Context: an optimization exercise on an open-source flow, tuned for small area. The choices shown serve that exercise and are no tape-out recipe.
RTL that was checked went through simulation tests only; none was proved equivalent to the original.
Not every run is shown, and edits may drop behaviour that the tests do not exercise.
No functional check of the RTL was part of runs 19 and 20.
The clock port is modelled as an ideal driver; clocking choices that lean on that would not hold on a real chip.

Figure 1. The metal 2 layer (run 1).
Scale: 2 px per um.
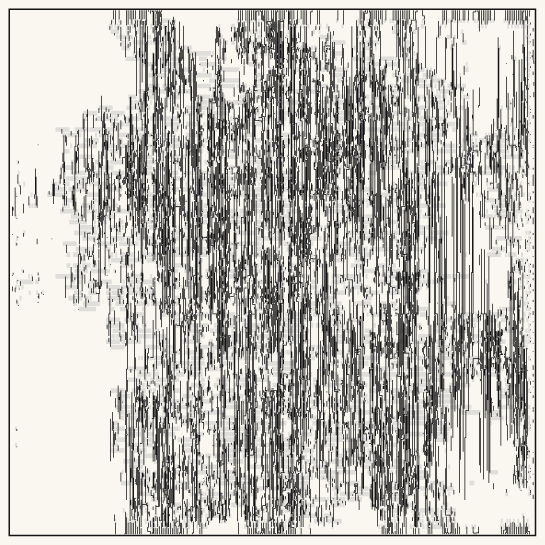
Figure 2. Routed clock nets over the placement (run 1).
Scale: 1.5 px per um.
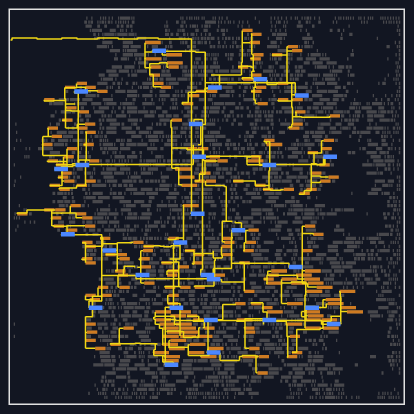
Figure 3. Wires at chosen ports, followed through buffers (run 1).
Scale: 2 px per um.
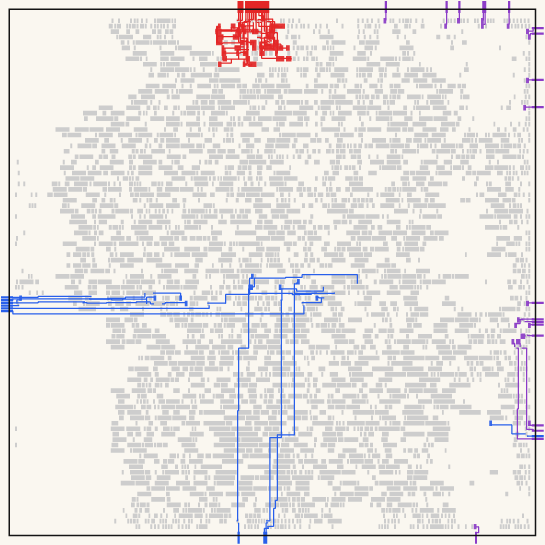
Figure 4. Placed cells, one color a class (run 1).
Scale: 2 px per um. Fill, decap, tap and diode cells in gray.
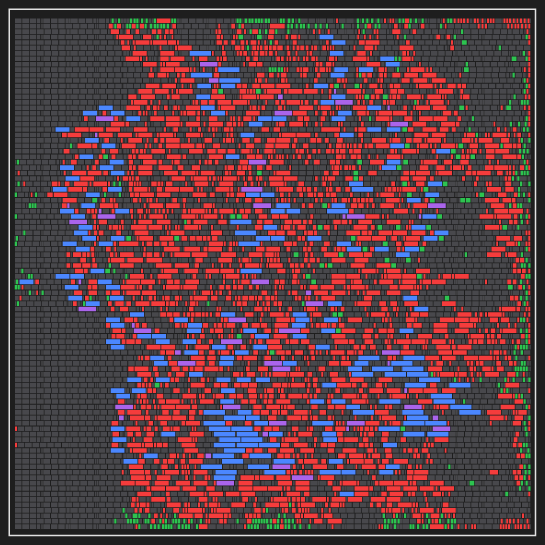
<file path="flow/config.mk">
export PLATFORM = sky130hd
export DESIGN_NAME = game_core
export DESIGN_NICKNAME = game_core
export VERILOG_FILES = /design/flow/design.v
export SDC_FILE = /design/flow/constraint.sdc
export NUM_CORES = 4
export LEC_CHECK = 0
export CAP_MARGIN = 20
export CORE_MARGIN = 2
export CORE_UTILIZATION = 40
export SLEW_MARGIN = 20
</file>
<file path="flow/constraint.sdc">
create_clock -name core_clock -period 12.0 [get_ports {clk}]
set_input_delay 2.4000 -clock core_clock [delete_from_list [all_inputs] [get_ports {clk}]]
set_output_delay 2.4000 -clock core_clock [all_outputs]
set_load 0.01 [all_outputs]
</file>
<file path="flow/design.v">
module mbullet #(parameter int DIR = 0)    
(
    input  logic       clk, rst, fe,
    input  logic       keep,               
    input  logic [9:0] px20, py20,         
    input  logic [9:0] cx, cy,             
    input  logic       cxok, cyok,         
    output logic [9:0] bx, by,
    output logic       hit
);
    function automatic logic ge10(input logic [9:0] a, input logic [9:0] b);
        logic g;
        g = 1'b1;
        for (int i = 0; i < 10; i++)
            g = (a[i] & ~b[i]) | (a[i] & g) | (~b[i] & g);
        ge10 = g;
    endfunction
    function automatic logic [9:0] add10(input logic [9:0] a, input logic [9:0] b);
        logic c;
        c = 1'b0;
        for (int i = 0; i < 10; i++) begin
            add10[i] = a[i] ^ b[i] ^ c;
            c = (a[i] & b[i]) | (a[i] & c) | (b[i] & c);
        end
    endfunction
    logic st, mv;                          
    logic [9:0] xin, yin;
    logic miss, inbox;
    wire m = fe & mv;
    always_comb begin
        xin = bx;
        yin = by;
        case (DIR)
            0: xin = add10(bx, {{8{m}}, 2'b00});
            1: xin = add10(bx, {7'd0, m, 2'b00});
            2: yin = add10(by, {{8{m}}, 2'b00});
            default: yin = add10(by, {7'd0, m, 2'b00});
        endcase
    end
    assign miss  = ge10(10'd40, yin) || (ge10(yin, 10'd434) && ge10(10'd1018, yin)) ||
                   ge10(10'd40, xin) || (ge10(xin, 10'd594) && ge10(10'd1018, xin));
    function automatic logic [10:0] sub10(input logic [9:0] a, input logic [9:0] b);
        logic c;
        c = 1'b1;
        for (int i = 0; i < 10; i++) begin
            sub10[i] = a[i] ^ ~b[i] ^ c;
            c = (a[i] & ~b[i]) | (a[i] & c) | (~b[i] & c);
        end
        sub10[10] = ~c;
    endfunction
    wire [10:0] hx = sub10(xin, cx);
    wire [10:0] hy = sub10(yin, cy);
    assign inbox = !hx[10] && ge10(10'd40, hx[9:0]) && cxok &&
                   !hy[10] && ge10(10'd40, hy[9:0]) && cyok;
    assign hit   = !st && !miss && inbox;
    always_ff @(posedge clk) begin
        if (rst || !keep || (fe && st) || (!st && (miss || inbox))) begin
            bx <= px20;
            by <= py20;
            mv <= 1'b0;
        end else begin
            bx <= xin;
            by <= yin;
            mv <= mv | fe;
        end
        if (rst)
            st <= 1'b1;
        else if (st)
            st <= 1'b0;
        else
            st <= miss || inbox;
    end
endmodule
module game_core(
    input  logic        clk,
    input  logic        reset,           
    input  logic        frame_clk,       
    input  logic [15:0] keycode,
    input  logic [9:0]  DrawX, DrawY,    
    output logic [2:0]  Health,
    output logic        active_key,
    output logic        dungeon_frame1, dungeon_frame2, dungeon_frame3,
    output logic        initial_frame, final_frame, game_over,
    output logic [9:0]  Monster_X, Monster_Y, Monster_X_2, Monster_Y_2,
    output logic [9:0]  monster_bullet_X_L, monster_bullet_Y_L,
                        monster_bullet_X_R, monster_bullet_Y_R,
                        monster_bullet_X_U, monster_bullet_Y_U,
                        monster_bullet_X_D, monster_bullet_Y_D,
    output logic [9:0]  bullet_X, bullet_Y,
    output logic [9:0]  char_frame_X, char_frame_Y,
    output logic        character_frame,
    output logic        is_character, is_monster1, is_monster2, is_monster3,
    output logic        is_bullet, is_bullet_l, is_bullet_r, is_bullet_u, is_bullet_d,
    output logic        is_heart, is_key,
    output logic [18:0] char_ra, background_ra, monster1_ra, monster2_ra, monster3_ra,
    output logic [18:0] bullet_ra, bullet_l_ra, bullet_r_ra, bullet_u_ra, bullet_d_ra,
    output logic [18:0] heart_ra, key_ra
);
    function automatic logic [10:0] sub10(input logic [9:0] a, input logic [9:0] b);
        logic c;
        c = 1'b1;
        for (int i = 0; i < 10; i++) begin
            sub10[i] = a[i] ^ ~b[i] ^ c;
            c = (a[i] & ~b[i]) | (a[i] & c) | (~b[i] & c);
        end
        sub10[10] = ~c;
    endfunction
    function automatic logic [10:0] nsub10(input logic [9:0] na, input logic [9:0] b);
        logic c;
        logic [9:0] t;
        c = 1'b0;
        for (int i = 0; i < 10; i++) begin
            t[i] = na[i] ^ b[i] ^ c;
            c = (na[i] & b[i]) | (na[i] & c) | (b[i] & c);
        end
        nsub10 = {c, ~t};
    endfunction
    function automatic logic ge10(input logic [9:0] a, input logic [9:0] b);
        logic g;
        g = 1'b1;
        for (int i = 0; i < 10; i++)
            g = (a[i] & ~b[i]) | (a[i] & g) | (~b[i] & g);
        ge10 = g;
    endfunction
    function automatic logic ge8(input logic [7:0] a, input logic [7:0] b);
        logic g;
        g = 1'b1;
        for (int i = 0; i < 8; i++)
            g = (a[i] & ~b[i]) | (a[i] & g) | (~b[i] & g);
        ge8 = g;
    endfunction
    function automatic logic [9:0] add10(input logic [9:0] a, input logic [9:0] b);
        logic c;
        c = 1'b0;
        for (int i = 0; i < 10; i++) begin
            add10[i] = a[i] ^ b[i] ^ c;
            c = (a[i] & b[i]) | (a[i] & c) | (b[i] & c);
        end
    endfunction
    function automatic logic [15:0] add16(input logic [15:0] a, input logic [15:0] b,
                                          input logic cin);
        logic c;
        c = cin;
        for (int i = 0; i < 16; i++) begin
            add16[i] = a[i] ^ b[i] ^ c;
            c = (a[i] & b[i]) | (a[i] & c) | (b[i] & c);
        end
    endfunction
    function automatic logic [15:0] mul42w(input logic [5:0] y, input logic [5:0] x, input logic wx, input logic wy);
        logic s0, k0, s1, k1, s2, k2, s3, k3, s4, k4, s5, k5, s6, k6, s7, k7, s8, k8, s9, k9, s10, k10, s11, k11, s12, k12, s13, k13, s14, k14, s15, k15, s16, k16, s17, k17, s18, k18, s19, k19, s20, k20, s21, k21, s22, k22, s23, k23;
        s0 = x[1] ^ y[0];
        k0 = x[1] & y[0];
        s1 = x[2] ^ y[1] ^ k0;
        k1 = (x[2] & y[1]) | (x[2] & k0) | (y[1] & k0);
        s2 = x[3] ^ y[2] ^ y[0];
        k2 = (x[3] & y[2]) | (x[3] & y[0]) | (y[2] & y[0]);
        s3 = k1 ^ s2;
        k3 = k1 & s2;
        s4 = x[4] ^ y[3] ^ y[1];
        k4 = (x[4] & y[3]) | (x[4] & y[1]) | (y[3] & y[1]);
        s5 = k2 ^ k3 ^ s4;
        k5 = (k2 & k3) | (k2 & s4) | (k3 & s4);
        s6 = x[5] ^ y[4] ^ y[2];
        k6 = (x[5] & y[4]) | (x[5] & y[2]) | (y[4] & y[2]);
        s7 = y[0] ^ k4 ^ k5;
        k7 = (y[0] & k4) | (y[0] & k5) | (k4 & k5);
        s8 = s6 ^ s7;
        k8 = s6 & s7;
        s9 = y[5] ^ y[3] ^ y[1];
        k9 = (y[5] & y[3]) | (y[5] & y[1]) | (y[3] & y[1]);
        s10 = wx ^ k6 ^ k7;
        k10 = (wx & k6) | (wx & k7) | (k6 & k7);
        s11 = k8 ^ s9 ^ s10;
        k11 = (k8 & s9) | (k8 & s10) | (s9 & s10);
        s12 = y[4] ^ y[2] ^ wx;
        k12 = (y[4] & y[2]) | (y[4] & wx) | (y[2] & wx);
        s13 = wy ^ k9 ^ k10;
        k13 = (wy & k9) | (wy & k10) | (k9 & k10);
        s14 = k11 ^ s12 ^ s13;
        k14 = (k11 & s12) | (k11 & s13) | (s12 & s13);
        s15 = y[5] ^ y[3] ^ wx;
        k15 = (y[5] & y[3]) | (y[5] & wx) | (y[3] & wx);
        s16 = wy ^ k12 ^ k13;
        k16 = (wy & k12) | (wy & k13) | (k12 & k13);
        s17 = k14 ^ s15 ^ s16;
        k17 = (k14 & s15) | (k14 & s16) | (s15 & s16);
        s18 = y[4] ^ wx ^ k15;
        k18 = (y[4] & wx) | (y[4] & k15) | (wx & k15);
        s19 = k16 ^ k17 ^ s18;
        k19 = (k16 & k17) | (k16 & s18) | (k17 & s18);
        s20 = y[5] ^ wy ^ k18;
        k20 = (y[5] & wy) | (y[5] & k18) | (wy & k18);
        s21 = k19 ^ s20;
        k21 = k19 & s20;
        s22 = wy ^ k20 ^ k21;
        k22 = (wy & k20) | (wy & k21) | (k20 & k21);
        s23 = wy ^ k22;
        k23 = wy & k22;
        mul42w = {wy, 1'b0, k23, s23, s22, s21, s19, s17, s14, s11, s8, s5, s3, s1, s0, x[0]};
    endfunction
    function automatic logic [11:0] mul42(input logic [5:0] y, input logic [5:0] x);
        logic s0, k0, s1, k1, s2, k2, s3, k3, s4, k4, s5, k5, s6, k6, s7, k7, s8, k8, s9, k9, s10, k10, s11, k11, s12, k12, s13, k13, s14, k14, s15, k15, s16, k16, s17, k17;
        s0 = x[1] ^ y[0];
        k0 = x[1] & y[0];
        s1 = x[2] ^ y[1] ^ k0;
        k1 = (x[2] & y[1]) | (x[2] & k0) | (y[1] & k0);
        s2 = x[3] ^ y[2] ^ y[0];
        k2 = (x[3] & y[2]) | (x[3] & y[0]) | (y[2] & y[0]);
        s3 = k1 ^ s2;
        k3 = k1 & s2;
        s4 = x[4] ^ y[3] ^ y[1];
        k4 = (x[4] & y[3]) | (x[4] & y[1]) | (y[3] & y[1]);
        s5 = k2 ^ k3 ^ s4;
        k5 = (k2 & k3) | (k2 & s4) | (k3 & s4);
        s6 = x[5] ^ y[4] ^ y[2];
        k6 = (x[5] & y[4]) | (x[5] & y[2]) | (y[4] & y[2]);
        s7 = y[0] ^ k4 ^ k5;
        k7 = (y[0] & k4) | (y[0] & k5) | (k4 & k5);
        s8 = s6 ^ s7;
        k8 = s6 & s7;
        s9 = y[5] ^ y[3] ^ y[1];
        k9 = (y[5] & y[3]) | (y[5] & y[1]) | (y[3] & y[1]);
        s10 = k6 ^ k7 ^ k8;
        k10 = (k6 & k7) | (k6 & k8) | (k7 & k8);
        s11 = s9 ^ s10;
        k11 = s9 & s10;
        s12 = y[4] ^ y[2] ^ k9;
        k12 = (y[4] & y[2]) | (y[4] & k9) | (y[2] & k9);
        s13 = k10 ^ k11 ^ s12;
        k13 = (k10 & k11) | (k10 & s12) | (k11 & s12);
        s14 = y[5] ^ y[3] ^ k12;
        k14 = (y[5] & y[3]) | (y[5] & k12) | (y[3] & k12);
        s15 = k13 ^ s14;
        k15 = k13 & s14;
        s16 = y[4] ^ k14 ^ k15;
        k16 = (y[4] & k14) | (y[4] & k15) | (k14 & k15);
        s17 = y[5] ^ k16;
        k17 = y[5] & k16;
        mul42 = {k17, s17, s16, s15, s13, s11, s8, s5, s3, s1, s0, x[0]};
    endfunction
    function automatic logic [11:0] mul140(input logic [4:0] y, input logic [7:0] x);
        logic s0, k0, s1, k1, s2, k2, s3, k3, s4, k4, s5, k5, s6, k6, s7, k7, s8, k8, s9, k9, s10, k10, s11, k11, s12, k12, s13, k13, s14, k14;
        s0 = x[2] ^ y[0];
        k0 = x[2] & y[0];
        s1 = x[3] ^ y[1] ^ y[0];
        k1 = (x[3] & y[1]) | (x[3] & y[0]) | (y[1] & y[0]);
        s2 = k0 ^ s1;
        k2 = k0 & s1;
        s3 = x[4] ^ y[2] ^ y[1];
        k3 = (x[4] & y[2]) | (x[4] & y[1]) | (y[2] & y[1]);
        s4 = k1 ^ k2 ^ s3;
        k4 = (k1 & k2) | (k1 & s3) | (k2 & s3);
        s5 = x[5] ^ y[3] ^ y[2];
        k5 = (x[5] & y[3]) | (x[5] & y[2]) | (y[3] & y[2]);
        s6 = k3 ^ k4 ^ s5;
        k6 = (k3 & k4) | (k3 & s5) | (k4 & s5);
        s7 = x[6] ^ y[4] ^ y[3];
        k7 = (x[6] & y[4]) | (x[6] & y[3]) | (y[4] & y[3]);
        s8 = k5 ^ k6 ^ s7;
        k8 = (k5 & k6) | (k5 & s7) | (k6 & s7);
        s9 = x[7] ^ y[4] ^ y[0];
        k9 = (x[7] & y[4]) | (x[7] & y[0]) | (y[4] & y[0]);
        s10 = k7 ^ k8 ^ s9;
        k10 = (k7 & k8) | (k7 & s9) | (k8 & s9);
        s11 = y[1] ^ k9 ^ k10;
        k11 = (y[1] & k9) | (y[1] & k10) | (k9 & k10);
        s12 = y[2] ^ k11;
        k12 = y[2] & k11;
        s13 = y[3] ^ k12;
        k13 = y[3] & k12;
        s14 = y[4] ^ k13;
        k14 = y[4] & k13;
        mul140 = {s14, s13, s12, s11, s10, s8, s6, s4, s2, s0, x[1], x[0]};
    endfunction
    function automatic logic [4:0] mul5(input logic [2:0] y, input logic [2:0] x);
        logic s0, k0, s1, k1, s2, k2, s3, k3, s4, k4, s5, k5;
        s0 = x[0] ^ y[0];
        k0 = x[0] & y[0];
        s1 = x[1] ^ y[1] ^ k0;
        k1 = (x[1] & y[1]) | (x[1] & k0) | (y[1] & k0);
        s2 = x[2] ^ y[2] ^ y[0];
        k2 = (x[2] & y[2]) | (x[2] & y[0]) | (y[2] & y[0]);
        s3 = k1 ^ s2;
        k3 = k1 & s2;
        s4 = y[1] ^ k2 ^ k3;
        k4 = (y[1] & k2) | (y[1] & k3) | (k2 & k3);
        s5 = y[2] ^ k4;
        k5 = y[2] & k4;
        mul5 = {s5, s4, s3, s1, s0};
    endfunction
    function automatic logic [12:0] bg5(input logic [8:0] y, input logic [2:0] x);
        logic s0, k0, s1, k1, s2, k2, s3, k3, s4, k4, s5, k5, s6, k6, s7, k7, s8, k8, s9, k9, s10, k10, s11, k11, s12, k12, s13, k13, s14, k14, s15, k15, s16, k16, s17, k17;
        s0 = x[0] ^ y[0];
        k0 = x[0] & y[0];
        s1 = x[1] ^ y[1] ^ k0;
        k1 = (x[1] & y[1]) | (x[1] & k0) | (y[1] & k0);
        s2 = x[2] ^ y[2] ^ y[0];
        k2 = (x[2] & y[2]) | (x[2] & y[0]) | (y[2] & y[0]);
        s3 = k1 ^ s2;
        k3 = k1 & s2;
        s4 = y[3] ^ y[1] ^ k2;
        k4 = (y[3] & y[1]) | (y[3] & k2) | (y[1] & k2);
        s5 = k3 ^ s4;
        k5 = k3 & s4;
        s6 = y[4] ^ y[2] ^ k4;
        k6 = (y[4] & y[2]) | (y[4] & k4) | (y[2] & k4);
        s7 = k5 ^ s6;
        k7 = k5 & s6;
        s8 = y[5] ^ y[3] ^ k6;
        k8 = (y[5] & y[3]) | (y[5] & k6) | (y[3] & k6);
        s9 = k7 ^ s8;
        k9 = k7 & s8;
        s10 = y[6] ^ y[4] ^ k8;
        k10 = (y[6] & y[4]) | (y[6] & k8) | (y[4] & k8);
        s11 = k9 ^ s10;
        k11 = k9 & s10;
        s12 = y[7] ^ y[5] ^ k10;
        k12 = (y[7] & y[5]) | (y[7] & k10) | (y[5] & k10);
        s13 = k11 ^ s12;
        k13 = k11 & s12;
        s14 = y[8] ^ y[6] ^ k12;
        k14 = (y[8] & y[6]) | (y[8] & k12) | (y[6] & k12);
        s15 = k13 ^ s14;
        k15 = k13 & s14;
        s16 = y[7] ^ k14 ^ k15;
        k16 = (y[7] & k14) | (y[7] & k15) | (k14 & k15);
        s17 = y[8] ^ k16;
        k17 = y[8] & k16;
        bg5 = {1'b0, k17, s17, s16, s15, s13, s11, s9, s7, s5, s3, s1, s0};
    endfunction
    logic fdly, fe;
    always_ff @(posedge clk) begin
        fdly <= frame_clk;
        fe   <= frame_clk & ~fdly;
    end
    localparam logic [2:0] S_START = 3'd0, S_L1 = 3'd1, S_W1 = 3'd2, S_W2 = 3'd3,
                           S_L2 = 3'd4, S_L3 = 3'd5, S_END = 3'd6, S_GO = 3'd7;
    logic [2:0] st, st_n;
    logic F1, F2, F3, Fkey, N2, N3, akey;
    logic F1_n, F2_n, F3_n, Fkey_n, N2_n, N3_n, akey_n;
    logic soft_reset;
    logic [2:0] health;
    logic [9:0] cx, cy;                   
    logic eng_finish, eng_hit;
    logic [1:0] last;                     
    wire inL1 = st == S_L1;
    wire inL2 = st == S_L2;
    wire inL3 = st == S_L3;
    wire act  = (inL1 & ~F1) | (inL2 & ~F2) | (inL3 & ~F3);
    wire [1:0] lvl = inL1 ? 2'd1 : inL2 ? 2'd2 : 2'd3;
    wire fin  = eng_finish & (act | (last == lvl));
    wire die  = health == 3'd0;
    wire k28 = keycode == 16'h0028;
    wire k29 = keycode == 16'h0029;
    wire k44 = keycode == 16'd44;
    wire cx_300_330 = ge10(cx, 10'd300) && ge10(10'd330, cx);
    wire cy_210_230 = ge10(cy, 10'd210) && ge10(10'd230, cy);
    always_comb begin
        st_n = st;
        F1_n = F1; F2_n = F2; F3_n = F3;
        Fkey_n = Fkey; N2_n = N2; N3_n = N3; akey_n = akey;
        soft_reset = 1'b0;
        case (st)
            S_START:
                if (k28) begin
                    st_n = S_L1;
                    soft_reset = 1'b1;
                    Fkey_n = 1'b0;
                    akey_n = 1'b0;
                end
            S_L1:
                if (fin)
                    F1_n = 1'b1;
                else if ((F1 && ge10(cx, 10'd540) && ge10(cy, 10'd220) && ge10(10'd260, cy)) || k44) begin
                    N2_n = 1'b1;
                    st_n = S_W1;
                end else if (F1 && cx_300_330 && ge10(10'd60, cy)) begin
                    N3_n = 1'b1;
                    st_n = S_W1;
                end else if (die)
                    st_n = S_GO;
            S_W1: begin
                st_n = S_W2;
                soft_reset = 1'b1;
            end
            S_W2: begin
                soft_reset = 1'b1;
                if (N2) begin
                    st_n = S_L2;
                    N2_n = 1'b0;
                end else if (N3) begin
                    st_n = S_L3;
                    N3_n = 1'b0;
                end else
                    st_n = S_L1;
            end
            S_L2:
                if (fin && !F2) begin
                    akey_n = 1'b1;
                    F2_n = 1'b1;
                end else if (akey && cx_300_330 && cy_210_230) begin
                    akey_n = 1'b0;
                    Fkey_n = 1'b1;
                end else if (F2 && Fkey && cy_210_230 && ge10(10'd60, cx))
                    st_n = S_W1;
                else if (die)
                    st_n = S_GO;
            S_L3:
                if (fin)
                    F3_n = 1'b1;
                else if (F3 && cx_300_330 && ge10(cy, 10'd380))
                    st_n = S_W1;
                else if (die)
                    st_n = S_GO;
                else if (F3 && Fkey && cx_300_330 && cy_210_230)
                    st_n = S_END;
            default: begin        
                soft_reset = 1'b1;
                if (k29) begin
                    F1_n = 1'b0; F2_n = 1'b0; F3_n = 1'b0;
                    st_n = S_START;
                end
            end
        endcase
    end
    always_ff @(posedge clk) begin
        if (reset) begin
            st <= S_START;
            F1 <= 1'b0; F2 <= 1'b0; F3 <= 1'b0;
            Fkey <= 1'b0; N2 <= 1'b0; N3 <= 1'b0; akey <= 1'b0;
        end else begin
            st <= st_n;
            F1 <= F1_n; F2 <= F2_n; F3 <= F3_n;
            Fkey <= Fkey_n; N2 <= N2_n; N3 <= N3_n; akey <= akey_n;
        end
    end
    always_ff @(posedge clk) begin
        if (reset)
            health <= 3'b111;
        else if (act) begin
            if (eng_hit)
                health <= health - 3'd1;
        end else if (!(inL1 | inL2 | inL3 | st == S_W1 | st == S_W2))
            health <= 3'b111;
    end
    always_ff @(posedge clk)
        if (act)
            last <= lvl;
    logic nact;
    logic [1:0] nlvl;
    always_comb begin
        nact = 1'b0;
        nlvl = 2'd1;
        if (st == S_START)
            nact = k28 & ~F1;
        else if (st == S_W2) begin
            if (N2) begin
                nlvl = 2'd2;
                nact = ~F2;
            end else if (N3) begin
                nlvl = 2'd3;
                nact = ~F3;
            end else
                nact = ~F1;
        end
    end
    wire hard = nact & ~reset & (last != nlvl);
    wire erst = ~act;
    wire keep = ~reset & ((st_n == S_L1 & ~F1_n) | (st_n == S_L2 & ~F2_n) | (st_n == S_L3 & ~F3_n));
    assign Health = health;
    assign active_key = akey;
    assign dungeon_frame1 = inL1;
    assign dungeon_frame2 = inL2;
    assign dungeon_frame3 = inL3;
    assign initial_frame = st == S_START;
    assign final_frame = st == S_END;
    assign game_over = st == S_GO;
    logic [1:0] cxm, cym;      
    logic [1:0] cxm_n, cym_n;
    logic cpic, cpic_n;
    wire [7:0] klo = keycode[7:0];
    wire [7:0] khi = keycode[15:8];
    wire cy_top = ge10(10'd40, cy);
    wire cy_bot = ge10(cy, 10'd389) && ge10(10'd973, cy);
    wire cx_rgt = ge10(cx, 10'd557) && ge10(10'd981, cx);
    wire cx_lft = ge10(10'd40, cx);
    wire xmv = fe & cxm[1];
    wire ymv = fe & cym[1];
    wire [9:0] cx_in = add10(cx, {{8{xmv & cxm[0]}}, xmv, 1'b0});
    wire [9:0] cy_in = add10(cy, {{8{ymv & cym[0]}}, ymv, 1'b0});
    always_comb begin
        cxm_n = (keycode == 16'd0) ? 2'b00 : cxm;
        cym_n = (keycode == 16'd0) ? 2'b00 : cym;
        cpic_n = cpic;
        if (fe) begin
            case (keycode)
                16'h001a: begin cym_n = 2'b11; cxm_n = 2'b00; end
                16'h0004: begin cxm_n = 2'b11; cym_n = 2'b00; cpic_n = 1'b1; end
                16'h0016: begin cym_n = 2'b10; cxm_n = 2'b00; end
                16'h0007: begin cxm_n = 2'b10; cym_n = 2'b00; cpic_n = 1'b0; end
                16'h1a04, 16'h041a: begin cxm_n = 2'b11; cym_n = 2'b11; cpic_n = 1'b1; end
                16'h1a07, 16'h071a: begin cxm_n = 2'b10; cym_n = 2'b11; cpic_n = 1'b0; end
                16'h0416, 16'h1604: begin cxm_n = 2'b11; cym_n = 2'b10; cpic_n = 1'b1; end
                16'h1607, 16'h0716: begin cxm_n = 2'b10; cym_n = 2'b10; cpic_n = 1'b0; end
                default: ;
            endcase
            if (cy_bot && (klo == 8'h16 || khi == 8'h16))
                cym_n = 2'b00;
            else if (cy_top && (klo == 8'h1a || khi == 8'h1a))
                cym_n = 2'b00;
            if (cx_rgt && klo == 8'h07) begin
                cxm_n = 2'b00;
                if (cy_top || cy_bot)
                    cym_n = 2'b00;
            end else if (cx_lft && klo == 8'h04) begin
                cxm_n = 2'b00;
                if (cy_top || cy_bot)
                    cym_n = 2'b00;
            end
        end
    end
    always_ff @(posedge clk) begin
        if (reset || soft_reset) begin
            cx <= 10'd50;
            cy <= 10'd50;
            cxm <= 2'b00;
            cym <= 2'b00;
            cpic <= 1'b0;
        end else begin
            cx <= cx_in;
            cy <= cy_in;
            cxm <= cxm_n;
            cym <= cym_n;
            cpic <= cpic_n;
        end
    end
    assign char_frame_X = cx;
    assign char_frame_Y = cy;
    assign character_frame = cpic;
    logic [1:0] h1;
    logic [9:0] p1x, p1y;
    logic [7:0] c1;
    logic [1:0] d1;            
    logic [1:0] m1;            
    logic [1:0] m1_n;
    logic pb_hit1, pb_hit2;    
    wire [9:0] q1x = hard ? 10'd320 : p1x;
    wire [9:0] q1y = hard ? 10'd240 : p1y;
    always_comb begin
        m1_n = ge8(c1, 8'd120) ? 2'd0 : m1;
        if (fe) begin
            if (d1 == 2'b00)
                m1_n = ge10(10'd40, p1y) ? 2'd0 : 2'd3;
            else if (d1 == 2'b01)
                m1_n = 2'd1;
            else
                m1_n = (ge10(p1x, 10'd579) && ge10(10'd1003, p1x)) ? 2'd0 : 2'd2;
        end
    end
    wire m1l = fe & (m1 == 2'd1);
    wire m1r = fe & (m1 == 2'd2);
    wire m1u = fe & (m1 == 2'd3);
    wire [9:0] p1x_mv = add10(p1x, {{9{m1l}}, m1l | m1r});
    wire [9:0] p1y_mv = add10(p1y, {10{m1u}});
    wire [7:0] c1_inc = 8'(add10({2'b0, c1}, {9'd0, fe}));
    always_ff @(posedge clk) begin
        begin
            if (pb_hit1 && !hard)
                h1 <= h1 - 2'd1;
            else if (erst)
                h1 <= 2'd3;
            if (h1 == 2'd0 && !hard) begin
                p1x <= 10'd0;
                p1y <= 10'd0;
            end else if (erst) begin
                p1x <= 10'd320;
                p1y <= 10'd240;
            end else begin
                p1x <= p1x_mv;
                p1y <= p1y_mv;
            end
            m1 <= erst ? 2'd0 : m1_n;
            if (!ge8(8'd240, c1) || erst)
                c1 <= 8'd0;
            else
                c1 <= c1_inc;
        end
        if (!ge10(cx, q1x))
            d1 <= 2'b01;
        else if (!ge10(cy, q1y))
            d1 <= 2'b00;
        else
            d1 <= 2'b11;
    end
    logic [1:0] h2;
    logic [9:0] p2x, p2y;
    logic [7:0] c2;
    logic [1:0] d2;            
    logic [2:0] m2;            
    logic [2:0] m2_n;
    wire [9:0] q2x = hard ? 10'd200 : p2x;
    wire [9:0] q2y = hard ? 10'd300 : p2y;
    wire [10:0] ex = sub10(q2x, cx);
    wire [10:0] ey = sub10(q2y, cy);
    wire sx = ex[10];
    wire sy = ey[10];
    wire [15:0] es = add16({{5{sx}}, ex}, {{5{sy}}, ey} ^ {16{sx ~^ sy}}, sx ~^ sy);
    wire ahor = sx ? (es[15] | (es == 16'd0)) : !es[15];
    wire [1:0] d2_n = ahor ? (sx ? 2'b11 : 2'b01) : (sy ? 2'b10 : 2'b00);
    always_comb begin
        m2_n = ge8(8'd80, c2) ? 3'd0 : m2;
        if (fe) begin
            case (d2)
                2'b00: m2_n = ge10(10'd40, p2y) ? 3'd0 : 3'b100;
                2'b01: m2_n = 3'b101;
                2'b10: m2_n = (ge10(p2y, 10'd419) && ge10(10'd1003, p2y)) ? 3'd0 : 3'b110;
                default: m2_n = (ge10(p2x, 10'd579) && ge10(10'd1003, p2x)) ? 3'd0 : 3'b111;
            endcase
        end
    end
    wire m2u = fe & (m2 == 3'b100);
    wire m2l = fe & (m2 == 3'b101);
    wire m2d = fe & (m2 == 3'b110);
    wire m2r = fe & (m2 == 3'b111);
    wire [9:0] p2x_mv = add10(p2x, {{8{m2l}}, m2r, m2l | m2r});
    wire [9:0] p2y_mv = add10(p2y, {{8{m2u}}, m2d, m2u | m2d});
    wire [7:0] c2_inc = 8'(add10({2'b0, c2}, {9'd0, fe}));
    always_ff @(posedge clk) begin
        begin
            if (pb_hit2 && !hard)
                h2 <= h2 - 2'd1;
            else if (erst)
                h2 <= 2'd3;
            if (h2 == 2'd0 && !hard) begin
                p2x <= 10'd0;
                p2y <= 10'd0;
            end else if (erst) begin
                p2x <= 10'd200;
                p2y <= 10'd300;
            end else begin
                p2x <= p2x_mv;
                p2y <= p2y_mv;
            end
            m2 <= erst ? 3'd0 : m2_n;
            if (!ge8(8'd160, c2) || erst)
                c2 <= 8'd0;
            else
                c2 <= c2_inc;
        end
        d2 <= d2_n;
    end
    wire [10:0] tx = sub10(cx, p2x);
    wire [10:0] ty = sub10(cy, p2y);
    wire m2_touch = !tx[10] && ge10(10'd20, tx[9:0]) && ge10(10'd1003, p2x) &&
                    !ty[10] && ge10(10'd20, ty[9:0]) && ge10(10'd1003, p2y);
    wire [9:0] p1x20 = keep ? (hard ? 10'd340 : add10(p1x, 10'd20)) : 10'd0;
    wire [9:0] p1y20 = keep ? (hard ? 10'd260 : add10(p1y, 10'd20)) : 10'd0;
    wire cxok = ge10(10'd983, cx);
    wire cyok = ge10(10'd983, cy);
    logic [9:0] blx, bly, brx, bry, bux, buy, bdx, bdy;
    logic bl_hit, br_hit, bu_hit, bd_hit;
    mbullet #(.DIR(0)) mb_l(.clk(clk), .rst(erst), .fe(fe), .keep(keep), .px20(p1x20), .py20(p1y20),
                            .cx(cx), .cy(cy), .cxok(cxok), .cyok(cyok),
                            .bx(blx), .by(bly), .hit(bl_hit));
    mbullet #(.DIR(1)) mb_r(.clk(clk), .rst(erst), .fe(fe), .keep(keep), .px20(p1x20), .py20(p1y20),
                            .cx(cx), .cy(cy), .cxok(cxok), .cyok(cyok),
                            .bx(brx), .by(bry), .hit(br_hit));
    mbullet #(.DIR(2)) mb_u(.clk(clk), .rst(erst), .fe(fe), .keep(keep), .px20(p1x20), .py20(p1y20),
                            .cx(cx), .cy(cy), .cxok(cxok), .cyok(cyok),
                            .bx(bux), .by(buy), .hit(bu_hit));
    mbullet #(.DIR(3)) mb_d(.clk(clk), .rst(erst), .fe(fe), .keep(keep), .px20(p1x20), .py20(p1y20),
                            .cx(cx), .cy(cy), .cxok(cxok), .cyok(cyok),
                            .bx(bdx), .by(bdy), .hit(bd_hit));
    logic pst;                 
    logic [1:0] pdir;          
    logic pmv;
    logic [9:0] pbx, pby;
    wire pm = fe & pmv & ~pst;
    wire pmu = pm & (pdir == 2'd0);
    wire pmr = pm & (pdir == 2'd1);
    wire pmd = pm & (pdir == 2'd2);
    wire pml = pm & (pdir == 2'd3);
    wire [9:0] pxin = add10(pbx, {{7{pml}}, pml | pmr, 2'b00});
    wire [9:0] pyin = add10(pby, {{7{pmu}}, pmu | pmd, 2'b00});
    wire pmiss = ge10(10'd40, pyin) || (ge10(pyin, 10'd434) && ge10(10'd1018, pyin)) ||
                 ge10(10'd40, pxin) || (ge10(pxin, 10'd594) && ge10(10'd1018, pxin));
    wire [10:0] g1x = sub10(pxin, p1x);
    wire [10:0] g1y = sub10(pyin, p1y);
    wire [10:0] g2x = sub10(pxin, p2x);
    wire [10:0] g2y = sub10(pyin, p2y);
    wire pbox1 = !g1x[10] && ge10(10'd40, g1x[9:0]) && ge10(10'd983, p1x) &&
                 !g1y[10] && ge10(10'd40, g1y[9:0]) && ge10(10'd983, p1y);
    wire pbox2 = !g2x[10] && ge10(10'd40, g2x[9:0]) && ge10(10'd983, p2x) &&
                 !g2y[10] && ge10(10'd40, g2y[9:0]) && ge10(10'd983, p2y);
    assign pb_hit1 = !pst && !pmiss && pbox1;
    assign pb_hit2 = !pst && !pmiss && !pbox1 && pbox2;
    wire pend = !pst && (pmiss || pbox1 || pbox2);
    always_ff @(posedge clk) begin
        if (erst || (fe && pst) || pend) begin
            pbx <= add10(cx, 10'd20);
            pby <= add10(cy, 10'd20);
            pmv <= 1'b0;
        end else begin
            pbx <= pxin;
            pby <= pyin;
            pmv <= pmv | fe;
        end
        if (erst)
            pst <= 1'b1;
        else if (pst) begin
            if (klo == 8'h52) begin
                pst <= 1'b0; pdir <= 2'd0;
            end else if (klo == 8'h51) begin
                pst <= 1'b0; pdir <= 2'd2;
            end else if (klo == 8'h50) begin
                pst <= 1'b0; pdir <= 2'd3;
            end else if (klo == 8'h4f) begin
                pst <= 1'b0; pdir <= 2'd1;
            end
        end else if (pend)
            pst <= 1'b1;
    end
    assign eng_finish = p1x == 10'd0 && p1y == 10'd0 && p2x == 10'd0 && p2y == 10'd0;
    assign eng_hit = bl_hit | br_hit | bu_hit | bd_hit | m2_touch;
    assign Monster_X = act ? p1x : 10'd0;
    assign Monster_Y = act ? p1y : 10'd0;
    assign Monster_X_2 = act ? p2x : 10'd0;
    assign Monster_Y_2 = act ? p2y : 10'd0;
    assign monster_bullet_X_L = blx;
    assign monster_bullet_Y_L = bly;
    assign monster_bullet_X_R = brx;
    assign monster_bullet_Y_R = bry;
    assign monster_bullet_X_U = bux;
    assign monster_bullet_Y_U = buy;
    assign monster_bullet_X_D = bdx;
    assign monster_bullet_Y_D = bdy;
    assign bullet_X = act ? pbx : 10'd0;
    assign bullet_Y = act ? pby : 10'd0;
    wire anydf = inL1 | inL2 | inL3;
    wire [9:0] nDrawX = ~DrawX;
    wire [9:0] nDrawY = ~DrawY;
    wire [10:0] chx = nsub10(nDrawX, cx);
    wire [10:0] chy = nsub10(nDrawY, cy);
    wire cbox = !chx[10] && !ge10(chx[9:0], 10'd42) && !chy[10] && !ge10(chy[9:0], 10'd50);
    assign is_character = cbox && !(initial_frame || final_frame || game_over);
    wire xpos = xmv & ~cxm[0];
    wire ypos = ymv & ~cym[0];
    wire [5:0] lx = 6'(nsub10({4'd0, nDrawX[5:0]}, {4'd0, cx_in[5:0]}));
    wire [5:0] ly = 6'(nsub10({4'd0, nDrawY[5:0]}, {4'd0, cy_in[5:0]}));
    wire wx = xpos & (chx[5:1] == 5'd0);
    wire wy = ypos & (chy[5:1] == 5'd0);
    wire [15:0] cra = mul42w(ly, lx, wx, wy);
    assign char_ra = is_character ? {3'd0, cra} : 19'd0;
    wire [10:0] s1x = nsub10(nDrawX, Monster_X);
    wire [10:0] s1y = nsub10(nDrawY, Monster_Y);
    wire mbox1 = Monster_X != 10'd0 && !s1x[10] && !ge10(s1x[9:0], 10'd42) && ge10(10'd981, Monster_X) &&
                 !s1y[10] && !ge10(s1y[9:0], 10'd50) && ge10(10'd973, Monster_Y);
    assign is_monster1 = mbox1 && dungeon_frame1;
    assign is_monster2 = mbox1 && !dungeon_frame1 && (dungeon_frame2 || dungeon_frame3);
    wire [11:0] m1ra = mul42(s1y[5:0], s1x[5:0]);
    assign monster1_ra = is_monster1 ? {7'd0, m1ra} : 19'd0;
    assign monster2_ra = is_monster2 ? {7'd0, m1ra} : 19'd0;
    wire [10:0] s2x = nsub10(nDrawX, Monster_X_2);
    wire [10:0] s2y = nsub10(nDrawY, Monster_Y_2);
    wire mbox2 = Monster_X_2 != 10'd0 && !s2x[10] && !ge10(s2x[9:0], 10'd42) && ge10(10'd981, Monster_X_2) &&
                 !s2y[10] && !ge10(s2y[9:0], 10'd50) && ge10(10'd973, Monster_Y_2);
    assign is_monster3 = mbox2 && anydf;
    wire [11:0] m3ra = mul42(s2y[5:0], s2x[5:0]);
    assign monster3_ra = is_monster3 ? {7'd0, m3ra} : 19'd0;
    function automatic logic [5:0] bbox(input logic [9:0] dx, input logic [9:0] dy,
                                        input logic [9:0] bx, input logic [9:0] by);
        logic [10:0] sx, sy;
        sx = nsub10(dx, bx);
        sy = nsub10(dy, by);
        bbox[0] = !sx[10] && sx[9:3] == 7'd0 && !ge10({7'd0, sx[2:0]}, 10'd5) && ge10(10'd1018, bx) &&
                  !sy[10] && sy[9:3] == 7'd0 && !ge10({7'd0, sy[2:0]}, 10'd5) && ge10(10'd1018, by);
        bbox[5:1] = mul5(sy[2:0], sx[2:0]);
    endfunction
    wire [5:0] bl = bbox(nDrawX, nDrawY, monster_bullet_X_L, monster_bullet_Y_L);
    wire [5:0] br = bbox(nDrawX, nDrawY, monster_bullet_X_R, monster_bullet_Y_R);
    wire [5:0] bu = bbox(nDrawX, nDrawY, monster_bullet_X_U, monster_bullet_Y_U);
    wire [5:0] bd = bbox(nDrawX, nDrawY, monster_bullet_X_D, monster_bullet_Y_D);
    wire [5:0] bp = bbox(nDrawX, nDrawY, bullet_X, bullet_Y);
    assign is_bullet_l = bl[0] && !ge10(10'd20, monster_bullet_X_L) && !ge10(10'd20, monster_bullet_Y_L);
    assign is_bullet_r = br[0] && !ge10(10'd20, monster_bullet_X_R) && !ge10(10'd20, monster_bullet_Y_R);
    assign is_bullet_u = bu[0] && !ge10(10'd20, monster_bullet_X_U) && !ge10(10'd20, monster_bullet_Y_U);
    assign is_bullet_d = bd[0] && !ge10(10'd20, monster_bullet_X_D) && !ge10(10'd20, monster_bullet_Y_D);
    assign is_bullet   = bp[0] && bullet_X != 10'd0 && bullet_Y != 10'd0;
    assign bullet_l_ra = is_bullet_l ? 19'(bl[5:1]) : 19'd0;
    assign bullet_r_ra = is_bullet_r ? 19'(br[5:1]) : 19'd0;
    assign bullet_u_ra = is_bullet_u ? 19'(bu[5:1]) : 19'd0;
    assign bullet_d_ra = is_bullet_d ? 19'(bd[5:1]) : 19'd0;
    assign bullet_ra   = is_bullet   ? 19'(bp[5:1]) : 19'd0;
    wire [15:0] hmax = add16({9'd0, health, 4'b0}, {11'd0, health, 2'b0}, 1'b0);
    assign is_heart = !ge10(DrawX, hmax[9:0]) && !ge10(DrawY, 10'd20) && anydf;
    wire [11:0] hra = mul140(DrawY[4:0], DrawX[7:0]);
    assign heart_ra = is_heart ? {7'd0, hra[11:0]} : 19'd0;
    assign is_key = akey && ge10(DrawX, 10'd300) && !ge10(DrawX, 10'd360) &&
                    ge10(DrawY, 10'd210) && !ge10(DrawY, 10'd245);
    wire [5:0] kx = 6'(add10({4'd0, DrawX[5:0]}, 10'd20));    
    wire [5:0] ky = 6'(add10({4'd0, DrawY[5:0]}, 10'd46));    
    wire [15:0] kra = add16({4'd0, ky, kx}, ~{8'd0, ky, 2'b00}, 1'b1);
    assign key_ra = is_key ? {7'd0, kra[11:0]} : 19'd0;
    wire [12:0] bgh = bg5(DrawY[9:1], DrawX[9:7]);
    assign background_ra = {bgh, DrawX[6:1]};
endmodule
</file>
<file path="flow/flow/run.sh">
#!/bin/bash
# Standard layout, except that the port buffers are the platform's smallest
# buffer (buf_1) instead of the default pick. Every tool's output is kept in
# a log file in the work folder.
set -euo pipefail
bash standard.sh BUFFER_PORTS_ARGS="-buffer_cell sky130_fd_sc_hd__buf_1" finish > standard_flow.log 2>&1
</file>
<file path="flow/standard.sh">
#!/bin/bash
# synth_recipe.tcl (not shown) runs the flow's synth.tcl, then flattens the netlist and writes it again
# the make line also repeats each setting of config.mk as NAME=value (left out here)
make -C /OpenROAD-flow-scripts/flow DESIGN_CONFIG=/design/flow/config.mk WORK_HOME=/design/flow/orfs CLKGATE_MAP_FILE= SYNTH_SCRIPT=/design/flow/synth_recipe.tcl "${@:-finish}"
</file>
==> flow_summary.ini, run 1 <==
[outcome]
status = finished clean

[synth]
post-synth-top-count-cell = inv_1
synthCells = 2753
synthMuxAreaShare = 0.0178
synth-compound-area-share = 0.0910
synth_top_area_cell = fa_1
yosys.area_share.xor_xnor = 0.0187

[worst_setup_path]
rr_endpoint = d2[0]
crit_type = in2out
crit_top_cell = fa_1
crit_buf_inv = 4
worstPathArrival_ns = 8.95
rr_startpoint = st[0]
cp-endpoint = monster2_ra[0]
r2r_slack_ns = 2.30
startpoint_type = primary input
critical_path.max_stage_delay_ns = 0.68
worstSetupStartpoint = DrawX[2]

[final_layout]
comb.multi_input.count = 1994
register_area_um2 = 4960
area_delta_synth_final_pct = 11.7
antenna_cells = 1

[hold_path]
min_from = fdly
hold_path_class = reg2reg

[global_route]
grt_pass1_vias = 21197
grt_most_used_layer = met2
met1_usage = 0.382

[sta]
layout_setup_ws_ns = 0.651
rsz0062_at_grt = false
drv_slew = 0

[placement]
dp_cells = 3950
hpwl_um = 79900

[clock_network]
cts-resized-gates = 0
cts_made_buffers = 28
clockBufferDepth = 3

[floorplanning]
dieArea_um2 = 68900

[drt]
met3_length_um = 9990
Back to the opening pictures, Figure 1:
nets with wire on the layer: 3133
longest straight run: 135 um
vias: 22130
final wirelength: 101000 um
routing usage on met2: 0.456

Back to the opening pictures, Figure 2:
legend:
  blue:
    item: cells driving clock nets
    count: 28
  orange:
    item: flip-flops
    count: 219
  yellow:
    item: clock wires
    length: 3680 um
flops lie: widely spread
routed clock nets: 29
Skew-Pair Late Insertion Delay: 0.60 ns

Back to the opening pictures, Figure 3:
legend:
  red:
    port: keycode
    direction: input
    edge: north
    end_cells: 44
    buffers: 18
    wire: 609 um
  purple:
    port: bullet_r_ra
    direction: output
    edge: 12 east, 6 north, 1 south
    end_cells: 19
    buffers: 5
    wire: 190 um
  blue:
    port: Monster_X
    direction: output
    edge: 6 west, 3 south, 1 east
    end_cells: 10
    buffers: 10
    wire: 1140 um
I/O pin count: 449
I/O Buffers: 334

Back to the opening pictures, Figure 4:
legend:
  red:
    class: all other logic
    cells: 2460
  purple:
    class: clock drivers and dummy loads
    cells: 52
  blue:
    class: flip-flops
    cells: 219
  green:
    class: other buffers and delay cells
    cells: 407
design area: 29800 um2
sequential cell area share: 0.166
Final Util: 0.452

==> inputs of run 2 (changes only) <==
--- a/flow/config.mk
+++ b/flow/config.mk
@@ -7,5 +7,5 @@
 export LEC_CHECK = 0
-export CAP_MARGIN = 20
+export CAP_MARGIN = 0
 export CORE_MARGIN = 2
 export CORE_UTILIZATION = 40
-export SLEW_MARGIN = 20
+export SLEW_MARGIN = 0
Figure 5. Worst path highlighted (run 2).
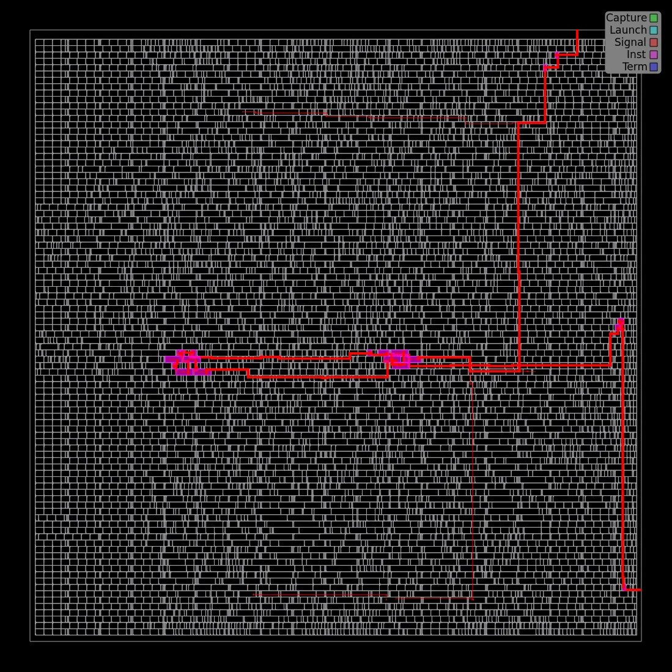
shortest period the worst path allows: 11.35 ns
final cell count without fillers: 4003
Fin Setup TNS: 0 ns
setup ws final: 0.651 ns

==> run 2 against run 1 <==
Against the previous run: still clean on timing, DRC and antenna; routed wire length stayed put; clock skew stayed put; final cell count is the same; worst hold slack unchanged; count of clock-buffer cells in the layout stayed put; critical path type unchanged; critical endpoint unchanged; highest routed layer unchanged.
==> flow_summary.ini, run 2 <==
[outcome]
status = finished clean

[worst_setup_path]
critical_path.max_stage_delay_ns = 0.68
rr_startpoint = st[0]
rr_endpoint = d2[0]
crit_buf_inv = 4
r2r_slack_ns = 2.30
crit_type = in2out
crit_top_cell = fa_1
cp-endpoint = monster2_ra[0]
worstSetupStartpoint = DrawX[2]

[clock_network]
insertion_delay_ns = 0.60
cts_made_buffers = 28
clockBufferDepth = 3

[final_layout]
comb.multi_input.count = 1994
seq_share = 0.166
register_area_um2 = 4960
final_area_um2 = 29800
final_core_util = 0.452

[synth]
synth-compound-area-share = 0.0910
yosys.area_share.xor_xnor = 0.0187
synthCells = 2753

[global_route]
grt_pass1_vias = 21197
grt_most_used_layer = met2
use_met2 = 0.456
met1_usage = 0.382

[placement]
io_buffers = 334
dp_cells = 3950
hpwl_um = 79900

[hold_path]
hold_path_class = reg2reg

[sta]
rsz0062_at_grt = false

[floorplanning]
io_pins = 449
dieArea_um2 = 68900

[drt]
wl_um = 101000
met3_length_um = 9990
==> inputs of run 3 (changes only) <==
--- a/flow/config.mk
+++ b/flow/config.mk
@@ -7,5 +7,5 @@
 export LEC_CHECK = 0
-export CAP_MARGIN = 0
+export CAP_MARGIN = 20
 export CORE_MARGIN = 2
-export CORE_UTILIZATION = 40
-export SLEW_MARGIN = 0
+export CORE_UTILIZATION = 65
+export SLEW_MARGIN = 20
Figure 6. Worst path highlighted (run 3).
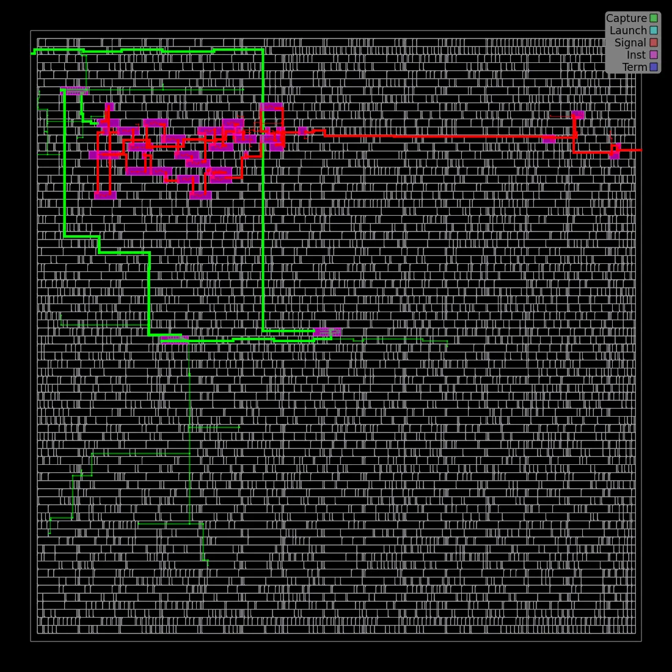
Final Util: 0.721
final cell count without fillers: 3663
shortest period the worst path allows: 11.46 ns
setup ws final: 0.544 ns

Figure 7. Routed clock nets over the placement (run 3).
Scale: 2 px per um.
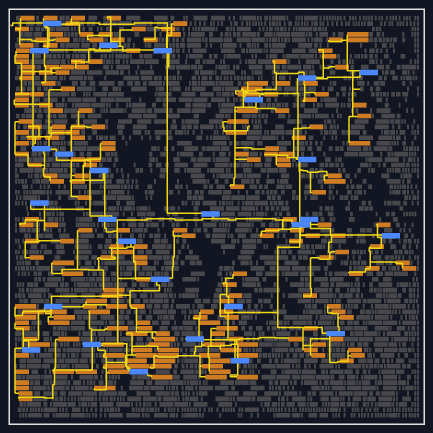
legend:
  orange:
    item: flip-flops
    count: 219
  blue:
    item: cells driving clock nets
    count: 27
  yellow:
    item: clock wires
    length: 3260 um
flops lie: widely spread
final setup skew: 0.0186 ns
Skew-Pair Late Insertion Delay: 0.58 ns

==> run 3 against run 2 <==
Against the previous run: still clean; die area shrank 38%; register-to-register slack lost 0.42 ns; critical path type is now in2reg; largest cell class unchanged; highest routed layer is now met5.
==> flow_summary.ini, run 3 <==
[drt]
met3_length_um = 14200
wl_met1_um = 34500

[floorplanning]
core_area_um2 = 40700
io_pins = 449
die_width_um = 207
dieArea_um2 = 42700

[placement]
io_buffers = 334

[synth]
yosys.area_share.xor_xnor = 0.0187
synthCells = 2753
ys_seq_area_frac = 0.186
synth-compound-area-share = 0.0910
async_flop_share = 0

[worst_setup_path]
rr_startpoint = st[0]
startpoint_type = primary input
critical_path.max_stage_delay_ns = 0.49
crit_type = in2reg
r2r_slack_ns = 1.88
worstSetupStartpoint = keycode[5]
cp-endpoint = d2[0]
crit_fanout = 10
rr_endpoint = d2[0]
crit_top_cell = fa_1
crit_buf_inv = 7

[global_route]
grt_most_used_layer = met2
grt_max_degree = 61
use_met2 = 0.689
met1_usage = 0.597
grt_pass1_vias = 23024

[sta]
rsz0062_at_grt = false
tns_ns = 0

[outcome]
status = finished clean

[clock_network]
cts_made_buffers = 27

[final_layout]
final_area_um2 = 29400
comb.multi_input.count = 1994
register_area_um2 = 4960
seq_share = 0.169
Figure 8. The metal 2 layer (run 3).
Scale: 3 px per um.
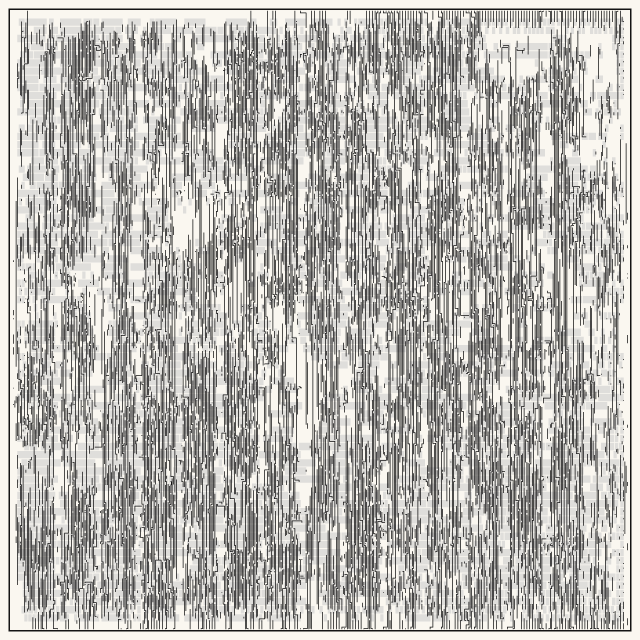
nets with wire on the layer: 3321
wire length on this layer: 42.5 mm
share of all routed wire: 43%
main direction: vertical
longest straight run: 77.9 um
vias: 23272
final wirelength: 99300 um

==> inputs of run 4 (changes only) <==
--- a/flow/config.mk
+++ b/flow/config.mk
@@ -10,2 +10,3 @@
 export CORE_UTILIZATION = 65
+export CTS_BUF_LIST = sky130_fd_sc_hd__clkbuf_2 sky130_fd_sc_hd__clkbuf_4
 export SLEW_MARGIN = 20
Figure 9. Routed clock nets over the placement (run 4).
Scale: 2 px per um.
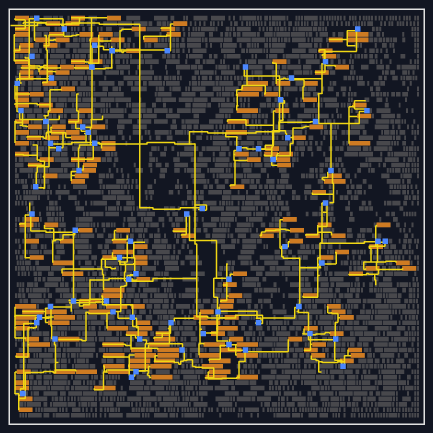
legend:
  blue:
    item: cells driving clock nets
    count: 67
  orange:
    item: flip-flops
    count: 219
  yellow:
    item: clock wires
    length: 3950 um
routed clock nets: 68
flops lie: widely spread
final setup skew: 0.0681 ns
Skew-Pair Late Insertion Delay: 0.81 ns

Figure 10. Worst path highlighted (run 4).
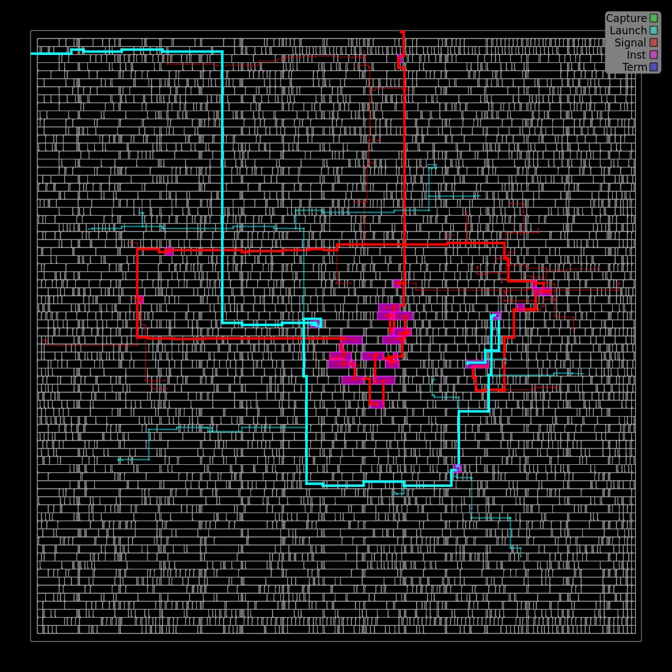
final cell count without fillers: 3736
setup ws final: 0.699 ns

==> run 4 against run 3 <==
Against the previous run: critical path depth shrank 10; area after synthesis stayed put; worst hold slack better by 0.017 ns; highest routed layer is now met4.
==> flow_summary.ini, run 4 <==
[outcome]
status = finished clean

[worst_setup_path]
r2r_slack_ns = 1.91
critical_path.max_stage_delay_ns = 0.78
startpoint_type = flip-flop
worstSetupStartpoint = st[0]
crit_top_cell = fa_1
rr_endpoint = d2[1]
rr_startpoint = st[0]
crit_buf_inv = 8
cp-endpoint = monster2_ra[9]
crit_fanout = 28

[global_route]
grt_most_used_layer = met2
met1_usage = 0.589

[synth]
ys_seq_area_frac = 0.186
async_flop_share = 0
synth-compound-area-share = 0.0910
yosys.area_share.xor_xnor = 0.0187
synthCells = 2753

[floorplanning]
dieArea_um2 = 42700
die_width_um = 207
io_pins = 449

[sta]
tns_ns = 0
rsz0062_at_grt = false

[drt]
wl_met1_um = 34600
met3_length_um = 14400

[final_layout]
comb.multi_input.count = 1994
seq_share = 0.170
final_core_util = 0.718
final_area_um2 = 29300
register_area_um2 = 4960

[placement]
io_buffers = 334

[clock_network]
cts_made_buffers = 67
Figure 11. The metal 2 layer (run 4).
Scale: 3 px per um.
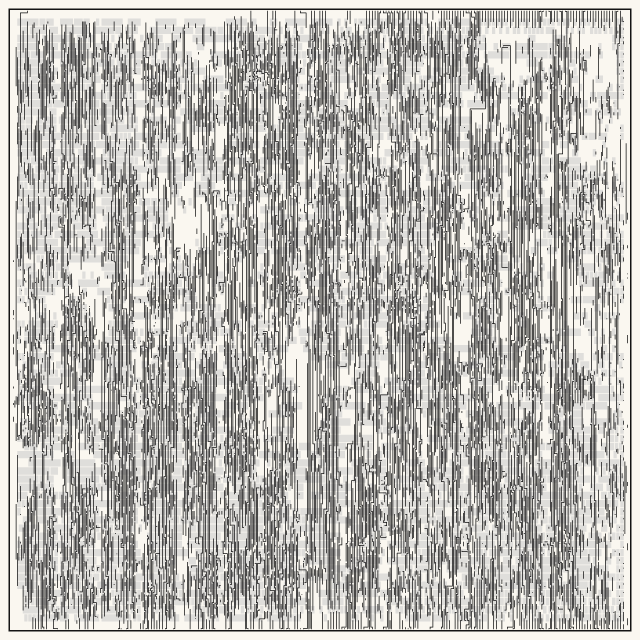
longest straight run: 78.5 um
share of all routed wire: 42%
wire length on this layer: 42.3 mm
nets with wire on the layer: 3348
main direction: vertical
routing usage on met2: 0.693
vias: 23601
final wirelength: 99700 um

==> inputs of run 5 (changes only) <==
--- a/flow/design.v
+++ b/flow/design.v
@@ -651,6 +651,4 @@
     end
-    wire [10:0] tx = sub10(cx, p2x);
-    wire [10:0] ty = sub10(cy, p2y);
-    wire m2_touch = !tx[10] && ge10(10'd20, tx[9:0]) && ge10(10'd1003, p2x) &&
-                    !ty[10] && ge10(10'd20, ty[9:0]) && ge10(10'd1003, p2y);
+    wire m2_touch = ((ex[10] && ge10(ex[9:0], 10'd1004)) || ex == 11'd0) && ge10(10'd1003, p2x) &&
+                    ((ey[10] && ge10(ey[9:0], 10'd1004)) || ey == 11'd0) && ge10(10'd1003, p2y);
     wire [9:0] p1x20 = keep ? (hard ? 10'd340 : add10(p1x, 10'd20)) : 10'd0;
Figure 12. The metal 2 layer (run 5).
Scale: 3 px per um.
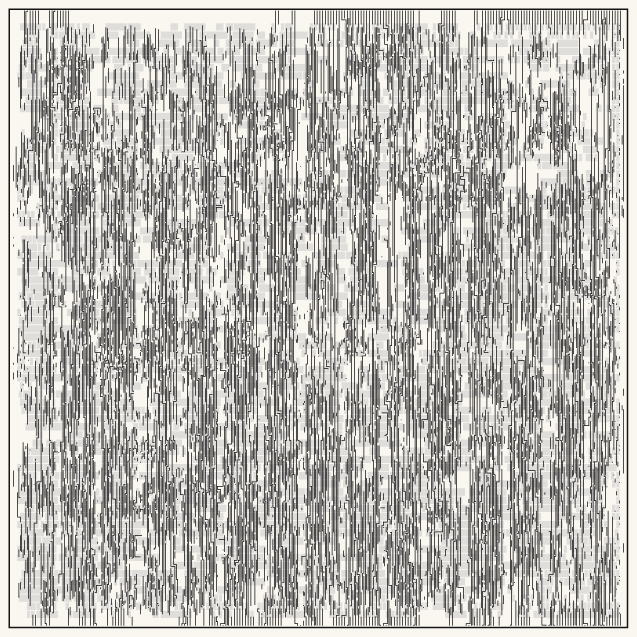
longest straight run: 68.3 um
wire length on this layer: 42.0 mm
main direction: vertical
vias: 23329
routing usage on met2: 0.683

Figure 13. Wires at chosen ports, followed through buffers (run 5).
Scale: 3 px per um.
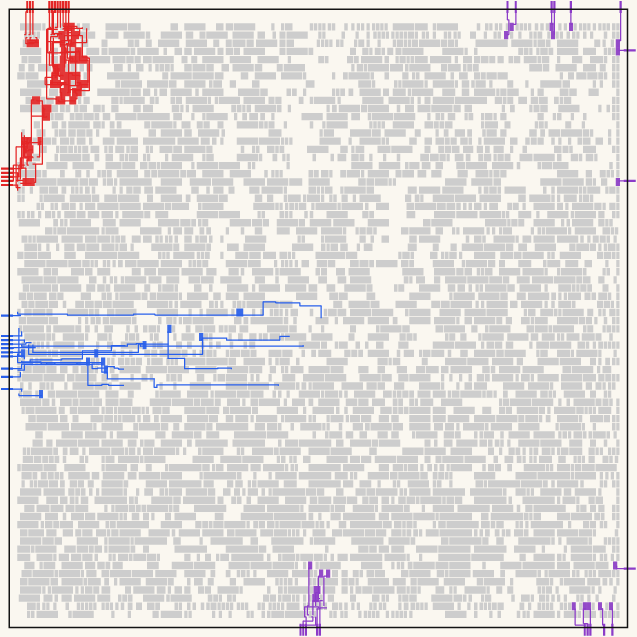
legend:
  blue:
    port: Monster_X
    direction: output
    edge: west
    end_cells: 10
    buffers: 10
    wire: 690 um
  red:
    port: keycode
    direction: input
    edge: 11 north, 5 west
    end_cells: 42
    buffers: 22
    wire: 616 um
  purple:
    port: bullet_r_ra
    direction: output
    edge: 10 south, 6 north, 3 east
    end_cells: 19
    buffers: 5
    wire: 179 um

==> run 5 against run 4 <==
Against the previous run: critical path depth increased by 9; via count down 1.2%; sequential share of layout area increased by 0.13 points; count of clock-buffer cells in the layout increased by 6; worst hold slack worse by 0.028 ns; utilization rose by 0.94 points; routed wire length fell by 2.9%; non-clock buffer count rose by 9; still clean on timing, DRC and antenna; critical path type is now in2reg.
==> flow_summary.ini, run 5 <==
[synth]
synthCells = 2731
ys_seq_area_frac = 0.188
synth-compound-area-share = 0.0877
yosys.area_share.xor_xnor = 0.0182
synthDistinctLibCells = 94
async_flop_share = 0

[drt]
met3_length_um = 14600
wl_met1_um = 32800
firstDrtPassIters = 8

[final_layout]
seq_share = 0.171
final_area_um2 = 29000
drive_gt1_frac = 0.0879
num-nonclk-buffers = 410
register_area_um2 = 4960
final_core_util = 0.728
instances_no_fill = 3718
comb.multi_input.count = 1981

[sta]
layout_setup_ws_ns = 0.732
rsz0062_at_grt = false
fmax_ghz = 0.0887
tns_ns = 0

[worst_setup_path]
crit_top_cell = fa_1
crit_fanout = 7
critical_path.max_stage_delay_ns = 0.58
rr_startpoint = st[1]
cp-endpoint = d2[0]
startpoint_type = primary input
crit_buf_inv = 6
endpoint_kind = flip-flop
r2r_slack_ns = 1.67
rr_endpoint = d2[0]
worstSetupStartpoint = keycode[13]

[clock_network]
clkSlewWorstSetupHoldPaths_ns = 0.06
cts_made_buffers = 67

[outcome]
status = finished clean

[floorplanning]
dieArea_um2 = 42300
die_width_um = 206
io_pins = 449

[global_route]
met1_usage = 0.563

[placement]
io_buffers = 334
Figure 14. Routed clock nets over the placement (run 5).
Scale: 2 px per um.
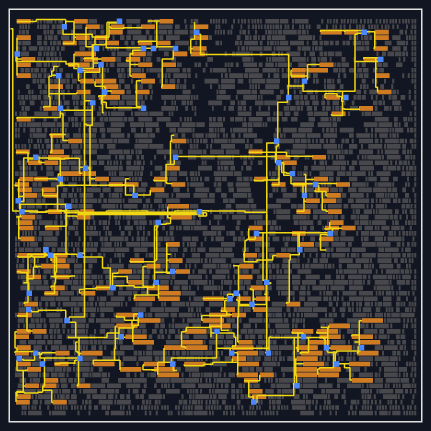
legend:
  blue:
    item: cells driving clock nets
    count: 67
  yellow:
    item: clock wires
    length: 3930 um
  orange:
    item: flip-flops
    count: 219
flops lie: widely spread
Skew-Pair Late Insertion Delay: 0.80 ns
final setup skew: 0.0730 ns

==> inputs of run 6 (changes only) <==
==> flow/flow/run.sh (replaced) <==
#!/bin/bash
# Standard layout, except that the port buffers are the platform's smallest
# buffer (buf_1) instead of the default pick, and that after CTS the cells on
# paths with spare slack are downsized (flow/recover.tcl, run as the CTS
# step's POST hook). Every tool's output is kept in a log file in the work
# folder (ORFS's own logs under orfs/logs, make's output in standard_flow.log).
set -euo pipefail
bash standard.sh BUFFER_PORTS_ARGS="-buffer_cell sky130_fd_sc_hd__buf_1" \
    POST_CTS_TCL="$PWD/flow/recover.tcl" SKIP_REPAIR_TIE_FANOUT=1 finish > standard_flow.log 2>&1
==> flow/flow/recover.tcl (new file) <==
# After CTS: downsize cells on paths with spare slack to recover area, then
# legalize the placement again.
log_cmd estimate_parasitics -placement
log_cmd repair_timing -recover_power 100 -setup_margin 0.1 -verbose
log_cmd detailed_placement
check_placement -verbose
log_cmd estimate_parasitics -placement
report_worst_slack -max
report_design_area
Figure 15. Routed clock nets over the placement (run 6).
Scale: 2 px per um.
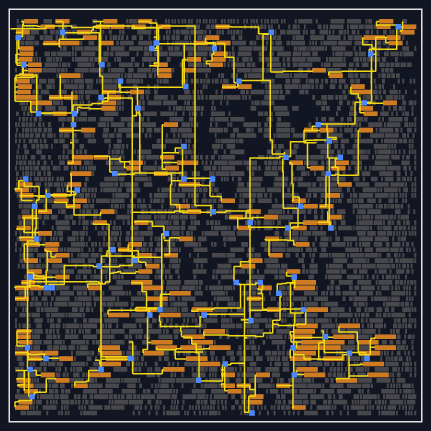
legend:
  blue:
    item: cells driving clock nets
    count: 68
  yellow:
    item: clock wires
    length: 4220 um
  orange:
    item: flip-flops
    count: 219
routed clock nets: 69
Skew-Pair Late Insertion Delay: 0.81 ns

Figure 16. Wires at chosen ports, followed through buffers (run 6).
Scale: 3 px per um.
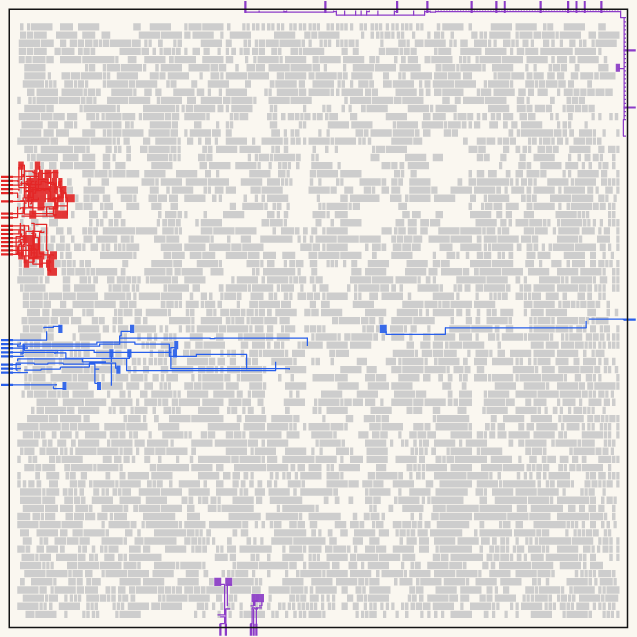
legend:
  red:
    port: keycode
    direction: input
    edge: west
    end_cells: 42
    buffers: 21
    wire: 487 um
  blue:
    port: Monster_X
    direction: output
    edge: 9 west, 1 east
    end_cells: 10
    buffers: 10
    wire: 663 um
  purple:
    port: bullet_r_ra
    direction: output
    edge: 12 north, 5 south, 2 east
    end_cells: 6
    buffers: 5
    wire: 288 um

==> run 6 against run 5 <==
Against the previous run: critical endpoint is now monster1_ra[9]; largest cell class unchanged; final cell count down 3.2%; still clean; maximum frequency decreased by 3.1%; first-iteration DRC count increased by 20%; die area did not move.
==> flow_summary.ini, run 6 <==
[worst_setup_path]
crit_buf_inv = 6
r2r_slack_ns = 1.29
ff2ff_path_depth = 31
startpoint_type = flip-flop
rr_startpoint = st[1]
crit_top_cell = fa_1
cp-endpoint = monster1_ra[9]
crit_fanout = 29
cp.depth = 25
worstSetupStartpoint = st[0]

[synth]
ys_seq_area_frac = 0.188
synthDistinctLibCells = 94
synthCells = 2731
synthSimpleGateAreaFrac = 0.177
ys_warn_count = 5
synth-compound-area-share = 0.0877
async_flop_share = 0
syn_area_um2 = 26400
yosys.area_share.xor_xnor = 0.0182

[floorplanning]
dieArea_um2 = 42300
die_y_um = 206
row_count = 73
die_width_um = 206

[final_layout]
drive_gt1_frac = 0.0726
register_area_um2 = 4960
num-nonclk-buffers = 407
final_area_um2 = 28400
comb.multi_input.count = 1868
clk_share = 0.0315
seq_share = 0.175

[drt]
firstDrtPassIters = 6
vias_per_cell = 6.41
met3_length_um = 15000

[sta]
finalClockSkew_ns = 0.0711
tns_ns = 0
drv_slew = 0
fmax_ghz = 0.0860
rsz0062_at_grt = false

[global_route]
met1_usage = 0.595
met3_usage = 0.191
track_usage = 0.471
use_met2 = 0.680

[outcome]
status = finished clean

[placement]
io_buffers = 334
Figure 17. Worst path highlighted (run 6).
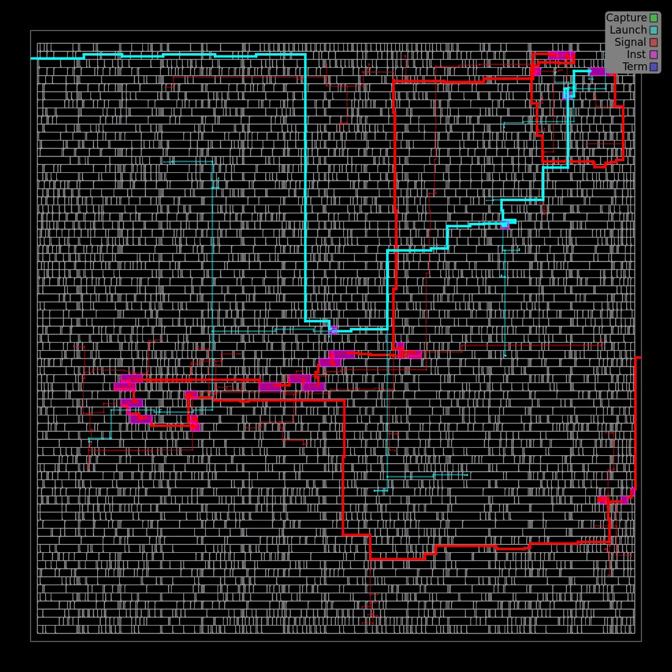
Final Util: 0.711
setup ws final: 0.370 ns
final cell count without fillers: 3600
shortest period the worst path allows: 11.63 ns

==> inputs of run 7 (changes only) <==
--- a/flow/config.mk
+++ b/flow/config.mk
@@ -10,3 +10,5 @@
 export CORE_UTILIZATION = 65
-export CTS_BUF_LIST = sky130_fd_sc_hd__clkbuf_2 sky130_fd_sc_hd__clkbuf_4
+export CTS_BUF_LIST = sky130_fd_sc_hd__clkbuf_4 sky130_fd_sc_hd__clkbuf_8
+export CTS_CLUSTER_DIAMETER = 75
+export CTS_CLUSTER_SIZE = 8
 export SLEW_MARGIN = 20
Figure 18. Worst path highlighted (run 7).
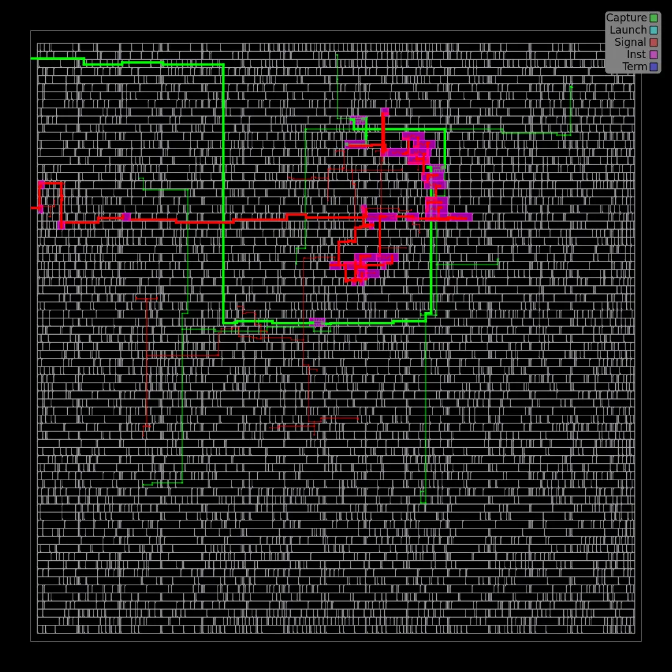
final cell count without fillers: 3533
shortest period the worst path allows: 11.69 ns

Figure 19. Placed cells, one color a class (run 7).
Scale: 2 px per um. Fill, decap, tap and diode cells in gray.
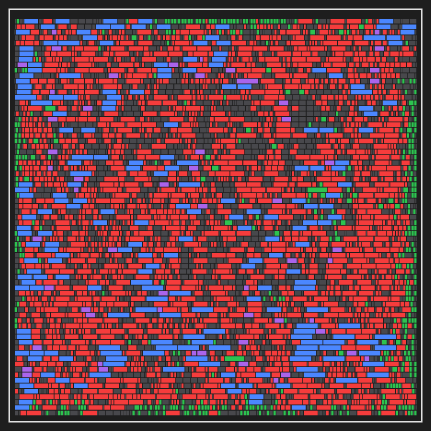
legend:
  green:
    class: other buffers and delay cells
    cells: 408
  purple:
    class: clock drivers and dummy loads
    cells: 56
  red:
    class: all other logic
    cells: 2322
  blue:
    class: flip-flops
    cells: 219
sequential cell area share: 0.176
Final Util: 0.706
core area: 39900 um2
design area: 28200 um2

==> run 7 against run 6 <==
Against the previous run: still clean on timing, DRC and antenna; sequential share of layout area rose by 0.12 points; first-iteration DRC count fell by 4.6%; synthesized cell count did not move; worst hold slack improved by 0.015 ns; non-clock buffer count rose by 1; utilization fell by 0.49 points; register-to-register slack got worse by 0.11 ns; global-route usage fell by 0.25 points; die area did not move; critical path type is now in2reg; largest cell class unchanged.
==> flow_summary.ini, run 7 <==
[outcome]
status = finished clean

[floorplanning]
die_y_um = 206
dieArea_um2 = 42300
die_width_um = 206
row_count = 73

[synth]
yosys.area_share.xor_xnor = 0.0182
synthCells = 2731
ys_warn_count = 5
async_flop_share = 0
ys_seq_area_frac = 0.188
synthSimpleGateAreaFrac = 0.177
syn_area_um2 = 26400

[worst_setup_path]
cp-endpoint = d2[1]
ff2ff_path_depth = 28
cp.depth = 29
startpoint_type = primary input
crit_buf_inv = 5
rr_startpoint = st[1]
worstSetupStartpoint = keycode[7]
crit_fanout = 18
r2r_slack_ns = 1.18

[sta]
fmax_ghz = 0.0855
layout_setup_ws_ns = 0.309
finalClockSkew_ns = 0.0380
rsz0062_at_grt = false
drv_slew = 0

[global_route]
use_met2 = 0.686
grt_most_used_layer = met2
met1_usage = 0.593

[clock_network]
insertion_delay_ns = 0.63

[drt]
met3_length_um = 14400
firstDrtPassIters = 6
vias_per_cell = 6.48
wl_met2_um = 41800

[run]
max_cap_violations = 0

[final_layout]
register_area_um2 = 4960
clk_share = 0.0247
num-nonclk-buffers = 408

[placement]
io_buffers = 334
Figure 20. Wires at chosen ports, followed through buffers (run 7).
Scale: 3 px per um.
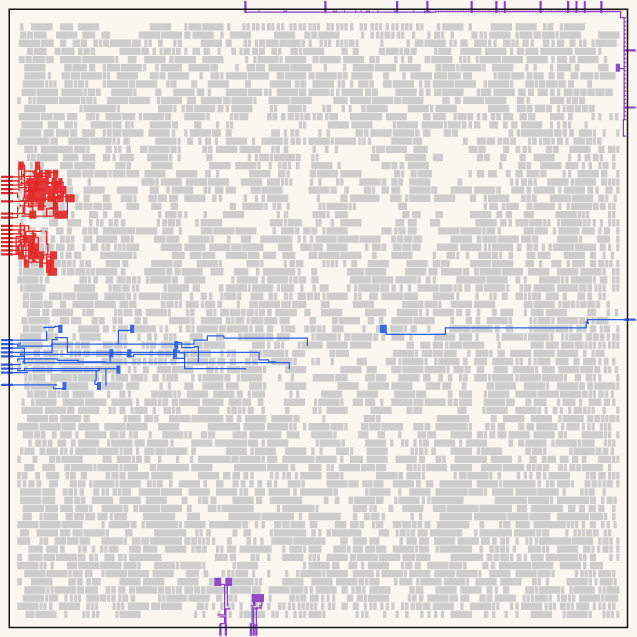
legend:
  blue:
    port: Monster_X
    direction: output
    edge: 9 west, 1 east
    end_cells: 10
    buffers: 10
    wire: 670 um
  red:
    port: keycode
    direction: input
    edge: west
    end_cells: 42
    buffers: 21
    wire: 469 um
  purple:
    port: bullet_r_ra
    direction: output
    edge: 12 north, 5 south, 2 east
    end_cells: 6
    buffers: 5
    wire: 281 um

==> inputs of run 8 (changes only) <==
--- a/flow/config.mk
+++ b/flow/config.mk
@@ -10,5 +10,5 @@
 export CORE_UTILIZATION = 65
-export CTS_BUF_LIST = sky130_fd_sc_hd__clkbuf_4 sky130_fd_sc_hd__clkbuf_8
-export CTS_CLUSTER_DIAMETER = 75
-export CTS_CLUSTER_SIZE = 8
+export CTS_BUF_LIST = sky130_fd_sc_hd__clkbuf_8
+export CTS_CLUSTER_DIAMETER = 60
+export CTS_CLUSTER_SIZE = 10
 export SLEW_MARGIN = 20
Figure 21. Wires at chosen ports, followed through buffers (run 8).
Scale: 3 px per um.
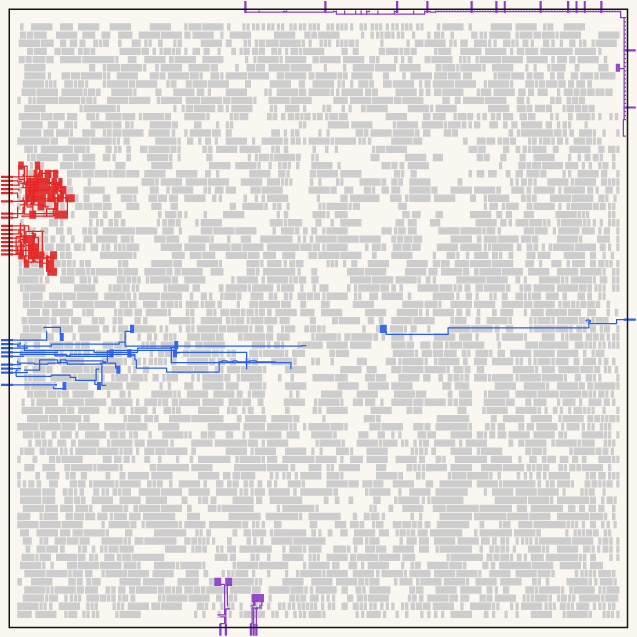
legend:
  purple:
    port: bullet_r_ra
    direction: output
    edge: 12 north, 5 south, 2 east
    end_cells: 6
    buffers: 5
    wire: 285 um
  red:
    port: keycode
    direction: input
    edge: west
    end_cells: 42
    buffers: 21
    wire: 467 um
  blue:
    port: Monster_X
    direction: output
    edge: 9 west, 1 east
    end_cells: 10
    buffers: 10
    wire: 675 um

Figure 22. The metal 2 layer (run 8).
Scale: 3 px per um.
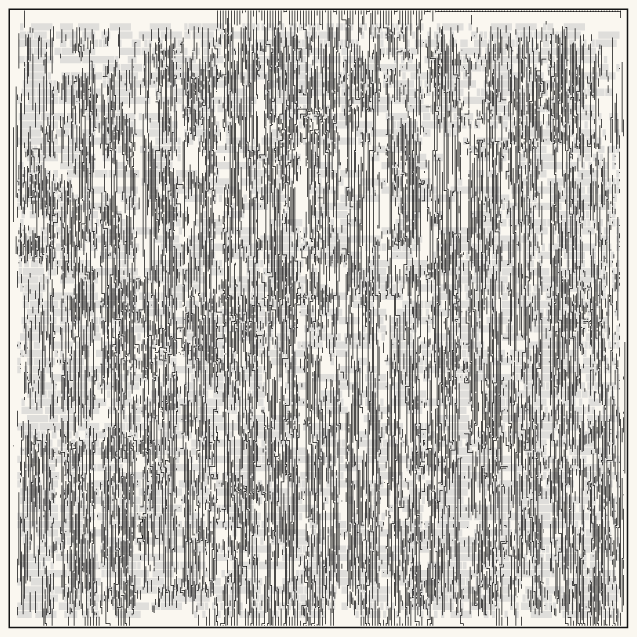
longest straight run: 64.9 um
wire length on this layer: 41.0 mm
main direction: vertical
nets with wire on the layer: 3131
routing usage on met2: 0.680
vias: 22859

==> run 8 against run 7 <==
Against the previous run: critical path depth decreased by 4; final area decreased by 0.19%; via count decreased by 0.10%; highest routed layer unchanged.
==> flow_summary.ini, run 8 <==
[drt]
wl_met2_um = 41000
firstDrtPassIters = 6
met3_length_um = 14900
vias_per_cell = 6.47

[placement]
place_area_um2 = 27600

[worst_setup_path]
worstPathArrival_ns = 9.20
crit_buf_inv = 6
r2r_slack_ns = 1.30
worstSetupStartpoint = F1
rr_startpoint = st[1]
startpoint_type = flip-flop
ff2ff_path_depth = 31

[synth]
syn_area_um2 = 26400
ys_seq_area_frac = 0.188
async_flop_share = 0
ys_warn_count = 5
synthCells = 2731
yosys-top-cells-area = fa_1, dfxtp_1, ha_1, edfxtp_1, inv_1
synth_edf_count = 58

[run]
max_cap_violations = 0

[clock_network]
clkSlewWorstSetupHoldPaths_ns = 0.07
insertion_delay_ns = 0.71

[floorplanning]
row_count = 73
dieArea_um2 = 42300
core_area_um2 = 39900
die_y_um = 206

[sta]
fmax_ghz = 0.0862
rsz0062_at_grt = false
drv_slew = 0
finalClockSkew_ns = 0.0574

[hold_path]
worstHoldEndpoint = fe

[global_route]
grt_most_used_layer = met2
met1_usage = 0.590

[final_layout]
clk_share = 0.0219
final_area_um2 = 28100
seq_share = 0.176
register_area_um2 = 4960
instances_no_fill = 3533
num-nonclk-buffers = 408

[outcome]
status = finished clean
Figure 23. Worst path highlighted (run 8).
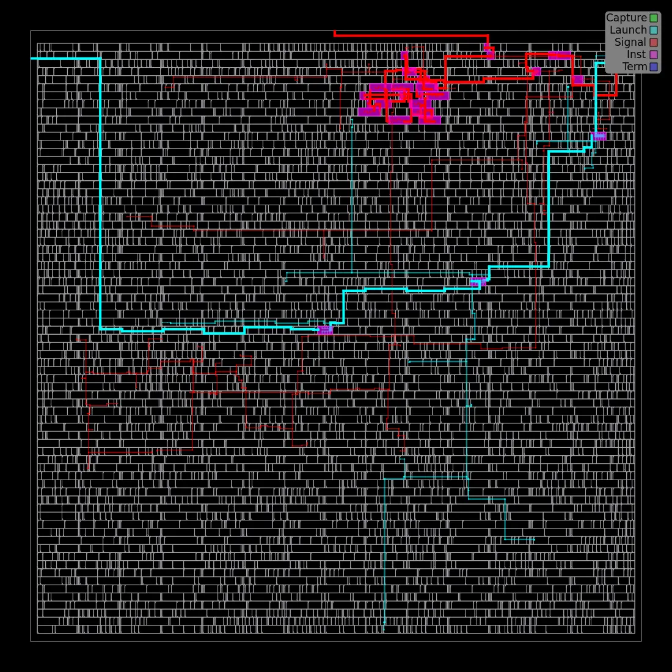
Final Util: 0.705
shortest period the worst path allows: 11.60 ns
setup ws final: 0.397 ns

==> inputs of run 9 (changes only) <==
--- a/flow/config.mk
+++ b/flow/config.mk
@@ -12,3 +12,3 @@
 export CTS_CLUSTER_DIAMETER = 60
-export CTS_CLUSTER_SIZE = 10
+export CTS_CLUSTER_SIZE = 14
 export SLEW_MARGIN = 20
Figure 24. Placed cells, one color a class (run 9).
Scale: 2 px per um. Fill, decap, tap and diode cells in gray.
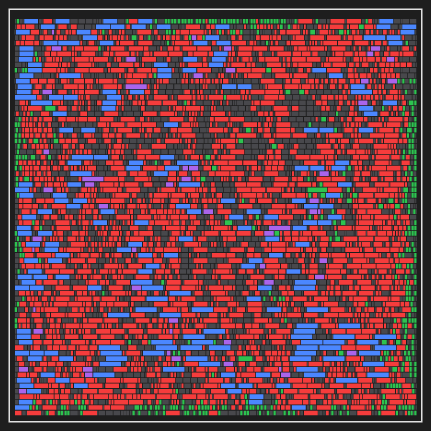
legend:
  red:
    class: all other logic
    cells: 2322
  blue:
    class: flip-flops
    cells: 219
  green:
    class: other buffers and delay cells
    cells: 409
  purple:
    class: clock drivers and dummy loads
    cells: 54
Row Count: 73
Final Util: 0.706
sequential cell area share: 0.176
design area: 28200 um2

Figure 25. The metal 2 layer (run 9).
Scale: 3 px per um.
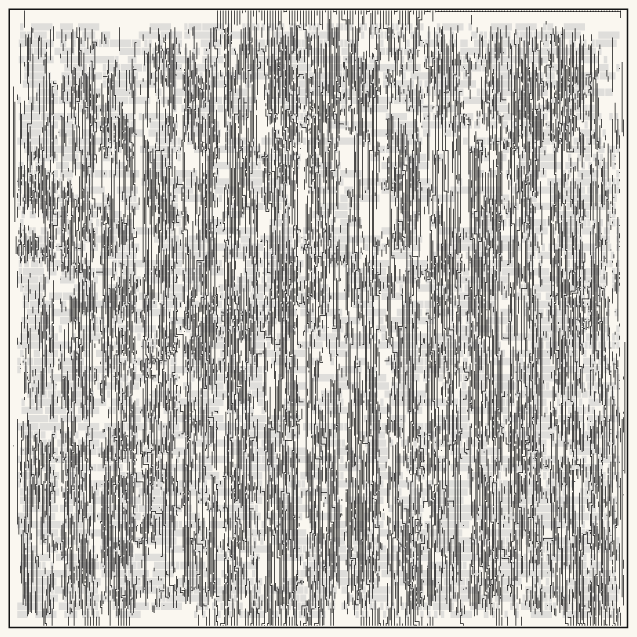
longest straight run: 80.9 um
wire length on this layer: 41.3 mm
final wirelength: 97000 um
vias: 22649

==> run 9 against run 8 <==
Against the previous run: still clean; final cell count about the same; count of clock-buffer cells in the layout is 5 lower; via count decreased by 0.92%; sequential cell count did not move; register-to-register slack better by 0.06 ns; routed wire length is essentially flat; maximum frequency rose by 0.38%; critical path type is now in2out.
==> flow_summary.ini, run 9 <==
[outcome]
status = finished clean

[worst_setup_path]
ff2ff_path_depth = 34
crit_buf_inv = 11
startpoint_type = primary input
r2r_slack_ns = 1.36
rr_startpoint = st[0]

[global_route]
met1_usage = 0.594
grt_most_used_layer = met2

[synth]
yosys-top-cells-area = fa_1, dfxtp_1, ha_1, edfxtp_1, inv_1
syn_area_um2 = 26400
ys_seq_area_frac = 0.188
synthCells = 2731

[placement]
place_area_um2 = 27600

[sta]
finalCriticalPeriod_ns = 11.56
fmax_ghz = 0.0865
layout_setup_ws_ns = 0.441

[drt]
met3_length_um = 14500
wl_met2_um = 41300
firstDrtPassIters = 6
vias_per_cell = 6.41

[final_layout]
register_area_um2 = 4960
instances_no_fill = 3532
clk_share = 0.0238

[clock_network]
clkSlewWorstSetupHoldPaths_ns = 0.09
insertion_delay_ns = 0.69

[hold_path]
worstHoldEndpoint = fe

[run]
max_cap_violations = 0
Figure 26. Wires at chosen ports, followed through buffers (run 9).
Scale: 3 px per um.
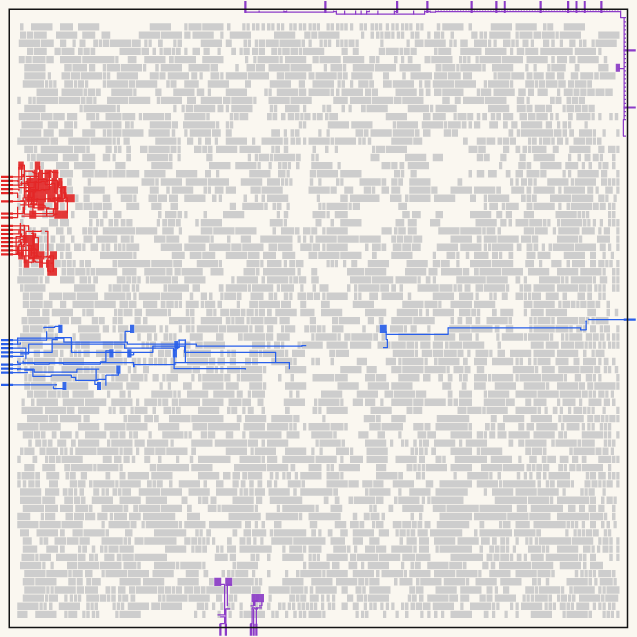
legend:
  red:
    port: keycode
    direction: input
    edge: west
    end_cells: 42
    buffers: 21
    wire: 465 um
  purple:
    port: bullet_r_ra
    direction: output
    edge: 12 north, 5 south, 2 east
    end_cells: 6
    buffers: 5
    wire: 285 um
  blue:
    port: Monster_X
    direction: output
    edge: 9 west, 1 east
    end_cells: 10
    buffers: 10
    wire: 683 um

==> inputs of run 10 (changes only) <==
--- a/flow/flow/run.sh
+++ b/flow/flow/run.sh
@@ -8,2 +8,2 @@
 bash standard.sh BUFFER_PORTS_ARGS="-buffer_cell sky130_fd_sc_hd__buf_1" \
-    POST_CTS_TCL="$PWD/flow/recover.tcl" SKIP_REPAIR_TIE_FANOUT=1 finish > standard_flow.log 2>&1
+    POST_CTS_TCL="$PWD/flow/recover.tcl" finish > standard_flow.log 2>&1
--- a/flow/config.mk
+++ b/flow/config.mk
@@ -10,5 +10,3 @@
 export CORE_UTILIZATION = 65
-export CTS_BUF_LIST = sky130_fd_sc_hd__clkbuf_8
-export CTS_CLUSTER_DIAMETER = 60
-export CTS_CLUSTER_SIZE = 14
+export CTS_BUF_LIST = sky130_fd_sc_hd__clkbuf_2 sky130_fd_sc_hd__clkbuf_4
 export SLEW_MARGIN = 20
Figure 27. The metal 2 layer (run 10).
Scale: 3 px per um.
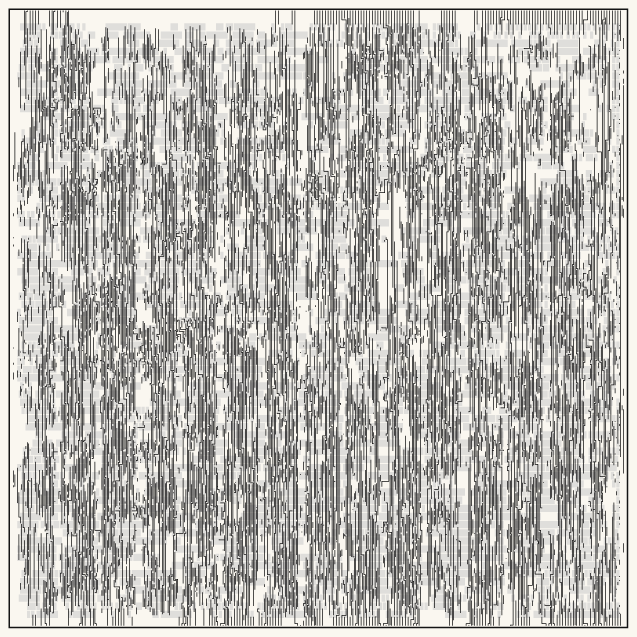
nets with wire on the layer: 3306
main direction: vertical
vias: 23189
final wirelength: 96700 um
routing usage on met2: 0.690

Figure 28. Wires at chosen ports, followed through buffers (run 10).
Scale: 3 px per um.
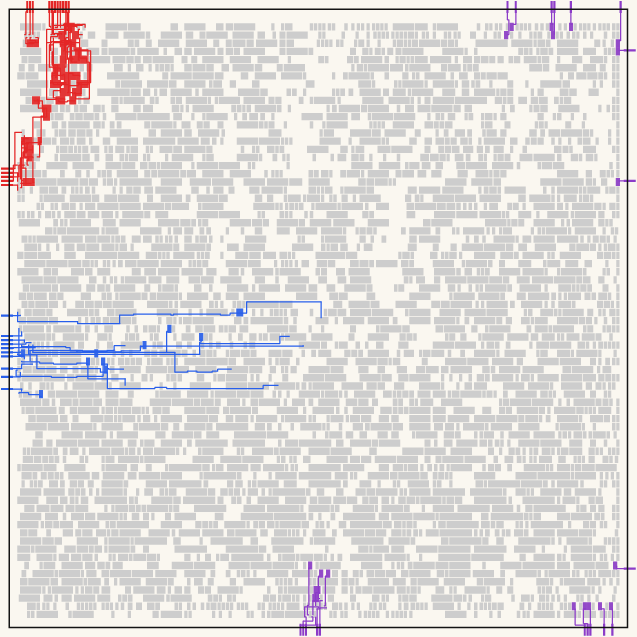
legend:
  red:
    port: keycode
    direction: input
    edge: 11 north, 5 west
    end_cells: 42
    buffers: 22
    wire: 625 um
  purple:
    port: bullet_r_ra
    direction: output
    edge: 10 south, 6 north, 3 east
    end_cells: 19
    buffers: 5
    wire: 179 um
  blue:
    port: Monster_X
    direction: output
    edge: west
    end_cells: 10
    buffers: 10
    wire: 702 um

==> run 10 against run 9 <==
Against the previous run: sequential cell count did not move; largest cell class unchanged; critical endpoint is now monster2_ra[9]; register-to-register slack improved by 0.11 ns; highest routed layer unchanged; critical path type is now reg2out; routed wire length shrank 0.38%; still clean.
==> flow_summary.ini, run 10 <==
[floorplanning]
row_count = 73
die_y_um = 206
core_area_um2 = 39900

[final_layout]
final_area_um2 = 28900
register_area_um2 = 4960
seq_share = 0.172
nNetsFinal = 3757
instances_no_fill = 3715
clk_share = 0.0309

[global_route]
met1_usage = 0.559
grt_most_used_layer = met2
grt_max_degree = 59

[synth]
syn_area_um2 = 26400
synth_top_cells_by_count = inv_1, fa_1, nor2_1
yosys-top-cells-area = fa_1, dfxtp_1, ha_1, edfxtp_1, inv_1
synthCells = 2731
synth_seq_cells = 219
ys_seq_area_frac = 0.188

[worst_setup_path]
startpoint_type = flip-flop
critical_path.max_stage_delay_ns = 0.97
ff2ff_path_depth = 31
crit_buf_inv = 6
worstSetupStartpoint = st[1]
endpoint_kind = primary output
crit_family = adder cells
crit_top_cell = fa_1
r2r_slack_ns = 1.47
rr_startpoint = st[1]

[outcome]
status = finished clean

[drt]
firstDrtPassIters = 7
wl_met2_um = 42100
met3_length_um = 14400
vias_per_cell = 6.24
ant_nets = 0

[sta]
finalClockSkew_ns = 0.0709
drv_slew = 0
fmax_ghz = 0.0854
rsz0062_at_grt = false
hold_viol_final = 0

[placement]
pre_cts_slack_ns = 0.112
place_area_um2 = 28100

[clock_network]
insertion_delay_ns = 0.81
clkSlewWorstSetupHoldPaths_ns = 0.06

[hold_path]
worstHoldEndpoint = fe

[run]
max_cap_violations = 0
Figure 29. Worst path highlighted (run 10).
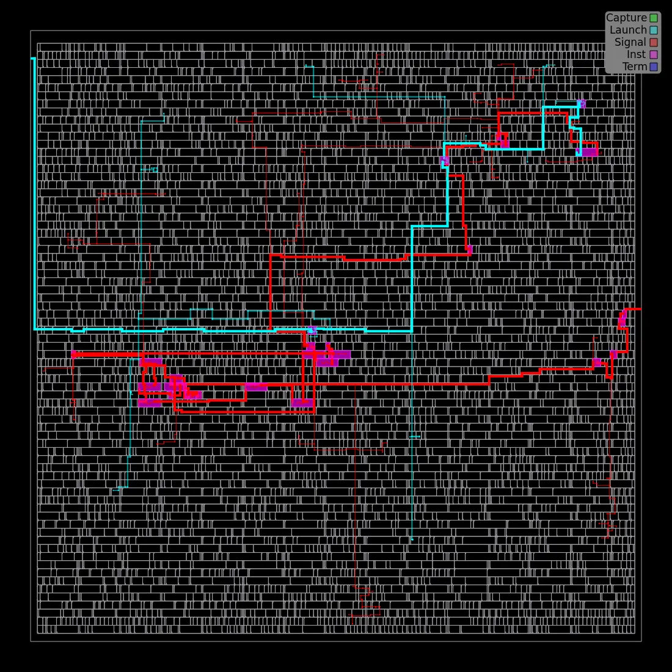
setup ws final: 0.293 ns
shortest period the worst path allows: 11.71 ns
Final Util: 0.723

==> inputs of run 11 (changes only) <==
--- a/flow/design.v
+++ b/flow/design.v
@@ -651,4 +651,6 @@
     end
-    wire m2_touch = ((ex[10] && ge10(ex[9:0], 10'd1004)) || ex == 11'd0) && ge10(10'd1003, p2x) &&
-                    ((ey[10] && ge10(ey[9:0], 10'd1004)) || ey == 11'd0) && ge10(10'd1003, p2y);
+    wire [10:0] tx = sub10(cx, p2x);
+    wire [10:0] ty = sub10(cy, p2y);
+    wire m2_touch = !tx[10] && ge10(10'd20, tx[9:0]) && ge10(10'd1003, p2x) &&
+                    !ty[10] && ge10(10'd20, ty[9:0]) && ge10(10'd1003, p2y);
     wire [9:0] p1x20 = keep ? (hard ? 10'd340 : add10(p1x, 10'd20)) : 10'd0;
--- a/flow/config.mk
+++ b/flow/config.mk
@@ -10,3 +10,2 @@
 export CORE_UTILIZATION = 65
-export CTS_BUF_LIST = sky130_fd_sc_hd__clkbuf_2 sky130_fd_sc_hd__clkbuf_4
 export SLEW_MARGIN = 20
Figure 30. Worst path highlighted (run 11).
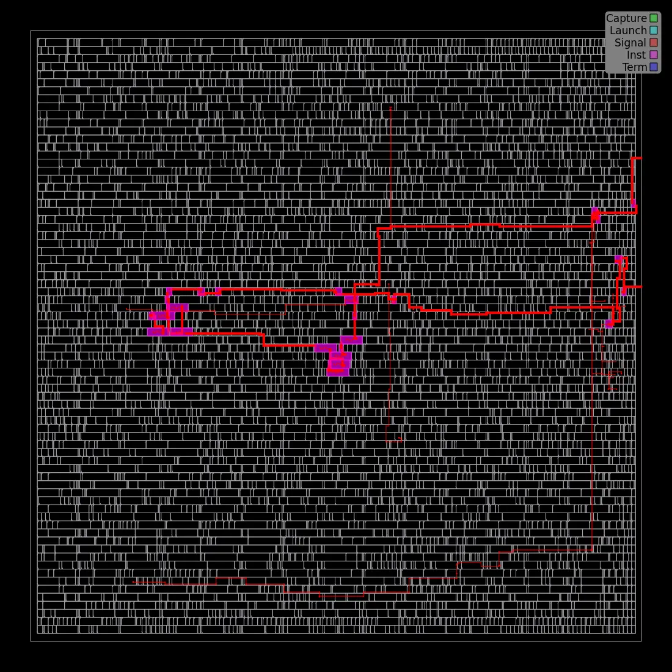
shortest period the worst path allows: 11.74 ns
final cell count without fillers: 3672

Figure 31. Wires at chosen ports, followed through buffers (run 11).
Scale: 3 px per um.
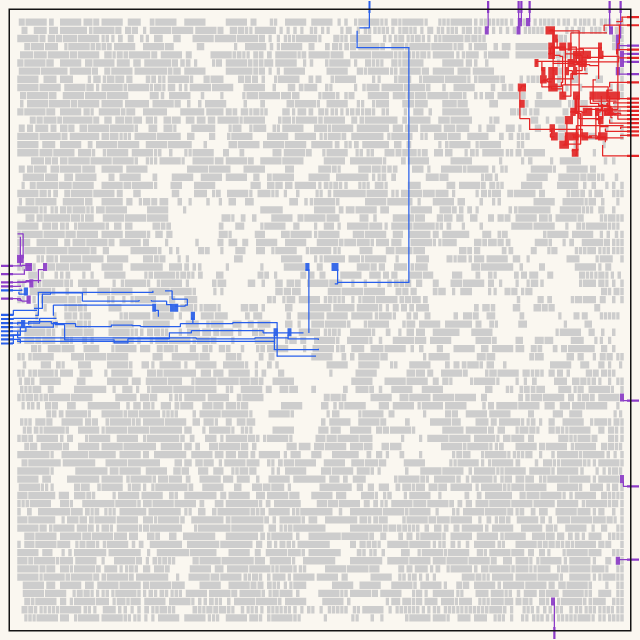
legend:
  blue:
    port: Monster_X
    direction: output
    edge: 9 west, 1 north
    end_cells: 10
    buffers: 10
    wire: 821 um
  purple:
    port: bullet_r_ra
    direction: output
    edge: 7 east, 6 north, 5 west, 1 south
    end_cells: 19
    buffers: 5
    wire: 130 um
  red:
    port: keycode
    direction: input
    edge: east
    end_cells: 44
    buffers: 20
    wire: 756 um

==> run 11 against run 10 <==
Against the previous run: first-iteration DRC count fell by 7.4%; utilization fell by 0.52 points; global-route usage rose by 0.73 points; final cell count fell by 1.2%; die area rose by 1.1%; worst hold slack improved by 0.011 ns; critical path depth rose by 1; critical path type is now in2out; largest cell class unchanged; highest routed layer unchanged.
==> flow_summary.ini, run 11 <==
[outcome]
status = finished clean

[final_layout]
nNetsFinal = 3757
final_core_util = 0.718
seq_share = 0.170
final_area_um2 = 29300
clk_share = 0.0322

[sta]
drv_slew = 0
fmax_ghz = 0.0852
layout_setup_ws_ns = 0.256
finalClockSkew_ns = 0.0166
rsz0062_at_grt = false
hold_viol_final = 0

[placement]
pre_cts_slack_ns = -0.0427

[synth]
synth_top_cells_by_count = inv_1, fa_1, nor2_1
ys_seq_area_frac = 0.186

[worst_setup_path]
rr_startpoint = st[0]
ff2ff_path_depth = 35
startpoint_type = primary input
endpoint_kind = primary output
r2r_slack_ns = 1.90
crit_buf_inv = 8

[drt]
vias_per_cell = 6.37
wl_um = 99900
wl_met2_um = 42700

[floorplanning]
die_y_um = 207
row_count = 74

[run]
max_cap_violations = 0

[clock_network]
insertion_delay_ns = 0.58

[hold_path]
worstHoldEndpoint = fe

[global_route]
grt_most_used_layer = met2
Figure 32. The metal 2 layer (run 11).
Scale: 3 px per um.
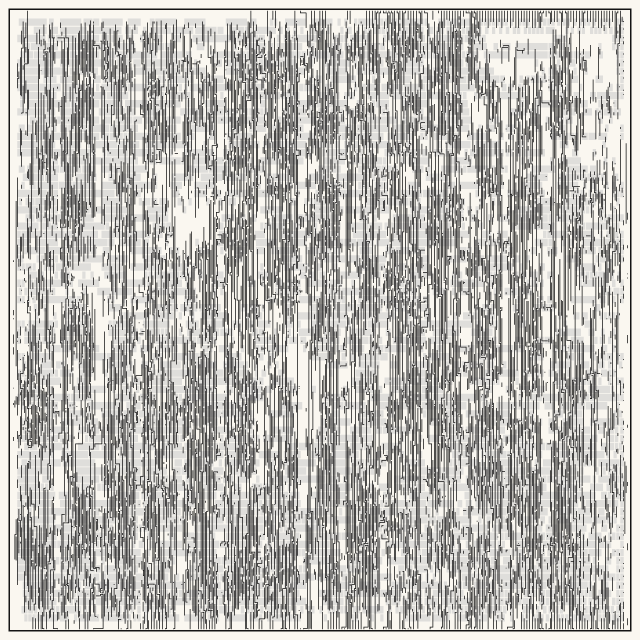
share of all routed wire: 43%
longest straight run: 108 um
main direction: vertical
routing usage on met2: 0.690
vias: 23380

==> inputs of run 12 (changes only) <==
--- a/flow/design.v
+++ b/flow/design.v
@@ -651,6 +651,4 @@
     end
-    wire [10:0] tx = sub10(cx, p2x);
-    wire [10:0] ty = sub10(cy, p2y);
-    wire m2_touch = !tx[10] && ge10(10'd20, tx[9:0]) && ge10(10'd1003, p2x) &&
-                    !ty[10] && ge10(10'd20, ty[9:0]) && ge10(10'd1003, p2y);
+    wire m2_touch = ((ex[10] && ge10(ex[9:0], 10'd1004)) || ex == 11'd0) && ge10(10'd1003, p2x) &&
+                    ((ey[10] && ge10(ey[9:0], 10'd1004)) || ey == 11'd0) && ge10(10'd1003, p2y);
     wire [9:0] p1x20 = keep ? (hard ? 10'd340 : add10(p1x, 10'd20)) : 10'd0;
==> flow/flow/run.sh (replaced) <==
#!/bin/bash
# Standard layout, except that: the port buffers are the platform's smallest
# buffer (buf_1) instead of the default pick; the constant outputs share one
# tie cell (repair_design buffers its net) instead of one tie cell each; and
# after CTS the cells on paths with spare slack are downsized
# (flow/recover.tcl, run as the CTS step's POST hook). Every tool's output is kept in a log file in the work
# folder (ORFS's own logs under orfs/logs, make's output in standard_flow.log).
set -euo pipefail
bash standard.sh BUFFER_PORTS_ARGS="-buffer_cell sky130_fd_sc_hd__buf_1" \
    POST_CTS_TCL="$PWD/flow/recover.tcl" SKIP_REPAIR_TIE_FANOUT=1 finish > standard_flow.log 2>&1
--- a/flow/config.mk
+++ b/flow/config.mk
@@ -10,2 +10,3 @@
 export CORE_UTILIZATION = 65
+export CTS_BUF_LIST = sky130_fd_sc_hd__clkbuf_2 sky130_fd_sc_hd__clkbuf_4
 export SLEW_MARGIN = 20
Figure 33. Placed cells, one color a class (run 12).
Scale: 2 px per um. Fill, decap, tap and diode cells in gray.
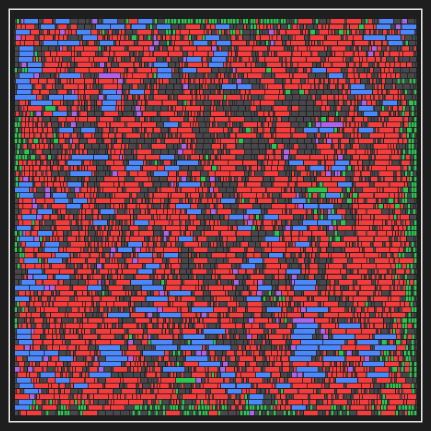
legend:
  green:
    class: other buffers and delay cells
    cells: 407
  purple:
    class: clock drivers and dummy loads
    cells: 123
  red:
    class: all other logic
    cells: 2322
  blue:
    class: flip-flops
    cells: 219
design area: 28400 um2
sequential cell area share: 0.175
Final Util: 0.711

Figure 34. The metal 2 layer (run 12).
Scale: 3 px per um.
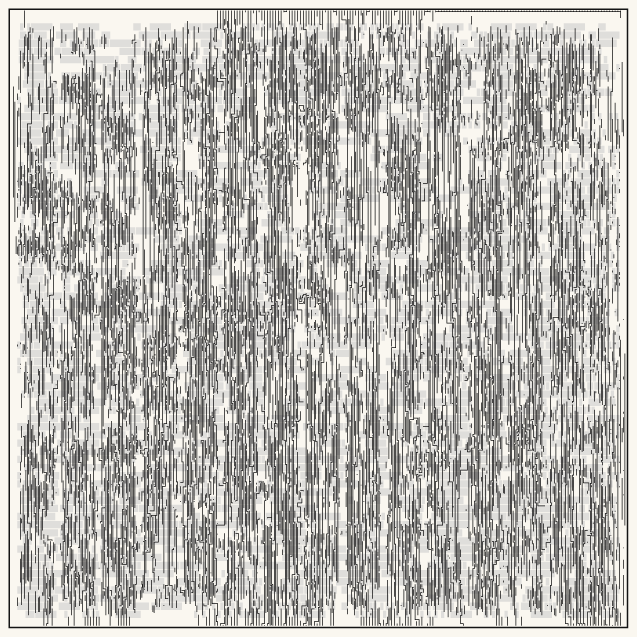
main direction: vertical
wire length on this layer: 41.4 mm
routing usage on met2: 0.680
vias: 23058
final wirelength: 97500 um

==> run 12 against run 11 <==
Against the previous run: final area shrank 3.0%; critical endpoint is now monster1_ra[9]; synthesized cell count shrank 0.80%; sequential cell count is the same; largest cell class unchanged; via count shrank 1.4%; first-iteration DRC count grew 24%.
==> flow_summary.ini, run 12 <==
[worst_setup_path]
ff2ff_path_depth = 31
startpoint_type = flip-flop
rr_startpoint = st[1]
r2r_slack_ns = 1.29
endpoint_kind = primary output
crit_buf_inv = 6
cp-endpoint = monster1_ra[9]

[drt]
wl_met2_um = 41400
vias_per_cell = 6.41

[sta]
drv_slew = 0
hold_viol_final = 0
rsz0062_at_grt = false
finalClockSkew_ns = 0.0711
fmax_ghz = 0.0860

[synth]
synth_top_area_cell = fa_1
ys_seq_area_frac = 0.188
synth-compound-area-share = 0.0877
synth_top_cells_by_count = inv_1, fa_1, nor2_1
synth_seq_cells = 219

[run]
max_cap_violations = 0

[outcome]
status = finished clean

[global_route]
grt_max_degree = 115

[floorplanning]
io_pins = 449
row_count = 73

[final_layout]
antenna_cells = 4

[hold_path]
worstHoldEndpoint = fe

[placement]
pre_cts_slack_ns = 0.0969
Figure 35. Worst path highlighted (run 12).
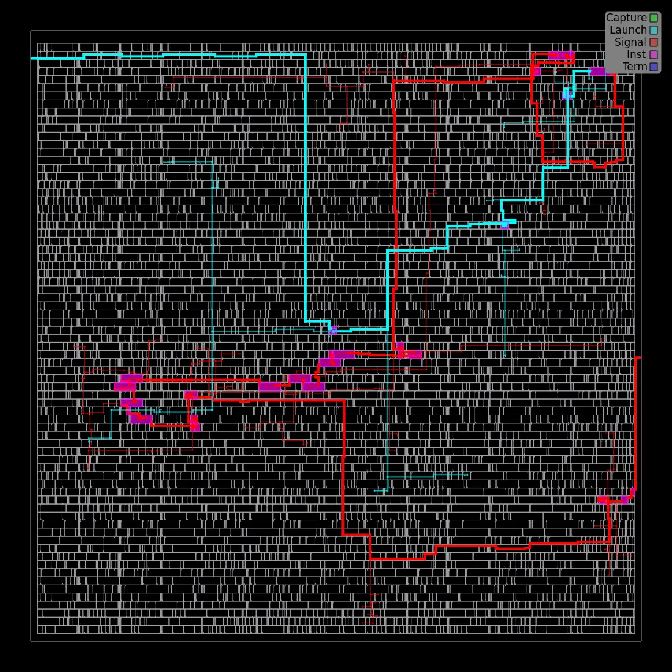
setup ws final: 0.370 ns
final cell count without fillers: 3600

==> inputs of run 13 (changes only) <==
--- a/flow/config.mk
+++ b/flow/config.mk
@@ -10,3 +10,5 @@
 export CORE_UTILIZATION = 65
-export CTS_BUF_LIST = sky130_fd_sc_hd__clkbuf_2 sky130_fd_sc_hd__clkbuf_4
+export CTS_BUF_LIST = sky130_fd_sc_hd__clkbuf_8
+export CTS_CLUSTER_DIAMETER = 60
+export CTS_CLUSTER_SIZE = 10
 export SLEW_MARGIN = 20
Figure 36. Placed cells, one color a class (run 13).
Scale: 2 px per um. Fill, decap, tap and diode cells in gray.
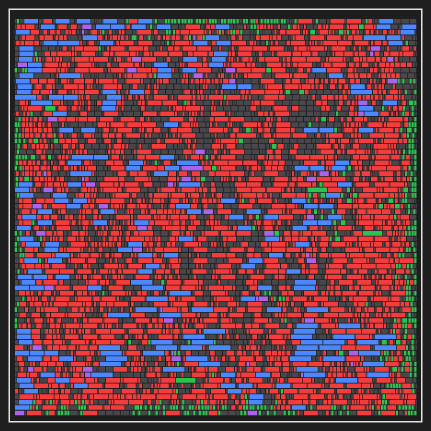
legend:
  blue:
    class: flip-flops
    cells: 219
  purple:
    class: clock drivers and dummy loads
    cells: 55
  red:
    class: all other logic
    cells: 2322
  green:
    class: other buffers and delay cells
    cells: 408
sequential cell area share: 0.176
design area: 28100 um2
Final Util: 0.705

==> run 13 against run 12 <==
Against the previous run: sequential share of layout area grew 0.15 points; non-clock buffer count grew 1; worst setup slack gained 0.028 ns; largest cell class unchanged; critical endpoint is now monster3_ra[10].
==> flow_summary.ini, run 13 <==
[sta]
fmax_ghz = 0.0862
hold_viol_final = 0
finalClockSkew_ns = 0.0574
layout_setup_ws_ns = 0.397

[outcome]
status = finished clean

[synth]
synth_seq_cells = 219
synth-compound-area-share = 0.0877
synth_top_area_cell = fa_1
ys_seq_area_frac = 0.188
synth_top_cells_by_count = inv_1, fa_1, nor2_1

[drt]
wl_um = 97000
dr_total_vias = 22859
vias_per_cell = 6.47

[worst_setup_path]
ff2ff_path_depth = 31
startpoint_type = flip-flop
endpoint_kind = primary output
rr_startpoint = st[1]
r2r_slack_ns = 1.30

[run]
max_cap_violations = 0

[final_layout]
antenna_cells = 4

[floorplanning]
row_count = 73

[placement]
pre_cts_slack_ns = 0.0969
Figure 37. Routed clock nets over the placement (run 13).
Scale: 2 px per um.
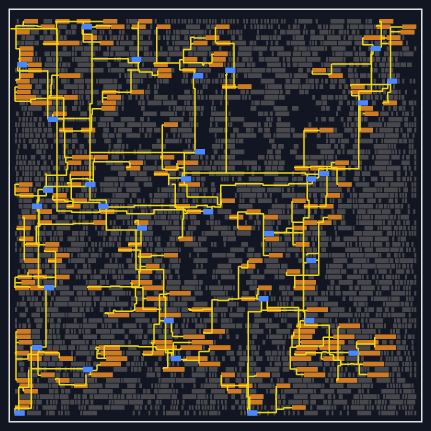
legend:
  orange:
    item: flip-flops
    count: 219
  blue:
    item: cells driving clock nets
    count: 31
  yellow:
    item: clock wires
    length: 3700 um
flops lie: widely spread
Skew-Pair Late Insertion Delay: 0.71 ns

==> inputs of run 14 (changes only) <==
--- a/flow/design.v
+++ b/flow/design.v
@@ -751,6 +751,6 @@
     assign char_ra = is_character ? {3'd0, cra} : 19'd0;
-    wire [10:0] s1x = nsub10(nDrawX, Monster_X);
-    wire [10:0] s1y = nsub10(nDrawY, Monster_Y);
-    wire mbox1 = Monster_X != 10'd0 && !s1x[10] && !ge10(s1x[9:0], 10'd42) && ge10(10'd981, Monster_X) &&
-                 !s1y[10] && !ge10(s1y[9:0], 10'd50) && ge10(10'd973, Monster_Y);
+    wire [10:0] s1x = nsub10(nDrawX, p1x);
+    wire [10:0] s1y = nsub10(nDrawY, p1y);
+    wire mbox1 = p1x != 10'd0 && !s1x[10] && !ge10(s1x[9:0], 10'd42) && ge10(10'd981, p1x) &&
+                 !s1y[10] && !ge10(s1y[9:0], 10'd50) && ge10(10'd973, p1y) && act;
     assign is_monster1 = mbox1 && dungeon_frame1;
@@ -760,6 +760,6 @@
     assign monster2_ra = is_monster2 ? {7'd0, m1ra} : 19'd0;
-    wire [10:0] s2x = nsub10(nDrawX, Monster_X_2);
-    wire [10:0] s2y = nsub10(nDrawY, Monster_Y_2);
-    wire mbox2 = Monster_X_2 != 10'd0 && !s2x[10] && !ge10(s2x[9:0], 10'd42) && ge10(10'd981, Monster_X_2) &&
-                 !s2y[10] && !ge10(s2y[9:0], 10'd50) && ge10(10'd973, Monster_Y_2);
+    wire [10:0] s2x = nsub10(nDrawX, p2x);
+    wire [10:0] s2y = nsub10(nDrawY, p2y);
+    wire mbox2 = p2x != 10'd0 && !s2x[10] && !ge10(s2x[9:0], 10'd42) && ge10(10'd981, p2x) &&
+                 !s2y[10] && !ge10(s2y[9:0], 10'd50) && ge10(10'd973, p2y) && act;
     assign is_monster3 = mbox2 && anydf;
@@ -780,3 +780,3 @@
     wire [5:0] bd = bbox(nDrawX, nDrawY, monster_bullet_X_D, monster_bullet_Y_D);
-    wire [5:0] bp = bbox(nDrawX, nDrawY, bullet_X, bullet_Y);
+    wire [5:0] bp = bbox(nDrawX, nDrawY, pbx, pby);
     assign is_bullet_l = bl[0] && !ge10(10'd20, monster_bullet_X_L) && !ge10(10'd20, monster_bullet_Y_L);
@@ -785,3 +785,3 @@
     assign is_bullet_d = bd[0] && !ge10(10'd20, monster_bullet_X_D) && !ge10(10'd20, monster_bullet_Y_D);
-    assign is_bullet   = bp[0] && bullet_X != 10'd0 && bullet_Y != 10'd0;
+    assign is_bullet   = bp[0] && pbx != 10'd0 && pby != 10'd0 && act;
     assign bullet_l_ra = is_bullet_l ? 19'(bl[5:1]) : 19'd0;
--- a/flow/config.mk
+++ b/flow/config.mk
@@ -13,2 +13,3 @@
 export CTS_CLUSTER_SIZE = 10
+export GPL_TIMING_DRIVEN = 0
 export SLEW_MARGIN = 20
Figure 38. Wires at chosen ports, followed through buffers (run 14).
Scale: 3 px per um.
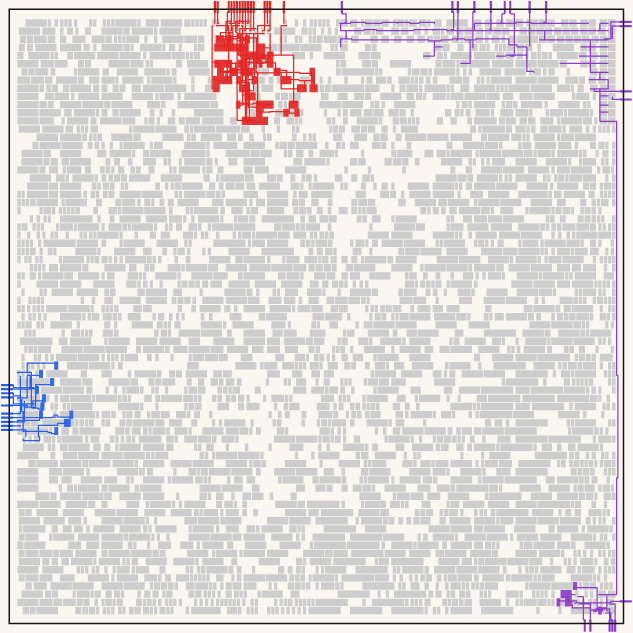
legend:
  red:
    port: keycode
    direction: input
    edge: north
    end_cells: 42
    buffers: 16
    wire: 752 um
  blue:
    port: Monster_X
    direction: output
    edge: west
    end_cells: 10
    buffers: 10
    wire: 227 um
  purple:
    port: bullet_r_ra
    direction: output
    edge: 9 north, 5 south, 5 east
    end_cells: 6
    buffers: 19
    wire: 798 um
I/O Buffers: 332

Figure 39. Worst path highlighted (run 14).
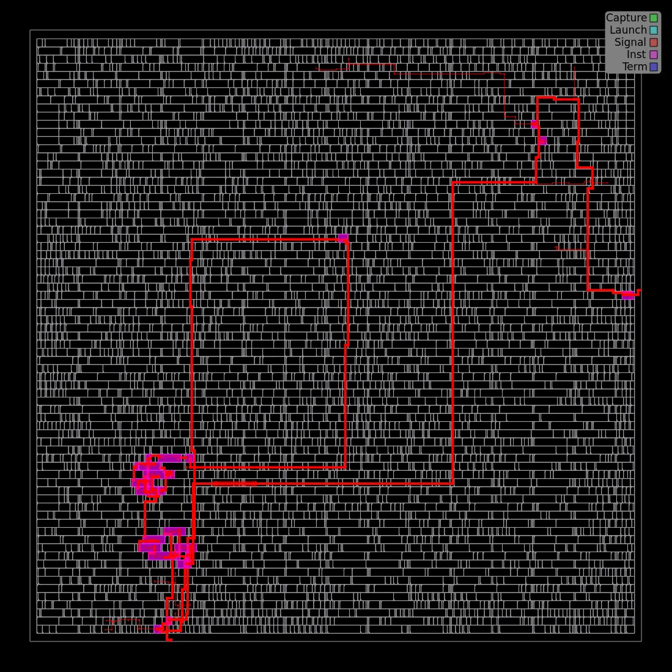
Final Util: 0.726
shortest period the worst path allows: 11.68 ns
setup ws final: 0.323 ns

==> run 14 against run 13 <==
Against the previous run: final cell count increased by 3.5%; critical path depth is 1 higher; worst setup slack got worse by 0.075 ns; sequential share of layout area fell by 0.39 points; first-iteration DRC count is 3.5% lower; global-route usage decreased by 0.051 points; routed wire length shrank 1.2%; die area decreased by 1.3%.
==> flow_summary.ini, run 14 <==
[outcome]
status = finished clean

[placement]
hpwl_um = 73800
pre_cts_slack_ns = -1.14

[final_layout]
num-nonclk-buffers = 531
seq_share = 0.173
multi_input_area_um2 = 18300
antenna_cells = 7
clk_share = 0.0191
final_area_um2 = 28800

[drt]
highest_layer = met5
wl_um = 95800
dr_total_vias = 23079
met3_length_um = 13100
routedWlPerCell_um = 26.2
drt_iter0_markers = 2722
vias_per_cell = 6.31

[synth]
synth_top_area_cell = fa_1
async_flop_share = 0
synth-compound-area-share = 0.0884
synthCells = 2728
postSynthAreaPerCell_um2 = 9.55
yosys-top-cells-area = fa_1, dfxtp_1, ha_1, edfxtp_1, inv_1
ys_seq_area_frac = 0.190
synth_top_cells_by_count = inv_1, fa_1, nor2_1
synth_seq_cells = 219

[worst_setup_path]
cp-endpoint = monster2_ra[1]
rr_startpoint = st[2]
rr_endpoint = d2[0]
endpoint_kind = primary output
startpoint_type = primary input
ff2ff_path_depth = 35
r2r_slack_ns = 1.40

[floorplanning]
row_count = 73
io_pins = 449

[hold_path]
hold_path_class = reg2reg

[sta]
hold_viol_final = 0
fin_crit_sh = 0.973
fmax_ghz = 0.0856

[global_route]
met3_usage = 0.157
Figure 40. Routed clock nets over the placement (run 14).
Scale: 2 px per um.
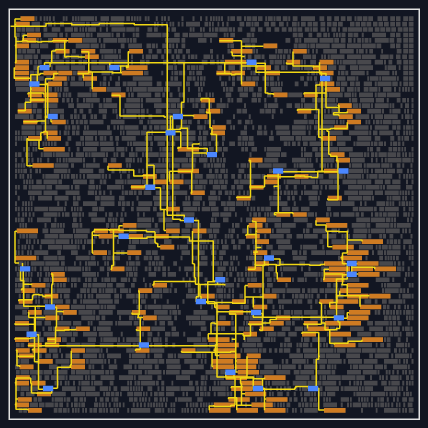
legend:
  orange:
    item: flip-flops
    count: 219
  blue:
    item: cells driving clock nets
    count: 29
  yellow:
    item: clock wires
    length: 3380 um
flops lie: widely spread
final setup skew: 0.0567 ns
Skew-Pair Late Insertion Delay: 0.67 ns

==> inputs of run 15 (changes only) <==
--- a/flow/config.mk
+++ b/flow/config.mk
@@ -13,2 +13,3 @@
 export CTS_CLUSTER_SIZE = 10
+export GPL_ROUTABILITY_DRIVEN = 0
 export GPL_TIMING_DRIVEN = 0
Figure 41. Wires at chosen ports, followed through buffers (run 15).
Scale: 3 px per um.
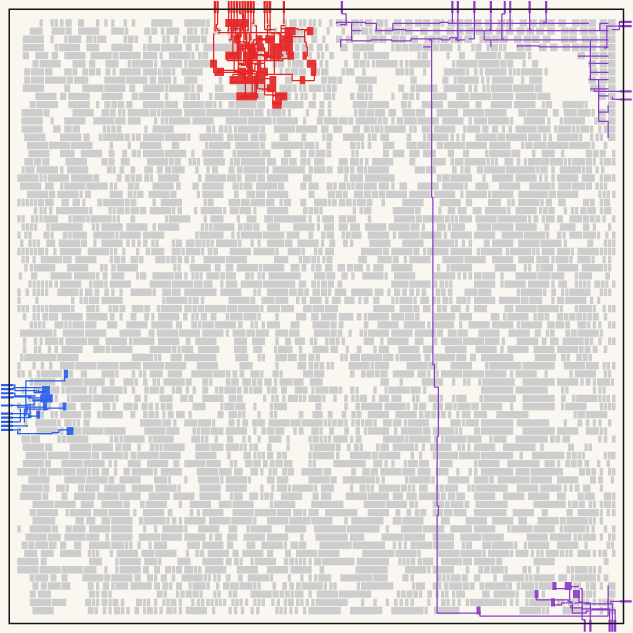
legend:
  red:
    port: keycode
    direction: input
    edge: north
    end_cells: 42
    buffers: 16
    wire: 675 um
  blue:
    port: Monster_X
    direction: output
    edge: west
    end_cells: 10
    buffers: 10
    wire: 184 um
  purple:
    port: bullet_r_ra
    direction: output
    edge: 9 north, 5 south, 5 east
    end_cells: 6
    buffers: 19
    wire: 871 um

Figure 42. Worst path highlighted (run 15).
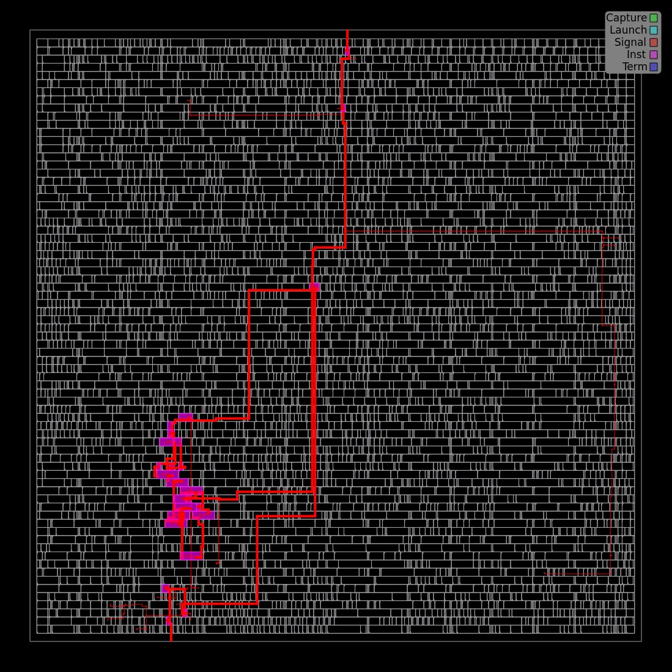
final cell count without fillers: 3655
setup ws final: 0.262 ns
shortest period the worst path allows: 11.74 ns
Final Util: 0.731

==> run 15 against run 14 <==
Against the previous run: still clean on timing, DRC and antenna; first-iteration DRC count is 8.7% higher; register-to-register slack better by 0.14 ns; non-clock buffer count is 3 higher; critical path depth is 2 lower; critical path type unchanged; critical endpoint unchanged; highest routed layer is now met4.
==> flow_summary.ini, run 15 <==
[worst_setup_path]
cp-endpoint = monster2_ra[1]
r2r_slack_ns = 1.54
startpoint_type = primary input
rr_endpoint = d2[1]
ff2ff_path_depth = 38
endpoint_kind = primary output
rr_startpoint = st[2]

[synth]
synthCells = 2728
synth_seq_cells = 219
yosys-top-cells-area = fa_1, dfxtp_1, ha_1, edfxtp_1, inv_1
synth_top_area_cell = fa_1
async_flop_share = 0
postSynthAreaPerCell_um2 = 9.55
synth-compound-area-share = 0.0884

[outcome]
status = finished clean

[drt]
wl_um = 92400
vias_per_cell = 6.26
dr_total_vias = 22889
drt_iter0_markers = 2959
routedWlPerCell_um = 25.3
met3_length_um = 12600

[floorplanning]
io_pins = 449
row_count = 73

[final_layout]
seq_share = 0.171
num-nonclk-buffers = 534
clk_share = 0.0214
final_area_um2 = 29000
multi_input_area_um2 = 18300

[hold_path]
hold_path_class = reg2reg

[placement]
pre_cts_slack_ns = -1.12
hpwl_um = 71700
io_buffers = 332

[sta]
fmax_ghz = 0.0852
hold_viol_final = 0

[clock_network]
insertion_delay_ns = 0.65

[global_route]
met3_usage = 0.141
Figure 43. Routed clock nets over the placement (run 15).
Scale: 2 px per um.
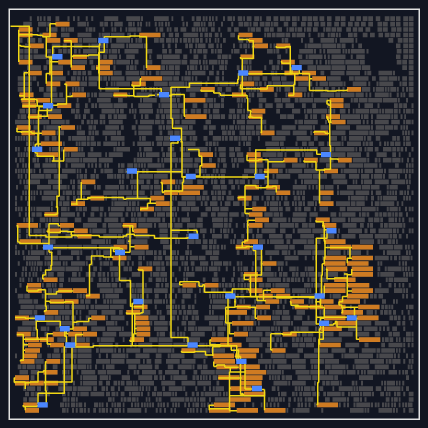
legend:
  blue:
    item: cells driving clock nets
    count: 29
  orange:
    item: flip-flops
    count: 219
  yellow:
    item: clock wires
    length: 3340 um
routed clock nets: 30
final setup skew: 0.0265 ns

==> inputs of run 16 (changes only) <==
--- a/flow/config.mk
+++ b/flow/config.mk
@@ -13,4 +13,2 @@
 export CTS_CLUSTER_SIZE = 10
-export GPL_ROUTABILITY_DRIVEN = 0
-export GPL_TIMING_DRIVEN = 0
 export SLEW_MARGIN = 20
Figure 44. Wires at chosen ports, followed through buffers (run 16).
Scale: 3 px per um.
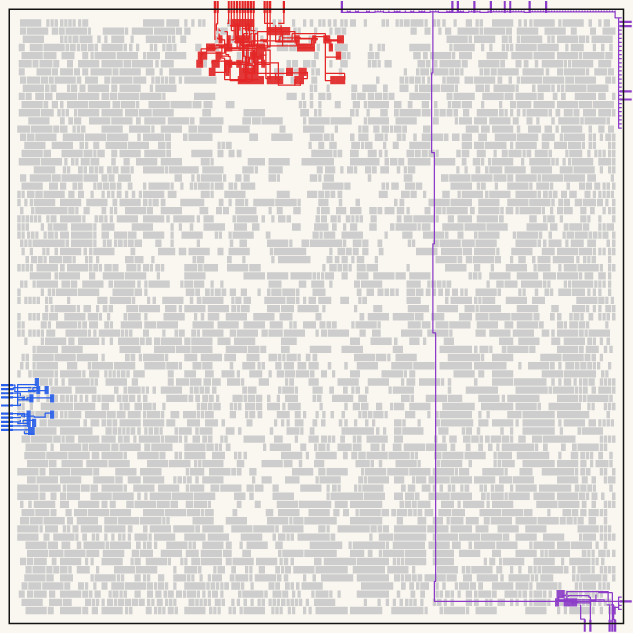
legend:
  purple:
    port: bullet_r_ra
    direction: output
    edge: 9 north, 5 south, 5 east
    end_cells: 6
    buffers: 5
    wire: 576 um
  blue:
    port: Monster_X
    direction: output
    edge: west
    end_cells: 10
    buffers: 10
    wire: 119 um
  red:
    port: keycode
    direction: input
    edge: north
    end_cells: 42
    buffers: 23
    wire: 747 um
I/O Buffers: 334

Figure 45. Placed cells, one color a class (run 16).
Scale: 2 px per um. Fill, decap, tap and diode cells in gray.
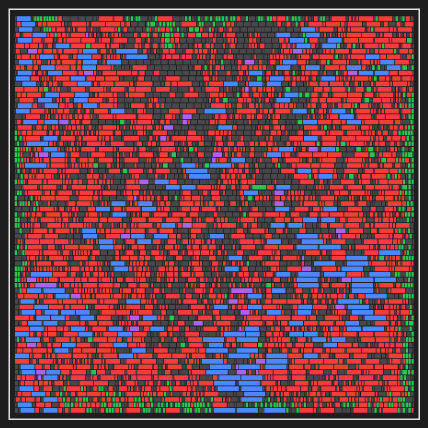
legend:
  purple:
    class: clock drivers and dummy loads
    cells: 48
  red:
    class: all other logic
    cells: 2327
  blue:
    class: flip-flops
    cells: 219
  green:
    class: other buffers and delay cells
    cells: 409
Final Util: 0.702
design area: 27800 um2
sequential cell area share: 0.178
core area: 39600 um2

==> run 16 against run 15 <==
Against the previous run: still clean; worst setup slack better by 0.30 ns; utilization down 2.8 points; final area decreased by 3.8%; sequential cell count unchanged; routed wire length rose by 1.0%.
==> flow_summary.ini, run 16 <==
[sta]
fmax_ghz = 0.0874
finalCriticalPeriod_ns = 11.44
layout_setup_ws_ns = 0.565
hold_viol_final = 0
finalClockSkew_ns = 0.0314

[drt]
drt_iter0_markers = 2640
met3_length_um = 12200
routedWlPerCell_um = 26.4
firstDrtPassIters = 7

[worst_setup_path]
rr_endpoint = d2[0]
ff2ff_path_depth = 34
startpoint_type = primary input
cp-endpoint = d2[0]
rr_startpoint = st[2]
r2r_slack_ns = 1.68
endpoint_kind = flip-flop

[floorplanning]
row_count = 73
io_pins = 449

[synth]
yosys-top-cells-area = fa_1, dfxtp_1, ha_1, edfxtp_1, inv_1
synth-compound-area-share = 0.0884
async_flop_share = 0
synth_seq_cells = 219
synthCells = 2728
postSynthAreaPerCell_um2 = 9.55
synth_top_area_cell = fa_1
ys_seq_area_frac = 0.190

[hold_path]
hold_path_class = reg2reg

[final_layout]
drive_gt1_frac = 0.0490
multi_input_area_um2 = 18200
instances_no_fill = 3532
inv_count = 448

[placement]
pre_cts_slack_ns = 0.0178
globalplace.congestion = 1.01

[global_route]
grt_max_degree = 115

[outcome]
status = finished clean

[clock_network]
insertion_delay_ns = 0.64
Figure 46. The metal 2 layer (run 16).
Scale: 3 px per um.
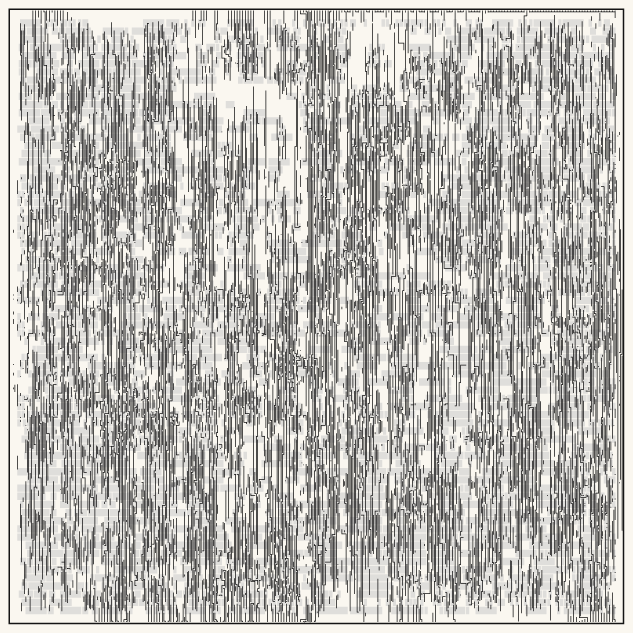
longest straight run: 86.9 um
main direction: vertical
wire length on this layer: 39.5 mm
share of all routed wire: 42%
nets with wire on the layer: 3076
final wirelength: 93400 um
routing usage on met2: 0.657
vias: 22205

==> inputs of run 17 (changes only) <==
--- a/flow/config.mk
+++ b/flow/config.mk
@@ -9,3 +9,3 @@
 export CORE_MARGIN = 2
-export CORE_UTILIZATION = 65
+export CORE_UTILIZATION = 75
 export CTS_BUF_LIST = sky130_fd_sc_hd__clkbuf_8
Figure 47. Worst path highlighted (run 17).
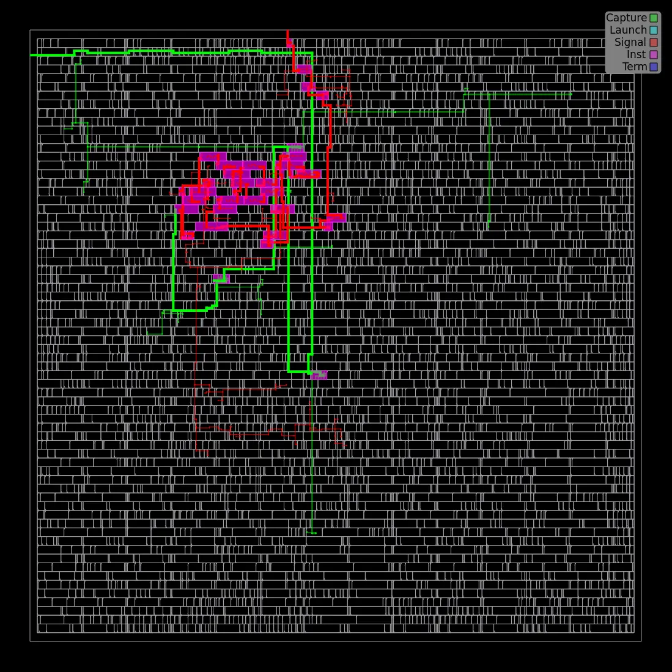
final cell count without fillers: 3466
setup ws final: 0.529 ns

Figure 48. Routed clock nets over the placement (run 17).
Scale: 2 px per um.
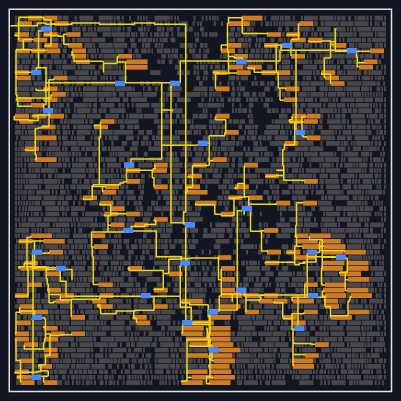
legend:
  orange:
    item: flip-flops
    count: 219
  blue:
    item: cells driving clock nets
    count: 28
  yellow:
    item: clock wires
    length: 3210 um
flops lie: widely spread
routed clock nets: 29
Skew-Pair Late Insertion Delay: 0.66 ns
final setup skew: 0.0477 ns

==> run 17 against run 16 <==
Against the previous run: clock skew is 0.016 ns higher; worst hold slack got worse by 0.0077 ns; utilization grew 11 points; global-route usage increased by 8.8 points.
==> flow_summary.ini, run 17 <==
[synth]
synth-compound-area-share = 0.0884
synth_seq_cells = 219
postSynthAreaPerCell_um2 = 9.55
synthCells = 2728
async_flop_share = 0
ys_seq_area_frac = 0.190
yosys-top-cells-area = fa_1, dfxtp_1, ha_1, edfxtp_1, inv_1
synth_top_area_cell = fa_1

[worst_setup_path]
endpoint_kind = flip-flop
startpoint_type = primary input
r2r_slack_ns = 1.48

[placement]
io_buffers = 334
pre_cts_slack_ns = -0.0597

[final_layout]
multi_input_area_um2 = 18200
drive_gt1_frac = 0.0473
seq_share = 0.179
inv_count = 448

[sta]
fmax_ghz = 0.0872
hold_viol_final = 0
finalCriticalPeriod_ns = 11.47

[outcome]
status = finished clean

[drt]
drt_iter0_markers = 3291
dr_total_vias = 23372
routedWlPerCell_um = 27.9
firstDrtPassIters = 6
Figure 49. Placed cells, one color a class (run 17).
Scale: 2 px per um. Fill, decap, tap and diode cells in gray.
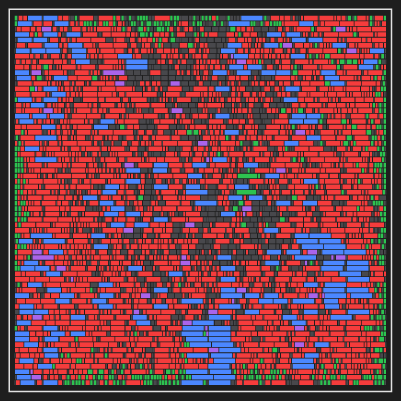
legend:
  blue:
    class: flip-flops
    cells: 219
  purple:
    class: clock drivers and dummy loads
    cells: 48
  red:
    class: all other logic
    cells: 2327
  green:
    class: other buffers and delay cells
    cells: 408
design area: 27800 um2
core area: 34400 um2

==> inputs of run 18 (changes only) <==
--- a/flow/flow/recover.tcl
+++ b/flow/flow/recover.tcl
@@ -3,3 +3,3 @@
 log_cmd estimate_parasitics -placement
-log_cmd repair_timing -recover_power 100 -setup_margin 0.1 -verbose
+log_cmd repair_timing -recover_power 100 -setup_margin 0.05 -verbose
 log_cmd detailed_placement
--- a/flow/config.mk
+++ b/flow/config.mk
@@ -9,3 +9,3 @@
 export CORE_MARGIN = 2
-export CORE_UTILIZATION = 75
+export CORE_UTILIZATION = 65
 export CTS_BUF_LIST = sky130_fd_sc_hd__clkbuf_8
Figure 50. Worst path highlighted (run 18).
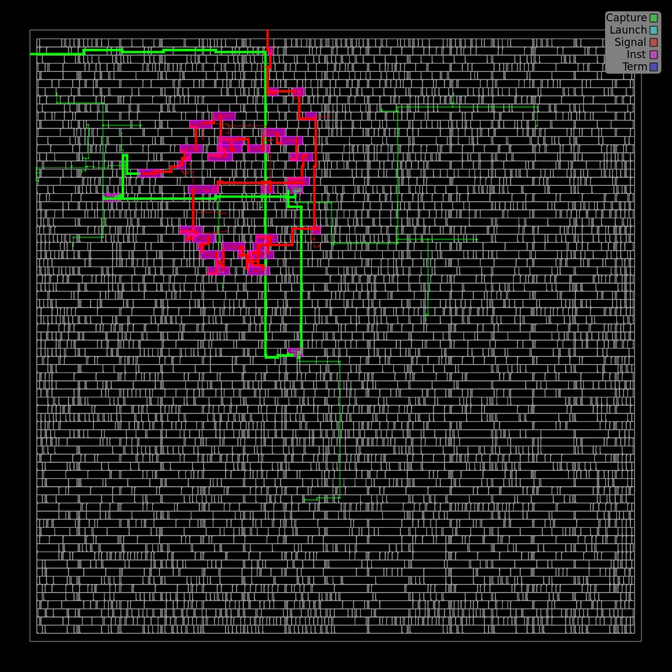
setup ws final: 0.565 ns
final cell count without fillers: 3532

==> run 18 against run 17 <==
Against the previous run: utilization decreased by 11 points; final area grew 0.19%; worst hold slack improved by 0.0077 ns; clock skew fell by 0.016 ns; sequential share of layout area is essentially flat; critical path depth stayed put; maximum frequency increased by 0.31%; first-iteration DRC count shrank 20%; largest cell class unchanged; area after synthesis stayed put.
==> flow_summary.ini, run 18 <==
[drt]
drt_iter0_markers = 2640
routedWlPerCell_um = 26.4
dr_total_vias = 22205
firstDrtPassIters = 7

[final_layout]
multi_input_area_um2 = 18200
inv_count = 448
final_area_um2 = 27800
drive_gt1_frac = 0.0490
layout_common_cells = inv_1, fa_1, buf_1
nNetsFinal = 3606

[synth]
synth_top_area_cell = fa_1
yosys-top-cells-area = fa_1, dfxtp_1, ha_1, edfxtp_1, inv_1
ys_seq_area_frac = 0.190
ys_warn_count = 5
postSynthAreaPerCell_um2 = 9.55
synthCells = 2728
syn_area_um2 = 26100
synth-compound-area-share = 0.0884
synth_seq_cells = 219
async_flop_share = 0

[global_route]
grt-ovfl-total = 0
grt_most_used_layer = met2
use_met2 = 0.657

[worst_setup_path]
endpoint_kind = flip-flop
critical_path.max_stage_delay_ns = 0.60
r2r_slack_ns = 1.68
cp.required_ns = 12.53
crit_top_cell = fa_1
crit_fanout = 10

[sta]
finalCriticalPeriod_ns = 11.44
hold_viol_final = 0
finalClockSkew_ns = 0.0314
fmax_ghz = 0.0874
tns_ns = 0

[hold_path]
min_from = mb_d.mv

[placement]
pre_cts_slack_ns = 0.0178
io_buffers = 334

[outcome]
status = finished clean

[floorplanning]
io_pins = 449
core_area_um2 = 39600
Figure 51. Routed clock nets over the placement (run 18).
Scale: 2 px per um.
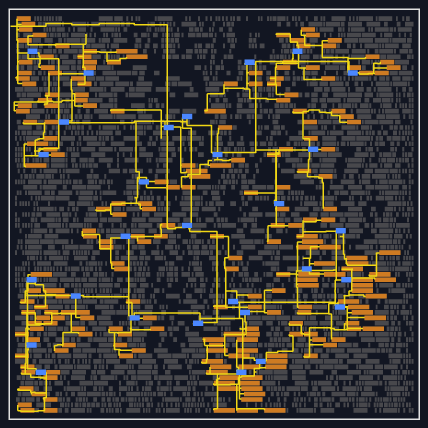
legend:
  blue:
    item: cells driving clock nets
    count: 29
  yellow:
    item: clock wires
    length: 3240 um
  orange:
    item: flip-flops
    count: 219
flops lie: widely spread
routed clock nets: 30
Skew-Pair Late Insertion Delay: 0.64 ns

==> inputs of run 19 (changes only) <==
--- a/flow/design.v
+++ b/flow/design.v
@@ -606,4 +606,4 @@
     wire sy = ey[10];
-    wire [15:0] es = add16({{5{sx}}, ex}, {{5{sy}}, ey} ^ {16{sx ~^ sy}}, sx ~^ sy);
-    wire ahor = sx ? (es[15] | (es == 16'd0)) : !es[15];
+    wire [11:0] es = 12'(add16({5'd0, sx, ex}, {4'd0, {{sy, ey} ^ {12{sx ~^ sy}}}}, sx ~^ sy));
+    wire ahor = sx ? (es[11] | (es == 12'd0)) : !es[11];
     wire [1:0] d2_n = ahor ? (sx ? 2'b11 : 2'b01) : (sy ? 2'b10 : 2'b00);
--- a/flow/flow/recover.tcl
+++ b/flow/flow/recover.tcl
@@ -3,3 +3,3 @@
 log_cmd estimate_parasitics -placement
-log_cmd repair_timing -recover_power 100 -setup_margin 0.05 -verbose
+log_cmd repair_timing -recover_power 100 -setup_margin 0.1 -verbose
 log_cmd detailed_placement
Figure 52. Placed cells, one color a class (run 19).
Scale: 2 px per um. Fill, decap, tap and diode cells in gray.
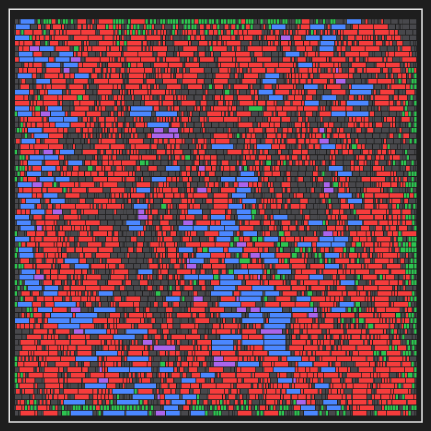
legend:
  blue:
    class: flip-flops
    cells: 219
  red:
    class: all other logic
    cells: 2317
  purple:
    class: clock drivers and dummy loads
    cells: 52
  green:
    class: other buffers and delay cells
    cells: 408
core area: 39900 um2
sequential cell area share: 0.176
design area: 28200 um2
Final Util: 0.706

Figure 53. Wires at chosen ports, followed through buffers (run 19).
Scale: 3 px per um.
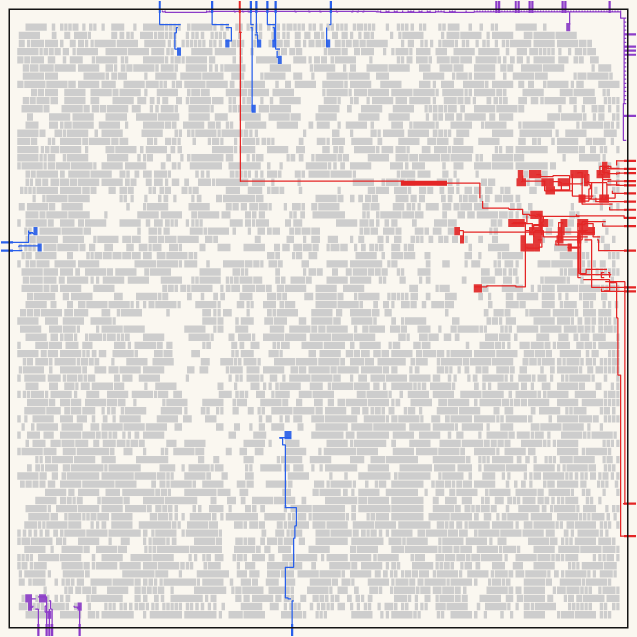
legend:
  purple:
    port: bullet_r_ra
    direction: output
    edge: 9 north, 5 south, 5 east
    end_cells: 6
    buffers: 5
    wire: 316 um
  red:
    port: keycode
    direction: input
    edge: 15 east, 1 north
    end_cells: 40
    buffers: 18
    wire: 977 um
  blue:
    port: Monster_X
    direction: output
    edge: 7 north, 2 west, 1 south
    end_cells: 10
    buffers: 10
    wire: 226 um

==> run 19 against run 18 <==
Against the previous run: still clean on timing, DRC and antenna; non-clock buffer count decreased by 1; die area rose by 1.4%; register-to-register slack gained 0.44 ns; via count grew 2.6%; sequential share of layout area decreased by 0.20 points; synthesized cell count about the same; critical path type unchanged; critical endpoint is now d2[1].
==> flow_summary.ini, run 19 <==
[outcome]
status = finished clean

[global_route]
grt_most_used_layer = met2
grt-ovfl-total = 0
use_met2 = 0.671

[floorplanning]
io_pins = 449

[sta]
finalCriticalPeriod_ns = 11.32
hold_viol_final = 0
fmax_ghz = 0.0883

[drt]
routedWlPerCell_um = 27.2
firstDrtPassIters = 8

[worst_setup_path]
crit_top_cell = fa_1
endpoint_kind = flip-flop
critical_path.max_stage_delay_ns = 0.54

[hold_path]
min_from = fdly

[final_layout]
layout_common_cells = inv_1, fa_1, buf_1
nNetsFinal = 3594
multi_input_area_um2 = 18500
instances_no_fill = 3525
drive_gt1_frac = 0.0527

[synth]
synthCells = 2726
async_flop_share = 0
synth_top_area_cell = fa_1
postSynthAreaPerCell_um2 = 9.70
Figure 54. Routed clock nets over the placement (run 19).
Scale: 2 px per um.
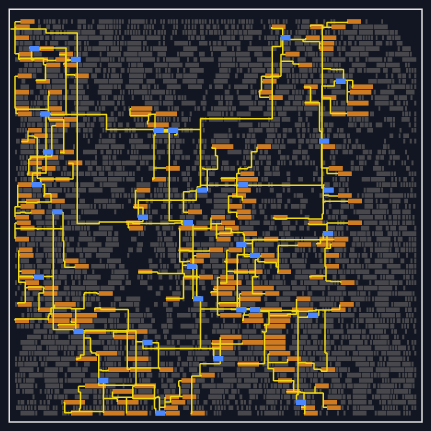
legend:
  yellow:
    item: clock wires
    length: 3470 um
  orange:
    item: flip-flops
    count: 219
  blue:
    item: cells driving clock nets
    count: 31
flops lie: widely spread
Skew-Pair Late Insertion Delay: 0.66 ns
final setup skew: 0.0220 ns

## Run 20: files that changed since run 19, shown whole
removed: flow/flow/run.sh
removed: flow/flow/recover.tcl
removed: flow/standard.sh
==> flow/design.v <==
module bullet(
				input logic Clk, Reset, frame_clk, 
				input logic [15:0] keycode,
				input logic [9:0] Char_X, Char_Y, Monster_X, Monster_Y, Monster2_X, Monster2_Y,
				output logic [9:0] bullet_X, bullet_Y,
				output logic hit,
				output logic hit2
);
	parameter [9:0] bullet_X_Min = 10'd40;        
	parameter [9:0] bullet_X_Max = 10'd599;      
	parameter [9:0] bullet_Y_Min = 10'd40;        
	parameter [9:0] bullet_Y_Max = 10'd439;      
	parameter [9:0] bullet_X_Step = 10'd4;     
	parameter [9:0] bullet_Y_Step = 10'd4;       
	parameter [9:0] bullet_X_Size = 10'd5; 
	parameter [9:0] bullet_Y_Size = 10'd5;
	parameter [9:0] monster_X_Size = 10'd40;
	parameter [9:0] monster_Y_Size = 10'd40;
	parameter [9:0] bullet_start = 10'd20;
    logic frame_clk_delayed, frame_clk_rising_edge;
    always_ff @ (posedge Clk) begin
        frame_clk_delayed <= frame_clk;
        frame_clk_rising_edge <= (frame_clk == 1'b1) && (frame_clk_delayed == 1'b0);
    end
	logic [9:0] bullet_X_Pos, bullet_X_Motion, bullet_Y_Pos, bullet_Y_Motion;
	logic [9:0] bullet_X_Pos_in, bullet_X_Motion_in, bullet_Y_Pos_in, bullet_Y_Motion_in;
	logic proceed, miss;
	enum logic [4:0] {Start, Up, Right, Down, Left} State, Next_state;
	assign bullet_X = bullet_X_Pos;
	assign bullet_Y = bullet_Y_Pos;
	always_ff @(posedge Clk) begin
		if(Reset|(~proceed)|hit|miss|hit2) begin
			bullet_X_Pos <= Char_X + bullet_start;
			bullet_Y_Pos <= Char_Y + bullet_start;
			bullet_X_Motion <= 10'd0;
			bullet_Y_Motion <= 10'd0;
		end
		else begin
			bullet_X_Pos <= bullet_X_Pos_in;
			bullet_Y_Pos <= bullet_Y_Pos_in;
			bullet_X_Motion <= bullet_X_Motion_in;
			bullet_Y_Motion <= bullet_Y_Motion_in;
		end
	end
	always_ff @(posedge Clk) begin
		if(Reset)
			State <= Start;
		else
			State <= Next_state;
	end
	always_comb begin
		bullet_Y_Motion_in = bullet_Y_Motion;
		bullet_X_Motion_in = bullet_X_Motion;
		bullet_X_Pos_in = bullet_X_Pos;
		bullet_Y_Pos_in = bullet_Y_Pos;
		proceed = 1'b1;
		Next_state = State;
		case(State)
			Start:
			begin
			if (keycode[7:0] == 8'h52)
				Next_state = Up;
			else if (keycode[7:0] == 8'h51)
				Next_state = Down;
			else if (keycode[7:0] == 8'h50)
				Next_state = Left;
			else if (keycode[7:0] == 8'h4f)
				Next_state = Right;
			end
			Up, Down, Left, Right:
			begin
				if (hit|miss|hit2)
					Next_state = Start;
			end
			default:Next_state = State;
		endcase
		if (frame_clk_rising_edge) begin
		unique case(State)
			Start:	
				proceed = 1'b0;
			Up: 
			begin
				bullet_Y_Motion_in = (~(bullet_Y_Step) + 1'b1);
			end
			Down: 
			begin
				bullet_Y_Motion_in = bullet_Y_Step;
			end
			Left: 
			begin
				bullet_X_Motion_in = (~(bullet_X_Step) + 1'b1);
			end
			Right: 
			begin
				bullet_X_Motion_in = bullet_X_Step;
			end
		endcase
		bullet_X_Pos_in = bullet_X_Pos + bullet_X_Motion;
		bullet_Y_Pos_in = bullet_Y_Pos + bullet_Y_Motion;
		end
	end
	always_comb begin
		miss = 1'b0;
		hit = 1'b0;
		hit2 = 1'b0;
		if (State != Start) begin
			if (bullet_Y_Pos_in <= bullet_Y_Min || (bullet_Y_Pos_in + bullet_Y_Size) >= bullet_Y_Max)
				miss = 1'b1;
			else if (bullet_X_Pos_in <= bullet_X_Min || (bullet_X_Pos_in + bullet_X_Size) >= bullet_X_Max)
				miss = 1'b1;
			else if (bullet_X_Pos_in <= (Monster_X + monster_X_Size) && bullet_X_Pos_in >= (Monster_X) && bullet_Y_Pos_in <= (Monster_Y + monster_Y_Size) && bullet_Y_Pos_in >= (Monster_Y))
				hit = 1'b1;
			else if (bullet_X_Pos_in <= (Monster2_X + monster_X_Size) && bullet_X_Pos_in >= (Monster2_X) && bullet_Y_Pos_in <= (Monster2_Y + monster_Y_Size) && bullet_Y_Pos_in >= (Monster2_Y))
				hit2 = 1'b1;
		end
	end
endmodule
module monster(
				input logic Clk, Reset, frame_clk, hit,
				input logic [9:0]		Char_X, Char_Y,
				output logic [9:0]	Monster_X, Monster_Y,
				output logic [9:0]	monster_bullet_X_L, monster_bullet_Y_L, 
											monster_bullet_X_R, monster_bullet_Y_R, 
											monster_bullet_X_U, monster_bullet_Y_U,
											monster_bullet_X_D, monster_bullet_Y_D,
				output logic 	hit_char	
);
	parameter [9:0] monster_X_top = 10'd320;   
	parameter [9:0] monster_Y_top = 10'd240; 
	parameter [9:0] monster_X_Min = 10'd40;        
	parameter [9:0] monster_X_Max = 10'd599;      
	parameter [9:0] monster_Y_Min = 10'd40;        
	parameter [9:0] monster_Y_Max = 10'd439;      
	parameter [9:0] monster_X_Step = 10'd1;     
	parameter [9:0] monster_Y_Step = 10'd1;       
	parameter [9:0] monster_X_Size = 10'd20;
	parameter [9:0] monster_Y_Size = 10'd20;
	parameter [1:0] initial_health = 2'b11;
	parameter [9:0] count_Mid = 10'd120;
	parameter [9:0] count_Max = 10'd240;
    logic frame_clk_delayed, frame_clk_rising_edge;
    always_ff @ (posedge Clk) begin
        frame_clk_delayed <= frame_clk;
        frame_clk_rising_edge <= (frame_clk == 1'b1) && (frame_clk_delayed == 1'b0);
    end
	logic [1:0] health;
	logic [9:0] monster_X_Pos, monster_X_Motion, monster_Y_Pos, monster_Y_Motion;
	logic [9:0] monster_X_Pos_in, monster_X_Motion_in, monster_Y_Pos_in, monster_Y_Motion_in;
	logic L_hit, R_hit, U_hit, D_hit;
	logic L_hit2, R_hit2, U_hit2, D_hit2;
	logic [9:0] count, count_in;
	logic [1:0] dir_mon;
	assign hit_char = L_hit | R_hit | U_hit | D_hit;
	always_ff @(posedge Clk) begin
		if (Reset) begin
			health <= initial_health;
			monster_X_Pos <= monster_X_top;
			monster_Y_Pos <= monster_Y_top;
			monster_X_Motion <= 10'd0;
			monster_Y_Motion <= 10'd0;
			count <= 10'd0;
		end
		else begin
			monster_X_Pos <= monster_X_Pos_in;
			monster_Y_Pos <= monster_Y_Pos_in;
			monster_X_Motion <= monster_X_Motion_in;
			monster_Y_Motion <= monster_Y_Motion_in;
			count <= count_in;
		end
		if(count > count_Max) begin
			count <= 10'b0;
		end
		if(monster_X_Pos > Char_X)begin
			dir_mon <= 2'b01;
		end else if (monster_Y_Pos > Char_Y)begin
			dir_mon <= 2'b00;
		end else if (monster_X_Pos <= Char_X)begin
			dir_mon <= 2'b11;
		end else begin
			dir_mon <= 2'b10;
		end
		if (hit)
			health <= health - 1'b1;
		if (health == 2'b00) begin
			monster_X_Pos <= 10'b0;
			monster_Y_Pos <= 10'b0;
		end
	end
	always_comb
    begin
        monster_X_Pos_in = monster_X_Pos;
        monster_Y_Pos_in = monster_Y_Pos;
		  count_in = count;
		  if(count < count_Mid)begin
		  		monster_X_Motion_in = monster_X_Motion;
				monster_Y_Motion_in = monster_Y_Motion;
		  end else begin
				monster_X_Motion_in = 10'b0;
				monster_Y_Motion_in = 10'b0;
		  end
        if (frame_clk_rising_edge)
        begin
				count_in = count + 10'd1;
				if(dir_mon == 2'b00) begin  
					monster_Y_Motion_in = (~(monster_Y_Step) + 1'b1);
					monster_X_Motion_in = 10'b0;
				end else if(dir_mon == 2'b01) begin  
					monster_X_Motion_in = (~(monster_X_Step) + 1'b1);
					monster_Y_Motion_in = 10'b0;
				end else if(dir_mon == 2'b10) begin  
					monster_Y_Motion_in = monster_Y_Step;
					monster_X_Motion_in = 10'b0;
				end else if(dir_mon == 2'b11) begin  
					monster_X_Motion_in = monster_X_Step;
					monster_Y_Motion_in = 10'b0;
				end 
				if( monster_Y_Pos + monster_Y_Size >= monster_Y_Max && dir_mon == 2'b10)  
				begin
                monster_Y_Motion_in = 10'd0;
				end
            if ( monster_Y_Pos <= monster_Y_Min && dir_mon == 2'b00)   
				begin
                monster_Y_Motion_in = 10'd0;
				end
				if( monster_X_Pos + monster_X_Size >= monster_X_Max && dir_mon == 2'b11)   
				begin
                monster_X_Motion_in = 10'd0;
				end
            if ( monster_X_Pos <= monster_X_Min && dir_mon == 2'b10)   
				begin
                monster_X_Motion_in = 10'd0;   
				end
            monster_X_Pos_in = monster_X_Pos + monster_X_Motion;
            monster_Y_Pos_in = monster_Y_Pos + monster_Y_Motion;
        end
	end
	always_comb begin
		Monster_X = monster_X_Pos;
		Monster_Y = monster_Y_Pos;
	end
	bullet bullet_left (
						.keycode(8'h0050),
						.Char_X(monster_X_Pos),
						.Char_Y(monster_Y_Pos),
						.Monster_X(Char_X),
						.Monster_Y(Char_Y),
						.Monster2_X(10'b0),
						.Monster2_Y(10'b0),
						.bullet_X(monster_bullet_X_L),
						.bullet_Y(monster_bullet_Y_L),
						.hit(L_hit),
						.hit2(L_hit2),
						.*
	);
	bullet bullet_right (
						.keycode(8'h004f),
						.Char_X(monster_X_Pos),
						.Char_Y(monster_Y_Pos),
						.Monster_X(Char_X),
						.Monster_Y(Char_Y),
						.Monster2_X(10'b0),
						.Monster2_Y(10'b0),
						.bullet_X(monster_bullet_X_R),
						.bullet_Y(monster_bullet_Y_R),
						.hit(R_hit),
						.hit2(R_hit2),
						.*
	);
	bullet bullet_down (
						.keycode(8'h0051),
						.Char_X(monster_X_Pos),
						.Char_Y(monster_Y_Pos),
						.Monster_X(Char_X),
						.Monster_Y(Char_Y),
						.Monster2_X(10'b0),
						.Monster2_Y(10'b0),
						.bullet_X(monster_bullet_X_D),
						.bullet_Y(monster_bullet_Y_D),
						.hit(D_hit),
						.hit2(D_hit2),
						.*
	);
	bullet bullet_up (
						.keycode(8'h0052),
						.Char_X(monster_X_Pos),
						.Char_Y(monster_Y_Pos),
						.Monster_X(Char_X),
						.Monster_Y(Char_Y),
						.Monster2_X(10'b0),
						.Monster2_Y(10'b0),
						.bullet_X(monster_bullet_X_U),
						.bullet_Y(monster_bullet_Y_U),
						.hit(U_hit),
						.hit2(U_hit2),
						.*
	);
endmodule
module monster2(
				input logic Clk, Reset, frame_clk, hit,
				input logic [9:0]		Char_X, Char_Y,
				output logic [9:0]	Monster_X_2, Monster_Y_2,
				output logic 	hit_char
);
	parameter [9:0] monster_X_top = 10'd200;   
	parameter [9:0] monster_Y_top = 10'd300; 
	parameter [9:0] monster_X_Min = 10'd40;        
	parameter [9:0] monster_X_Max = 10'd599;      
	parameter [9:0] monster_Y_Min = 10'd40;        
	parameter [9:0] monster_Y_Max = 10'd439;      
	parameter [9:0] monster_X_Step = 10'd3;     
	parameter [9:0] monster_Y_Step = 10'd3;       
	parameter [9:0] monster_X_Size = 10'd20;
	parameter [9:0] monster_Y_Size = 10'd20;
	parameter [1:0] initial_health = 2'b11;
	parameter [9:0] count_Mid = 10'd80;
	parameter [9:0] count_Max = 10'd160;
    logic frame_clk_delayed, frame_clk_rising_edge;
    always_ff @ (posedge Clk) begin
        frame_clk_delayed <= frame_clk;
        frame_clk_rising_edge <= (frame_clk == 1'b1) && (frame_clk_delayed == 1'b0);
    end
	logic [1:0] health;
	logic [9:0] monster_X_Pos, monster_X_Motion, monster_Y_Pos, monster_Y_Motion;
	logic [9:0] monster_X_Pos_in, monster_X_Motion_in, monster_Y_Pos_in, monster_Y_Motion_in;
	logic [9:0] count, count_in;
	logic [1:0] dir_mon;
	always_ff @(posedge Clk) begin
		if (Reset) begin
			health <= initial_health;
			monster_X_Pos <= monster_X_top;
			monster_Y_Pos <= monster_Y_top;
			monster_X_Motion <= 10'd0;
			monster_Y_Motion <= 10'd0;
			count <= 10'd0;
		end
		else begin
			monster_X_Pos <= monster_X_Pos_in;
			monster_Y_Pos <= monster_Y_Pos_in;
			monster_X_Motion <= monster_X_Motion_in;
			monster_Y_Motion <= monster_Y_Motion_in;
			count <= count_in;
		end
		if(count > count_Max) begin
			count <= 10'b0;
		end
		if(monster_X_Pos >= Char_X) begin
			if(monster_Y_Pos >= Char_Y) begin
				if((monster_X_Pos - Char_X) >= (monster_Y_Pos - Char_Y)) begin
					dir_mon <= 2'b01; 
				end 
				else begin
					dir_mon <= 2'b00; 
				end
			end
			else begin
				if((monster_X_Pos - Char_X) >= (Char_Y - monster_Y_Pos)) begin
					dir_mon <= 2'b01; 
				end 
				else begin
					dir_mon <= 2'b10; 
				end
			end
		end
		else begin
			if(monster_Y_Pos >= Char_Y) begin
				if((Char_X - monster_X_Pos) >= (monster_Y_Pos - Char_Y)) begin
					dir_mon <= 2'b11; 
				end 
				else begin
					dir_mon <= 2'b00; 
				end
			end
			else begin
				if((Char_X - monster_X_Pos) >= (Char_Y - monster_Y_Pos)) begin
					dir_mon <= 2'b11; 
				end 
				else begin
					dir_mon <= 2'b10; 
				end
			end
		end
		if (hit)
			health <= health - 1'b1;
		if (health == 2'b00) begin
			monster_X_Pos <= 10'b0;
			monster_Y_Pos <= 10'b0;
		end
	end
	always_comb
    begin
        monster_X_Pos_in = monster_X_Pos;
        monster_Y_Pos_in = monster_Y_Pos;
		  count_in = count;
		  if(count > count_Mid)begin
		  		monster_X_Motion_in = monster_X_Motion;
				monster_Y_Motion_in = monster_Y_Motion;
		  end else begin
				monster_X_Motion_in = 10'b0;
				monster_Y_Motion_in = 10'b0;
		  end
        if (frame_clk_rising_edge)
        begin
				count_in = count + 10'd1;
				if(dir_mon == 2'b00) begin  
					monster_Y_Motion_in = (~(monster_Y_Step) + 1'b1);
					monster_X_Motion_in = 10'b0;
				end else if(dir_mon == 2'b01) begin  
					monster_X_Motion_in = (~(monster_X_Step) + 1'b1);
					monster_Y_Motion_in = 10'b0;
				end else if(dir_mon == 2'b10) begin  
					monster_Y_Motion_in = monster_Y_Step;
					monster_X_Motion_in = 10'b0;
				end else if(dir_mon == 2'b11) begin  
					monster_X_Motion_in = monster_X_Step;
					monster_Y_Motion_in = 10'b0;
				end 
				if( monster_Y_Pos + monster_Y_Size >= monster_Y_Max && dir_mon == 2'b10)  
				begin
                monster_Y_Motion_in = 10'd0;
				end
            if ( monster_Y_Pos <= monster_Y_Min && dir_mon == 2'b00)   
				begin
                monster_Y_Motion_in = 10'd0;
				end
				if( monster_X_Pos + monster_X_Size >= monster_X_Max && dir_mon == 2'b11)   
				begin
                monster_X_Motion_in = 10'd0;
				end
            if ( monster_X_Pos <= monster_X_Min && dir_mon == 2'b10)   
				begin
                monster_X_Motion_in = 10'd0;   
				end
            monster_X_Pos_in = monster_X_Pos + monster_X_Motion;
            monster_Y_Pos_in = monster_Y_Pos + monster_Y_Motion;
        end
	end
	always_comb begin
		Monster_X_2 = monster_X_Pos;
		Monster_Y_2 = monster_Y_Pos;
	end
	always_comb begin
		hit_char = 1'b0;
		if (Char_X <= (Monster_X_2 + monster_X_Size) && Char_X >= (Monster_X_2) && Char_Y <= (Monster_Y_2 + monster_Y_Size) && Char_Y >= (Monster_Y_2))begin
			hit_char = 1'b1;
		end
	end
endmodule
module level(
            input logic          Clk, Reset, frame_clk,
            input logic [9:0]    Char_X, Char_Y,
            input logic [15:0]   keycode,
            output logic         finish,
				output logic 			hited,
            output logic [9:0]	Monster_X, Monster_Y,
				output logic [9:0]   Monster_X_2, Monster_Y_2,
				output logic [9:0]	monster_bullet_X_L, monster_bullet_Y_L, 
											monster_bullet_X_R, monster_bullet_Y_R, 
											monster_bullet_X_U, monster_bullet_Y_U,
											monster_bullet_X_D, monster_bullet_Y_D,
            output logic [9:0]   bullet_X, bullet_Y
);
logic hit_by_bullet, hit_by_monster, hit_by_bullet_2, hit_by_monster_2;
assign hited = hit_by_monster| hit_by_monster_2;
always_comb begin
    finish = 1'b0;
    if((Monster_X == 10'b0) && (Monster_Y == 10'b0) && (Monster_X_2 == 10'b0) && (Monster_Y_2 == 10'b0))
        finish = 1'b1;
end
monster monster_1 (
                .hit(hit_by_bullet),
                .hit_char(hit_by_monster),
                .*
);
monster2 monster_2 (.hit(hit_by_bullet_2),
						  .hit_char(hit_by_monster_2),
						  .*);
bullet bullet_1(
                .hit(hit_by_bullet),
					 .hit2(hit_by_bullet_2),
					 .Monster2_X(Monster_X_2),
					 .Monster2_Y(Monster_Y_2),
                .*
);
endmodule
module master_state_controller(
							input Clk, Reset,
							input [15:0] keycode,
							input [9:0] Char_X, Char_Y,
							input finish_1, finish_2, finish_3, Die,
							output logic active_1, active_2, active_3, initial_frame, 
							output logic final_frame, game_over, soft_reset, active_key,
							output logic active_4, active_5, active_6, active_7
);
enum logic [4:0] {Start, L1, Wait1, Wait2, L2, L3, End, Game_Over} State, Next_state;
always_ff @(posedge Clk) begin
	if (Reset)begin
		State <= Start;
		F1 <= 1'b0;
		F2 <= 1'b0;
		F3 <= 1'b0;
		Fkey <= 1'b0;
		N1 <= 1'b0;
		N2 <= 1'b0;
		N3 <= 1'b0;
		active_key <= 1'b0;
   end
	else begin
		State <= Next_state;
		F1 <= F1_in;
		F2 <= F2_in;
		F3 <= F3_in;
		Fkey <= Fkey_in;
		N1 <= N1_in;
		N2 <= N2_in;
		N3 <= N3_in;
		active_key <= active_key_in;
	end
end
logic N1, N2, N3;
logic N1_in, N2_in, N3_in;
logic F1, F2, F3, Fkey;
logic F1_in, F2_in, F3_in, Fkey_in;
logic active_key_in;
always_comb begin
	initial_frame = 1'b0;
	final_frame = 1'b0;
	active_1 = 1'b0;
	active_2 = 1'b0;
	active_3 = 1'b0;
	active_4 = 1'b0;
	active_5 = 1'b0;
	active_6 = 1'b0;
	active_7 = 1'b0;
	game_over = 1'b0;
	soft_reset = 1'b0;
	active_key_in = active_key;
	N1_in = N1;
	N2_in = N2;
	N3_in = N3;
	F1_in = F1;
	F2_in = F2;
	F3_in = F3;
	Fkey_in = Fkey;
	Next_state = State;
		case(State)
			Start:begin
					if(keycode == 16'h0028)begin
						Next_state = L1;
						soft_reset = 1'b1;
						Fkey_in = 1'b0;
						active_key_in = 1'b0;
					end
					end
			L1: begin
					soft_reset = 1'b0;
					if(finish_1)begin
						F1_in = 1'b1;
					end
					else if((F1 == 1'b1 && Char_X >= 10'd540 && Char_Y >= 10'd220 && Char_Y <= 10'd260) || keycode == 16'd0044)begin
						N2_in = 1'b1;
						Next_state = Wait1;
					end else if((F1 == 1'b1 && Char_X >= 10'd300 && Char_X <= 10'd330 && Char_Y <= 10'd60))begin
						N3_in = 1'b1;
						Next_state = Wait1;
					end else if(Die)
						Next_state = Game_Over;	
				 end
			Wait1:begin
						Next_state = Wait2;
						soft_reset = 1'b1;
					end
			Wait2:begin
						if(N2)begin
							Next_state = L2;
							N2_in = 1'b0;
						end else if(N3)begin
							Next_state = L3;
							N3_in = 1'b0;
						end else begin
							Next_state = L1;
							N1_in = 1'b0;
						end
						soft_reset = 1'b1;
					end
			L2: begin
					soft_reset = 1'b0;
					if(finish_2 && F2 == 1'b0)begin
						active_key_in = 1'b1;
						F2_in = 1'b1;
					end else if(active_key == 1'b1 && Char_X >= 10'd300 && Char_X <= 10'd330 && Char_Y >= 10'd210 && Char_Y <= 10'd230)begin
						active_key_in = 1'b0;
						Fkey_in = 1'b1;
					end else if(F2 == 1'b1 && Fkey == 1'b1 && Char_Y >= 10'd210 && Char_Y <= 10'd230 && Char_X <= 10'd60)begin
						N1_in = 1'b1;
						Next_state = Wait1;
					end else if(Die)begin
						Next_state = Game_Over;
					end
				 end
			L3: begin
					soft_reset = 1'b0;
					if(finish_3)begin
						F3_in = 1'b1;
					end
					else if((F3 == 1'b1 && Char_X >= 10'd300 && Char_X <= 10'd330 && Char_Y >= 10'd380))begin
						Next_state = Wait1;
						N1_in = 1'b1;
					end else if(Die)begin
						Next_state = Game_Over;	
					end else if(F3 == 1'b1 && Fkey == 1'b1 && Char_X >= 10'd300 && 
									Char_X <= 10'd330 && Char_Y >= 10'd210 && Char_Y <= 10'd230)begin
						Next_state = End;
					end
				 end
			End, Game_Over: begin
						soft_reset = 1'b1;
						if(keycode == 16'h0029)begin
							F1_in = 1'b0;
							F2_in = 1'b0;
							F3_in = 1'b0;
							Next_state = Start;
						end
					end
			default:;
		endcase
	case(State)
		Start: initial_frame = 1'b1;
		L1:begin
				if(F1 == 1'b0)
					active_1 = 1'b1;
				else
					active_4 = 1'b1;
			end
		L2:begin
				if(F2 == 1'b0)
					active_2 = 1'b1;
				else
					active_5 = 1'b1;
			end
		L3:begin
				if(F3 == 1'b0)
					active_3 = 1'b1;
				else
					active_6 = 1'b1;
			end
		Wait1, Wait2: 
			begin
				active_7 = 1'b1;
			end
		End: final_frame = 1'b1;
		Game_Over: game_over = 1'b1;
	endcase
end
endmodule
module partial_top_level(
                        input logic Clk, Reset, frame_clk,
                        input logic [15:0] keycode,
                        input logic [9:0]     Char_X, Char_Y,
                        output logic [9:0]	Monster_X, Monster_Y,
								output logic [9:0]	Monster_X_2, Monster_Y_2,
 								output logic [9:0]	monster_bullet_X_L, monster_bullet_Y_L, 
															monster_bullet_X_R, monster_bullet_Y_R, 
															monster_bullet_X_U, monster_bullet_Y_U,
															monster_bullet_X_D, monster_bullet_Y_D,
                        output logic [9:0]   bullet_X, bullet_Y,
								output logic [2:0]   Health,
								output logic dungeon_frame1, dungeon_frame2, dungeon_frame3, 
								output logic initial_frame, final_frame, game_over, 
								output logic soft_reset, active_key
);
logic finish_1, finish_2, finish_3, Die, die_1, die_2, die_3;
logic hit1, hit2, hit3;
logic active_1, active_2,active_3, active_4, active_5, active_6, active_7;
logic [2:0] hit_count1, hitcount_2, hit_count3;
logic [2:0] health, health_in;
logic [9:0] Monster_X_1, Monster_Y_1, monster_bullet_X_L_1, monster_bullet_Y_L_1, 
            monster_bullet_X_R_1, monster_bullet_Y_R_1, monster_bullet_X_U_1, monster_bullet_Y_U_1,
				monster_bullet_X_D_1, monster_bullet_Y_D_1, bullet_X_1, bullet_Y_1,
            Monster_X__2, Monster_Y__2, monster_bullet_X_L_2, monster_bullet_Y_L_2, 
            monster_bullet_X_R_2, monster_bullet_Y_R_2, monster_bullet_X_U_2, monster_bullet_Y_U_2,
				monster_bullet_X_D_2, monster_bullet_Y_D_2, bullet_X_2, bullet_Y_2,
				Monster_X_3, Monster_Y_3, monster_bullet_X_L_3, monster_bullet_Y_L_3, 
            monster_bullet_X_R_3, monster_bullet_Y_R_3, monster_bullet_X_U_3, monster_bullet_Y_U_3,
				monster_bullet_X_D_3, monster_bullet_Y_D_3, bullet_X_3, bullet_Y_3;
logic [9:0] Monster_X_1_2, Monster_Y_1_2, Monster_X_2_2, Monster_Y_2_2, Monster_X_3_2, Monster_Y_3_2;
assign dungeon_frame1 = active_1 || active_4;
assign dungeon_frame2 = active_2 || active_5;
assign dungeon_frame3 = active_3 || active_6;
assign Health = health;
always_ff @(posedge Clk) begin
    if(Reset)
        health <= 3'b111;
    else
        health <= health_in;
end
always_comb begin
	 health_in = health;
	 Die = 1'b0;
    if(active_1 == 1'b1) begin
        Monster_X = Monster_X_1; 
        Monster_Y = Monster_Y_1;
		  if(hit1)
			health_in = health - 1'b1;
		  Monster_X_2 = Monster_X_1_2;
		  Monster_Y_2 = Monster_Y_1_2;
        monster_bullet_X_L = monster_bullet_X_L_1;
        monster_bullet_Y_L = monster_bullet_Y_L_1; 
		  monster_bullet_X_R = monster_bullet_X_R_1;
        monster_bullet_Y_R = monster_bullet_Y_R_1;
	     monster_bullet_X_U = monster_bullet_X_U_1; 
        monster_bullet_Y_U = monster_bullet_Y_U_1;
		  monster_bullet_X_D = monster_bullet_X_D_1; 
        monster_bullet_Y_D = monster_bullet_Y_D_1;
        bullet_X = bullet_X_1; 
        bullet_Y = bullet_Y_1;
    end
    else if (active_2 == 1'b1) begin
        Monster_X = Monster_X__2; 
        Monster_Y = Monster_Y__2;
		  if(hit2)
			health_in = health - 1'b1;
		  Monster_X_2 = Monster_X_2_2;
		  Monster_Y_2 = Monster_Y_2_2;
        monster_bullet_X_L = monster_bullet_X_L_2;
        monster_bullet_Y_L = monster_bullet_Y_L_2; 
		  monster_bullet_X_R = monster_bullet_X_R_2;
        monster_bullet_Y_R = monster_bullet_Y_R_2;
	     monster_bullet_X_U = monster_bullet_X_U_2; 
        monster_bullet_Y_U = monster_bullet_Y_U_2;
		  monster_bullet_X_D = monster_bullet_X_D_2; 
        monster_bullet_Y_D = monster_bullet_Y_D_2;
        bullet_X = bullet_X_2; 
        bullet_Y = bullet_Y_2;
    end else if (active_3 == 1'b1) begin
		  Monster_X = Monster_X_3; 
        Monster_Y = Monster_Y_3;
		  Monster_X_2 = Monster_X_3_2;
		  Monster_Y_2 = Monster_Y_3_2;		
		  if(hit3)
			health_in = health - 1'b1;
        monster_bullet_X_L = monster_bullet_X_L_3;
        monster_bullet_Y_L = monster_bullet_Y_L_3; 
		  monster_bullet_X_R = monster_bullet_X_R_3;
        monster_bullet_Y_R = monster_bullet_Y_R_3;
	     monster_bullet_X_U = monster_bullet_X_U_3; 
        monster_bullet_Y_U = monster_bullet_Y_U_3;
		  monster_bullet_X_D = monster_bullet_X_D_3; 
        monster_bullet_Y_D = monster_bullet_Y_D_3;
        bullet_X = bullet_X_3; 
        bullet_Y = bullet_Y_3;
    end else if(active_4 || active_5 || active_6 || active_7)begin
		  Monster_X = 10'b0; 
        Monster_Y = 10'b0;
		  Monster_X_2 = 10'b0;
		  Monster_Y_2 = 10'b0;
        monster_bullet_X_L = 10'b0;
        monster_bullet_Y_L = 10'b0; 
		  monster_bullet_X_R = 10'b0;
        monster_bullet_Y_R = 10'b0;
	     monster_bullet_X_U = 10'b0; 
        monster_bullet_Y_U = 10'b0;
		  monster_bullet_X_D = 10'b0; 
        monster_bullet_Y_D = 10'b0;
        bullet_X = 10'b0; 
        bullet_Y = 10'b0;
	 end else begin
        Monster_X = 10'b0; 
        Monster_Y = 10'b0;
		  Monster_X_2 = 10'b0;
		  Monster_Y_2 = 10'b0;
		  health_in = 3'b111;
        monster_bullet_X_L = 10'b0;
        monster_bullet_Y_L = 10'b0; 
		  monster_bullet_X_R = 10'b0;
        monster_bullet_Y_R = 10'b0;
	     monster_bullet_X_U = 10'b0; 
        monster_bullet_Y_U = 10'b0;
		  monster_bullet_X_D = 10'b0; 
        monster_bullet_Y_D = 10'b0;
        bullet_X = 10'b0; 
        bullet_Y = 10'b0;
    end
	 if(health == 3'b0)
		Die = 1'b1;
end
master_state_controller MSC(.*);
level level_1(
            .Reset(~active_1),
            .finish(finish_1),
				.hited(hit1),
            .Monster_X(Monster_X_1),
            .Monster_Y(Monster_Y_1),
				.Monster_X_2(Monster_X_1_2),
				.Monster_Y_2(Monster_Y_1_2),
				.monster_bullet_X_L(monster_bullet_X_L_1), 
            .monster_bullet_Y_L(monster_bullet_Y_L_1), 
				.monster_bullet_X_R(monster_bullet_X_R_1), 
            .monster_bullet_Y_R(monster_bullet_Y_R_1), 
				.monster_bullet_X_U(monster_bullet_X_U_1), 
            .monster_bullet_Y_U(monster_bullet_Y_U_1),
				.monster_bullet_X_D(monster_bullet_X_D_1), 
            .monster_bullet_Y_D(monster_bullet_Y_D_1),
            .bullet_X(bullet_X_1), 
            .bullet_Y(bullet_Y_1),
            .*
);
level level_2(
            .Reset(~active_2),
            .finish(finish_2),
				.hited(hit2),
            .Monster_X(Monster_X__2),
            .Monster_Y(Monster_Y__2),
				.Monster_X_2(Monster_X_2_2),
				.Monster_Y_2(Monster_Y_2_2),
				.monster_bullet_X_L(monster_bullet_X_L_2), 
            .monster_bullet_Y_L(monster_bullet_Y_L_2), 
				.monster_bullet_X_R(monster_bullet_X_R_2), 
            .monster_bullet_Y_R(monster_bullet_Y_R_2), 
				.monster_bullet_X_U(monster_bullet_X_U_2), 
            .monster_bullet_Y_U(monster_bullet_Y_U_2),
				.monster_bullet_X_D(monster_bullet_X_D_2), 
            .monster_bullet_Y_D(monster_bullet_Y_D_2),
            .bullet_X(bullet_X_2), 
            .bullet_Y(bullet_Y_2),
            .*
);
level level_3(
            .Reset(~active_3),
            .finish(finish_3),
				.hited(hit3),
            .Monster_X(Monster_X_3),
            .Monster_Y(Monster_Y_3),
				.Monster_X_2(Monster_X_3_2),
				.Monster_Y_2(Monster_Y_3_2),
				.monster_bullet_X_L(monster_bullet_X_L_3), 
            .monster_bullet_Y_L(monster_bullet_Y_L_3), 
				.monster_bullet_X_R(monster_bullet_X_R_3), 
            .monster_bullet_Y_R(monster_bullet_Y_R_3), 
				.monster_bullet_X_U(monster_bullet_X_U_3), 
            .monster_bullet_Y_U(monster_bullet_Y_U_3),
				.monster_bullet_X_D(monster_bullet_X_D_3), 
            .monster_bullet_Y_D(monster_bullet_Y_D_3),
            .bullet_X(bullet_X_3), 
            .bullet_Y(bullet_Y_3),
            .*
);
endmodule
module  character( input         Clk,                 
                             Reset,               
                             frame_clk,           
									  soft_reset,
					input logic [15:0] keycode,
               input [9:0]   DrawX, DrawY,        
					input initial_frame, final_frame, game_over,
               output logic  is_character,              
					output logic character_frame,
					output logic [9:0] charX, charY,
					output logic [9:0] char_frame_X, char_frame_Y
              );
    parameter [9:0] char_X_top = 10'd50;   
    parameter [9:0] char_Y_top = 10'd50;   
    parameter [9:0] char_X_Min = 10'd40;        
    parameter [9:0] char_X_Max = 10'd599;      
    parameter [9:0] char_Y_Min = 10'd40;        
    parameter [9:0] char_Y_Max = 10'd439;      
    parameter [9:0] char_X_Step = 10'd2;     
    parameter [9:0] char_Y_Step = 10'd2;       
	 parameter [9:0] char_X_Size = 10'd42; 
	 parameter [9:0] char_Y_Size = 10'd50; 
    logic [9:0] char_X_Pos, char_X_Motion, char_Y_Pos, char_Y_Motion;
    logic [9:0] char_X_Pos_in, char_X_Motion_in, char_Y_Pos_in, char_Y_Motion_in;
    logic char_pic, char_pic_in;
    logic frame_clk_delayed, frame_clk_rising_edge;
    always_ff @ (posedge Clk) begin
        frame_clk_delayed <= frame_clk;
        frame_clk_rising_edge <= (frame_clk == 1'b1) && (frame_clk_delayed == 1'b0);
    end
    always_ff @ (posedge Clk)
    begin
        if (Reset || soft_reset)
        begin
            char_X_Pos <= char_X_top;
            char_Y_Pos <= char_Y_top;
            char_X_Motion <= 10'd0;
            char_Y_Motion <= 10'd0;
				char_pic <= 1'b0;
        end
        else
        begin
            char_X_Pos <= char_X_Pos_in;
            char_Y_Pos <= char_Y_Pos_in;
            char_X_Motion <= char_X_Motion_in;
            char_Y_Motion <= char_Y_Motion_in;
				char_pic <= char_pic_in;
        end
    end
    always_comb
    begin
        char_X_Pos_in = char_X_Pos;
        char_Y_Pos_in = char_Y_Pos;
		  if(keycode == 16'b0)begin
				char_X_Motion_in = 10'd0;
				char_Y_Motion_in = 10'd0;
		  end
		  else begin
				char_X_Motion_in = char_X_Motion;
				char_Y_Motion_in = char_Y_Motion;
		  end
		  char_pic_in = char_pic;
        if (frame_clk_rising_edge)
        begin
				if(keycode == 16'h001a)  
				begin
					char_Y_Motion_in = (~(char_Y_Step) + 1'b1);
					char_X_Motion_in = 10'd0;
				end
				else if(keycode == 16'h0004)  
				begin
					char_X_Motion_in = (~(char_X_Step) + 1'b1);
					char_Y_Motion_in = 10'd0;
					char_pic_in = 1'b1;
				end
				else if(keycode == 16'h0016)  
				begin
					char_Y_Motion_in = char_Y_Step;
					char_X_Motion_in = 10'd0;
				end
				else if(keycode == 16'h0007)  
				begin
					char_X_Motion_in = char_X_Step;
					char_Y_Motion_in = 10'd0;
					char_pic_in = 1'b0;
				end else if(keycode == 16'h1a04 || keycode == 16'h041a)  
				begin
					char_X_Motion_in = (~(char_X_Step) + 1'b1);
					char_Y_Motion_in = (~(char_Y_Step) + 1'b1);
					char_pic_in = 1'b1;
				end else if(keycode == 16'h1a07 || keycode == 16'h071a)  
				begin
					char_X_Motion_in = char_X_Step;;
					char_Y_Motion_in = (~(char_Y_Step) + 1'b1);
					char_pic_in = 1'b0;
				end else if(keycode == 16'h0416 ||keycode == 16'h1604)  
				begin
					char_X_Motion_in = (~(char_X_Step) + 1'b1);
					char_Y_Motion_in = char_Y_Step;
					char_pic_in = 1'b1;
				end else if(keycode == 16'h1607 || keycode == 16'h0716)  
				begin
					char_X_Motion_in = char_X_Step;
					char_Y_Motion_in = char_Y_Step;
					char_pic_in = 1'b0;
				end
				if( char_Y_Pos + char_Y_Size >= char_Y_Max && (keycode[7:0] == 8'h16 || keycode[15:8] == 8'h16))   
				begin
                char_Y_Motion_in = 10'd0;
				end
            else if ( char_Y_Pos <= char_Y_Min && (keycode[7:0] == 8'h1a || keycode[15:8] == 8'h1a))   
				begin
                char_Y_Motion_in = 10'd0;
				end
				if( char_X_Pos + char_X_Size >= char_X_Max && keycode[7:0] == 8'b00000111)   
				begin
                char_X_Motion_in = 10'd0;   
					 if(char_Y_Pos <= char_Y_Min || char_Y_Pos + char_Y_Size >= char_Y_Max)
							char_Y_Motion_in = 10'd0;
				end
            else if ( char_X_Pos <= char_X_Min && keycode[7:0] == 8'b00000100)   
				begin
                char_X_Motion_in = 10'd0;   
					 if(char_Y_Pos <= char_Y_Min || char_Y_Pos + char_Y_Size >= char_Y_Max)
							char_Y_Motion_in = 10'd0;
				end
            char_X_Pos_in = char_X_Pos + char_X_Motion;
            char_Y_Pos_in = char_Y_Pos + char_Y_Motion;
        end
    end
    int DistX, DistY, X, Y, X_size, Y_size, X_start, Y_start;
    assign X_start = char_X_Pos;
	 assign Y_start = char_Y_Pos;
    assign DistX = DrawX;
	 assign DistY = DrawY;
	 assign X_size = char_X_Size;
	 assign Y_size = char_Y_Size;
    always_comb begin
		  character_frame = char_pic;
		  char_frame_X = char_X_Pos;
		  char_frame_Y = char_Y_Pos;
        if ( (DistX >= X_start) && (DistX < X_start + X_size) && (DistY >= Y_start) && (DistY < Y_start + Y_size))
		  begin
				charX = DistX - char_X_Pos_in;
				charY = DistY - char_Y_Pos_in;
				if(initial_frame == 0 && final_frame == 0 && game_over == 0)begin
					is_character = 1'b1;
				end else begin
					is_character = 1'b0;
				end
		  end
        else
		  begin
            is_character = 1'b0;
				charX = 10'b0;
				charY = 10'b0;
		  end
    end
endmodule
module BM_decider
(input logic [9:0] monster_bullet_X_L, monster_bullet_Y_L,
						 monster_bullet_X_R, monster_bullet_Y_R,
						 monster_bullet_X_U, monster_bullet_Y_U,
						 monster_bullet_X_D, monster_bullet_Y_D,
 input logic 		 dungeon_frame1, dungeon_frame2, dungeon_frame3, active_key,
 input logic [9:0] DrawX, DrawY,
 input logic [2:0] Health,
 input logic [9:0] Monster_X, Monster_Y, Monster_X_2, Monster_Y_2, bullet_X, bullet_Y,
 output logic 		 is_bullet, is_bullet_l, is_bullet_r, is_bullet_u, is_bullet_d,  is_monster1, is_monster2, is_monster3,
 output logic 		 is_heart, is_key,
 output logic [9:0] m1_idx_x, m1_idx_y, b_idx_x, b_idx_y, m2_idx_x, m2_idx_y,
						  bl_idx_x, bl_idx_y, br_idx_x, br_idx_y, 
					     bu_idx_x, bu_idx_y, bd_idx_x, bd_idx_y, key_idx_x, key_idx_y
);
parameter [9:0] monster_width = 10'd42;
parameter [9:0] monster_height = 10'd50;
parameter [9:0] bullet_height = 10'd5;
parameter [9:0] bullet_width= 10'd5;
parameter [9:0] heart_width = 10'd20;
parameter [9:0] bullet_start = 10'd20;
parameter [9:0] key_min_x = 10'd300;
parameter [9:0] key_min_y = 10'd210;
logic is_Mons1, is_Mons2, is_Mons3;
int heart_max;
assign is_monster1 = is_Mons1;
assign is_monster2 = is_Mons2;
assign is_monster3 = is_Mons3;
assign heart_max = Health * heart_width;
	always_comb begin
		if(DrawX < heart_max && DrawX >= 10'd0 && DrawY < 10'd20 && DrawY >= 10'd0 && 
										(dungeon_frame1 || dungeon_frame2 || dungeon_frame3))begin
			is_heart = 1'b1;
		end else begin
			is_heart = 1'b0;
		end
		if(active_key && DrawX >= 10'd300 && DrawX < 10'd360 && DrawY >= 10'd210 && DrawY < 10'd245)begin
			is_key = 1'b1;
			key_idx_x = DrawX - key_min_x;
			key_idx_y = DrawY - key_min_y;
		end else begin
			is_key = 1'b0;
			key_idx_x = 10'b0;
			key_idx_y = 10'b0;
		end
		is_Mons1 = 1'b0;
		is_Mons2 = 1'b0;
		is_Mons3 = 1'b0;
		m1_idx_x = 1'b0;
		m1_idx_y = 1'b0;
		m2_idx_x = 1'b0;
		m2_idx_y = 1'b0;
		if(Monster_X > 10'b0 && (DrawX < Monster_X + monster_width) && (DrawX >= Monster_X) 
						  && (DrawY < Monster_Y + monster_height) && (DrawY >= Monster_Y))begin 
			if (dungeon_frame1) begin
				is_Mons1 = 1'b1;
				is_Mons2 = 1'b0;
			end else if (dungeon_frame2 || dungeon_frame3) begin
				is_Mons1 = 1'b0;
				is_Mons2 = 1'b1;
			end else begin
				is_Mons1 = 1'b0;
				is_Mons2 = 1'b0;
			end
			m1_idx_x =  DrawX - Monster_X;
			m1_idx_y = DrawY - Monster_Y;
		end 
		if(Monster_X_2 > 10'b0 && (DrawX < Monster_X_2 + monster_width) && (DrawX >= Monster_X_2) 
						  && (DrawY < Monster_Y_2 + monster_height) && (DrawY >= Monster_Y_2))begin 
			if (dungeon_frame1 || dungeon_frame2 || dungeon_frame3) begin
				is_Mons3 = 1'b1;
			end
			m2_idx_x =  DrawX - Monster_X_2;
			m2_idx_y = DrawY - Monster_Y_2;
		end 
		if(monster_bullet_X_L > bullet_start && monster_bullet_Y_L > bullet_start && (DrawX < monster_bullet_X_L + bullet_width) && (DrawX >= monster_bullet_X_L) 
						  && (DrawY < monster_bullet_Y_L + bullet_height) && (DrawY >= monster_bullet_Y_L) )begin
			is_bullet_l = 1'b1;
			bl_idx_x = DrawX - monster_bullet_X_L;
			bl_idx_y = DrawY - monster_bullet_Y_L;
		end else begin
			is_bullet_l = 1'b0;
			bl_idx_x = 10'b0;
			bl_idx_y = 10'b0;
		end
		if(monster_bullet_X_R > bullet_start && monster_bullet_Y_R > bullet_start && (DrawX < monster_bullet_X_R + bullet_width) && (DrawX >= monster_bullet_X_R) 
						  && (DrawY < monster_bullet_Y_R + bullet_height) && (DrawY >= monster_bullet_Y_R) )begin
			is_bullet_r = 1'b1;
			br_idx_x = DrawX - monster_bullet_X_R;
			br_idx_y = DrawY - monster_bullet_Y_R;
		end else begin
			is_bullet_r = 1'b0;
			br_idx_x = 10'b0;
			br_idx_y = 10'b0;
		end
		if(monster_bullet_X_U > bullet_start && monster_bullet_Y_U > bullet_start && (DrawX < monster_bullet_X_U + bullet_width) && (DrawX >= monster_bullet_X_U) 
						  && (DrawY < monster_bullet_Y_U + bullet_height) && (DrawY >= monster_bullet_Y_U) )begin
			is_bullet_u = 1'b1;
			bu_idx_x = DrawX - monster_bullet_X_U;
			bu_idx_y = DrawY - monster_bullet_Y_U;
		end else begin
			is_bullet_u = 1'b0;
			bu_idx_x = 10'b0;
			bu_idx_y = 10'b0;
		end
		if(monster_bullet_X_D > bullet_start && monster_bullet_Y_D > bullet_start && (DrawX < monster_bullet_X_D + bullet_width) && (DrawX >= monster_bullet_X_D) 
						  && (DrawY < monster_bullet_Y_D + bullet_height) && (DrawY >= monster_bullet_Y_D) )begin
			is_bullet_d = 1'b1;
			bd_idx_x = DrawX - monster_bullet_X_D;
			bd_idx_y = DrawY - monster_bullet_Y_D;
		end else begin
			is_bullet_d = 1'b0;
			bd_idx_x = 10'b0;
			bd_idx_y = 10'b0;
		end
		if(bullet_X != 1'b0 && bullet_Y != 1'b0 && (DrawX < bullet_X + bullet_width) && (DrawX >= bullet_X) 
						  && (DrawY < bullet_Y + bullet_height) && (DrawY >= bullet_Y) )begin
			is_bullet = 1'b1;
			b_idx_x =  DrawX - bullet_X;
			b_idx_y = DrawY - bullet_Y;
		end else begin
			is_bullet = 1'b0;
			b_idx_x = 10'b0;
			b_idx_y = 10'b0;
		end
	end
endmodule
module idx_decider(input logic is_character, is_monster1, is_monster2, is_bullet, is_monster3,
						 input logic is_bullet_l, is_bullet_r, is_bullet_u, is_bullet_d,
						 input logic is_heart, is_key,
						 input logic [9:0] DrawX, DrawY,
						 input logic [9:0] charX, charY,
						 input logic [9:0] m1_idx_x, m1_idx_y, b_idx_x, b_idx_y, m2_idx_x, m2_idx_y,
												 bl_idx_x, bl_idx_y, br_idx_x, br_idx_y, 
												 bu_idx_x, bu_idx_y, bd_idx_x, bd_idx_y, key_idx_x, key_idx_y,
						 output logic [18:0] char_ra, background_ra, monster1_ra, monster2_ra, monster3_ra,
						 output logic [18:0] bullet_ra,
						 output logic [18:0] bullet_l_ra, bullet_r_ra, bullet_u_ra, bullet_d_ra,
						 output logic [18:0] heart_ra, key_ra
						);
	parameter [9:0] char_X_Size = 10'd42;
	parameter [9:0] mon_X_Size = 10'd42;
	parameter [9:0] bul_X_Size = 10'd5;
	parameter [9:0] back_X_Size = 10'd320;
	parameter [9:0] heart_X_Size = 10'd140;
	parameter [9:0] key_X_Size = 10'd60;
	always_comb
	begin
		background_ra = (DrawY >> 1)* back_X_Size + (DrawX >> 1);
	   char_ra= 19'b0;
		bullet_ra = 19'b0;
		monster1_ra = 19'b0;
		monster2_ra = 19'b0;
		monster3_ra = 19'b0;
		bullet_l_ra = 19'b0;			
		bullet_r_ra = 19'b0;
		bullet_u_ra = 19'b0;
		bullet_d_ra = 19'b0;
		heart_ra = 19'b0;
		key_ra = 19'b0;
		if(is_key == 1'b1)begin
			key_ra = key_idx_y * key_X_Size + key_idx_x;
		end
		if(is_heart == 1'b1)begin
			heart_ra = DrawY * heart_X_Size + DrawX;
		end
		if(is_character == 1'b1) begin
			char_ra = charY * char_X_Size + charX;
		end
		if (is_monster1 == 1'b1) begin
			monster1_ra = m1_idx_y * mon_X_Size + m1_idx_x;
		end
		if (is_monster2 == 1'b1) begin
			monster2_ra = m1_idx_y * mon_X_Size + m1_idx_x;
		end
		if (is_monster3 == 1'b1) begin
			monster3_ra = m2_idx_y * mon_X_Size + m2_idx_x;
		end
		if (is_bullet == 1'b1) begin
			bullet_ra = b_idx_y * bul_X_Size + b_idx_x;
		end
		if (is_bullet_l == 1'b1) begin
			bullet_l_ra = bl_idx_y * bul_X_Size + bl_idx_x;
		end
		if (is_bullet_r == 1'b1) begin
			bullet_r_ra = br_idx_y * bul_X_Size + br_idx_x;
		end
		if (is_bullet_u == 1'b1) begin
			bullet_u_ra = bu_idx_y * bul_X_Size + bu_idx_x;
		end
		if (is_bullet_d == 1'b1) begin
			bullet_d_ra = bd_idx_y * bul_X_Size + bd_idx_x;
		end
	end
endmodule
module game_core(
    input  logic        clk,
    input  logic        reset,           
    input  logic        frame_clk,       
    input  logic [15:0] keycode,
    input  logic [9:0]  DrawX, DrawY,    
    output logic [2:0]  Health,
    output logic        active_key,
    output logic        dungeon_frame1, dungeon_frame2, dungeon_frame3,
    output logic        initial_frame, final_frame, game_over,
    output logic [9:0]  Monster_X, Monster_Y, Monster_X_2, Monster_Y_2,
    output logic [9:0]  monster_bullet_X_L, monster_bullet_Y_L,
                        monster_bullet_X_R, monster_bullet_Y_R,
                        monster_bullet_X_U, monster_bullet_Y_U,
                        monster_bullet_X_D, monster_bullet_Y_D,
    output logic [9:0]  bullet_X, bullet_Y,
    output logic [9:0]  char_frame_X, char_frame_Y,
    output logic        character_frame,
    output logic        is_character, is_monster1, is_monster2, is_monster3,
    output logic        is_bullet, is_bullet_l, is_bullet_r, is_bullet_u, is_bullet_d,
    output logic        is_heart, is_key,
    output logic [18:0] char_ra, background_ra, monster1_ra, monster2_ra, monster3_ra,
    output logic [18:0] bullet_ra, bullet_l_ra, bullet_r_ra, bullet_u_ra, bullet_d_ra,
    output logic [18:0] heart_ra, key_ra
);
    logic soft_reset;
    logic [9:0] charX, charY;
    logic [9:0] m1_idx_x, m1_idx_y, b_idx_x, b_idx_y, m2_idx_x, m2_idx_y,
                bl_idx_x, bl_idx_y, br_idx_x, br_idx_y,
                bu_idx_x, bu_idx_y, bd_idx_x, bd_idx_y, key_idx_x, key_idx_y;
    partial_top_level ptl_instance(
        .Clk(clk), .Reset(reset), .frame_clk(frame_clk),
        .keycode(keycode),
        .Char_X(char_frame_X), .Char_Y(char_frame_Y),
        .Monster_X(Monster_X), .Monster_Y(Monster_Y),
        .Monster_X_2(Monster_X_2), .Monster_Y_2(Monster_Y_2),
        .monster_bullet_X_L(monster_bullet_X_L), .monster_bullet_Y_L(monster_bullet_Y_L),
        .monster_bullet_X_R(monster_bullet_X_R), .monster_bullet_Y_R(monster_bullet_Y_R),
        .monster_bullet_X_U(monster_bullet_X_U), .monster_bullet_Y_U(monster_bullet_Y_U),
        .monster_bullet_X_D(monster_bullet_X_D), .monster_bullet_Y_D(monster_bullet_Y_D),
        .bullet_X(bullet_X), .bullet_Y(bullet_Y),
        .Health(Health),
        .dungeon_frame1(dungeon_frame1), .dungeon_frame2(dungeon_frame2),
        .dungeon_frame3(dungeon_frame3),
        .initial_frame(initial_frame), .final_frame(final_frame), .game_over(game_over),
        .soft_reset(soft_reset), .active_key(active_key)
    );
    character character_instance(
        .Clk(clk), .Reset(reset), .frame_clk(frame_clk), .soft_reset(soft_reset),
        .keycode(keycode), .DrawX(DrawX), .DrawY(DrawY),
        .initial_frame(initial_frame), .final_frame(final_frame), .game_over(game_over),
        .is_character(is_character), .character_frame(character_frame),
        .charX(charX), .charY(charY),
        .char_frame_X(char_frame_X), .char_frame_Y(char_frame_Y)
    );
    BM_decider BM_ins(
        .monster_bullet_X_L(monster_bullet_X_L), .monster_bullet_Y_L(monster_bullet_Y_L),
        .monster_bullet_X_R(monster_bullet_X_R), .monster_bullet_Y_R(monster_bullet_Y_R),
        .monster_bullet_X_U(monster_bullet_X_U), .monster_bullet_Y_U(monster_bullet_Y_U),
        .monster_bullet_X_D(monster_bullet_X_D), .monster_bullet_Y_D(monster_bullet_Y_D),
        .dungeon_frame1(dungeon_frame1), .dungeon_frame2(dungeon_frame2),
        .dungeon_frame3(dungeon_frame3), .active_key(active_key),
        .DrawX(DrawX), .DrawY(DrawY), .Health(Health),
        .Monster_X(Monster_X), .Monster_Y(Monster_Y),
        .Monster_X_2(Monster_X_2), .Monster_Y_2(Monster_Y_2),
        .bullet_X(bullet_X), .bullet_Y(bullet_Y),
        .is_bullet(is_bullet), .is_bullet_l(is_bullet_l), .is_bullet_r(is_bullet_r),
        .is_bullet_u(is_bullet_u), .is_bullet_d(is_bullet_d),
        .is_monster1(is_monster1), .is_monster2(is_monster2), .is_monster3(is_monster3),
        .is_heart(is_heart), .is_key(is_key),
        .m1_idx_x(m1_idx_x), .m1_idx_y(m1_idx_y), .b_idx_x(b_idx_x), .b_idx_y(b_idx_y),
        .m2_idx_x(m2_idx_x), .m2_idx_y(m2_idx_y),
        .bl_idx_x(bl_idx_x), .bl_idx_y(bl_idx_y), .br_idx_x(br_idx_x), .br_idx_y(br_idx_y),
        .bu_idx_x(bu_idx_x), .bu_idx_y(bu_idx_y), .bd_idx_x(bd_idx_x), .bd_idx_y(bd_idx_y),
        .key_idx_x(key_idx_x), .key_idx_y(key_idx_y)
    );
    idx_decider idx_des_ins(
        .is_character(is_character), .is_monster1(is_monster1), .is_monster2(is_monster2),
        .is_bullet(is_bullet), .is_monster3(is_monster3),
        .is_bullet_l(is_bullet_l), .is_bullet_r(is_bullet_r),
        .is_bullet_u(is_bullet_u), .is_bullet_d(is_bullet_d),
        .is_heart(is_heart), .is_key(is_key),
        .DrawX(DrawX), .DrawY(DrawY), .charX(charX), .charY(charY),
        .m1_idx_x(m1_idx_x), .m1_idx_y(m1_idx_y), .b_idx_x(b_idx_x), .b_idx_y(b_idx_y),
        .m2_idx_x(m2_idx_x), .m2_idx_y(m2_idx_y),
        .bl_idx_x(bl_idx_x), .bl_idx_y(bl_idx_y), .br_idx_x(br_idx_x), .br_idx_y(br_idx_y),
        .bu_idx_x(bu_idx_x), .bu_idx_y(bu_idx_y), .bd_idx_x(bd_idx_x), .bd_idx_y(bd_idx_y),
        .key_idx_x(key_idx_x), .key_idx_y(key_idx_y),
        .char_ra(char_ra), .background_ra(background_ra), .monster1_ra(monster1_ra),
        .monster2_ra(monster2_ra), .monster3_ra(monster3_ra), .bullet_ra(bullet_ra),
        .bullet_l_ra(bullet_l_ra), .bullet_r_ra(bullet_r_ra),
        .bullet_u_ra(bullet_u_ra), .bullet_d_ra(bullet_d_ra),
        .heart_ra(heart_ra), .key_ra(key_ra)
    );
endmodule
==> flow/run.sh <==
#!/bin/bash
# synth_recipe.tcl (not shown) runs the flow's synth.tcl, then flattens the netlist and writes it again
# the make line also repeats each setting of config.mk as NAME=value (left out here)
make -C /OpenROAD-flow-scripts/flow DESIGN_CONFIG=/design/flow/config.mk WORK_HOME=/design/flow/orfs CLKGATE_MAP_FILE= SYNTH_SCRIPT=/design/flow/synth_recipe.tcl finish
==> flow/config.mk <==
export PLATFORM = sky130hd
export DESIGN_NAME = game_core
export DESIGN_NICKNAME = game_core
export VERILOG_FILES = /design/flow/design.v
export SDC_FILE = /design/flow/constraint.sdc
export NUM_CORES = 4
export LEC_CHECK = 0
export CAP_MARGIN = 20
export CORE_MARGIN = 2
export CORE_UTILIZATION = 40
export SLEW_MARGIN = 20
Figure 55. Worst path highlighted (run 20).
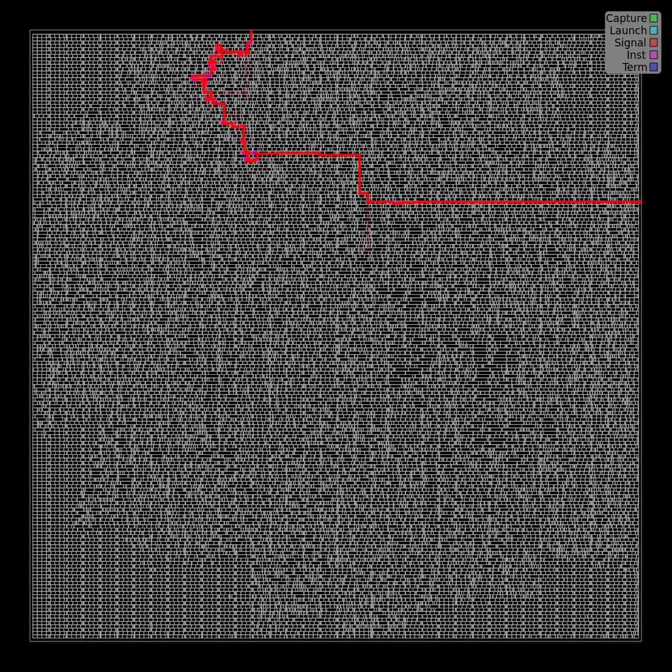
Final Util: 0.455
shortest period the worst path allows: 11.67 ns
setup ws final: 0.331 ns

Figure 56. Routed clock nets over the placement (run 20).
Scale: 1 px per um.
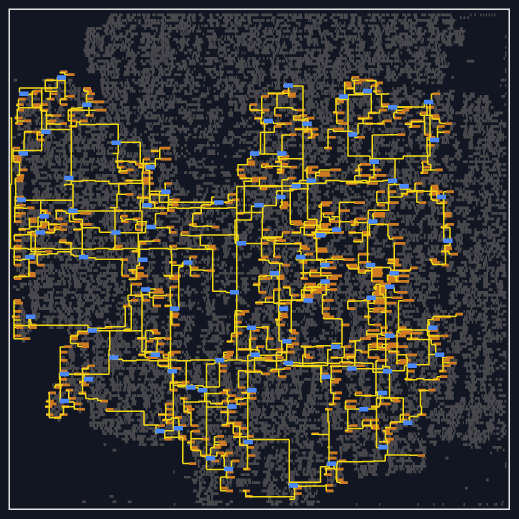
legend:
  blue:
    item: cells driving clock nets
    count: 94
  yellow:
    item: clock wires
    length: 13300 um
  orange:
    item: flip-flops
    count: 733
routed clock nets: 95
Skew-Pair Late Insertion Delay: 0.77 ns
final setup skew: 0.0551 ns

==> run 20 against run 19 <==
Against the previous run: still clean on timing, DRC and antenna; worst setup slack worse by 0.35 ns; sequential cell count up 514; critical endpoint is now monster3_ra[15].
==> flow_summary.ini, run 20 <==
[outcome]
status = finished clean

[global_route]
grt_most_used_layer = met2
grt-ovfl-total = 0
track_usage = 0.338
use_met2 = 0.531
grt_pass1_vias = 92602

[sta]
fmax_ghz = 0.0857
hold_viol_final = 0
worstMarginPinSlew_ns = 1.33

[final_layout]
multi_input_area_um2 = 76300
nNetsFinal = 14755
comb.multi_input.count = 9952
layout_common_cells = ha_1, inv_1, a21oi_1
instances_no_fill = 15923
drive_gt1_frac = 0.0629

[synth]
postSynthAreaPerCell_um2 = 8.07
synth_edf_count = 150
async_flop_share = 0
ys_warn_count = 9
synth_top_area_cell = ha_1
synth_top_cells_by_count = ha_1, inv_1, a21oi_1
yosys.area_share.xor_xnor = 0.0746
synth_seq_cells = 733
synthCells = 12120

[worst_setup_path]
crit_fanout = 7
cp.depth = 31
endpoint_kind = primary output
cpMaxStageDelayCell = or4b_2
critical_path.max_stage_delay_ns = 0.60

[clock_network]
cts_made_buffers = 94
clockBufferDepth = 3
cts_sinks = 733
cts_max_level = 3
postCtsHoldBufs = 0
cts_setup_buffers = 2
clkSlewWorstSetupHoldPaths_ns = 0.06

[placement]
dp_cells = 15698

[hold_path]
hold_path_class = reg2reg
min_from = character_instance.frame_clk_delayed

[drt]
firstDrtPassIters = 7
highest_layer = met5
routedWlPerCell_um = 27.6

[floorplanning]
io_pins = 449
Figure 57. Placed cells, one color a class (run 20).
Scale: 1 px per um. Fill, decap, tap and diode cells in gray.
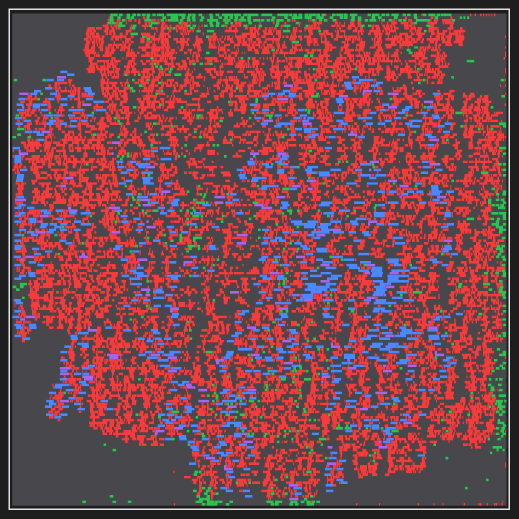
legend:
  purple:
    class: clock drivers and dummy loads
    cells: 174
  blue:
    class: flip-flops
    cells: 733
  green:
    class: other buffers and delay cells
    cells: 762
  red:
    class: all other logic
    cells: 11024
sequential cell area share: 0.146
Row Count: 181
design area: 111000 um2
core area: 243000 um2


==> screenshots <==
Routed clock nets over the placement.
Scale: 2 px per um.
panel A
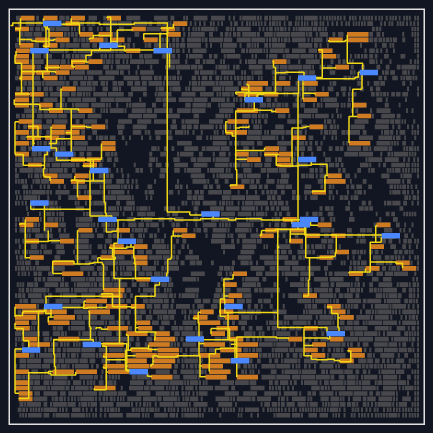
panel B
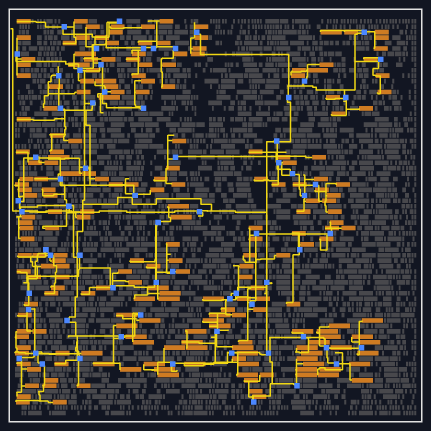
Panel B is run 10.
Panel A is run 11.

Key to panel B:
legend:
  orange:
    item: flip-flops
    count: 219
  yellow:
    item: clock wires
    length: 3940 um
  blue:
    item: cells driving clock nets
    count: 67
routed clock nets: 68


==> layout pictures side by side <==
The metal 2 layer.
(a)
Scale: 3 px per um.
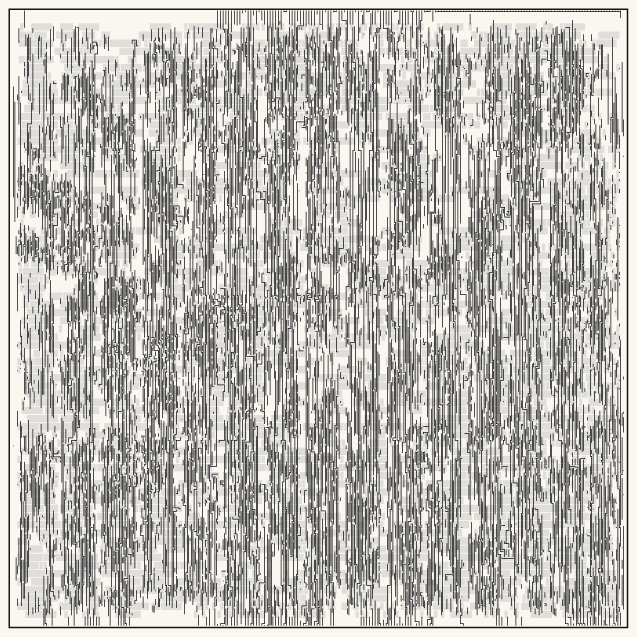
(b)
Scale: 3 px per um.
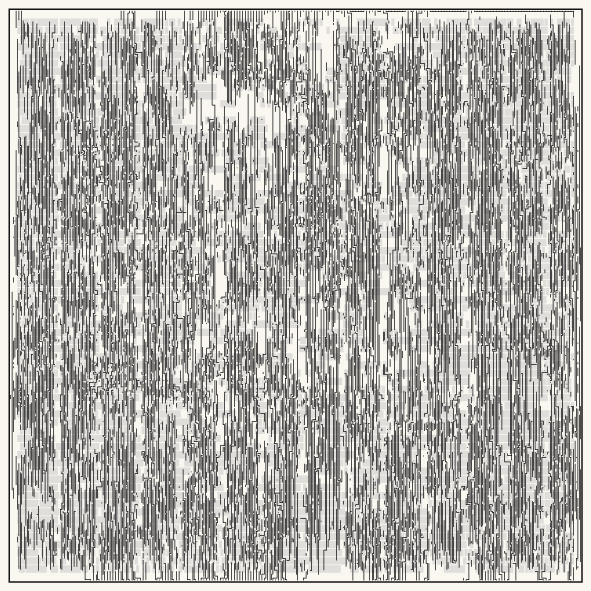
(c)
Scale: 3 px per um.
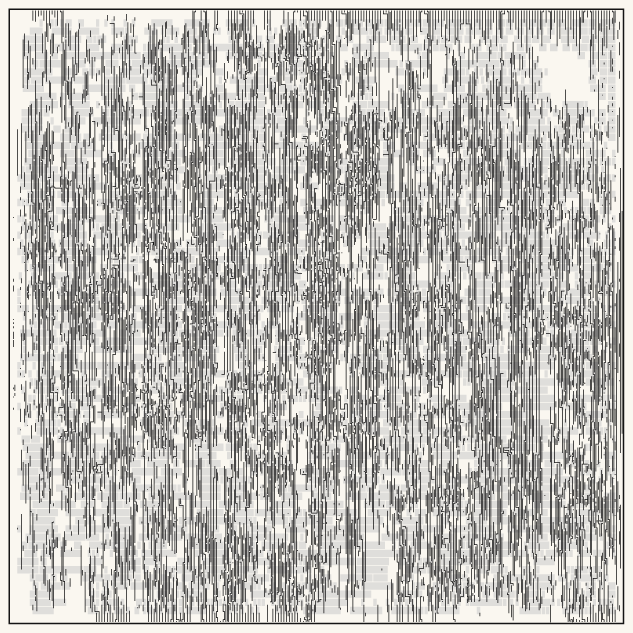
(d)
Scale: 3 px per um.
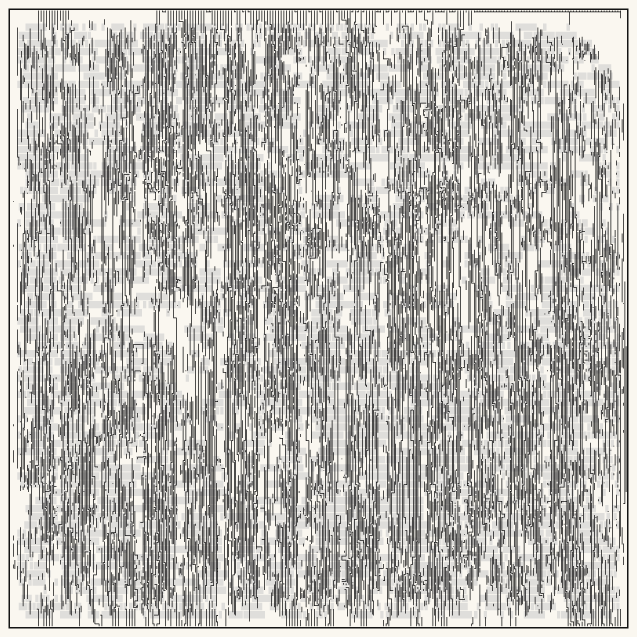
(e)
Scale: 3 px per um.
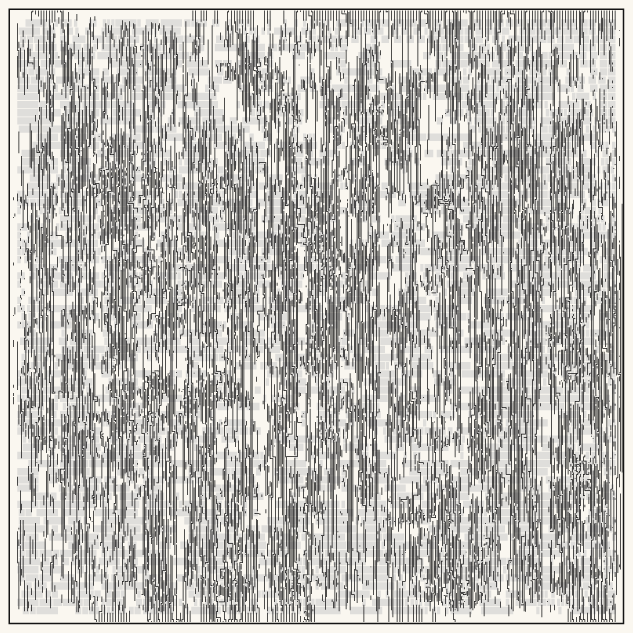
(f)
Scale: 1 px per um.
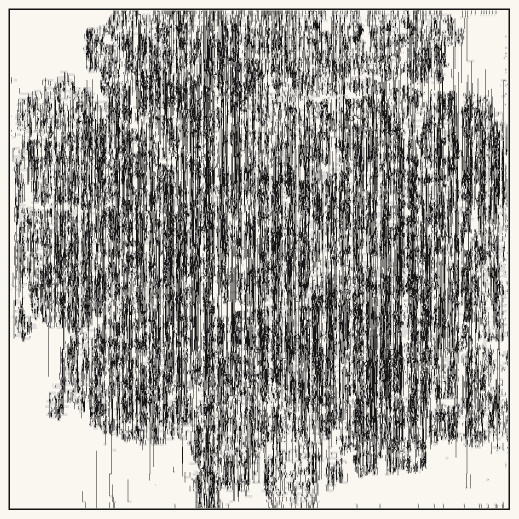
For run 17, see (b).
For run 7, see (a).
For run 20, see (f).
For run 14, see (e).
For run 19, see (d).
For run 15, see (c).

Key to (a):
wire length on this layer: 41.8 mm
longest straight run: 94.9 um

-- re-timing with driven ports --
No port has a modelled driver above. Below, the same layouts with a new extraction and two added sets of constraints. Step 1 assumes that a clkbuf_16 drives the clock port and a buf_2 every other input. Step 2 adds t to the input delays and takes it off the output delays; t is the mean of the earliest and latest rising clock arrival at the registers after step 1. Input paths then give back, and output paths get back, about the clock's delay inside the block. a / b / c = ideal ports / drivers / drivers and shift; a / b = the first two.
run	shift t [ns]	setup slack, ns	slew at the worst register clock pin (ns)	worst data-port slew with drivers (ns)
run 1	0.649	0.651 / 0.619 / 0.283	0.07 / 0.07	0.07
run 2	0.649	0.651 / 0.619 / 0.283	0.07 / 0.07	0.07
run 3	0.625	0.544 / 0.576 / -0.050	0.07 / 0.07	0.09
run 4	0.828	0.699 / 0.645 / -0.001	0.08 / 0.08	0.09
run 5	0.809	0.732 / 0.762 / -0.047	0.08 / 0.08	0.05
run 6	0.825	0.370 / 0.315 / -0.238	0.09 / 0.09	0.13
run 7	0.667	0.309 / 0.273 / -0.321	0.08 / 0.08	0.08
run 8	0.734	0.397 / 0.341 / -0.262	0.09 / 0.09	0.07
run 9	0.714	0.441 / 0.408 / -0.177	0.10 / 0.10	0.07
run 10	0.826	0.293 / 0.242 / -0.266	0.08 / 0.08	0.05
run 11	0.631	0.256 / 0.225 / -0.176	0.07 / 0.07	0.09
run 12	0.825	0.370 / 0.315 / -0.238	0.09 / 0.09	0.13
run 13	0.734	0.397 / 0.341 / -0.262	0.09 / 0.09	0.07
run 14	0.697	0.323 / 0.274 / -0.255	0.09 / 0.09	0.11
run 15	0.696	0.262 / 0.238 / -0.285	0.08 / 0.08	0.09
run 16	0.679	0.565 / 0.594 / -0.083	0.08 / 0.08	0.09
run 17	0.697	0.529 / 0.554 / -0.132	0.09 / 0.09	0.27
run 18	0.679	0.565 / 0.594 / -0.083	0.08 / 0.08	0.09
run 19	0.701	0.680 / 0.665 / 0.007	0.09 / 0.09	0.14
run 20	0.833	0.331 / 0.135 / 0.135	0.07 / 0.07	0.21
With both steps, setup timing fails in 16 of these runs, where it was met with ideal ports. The setup slack of run 5, which loses most, moves by +0.030 ns with the drivers and by -0.779 ns with both steps.
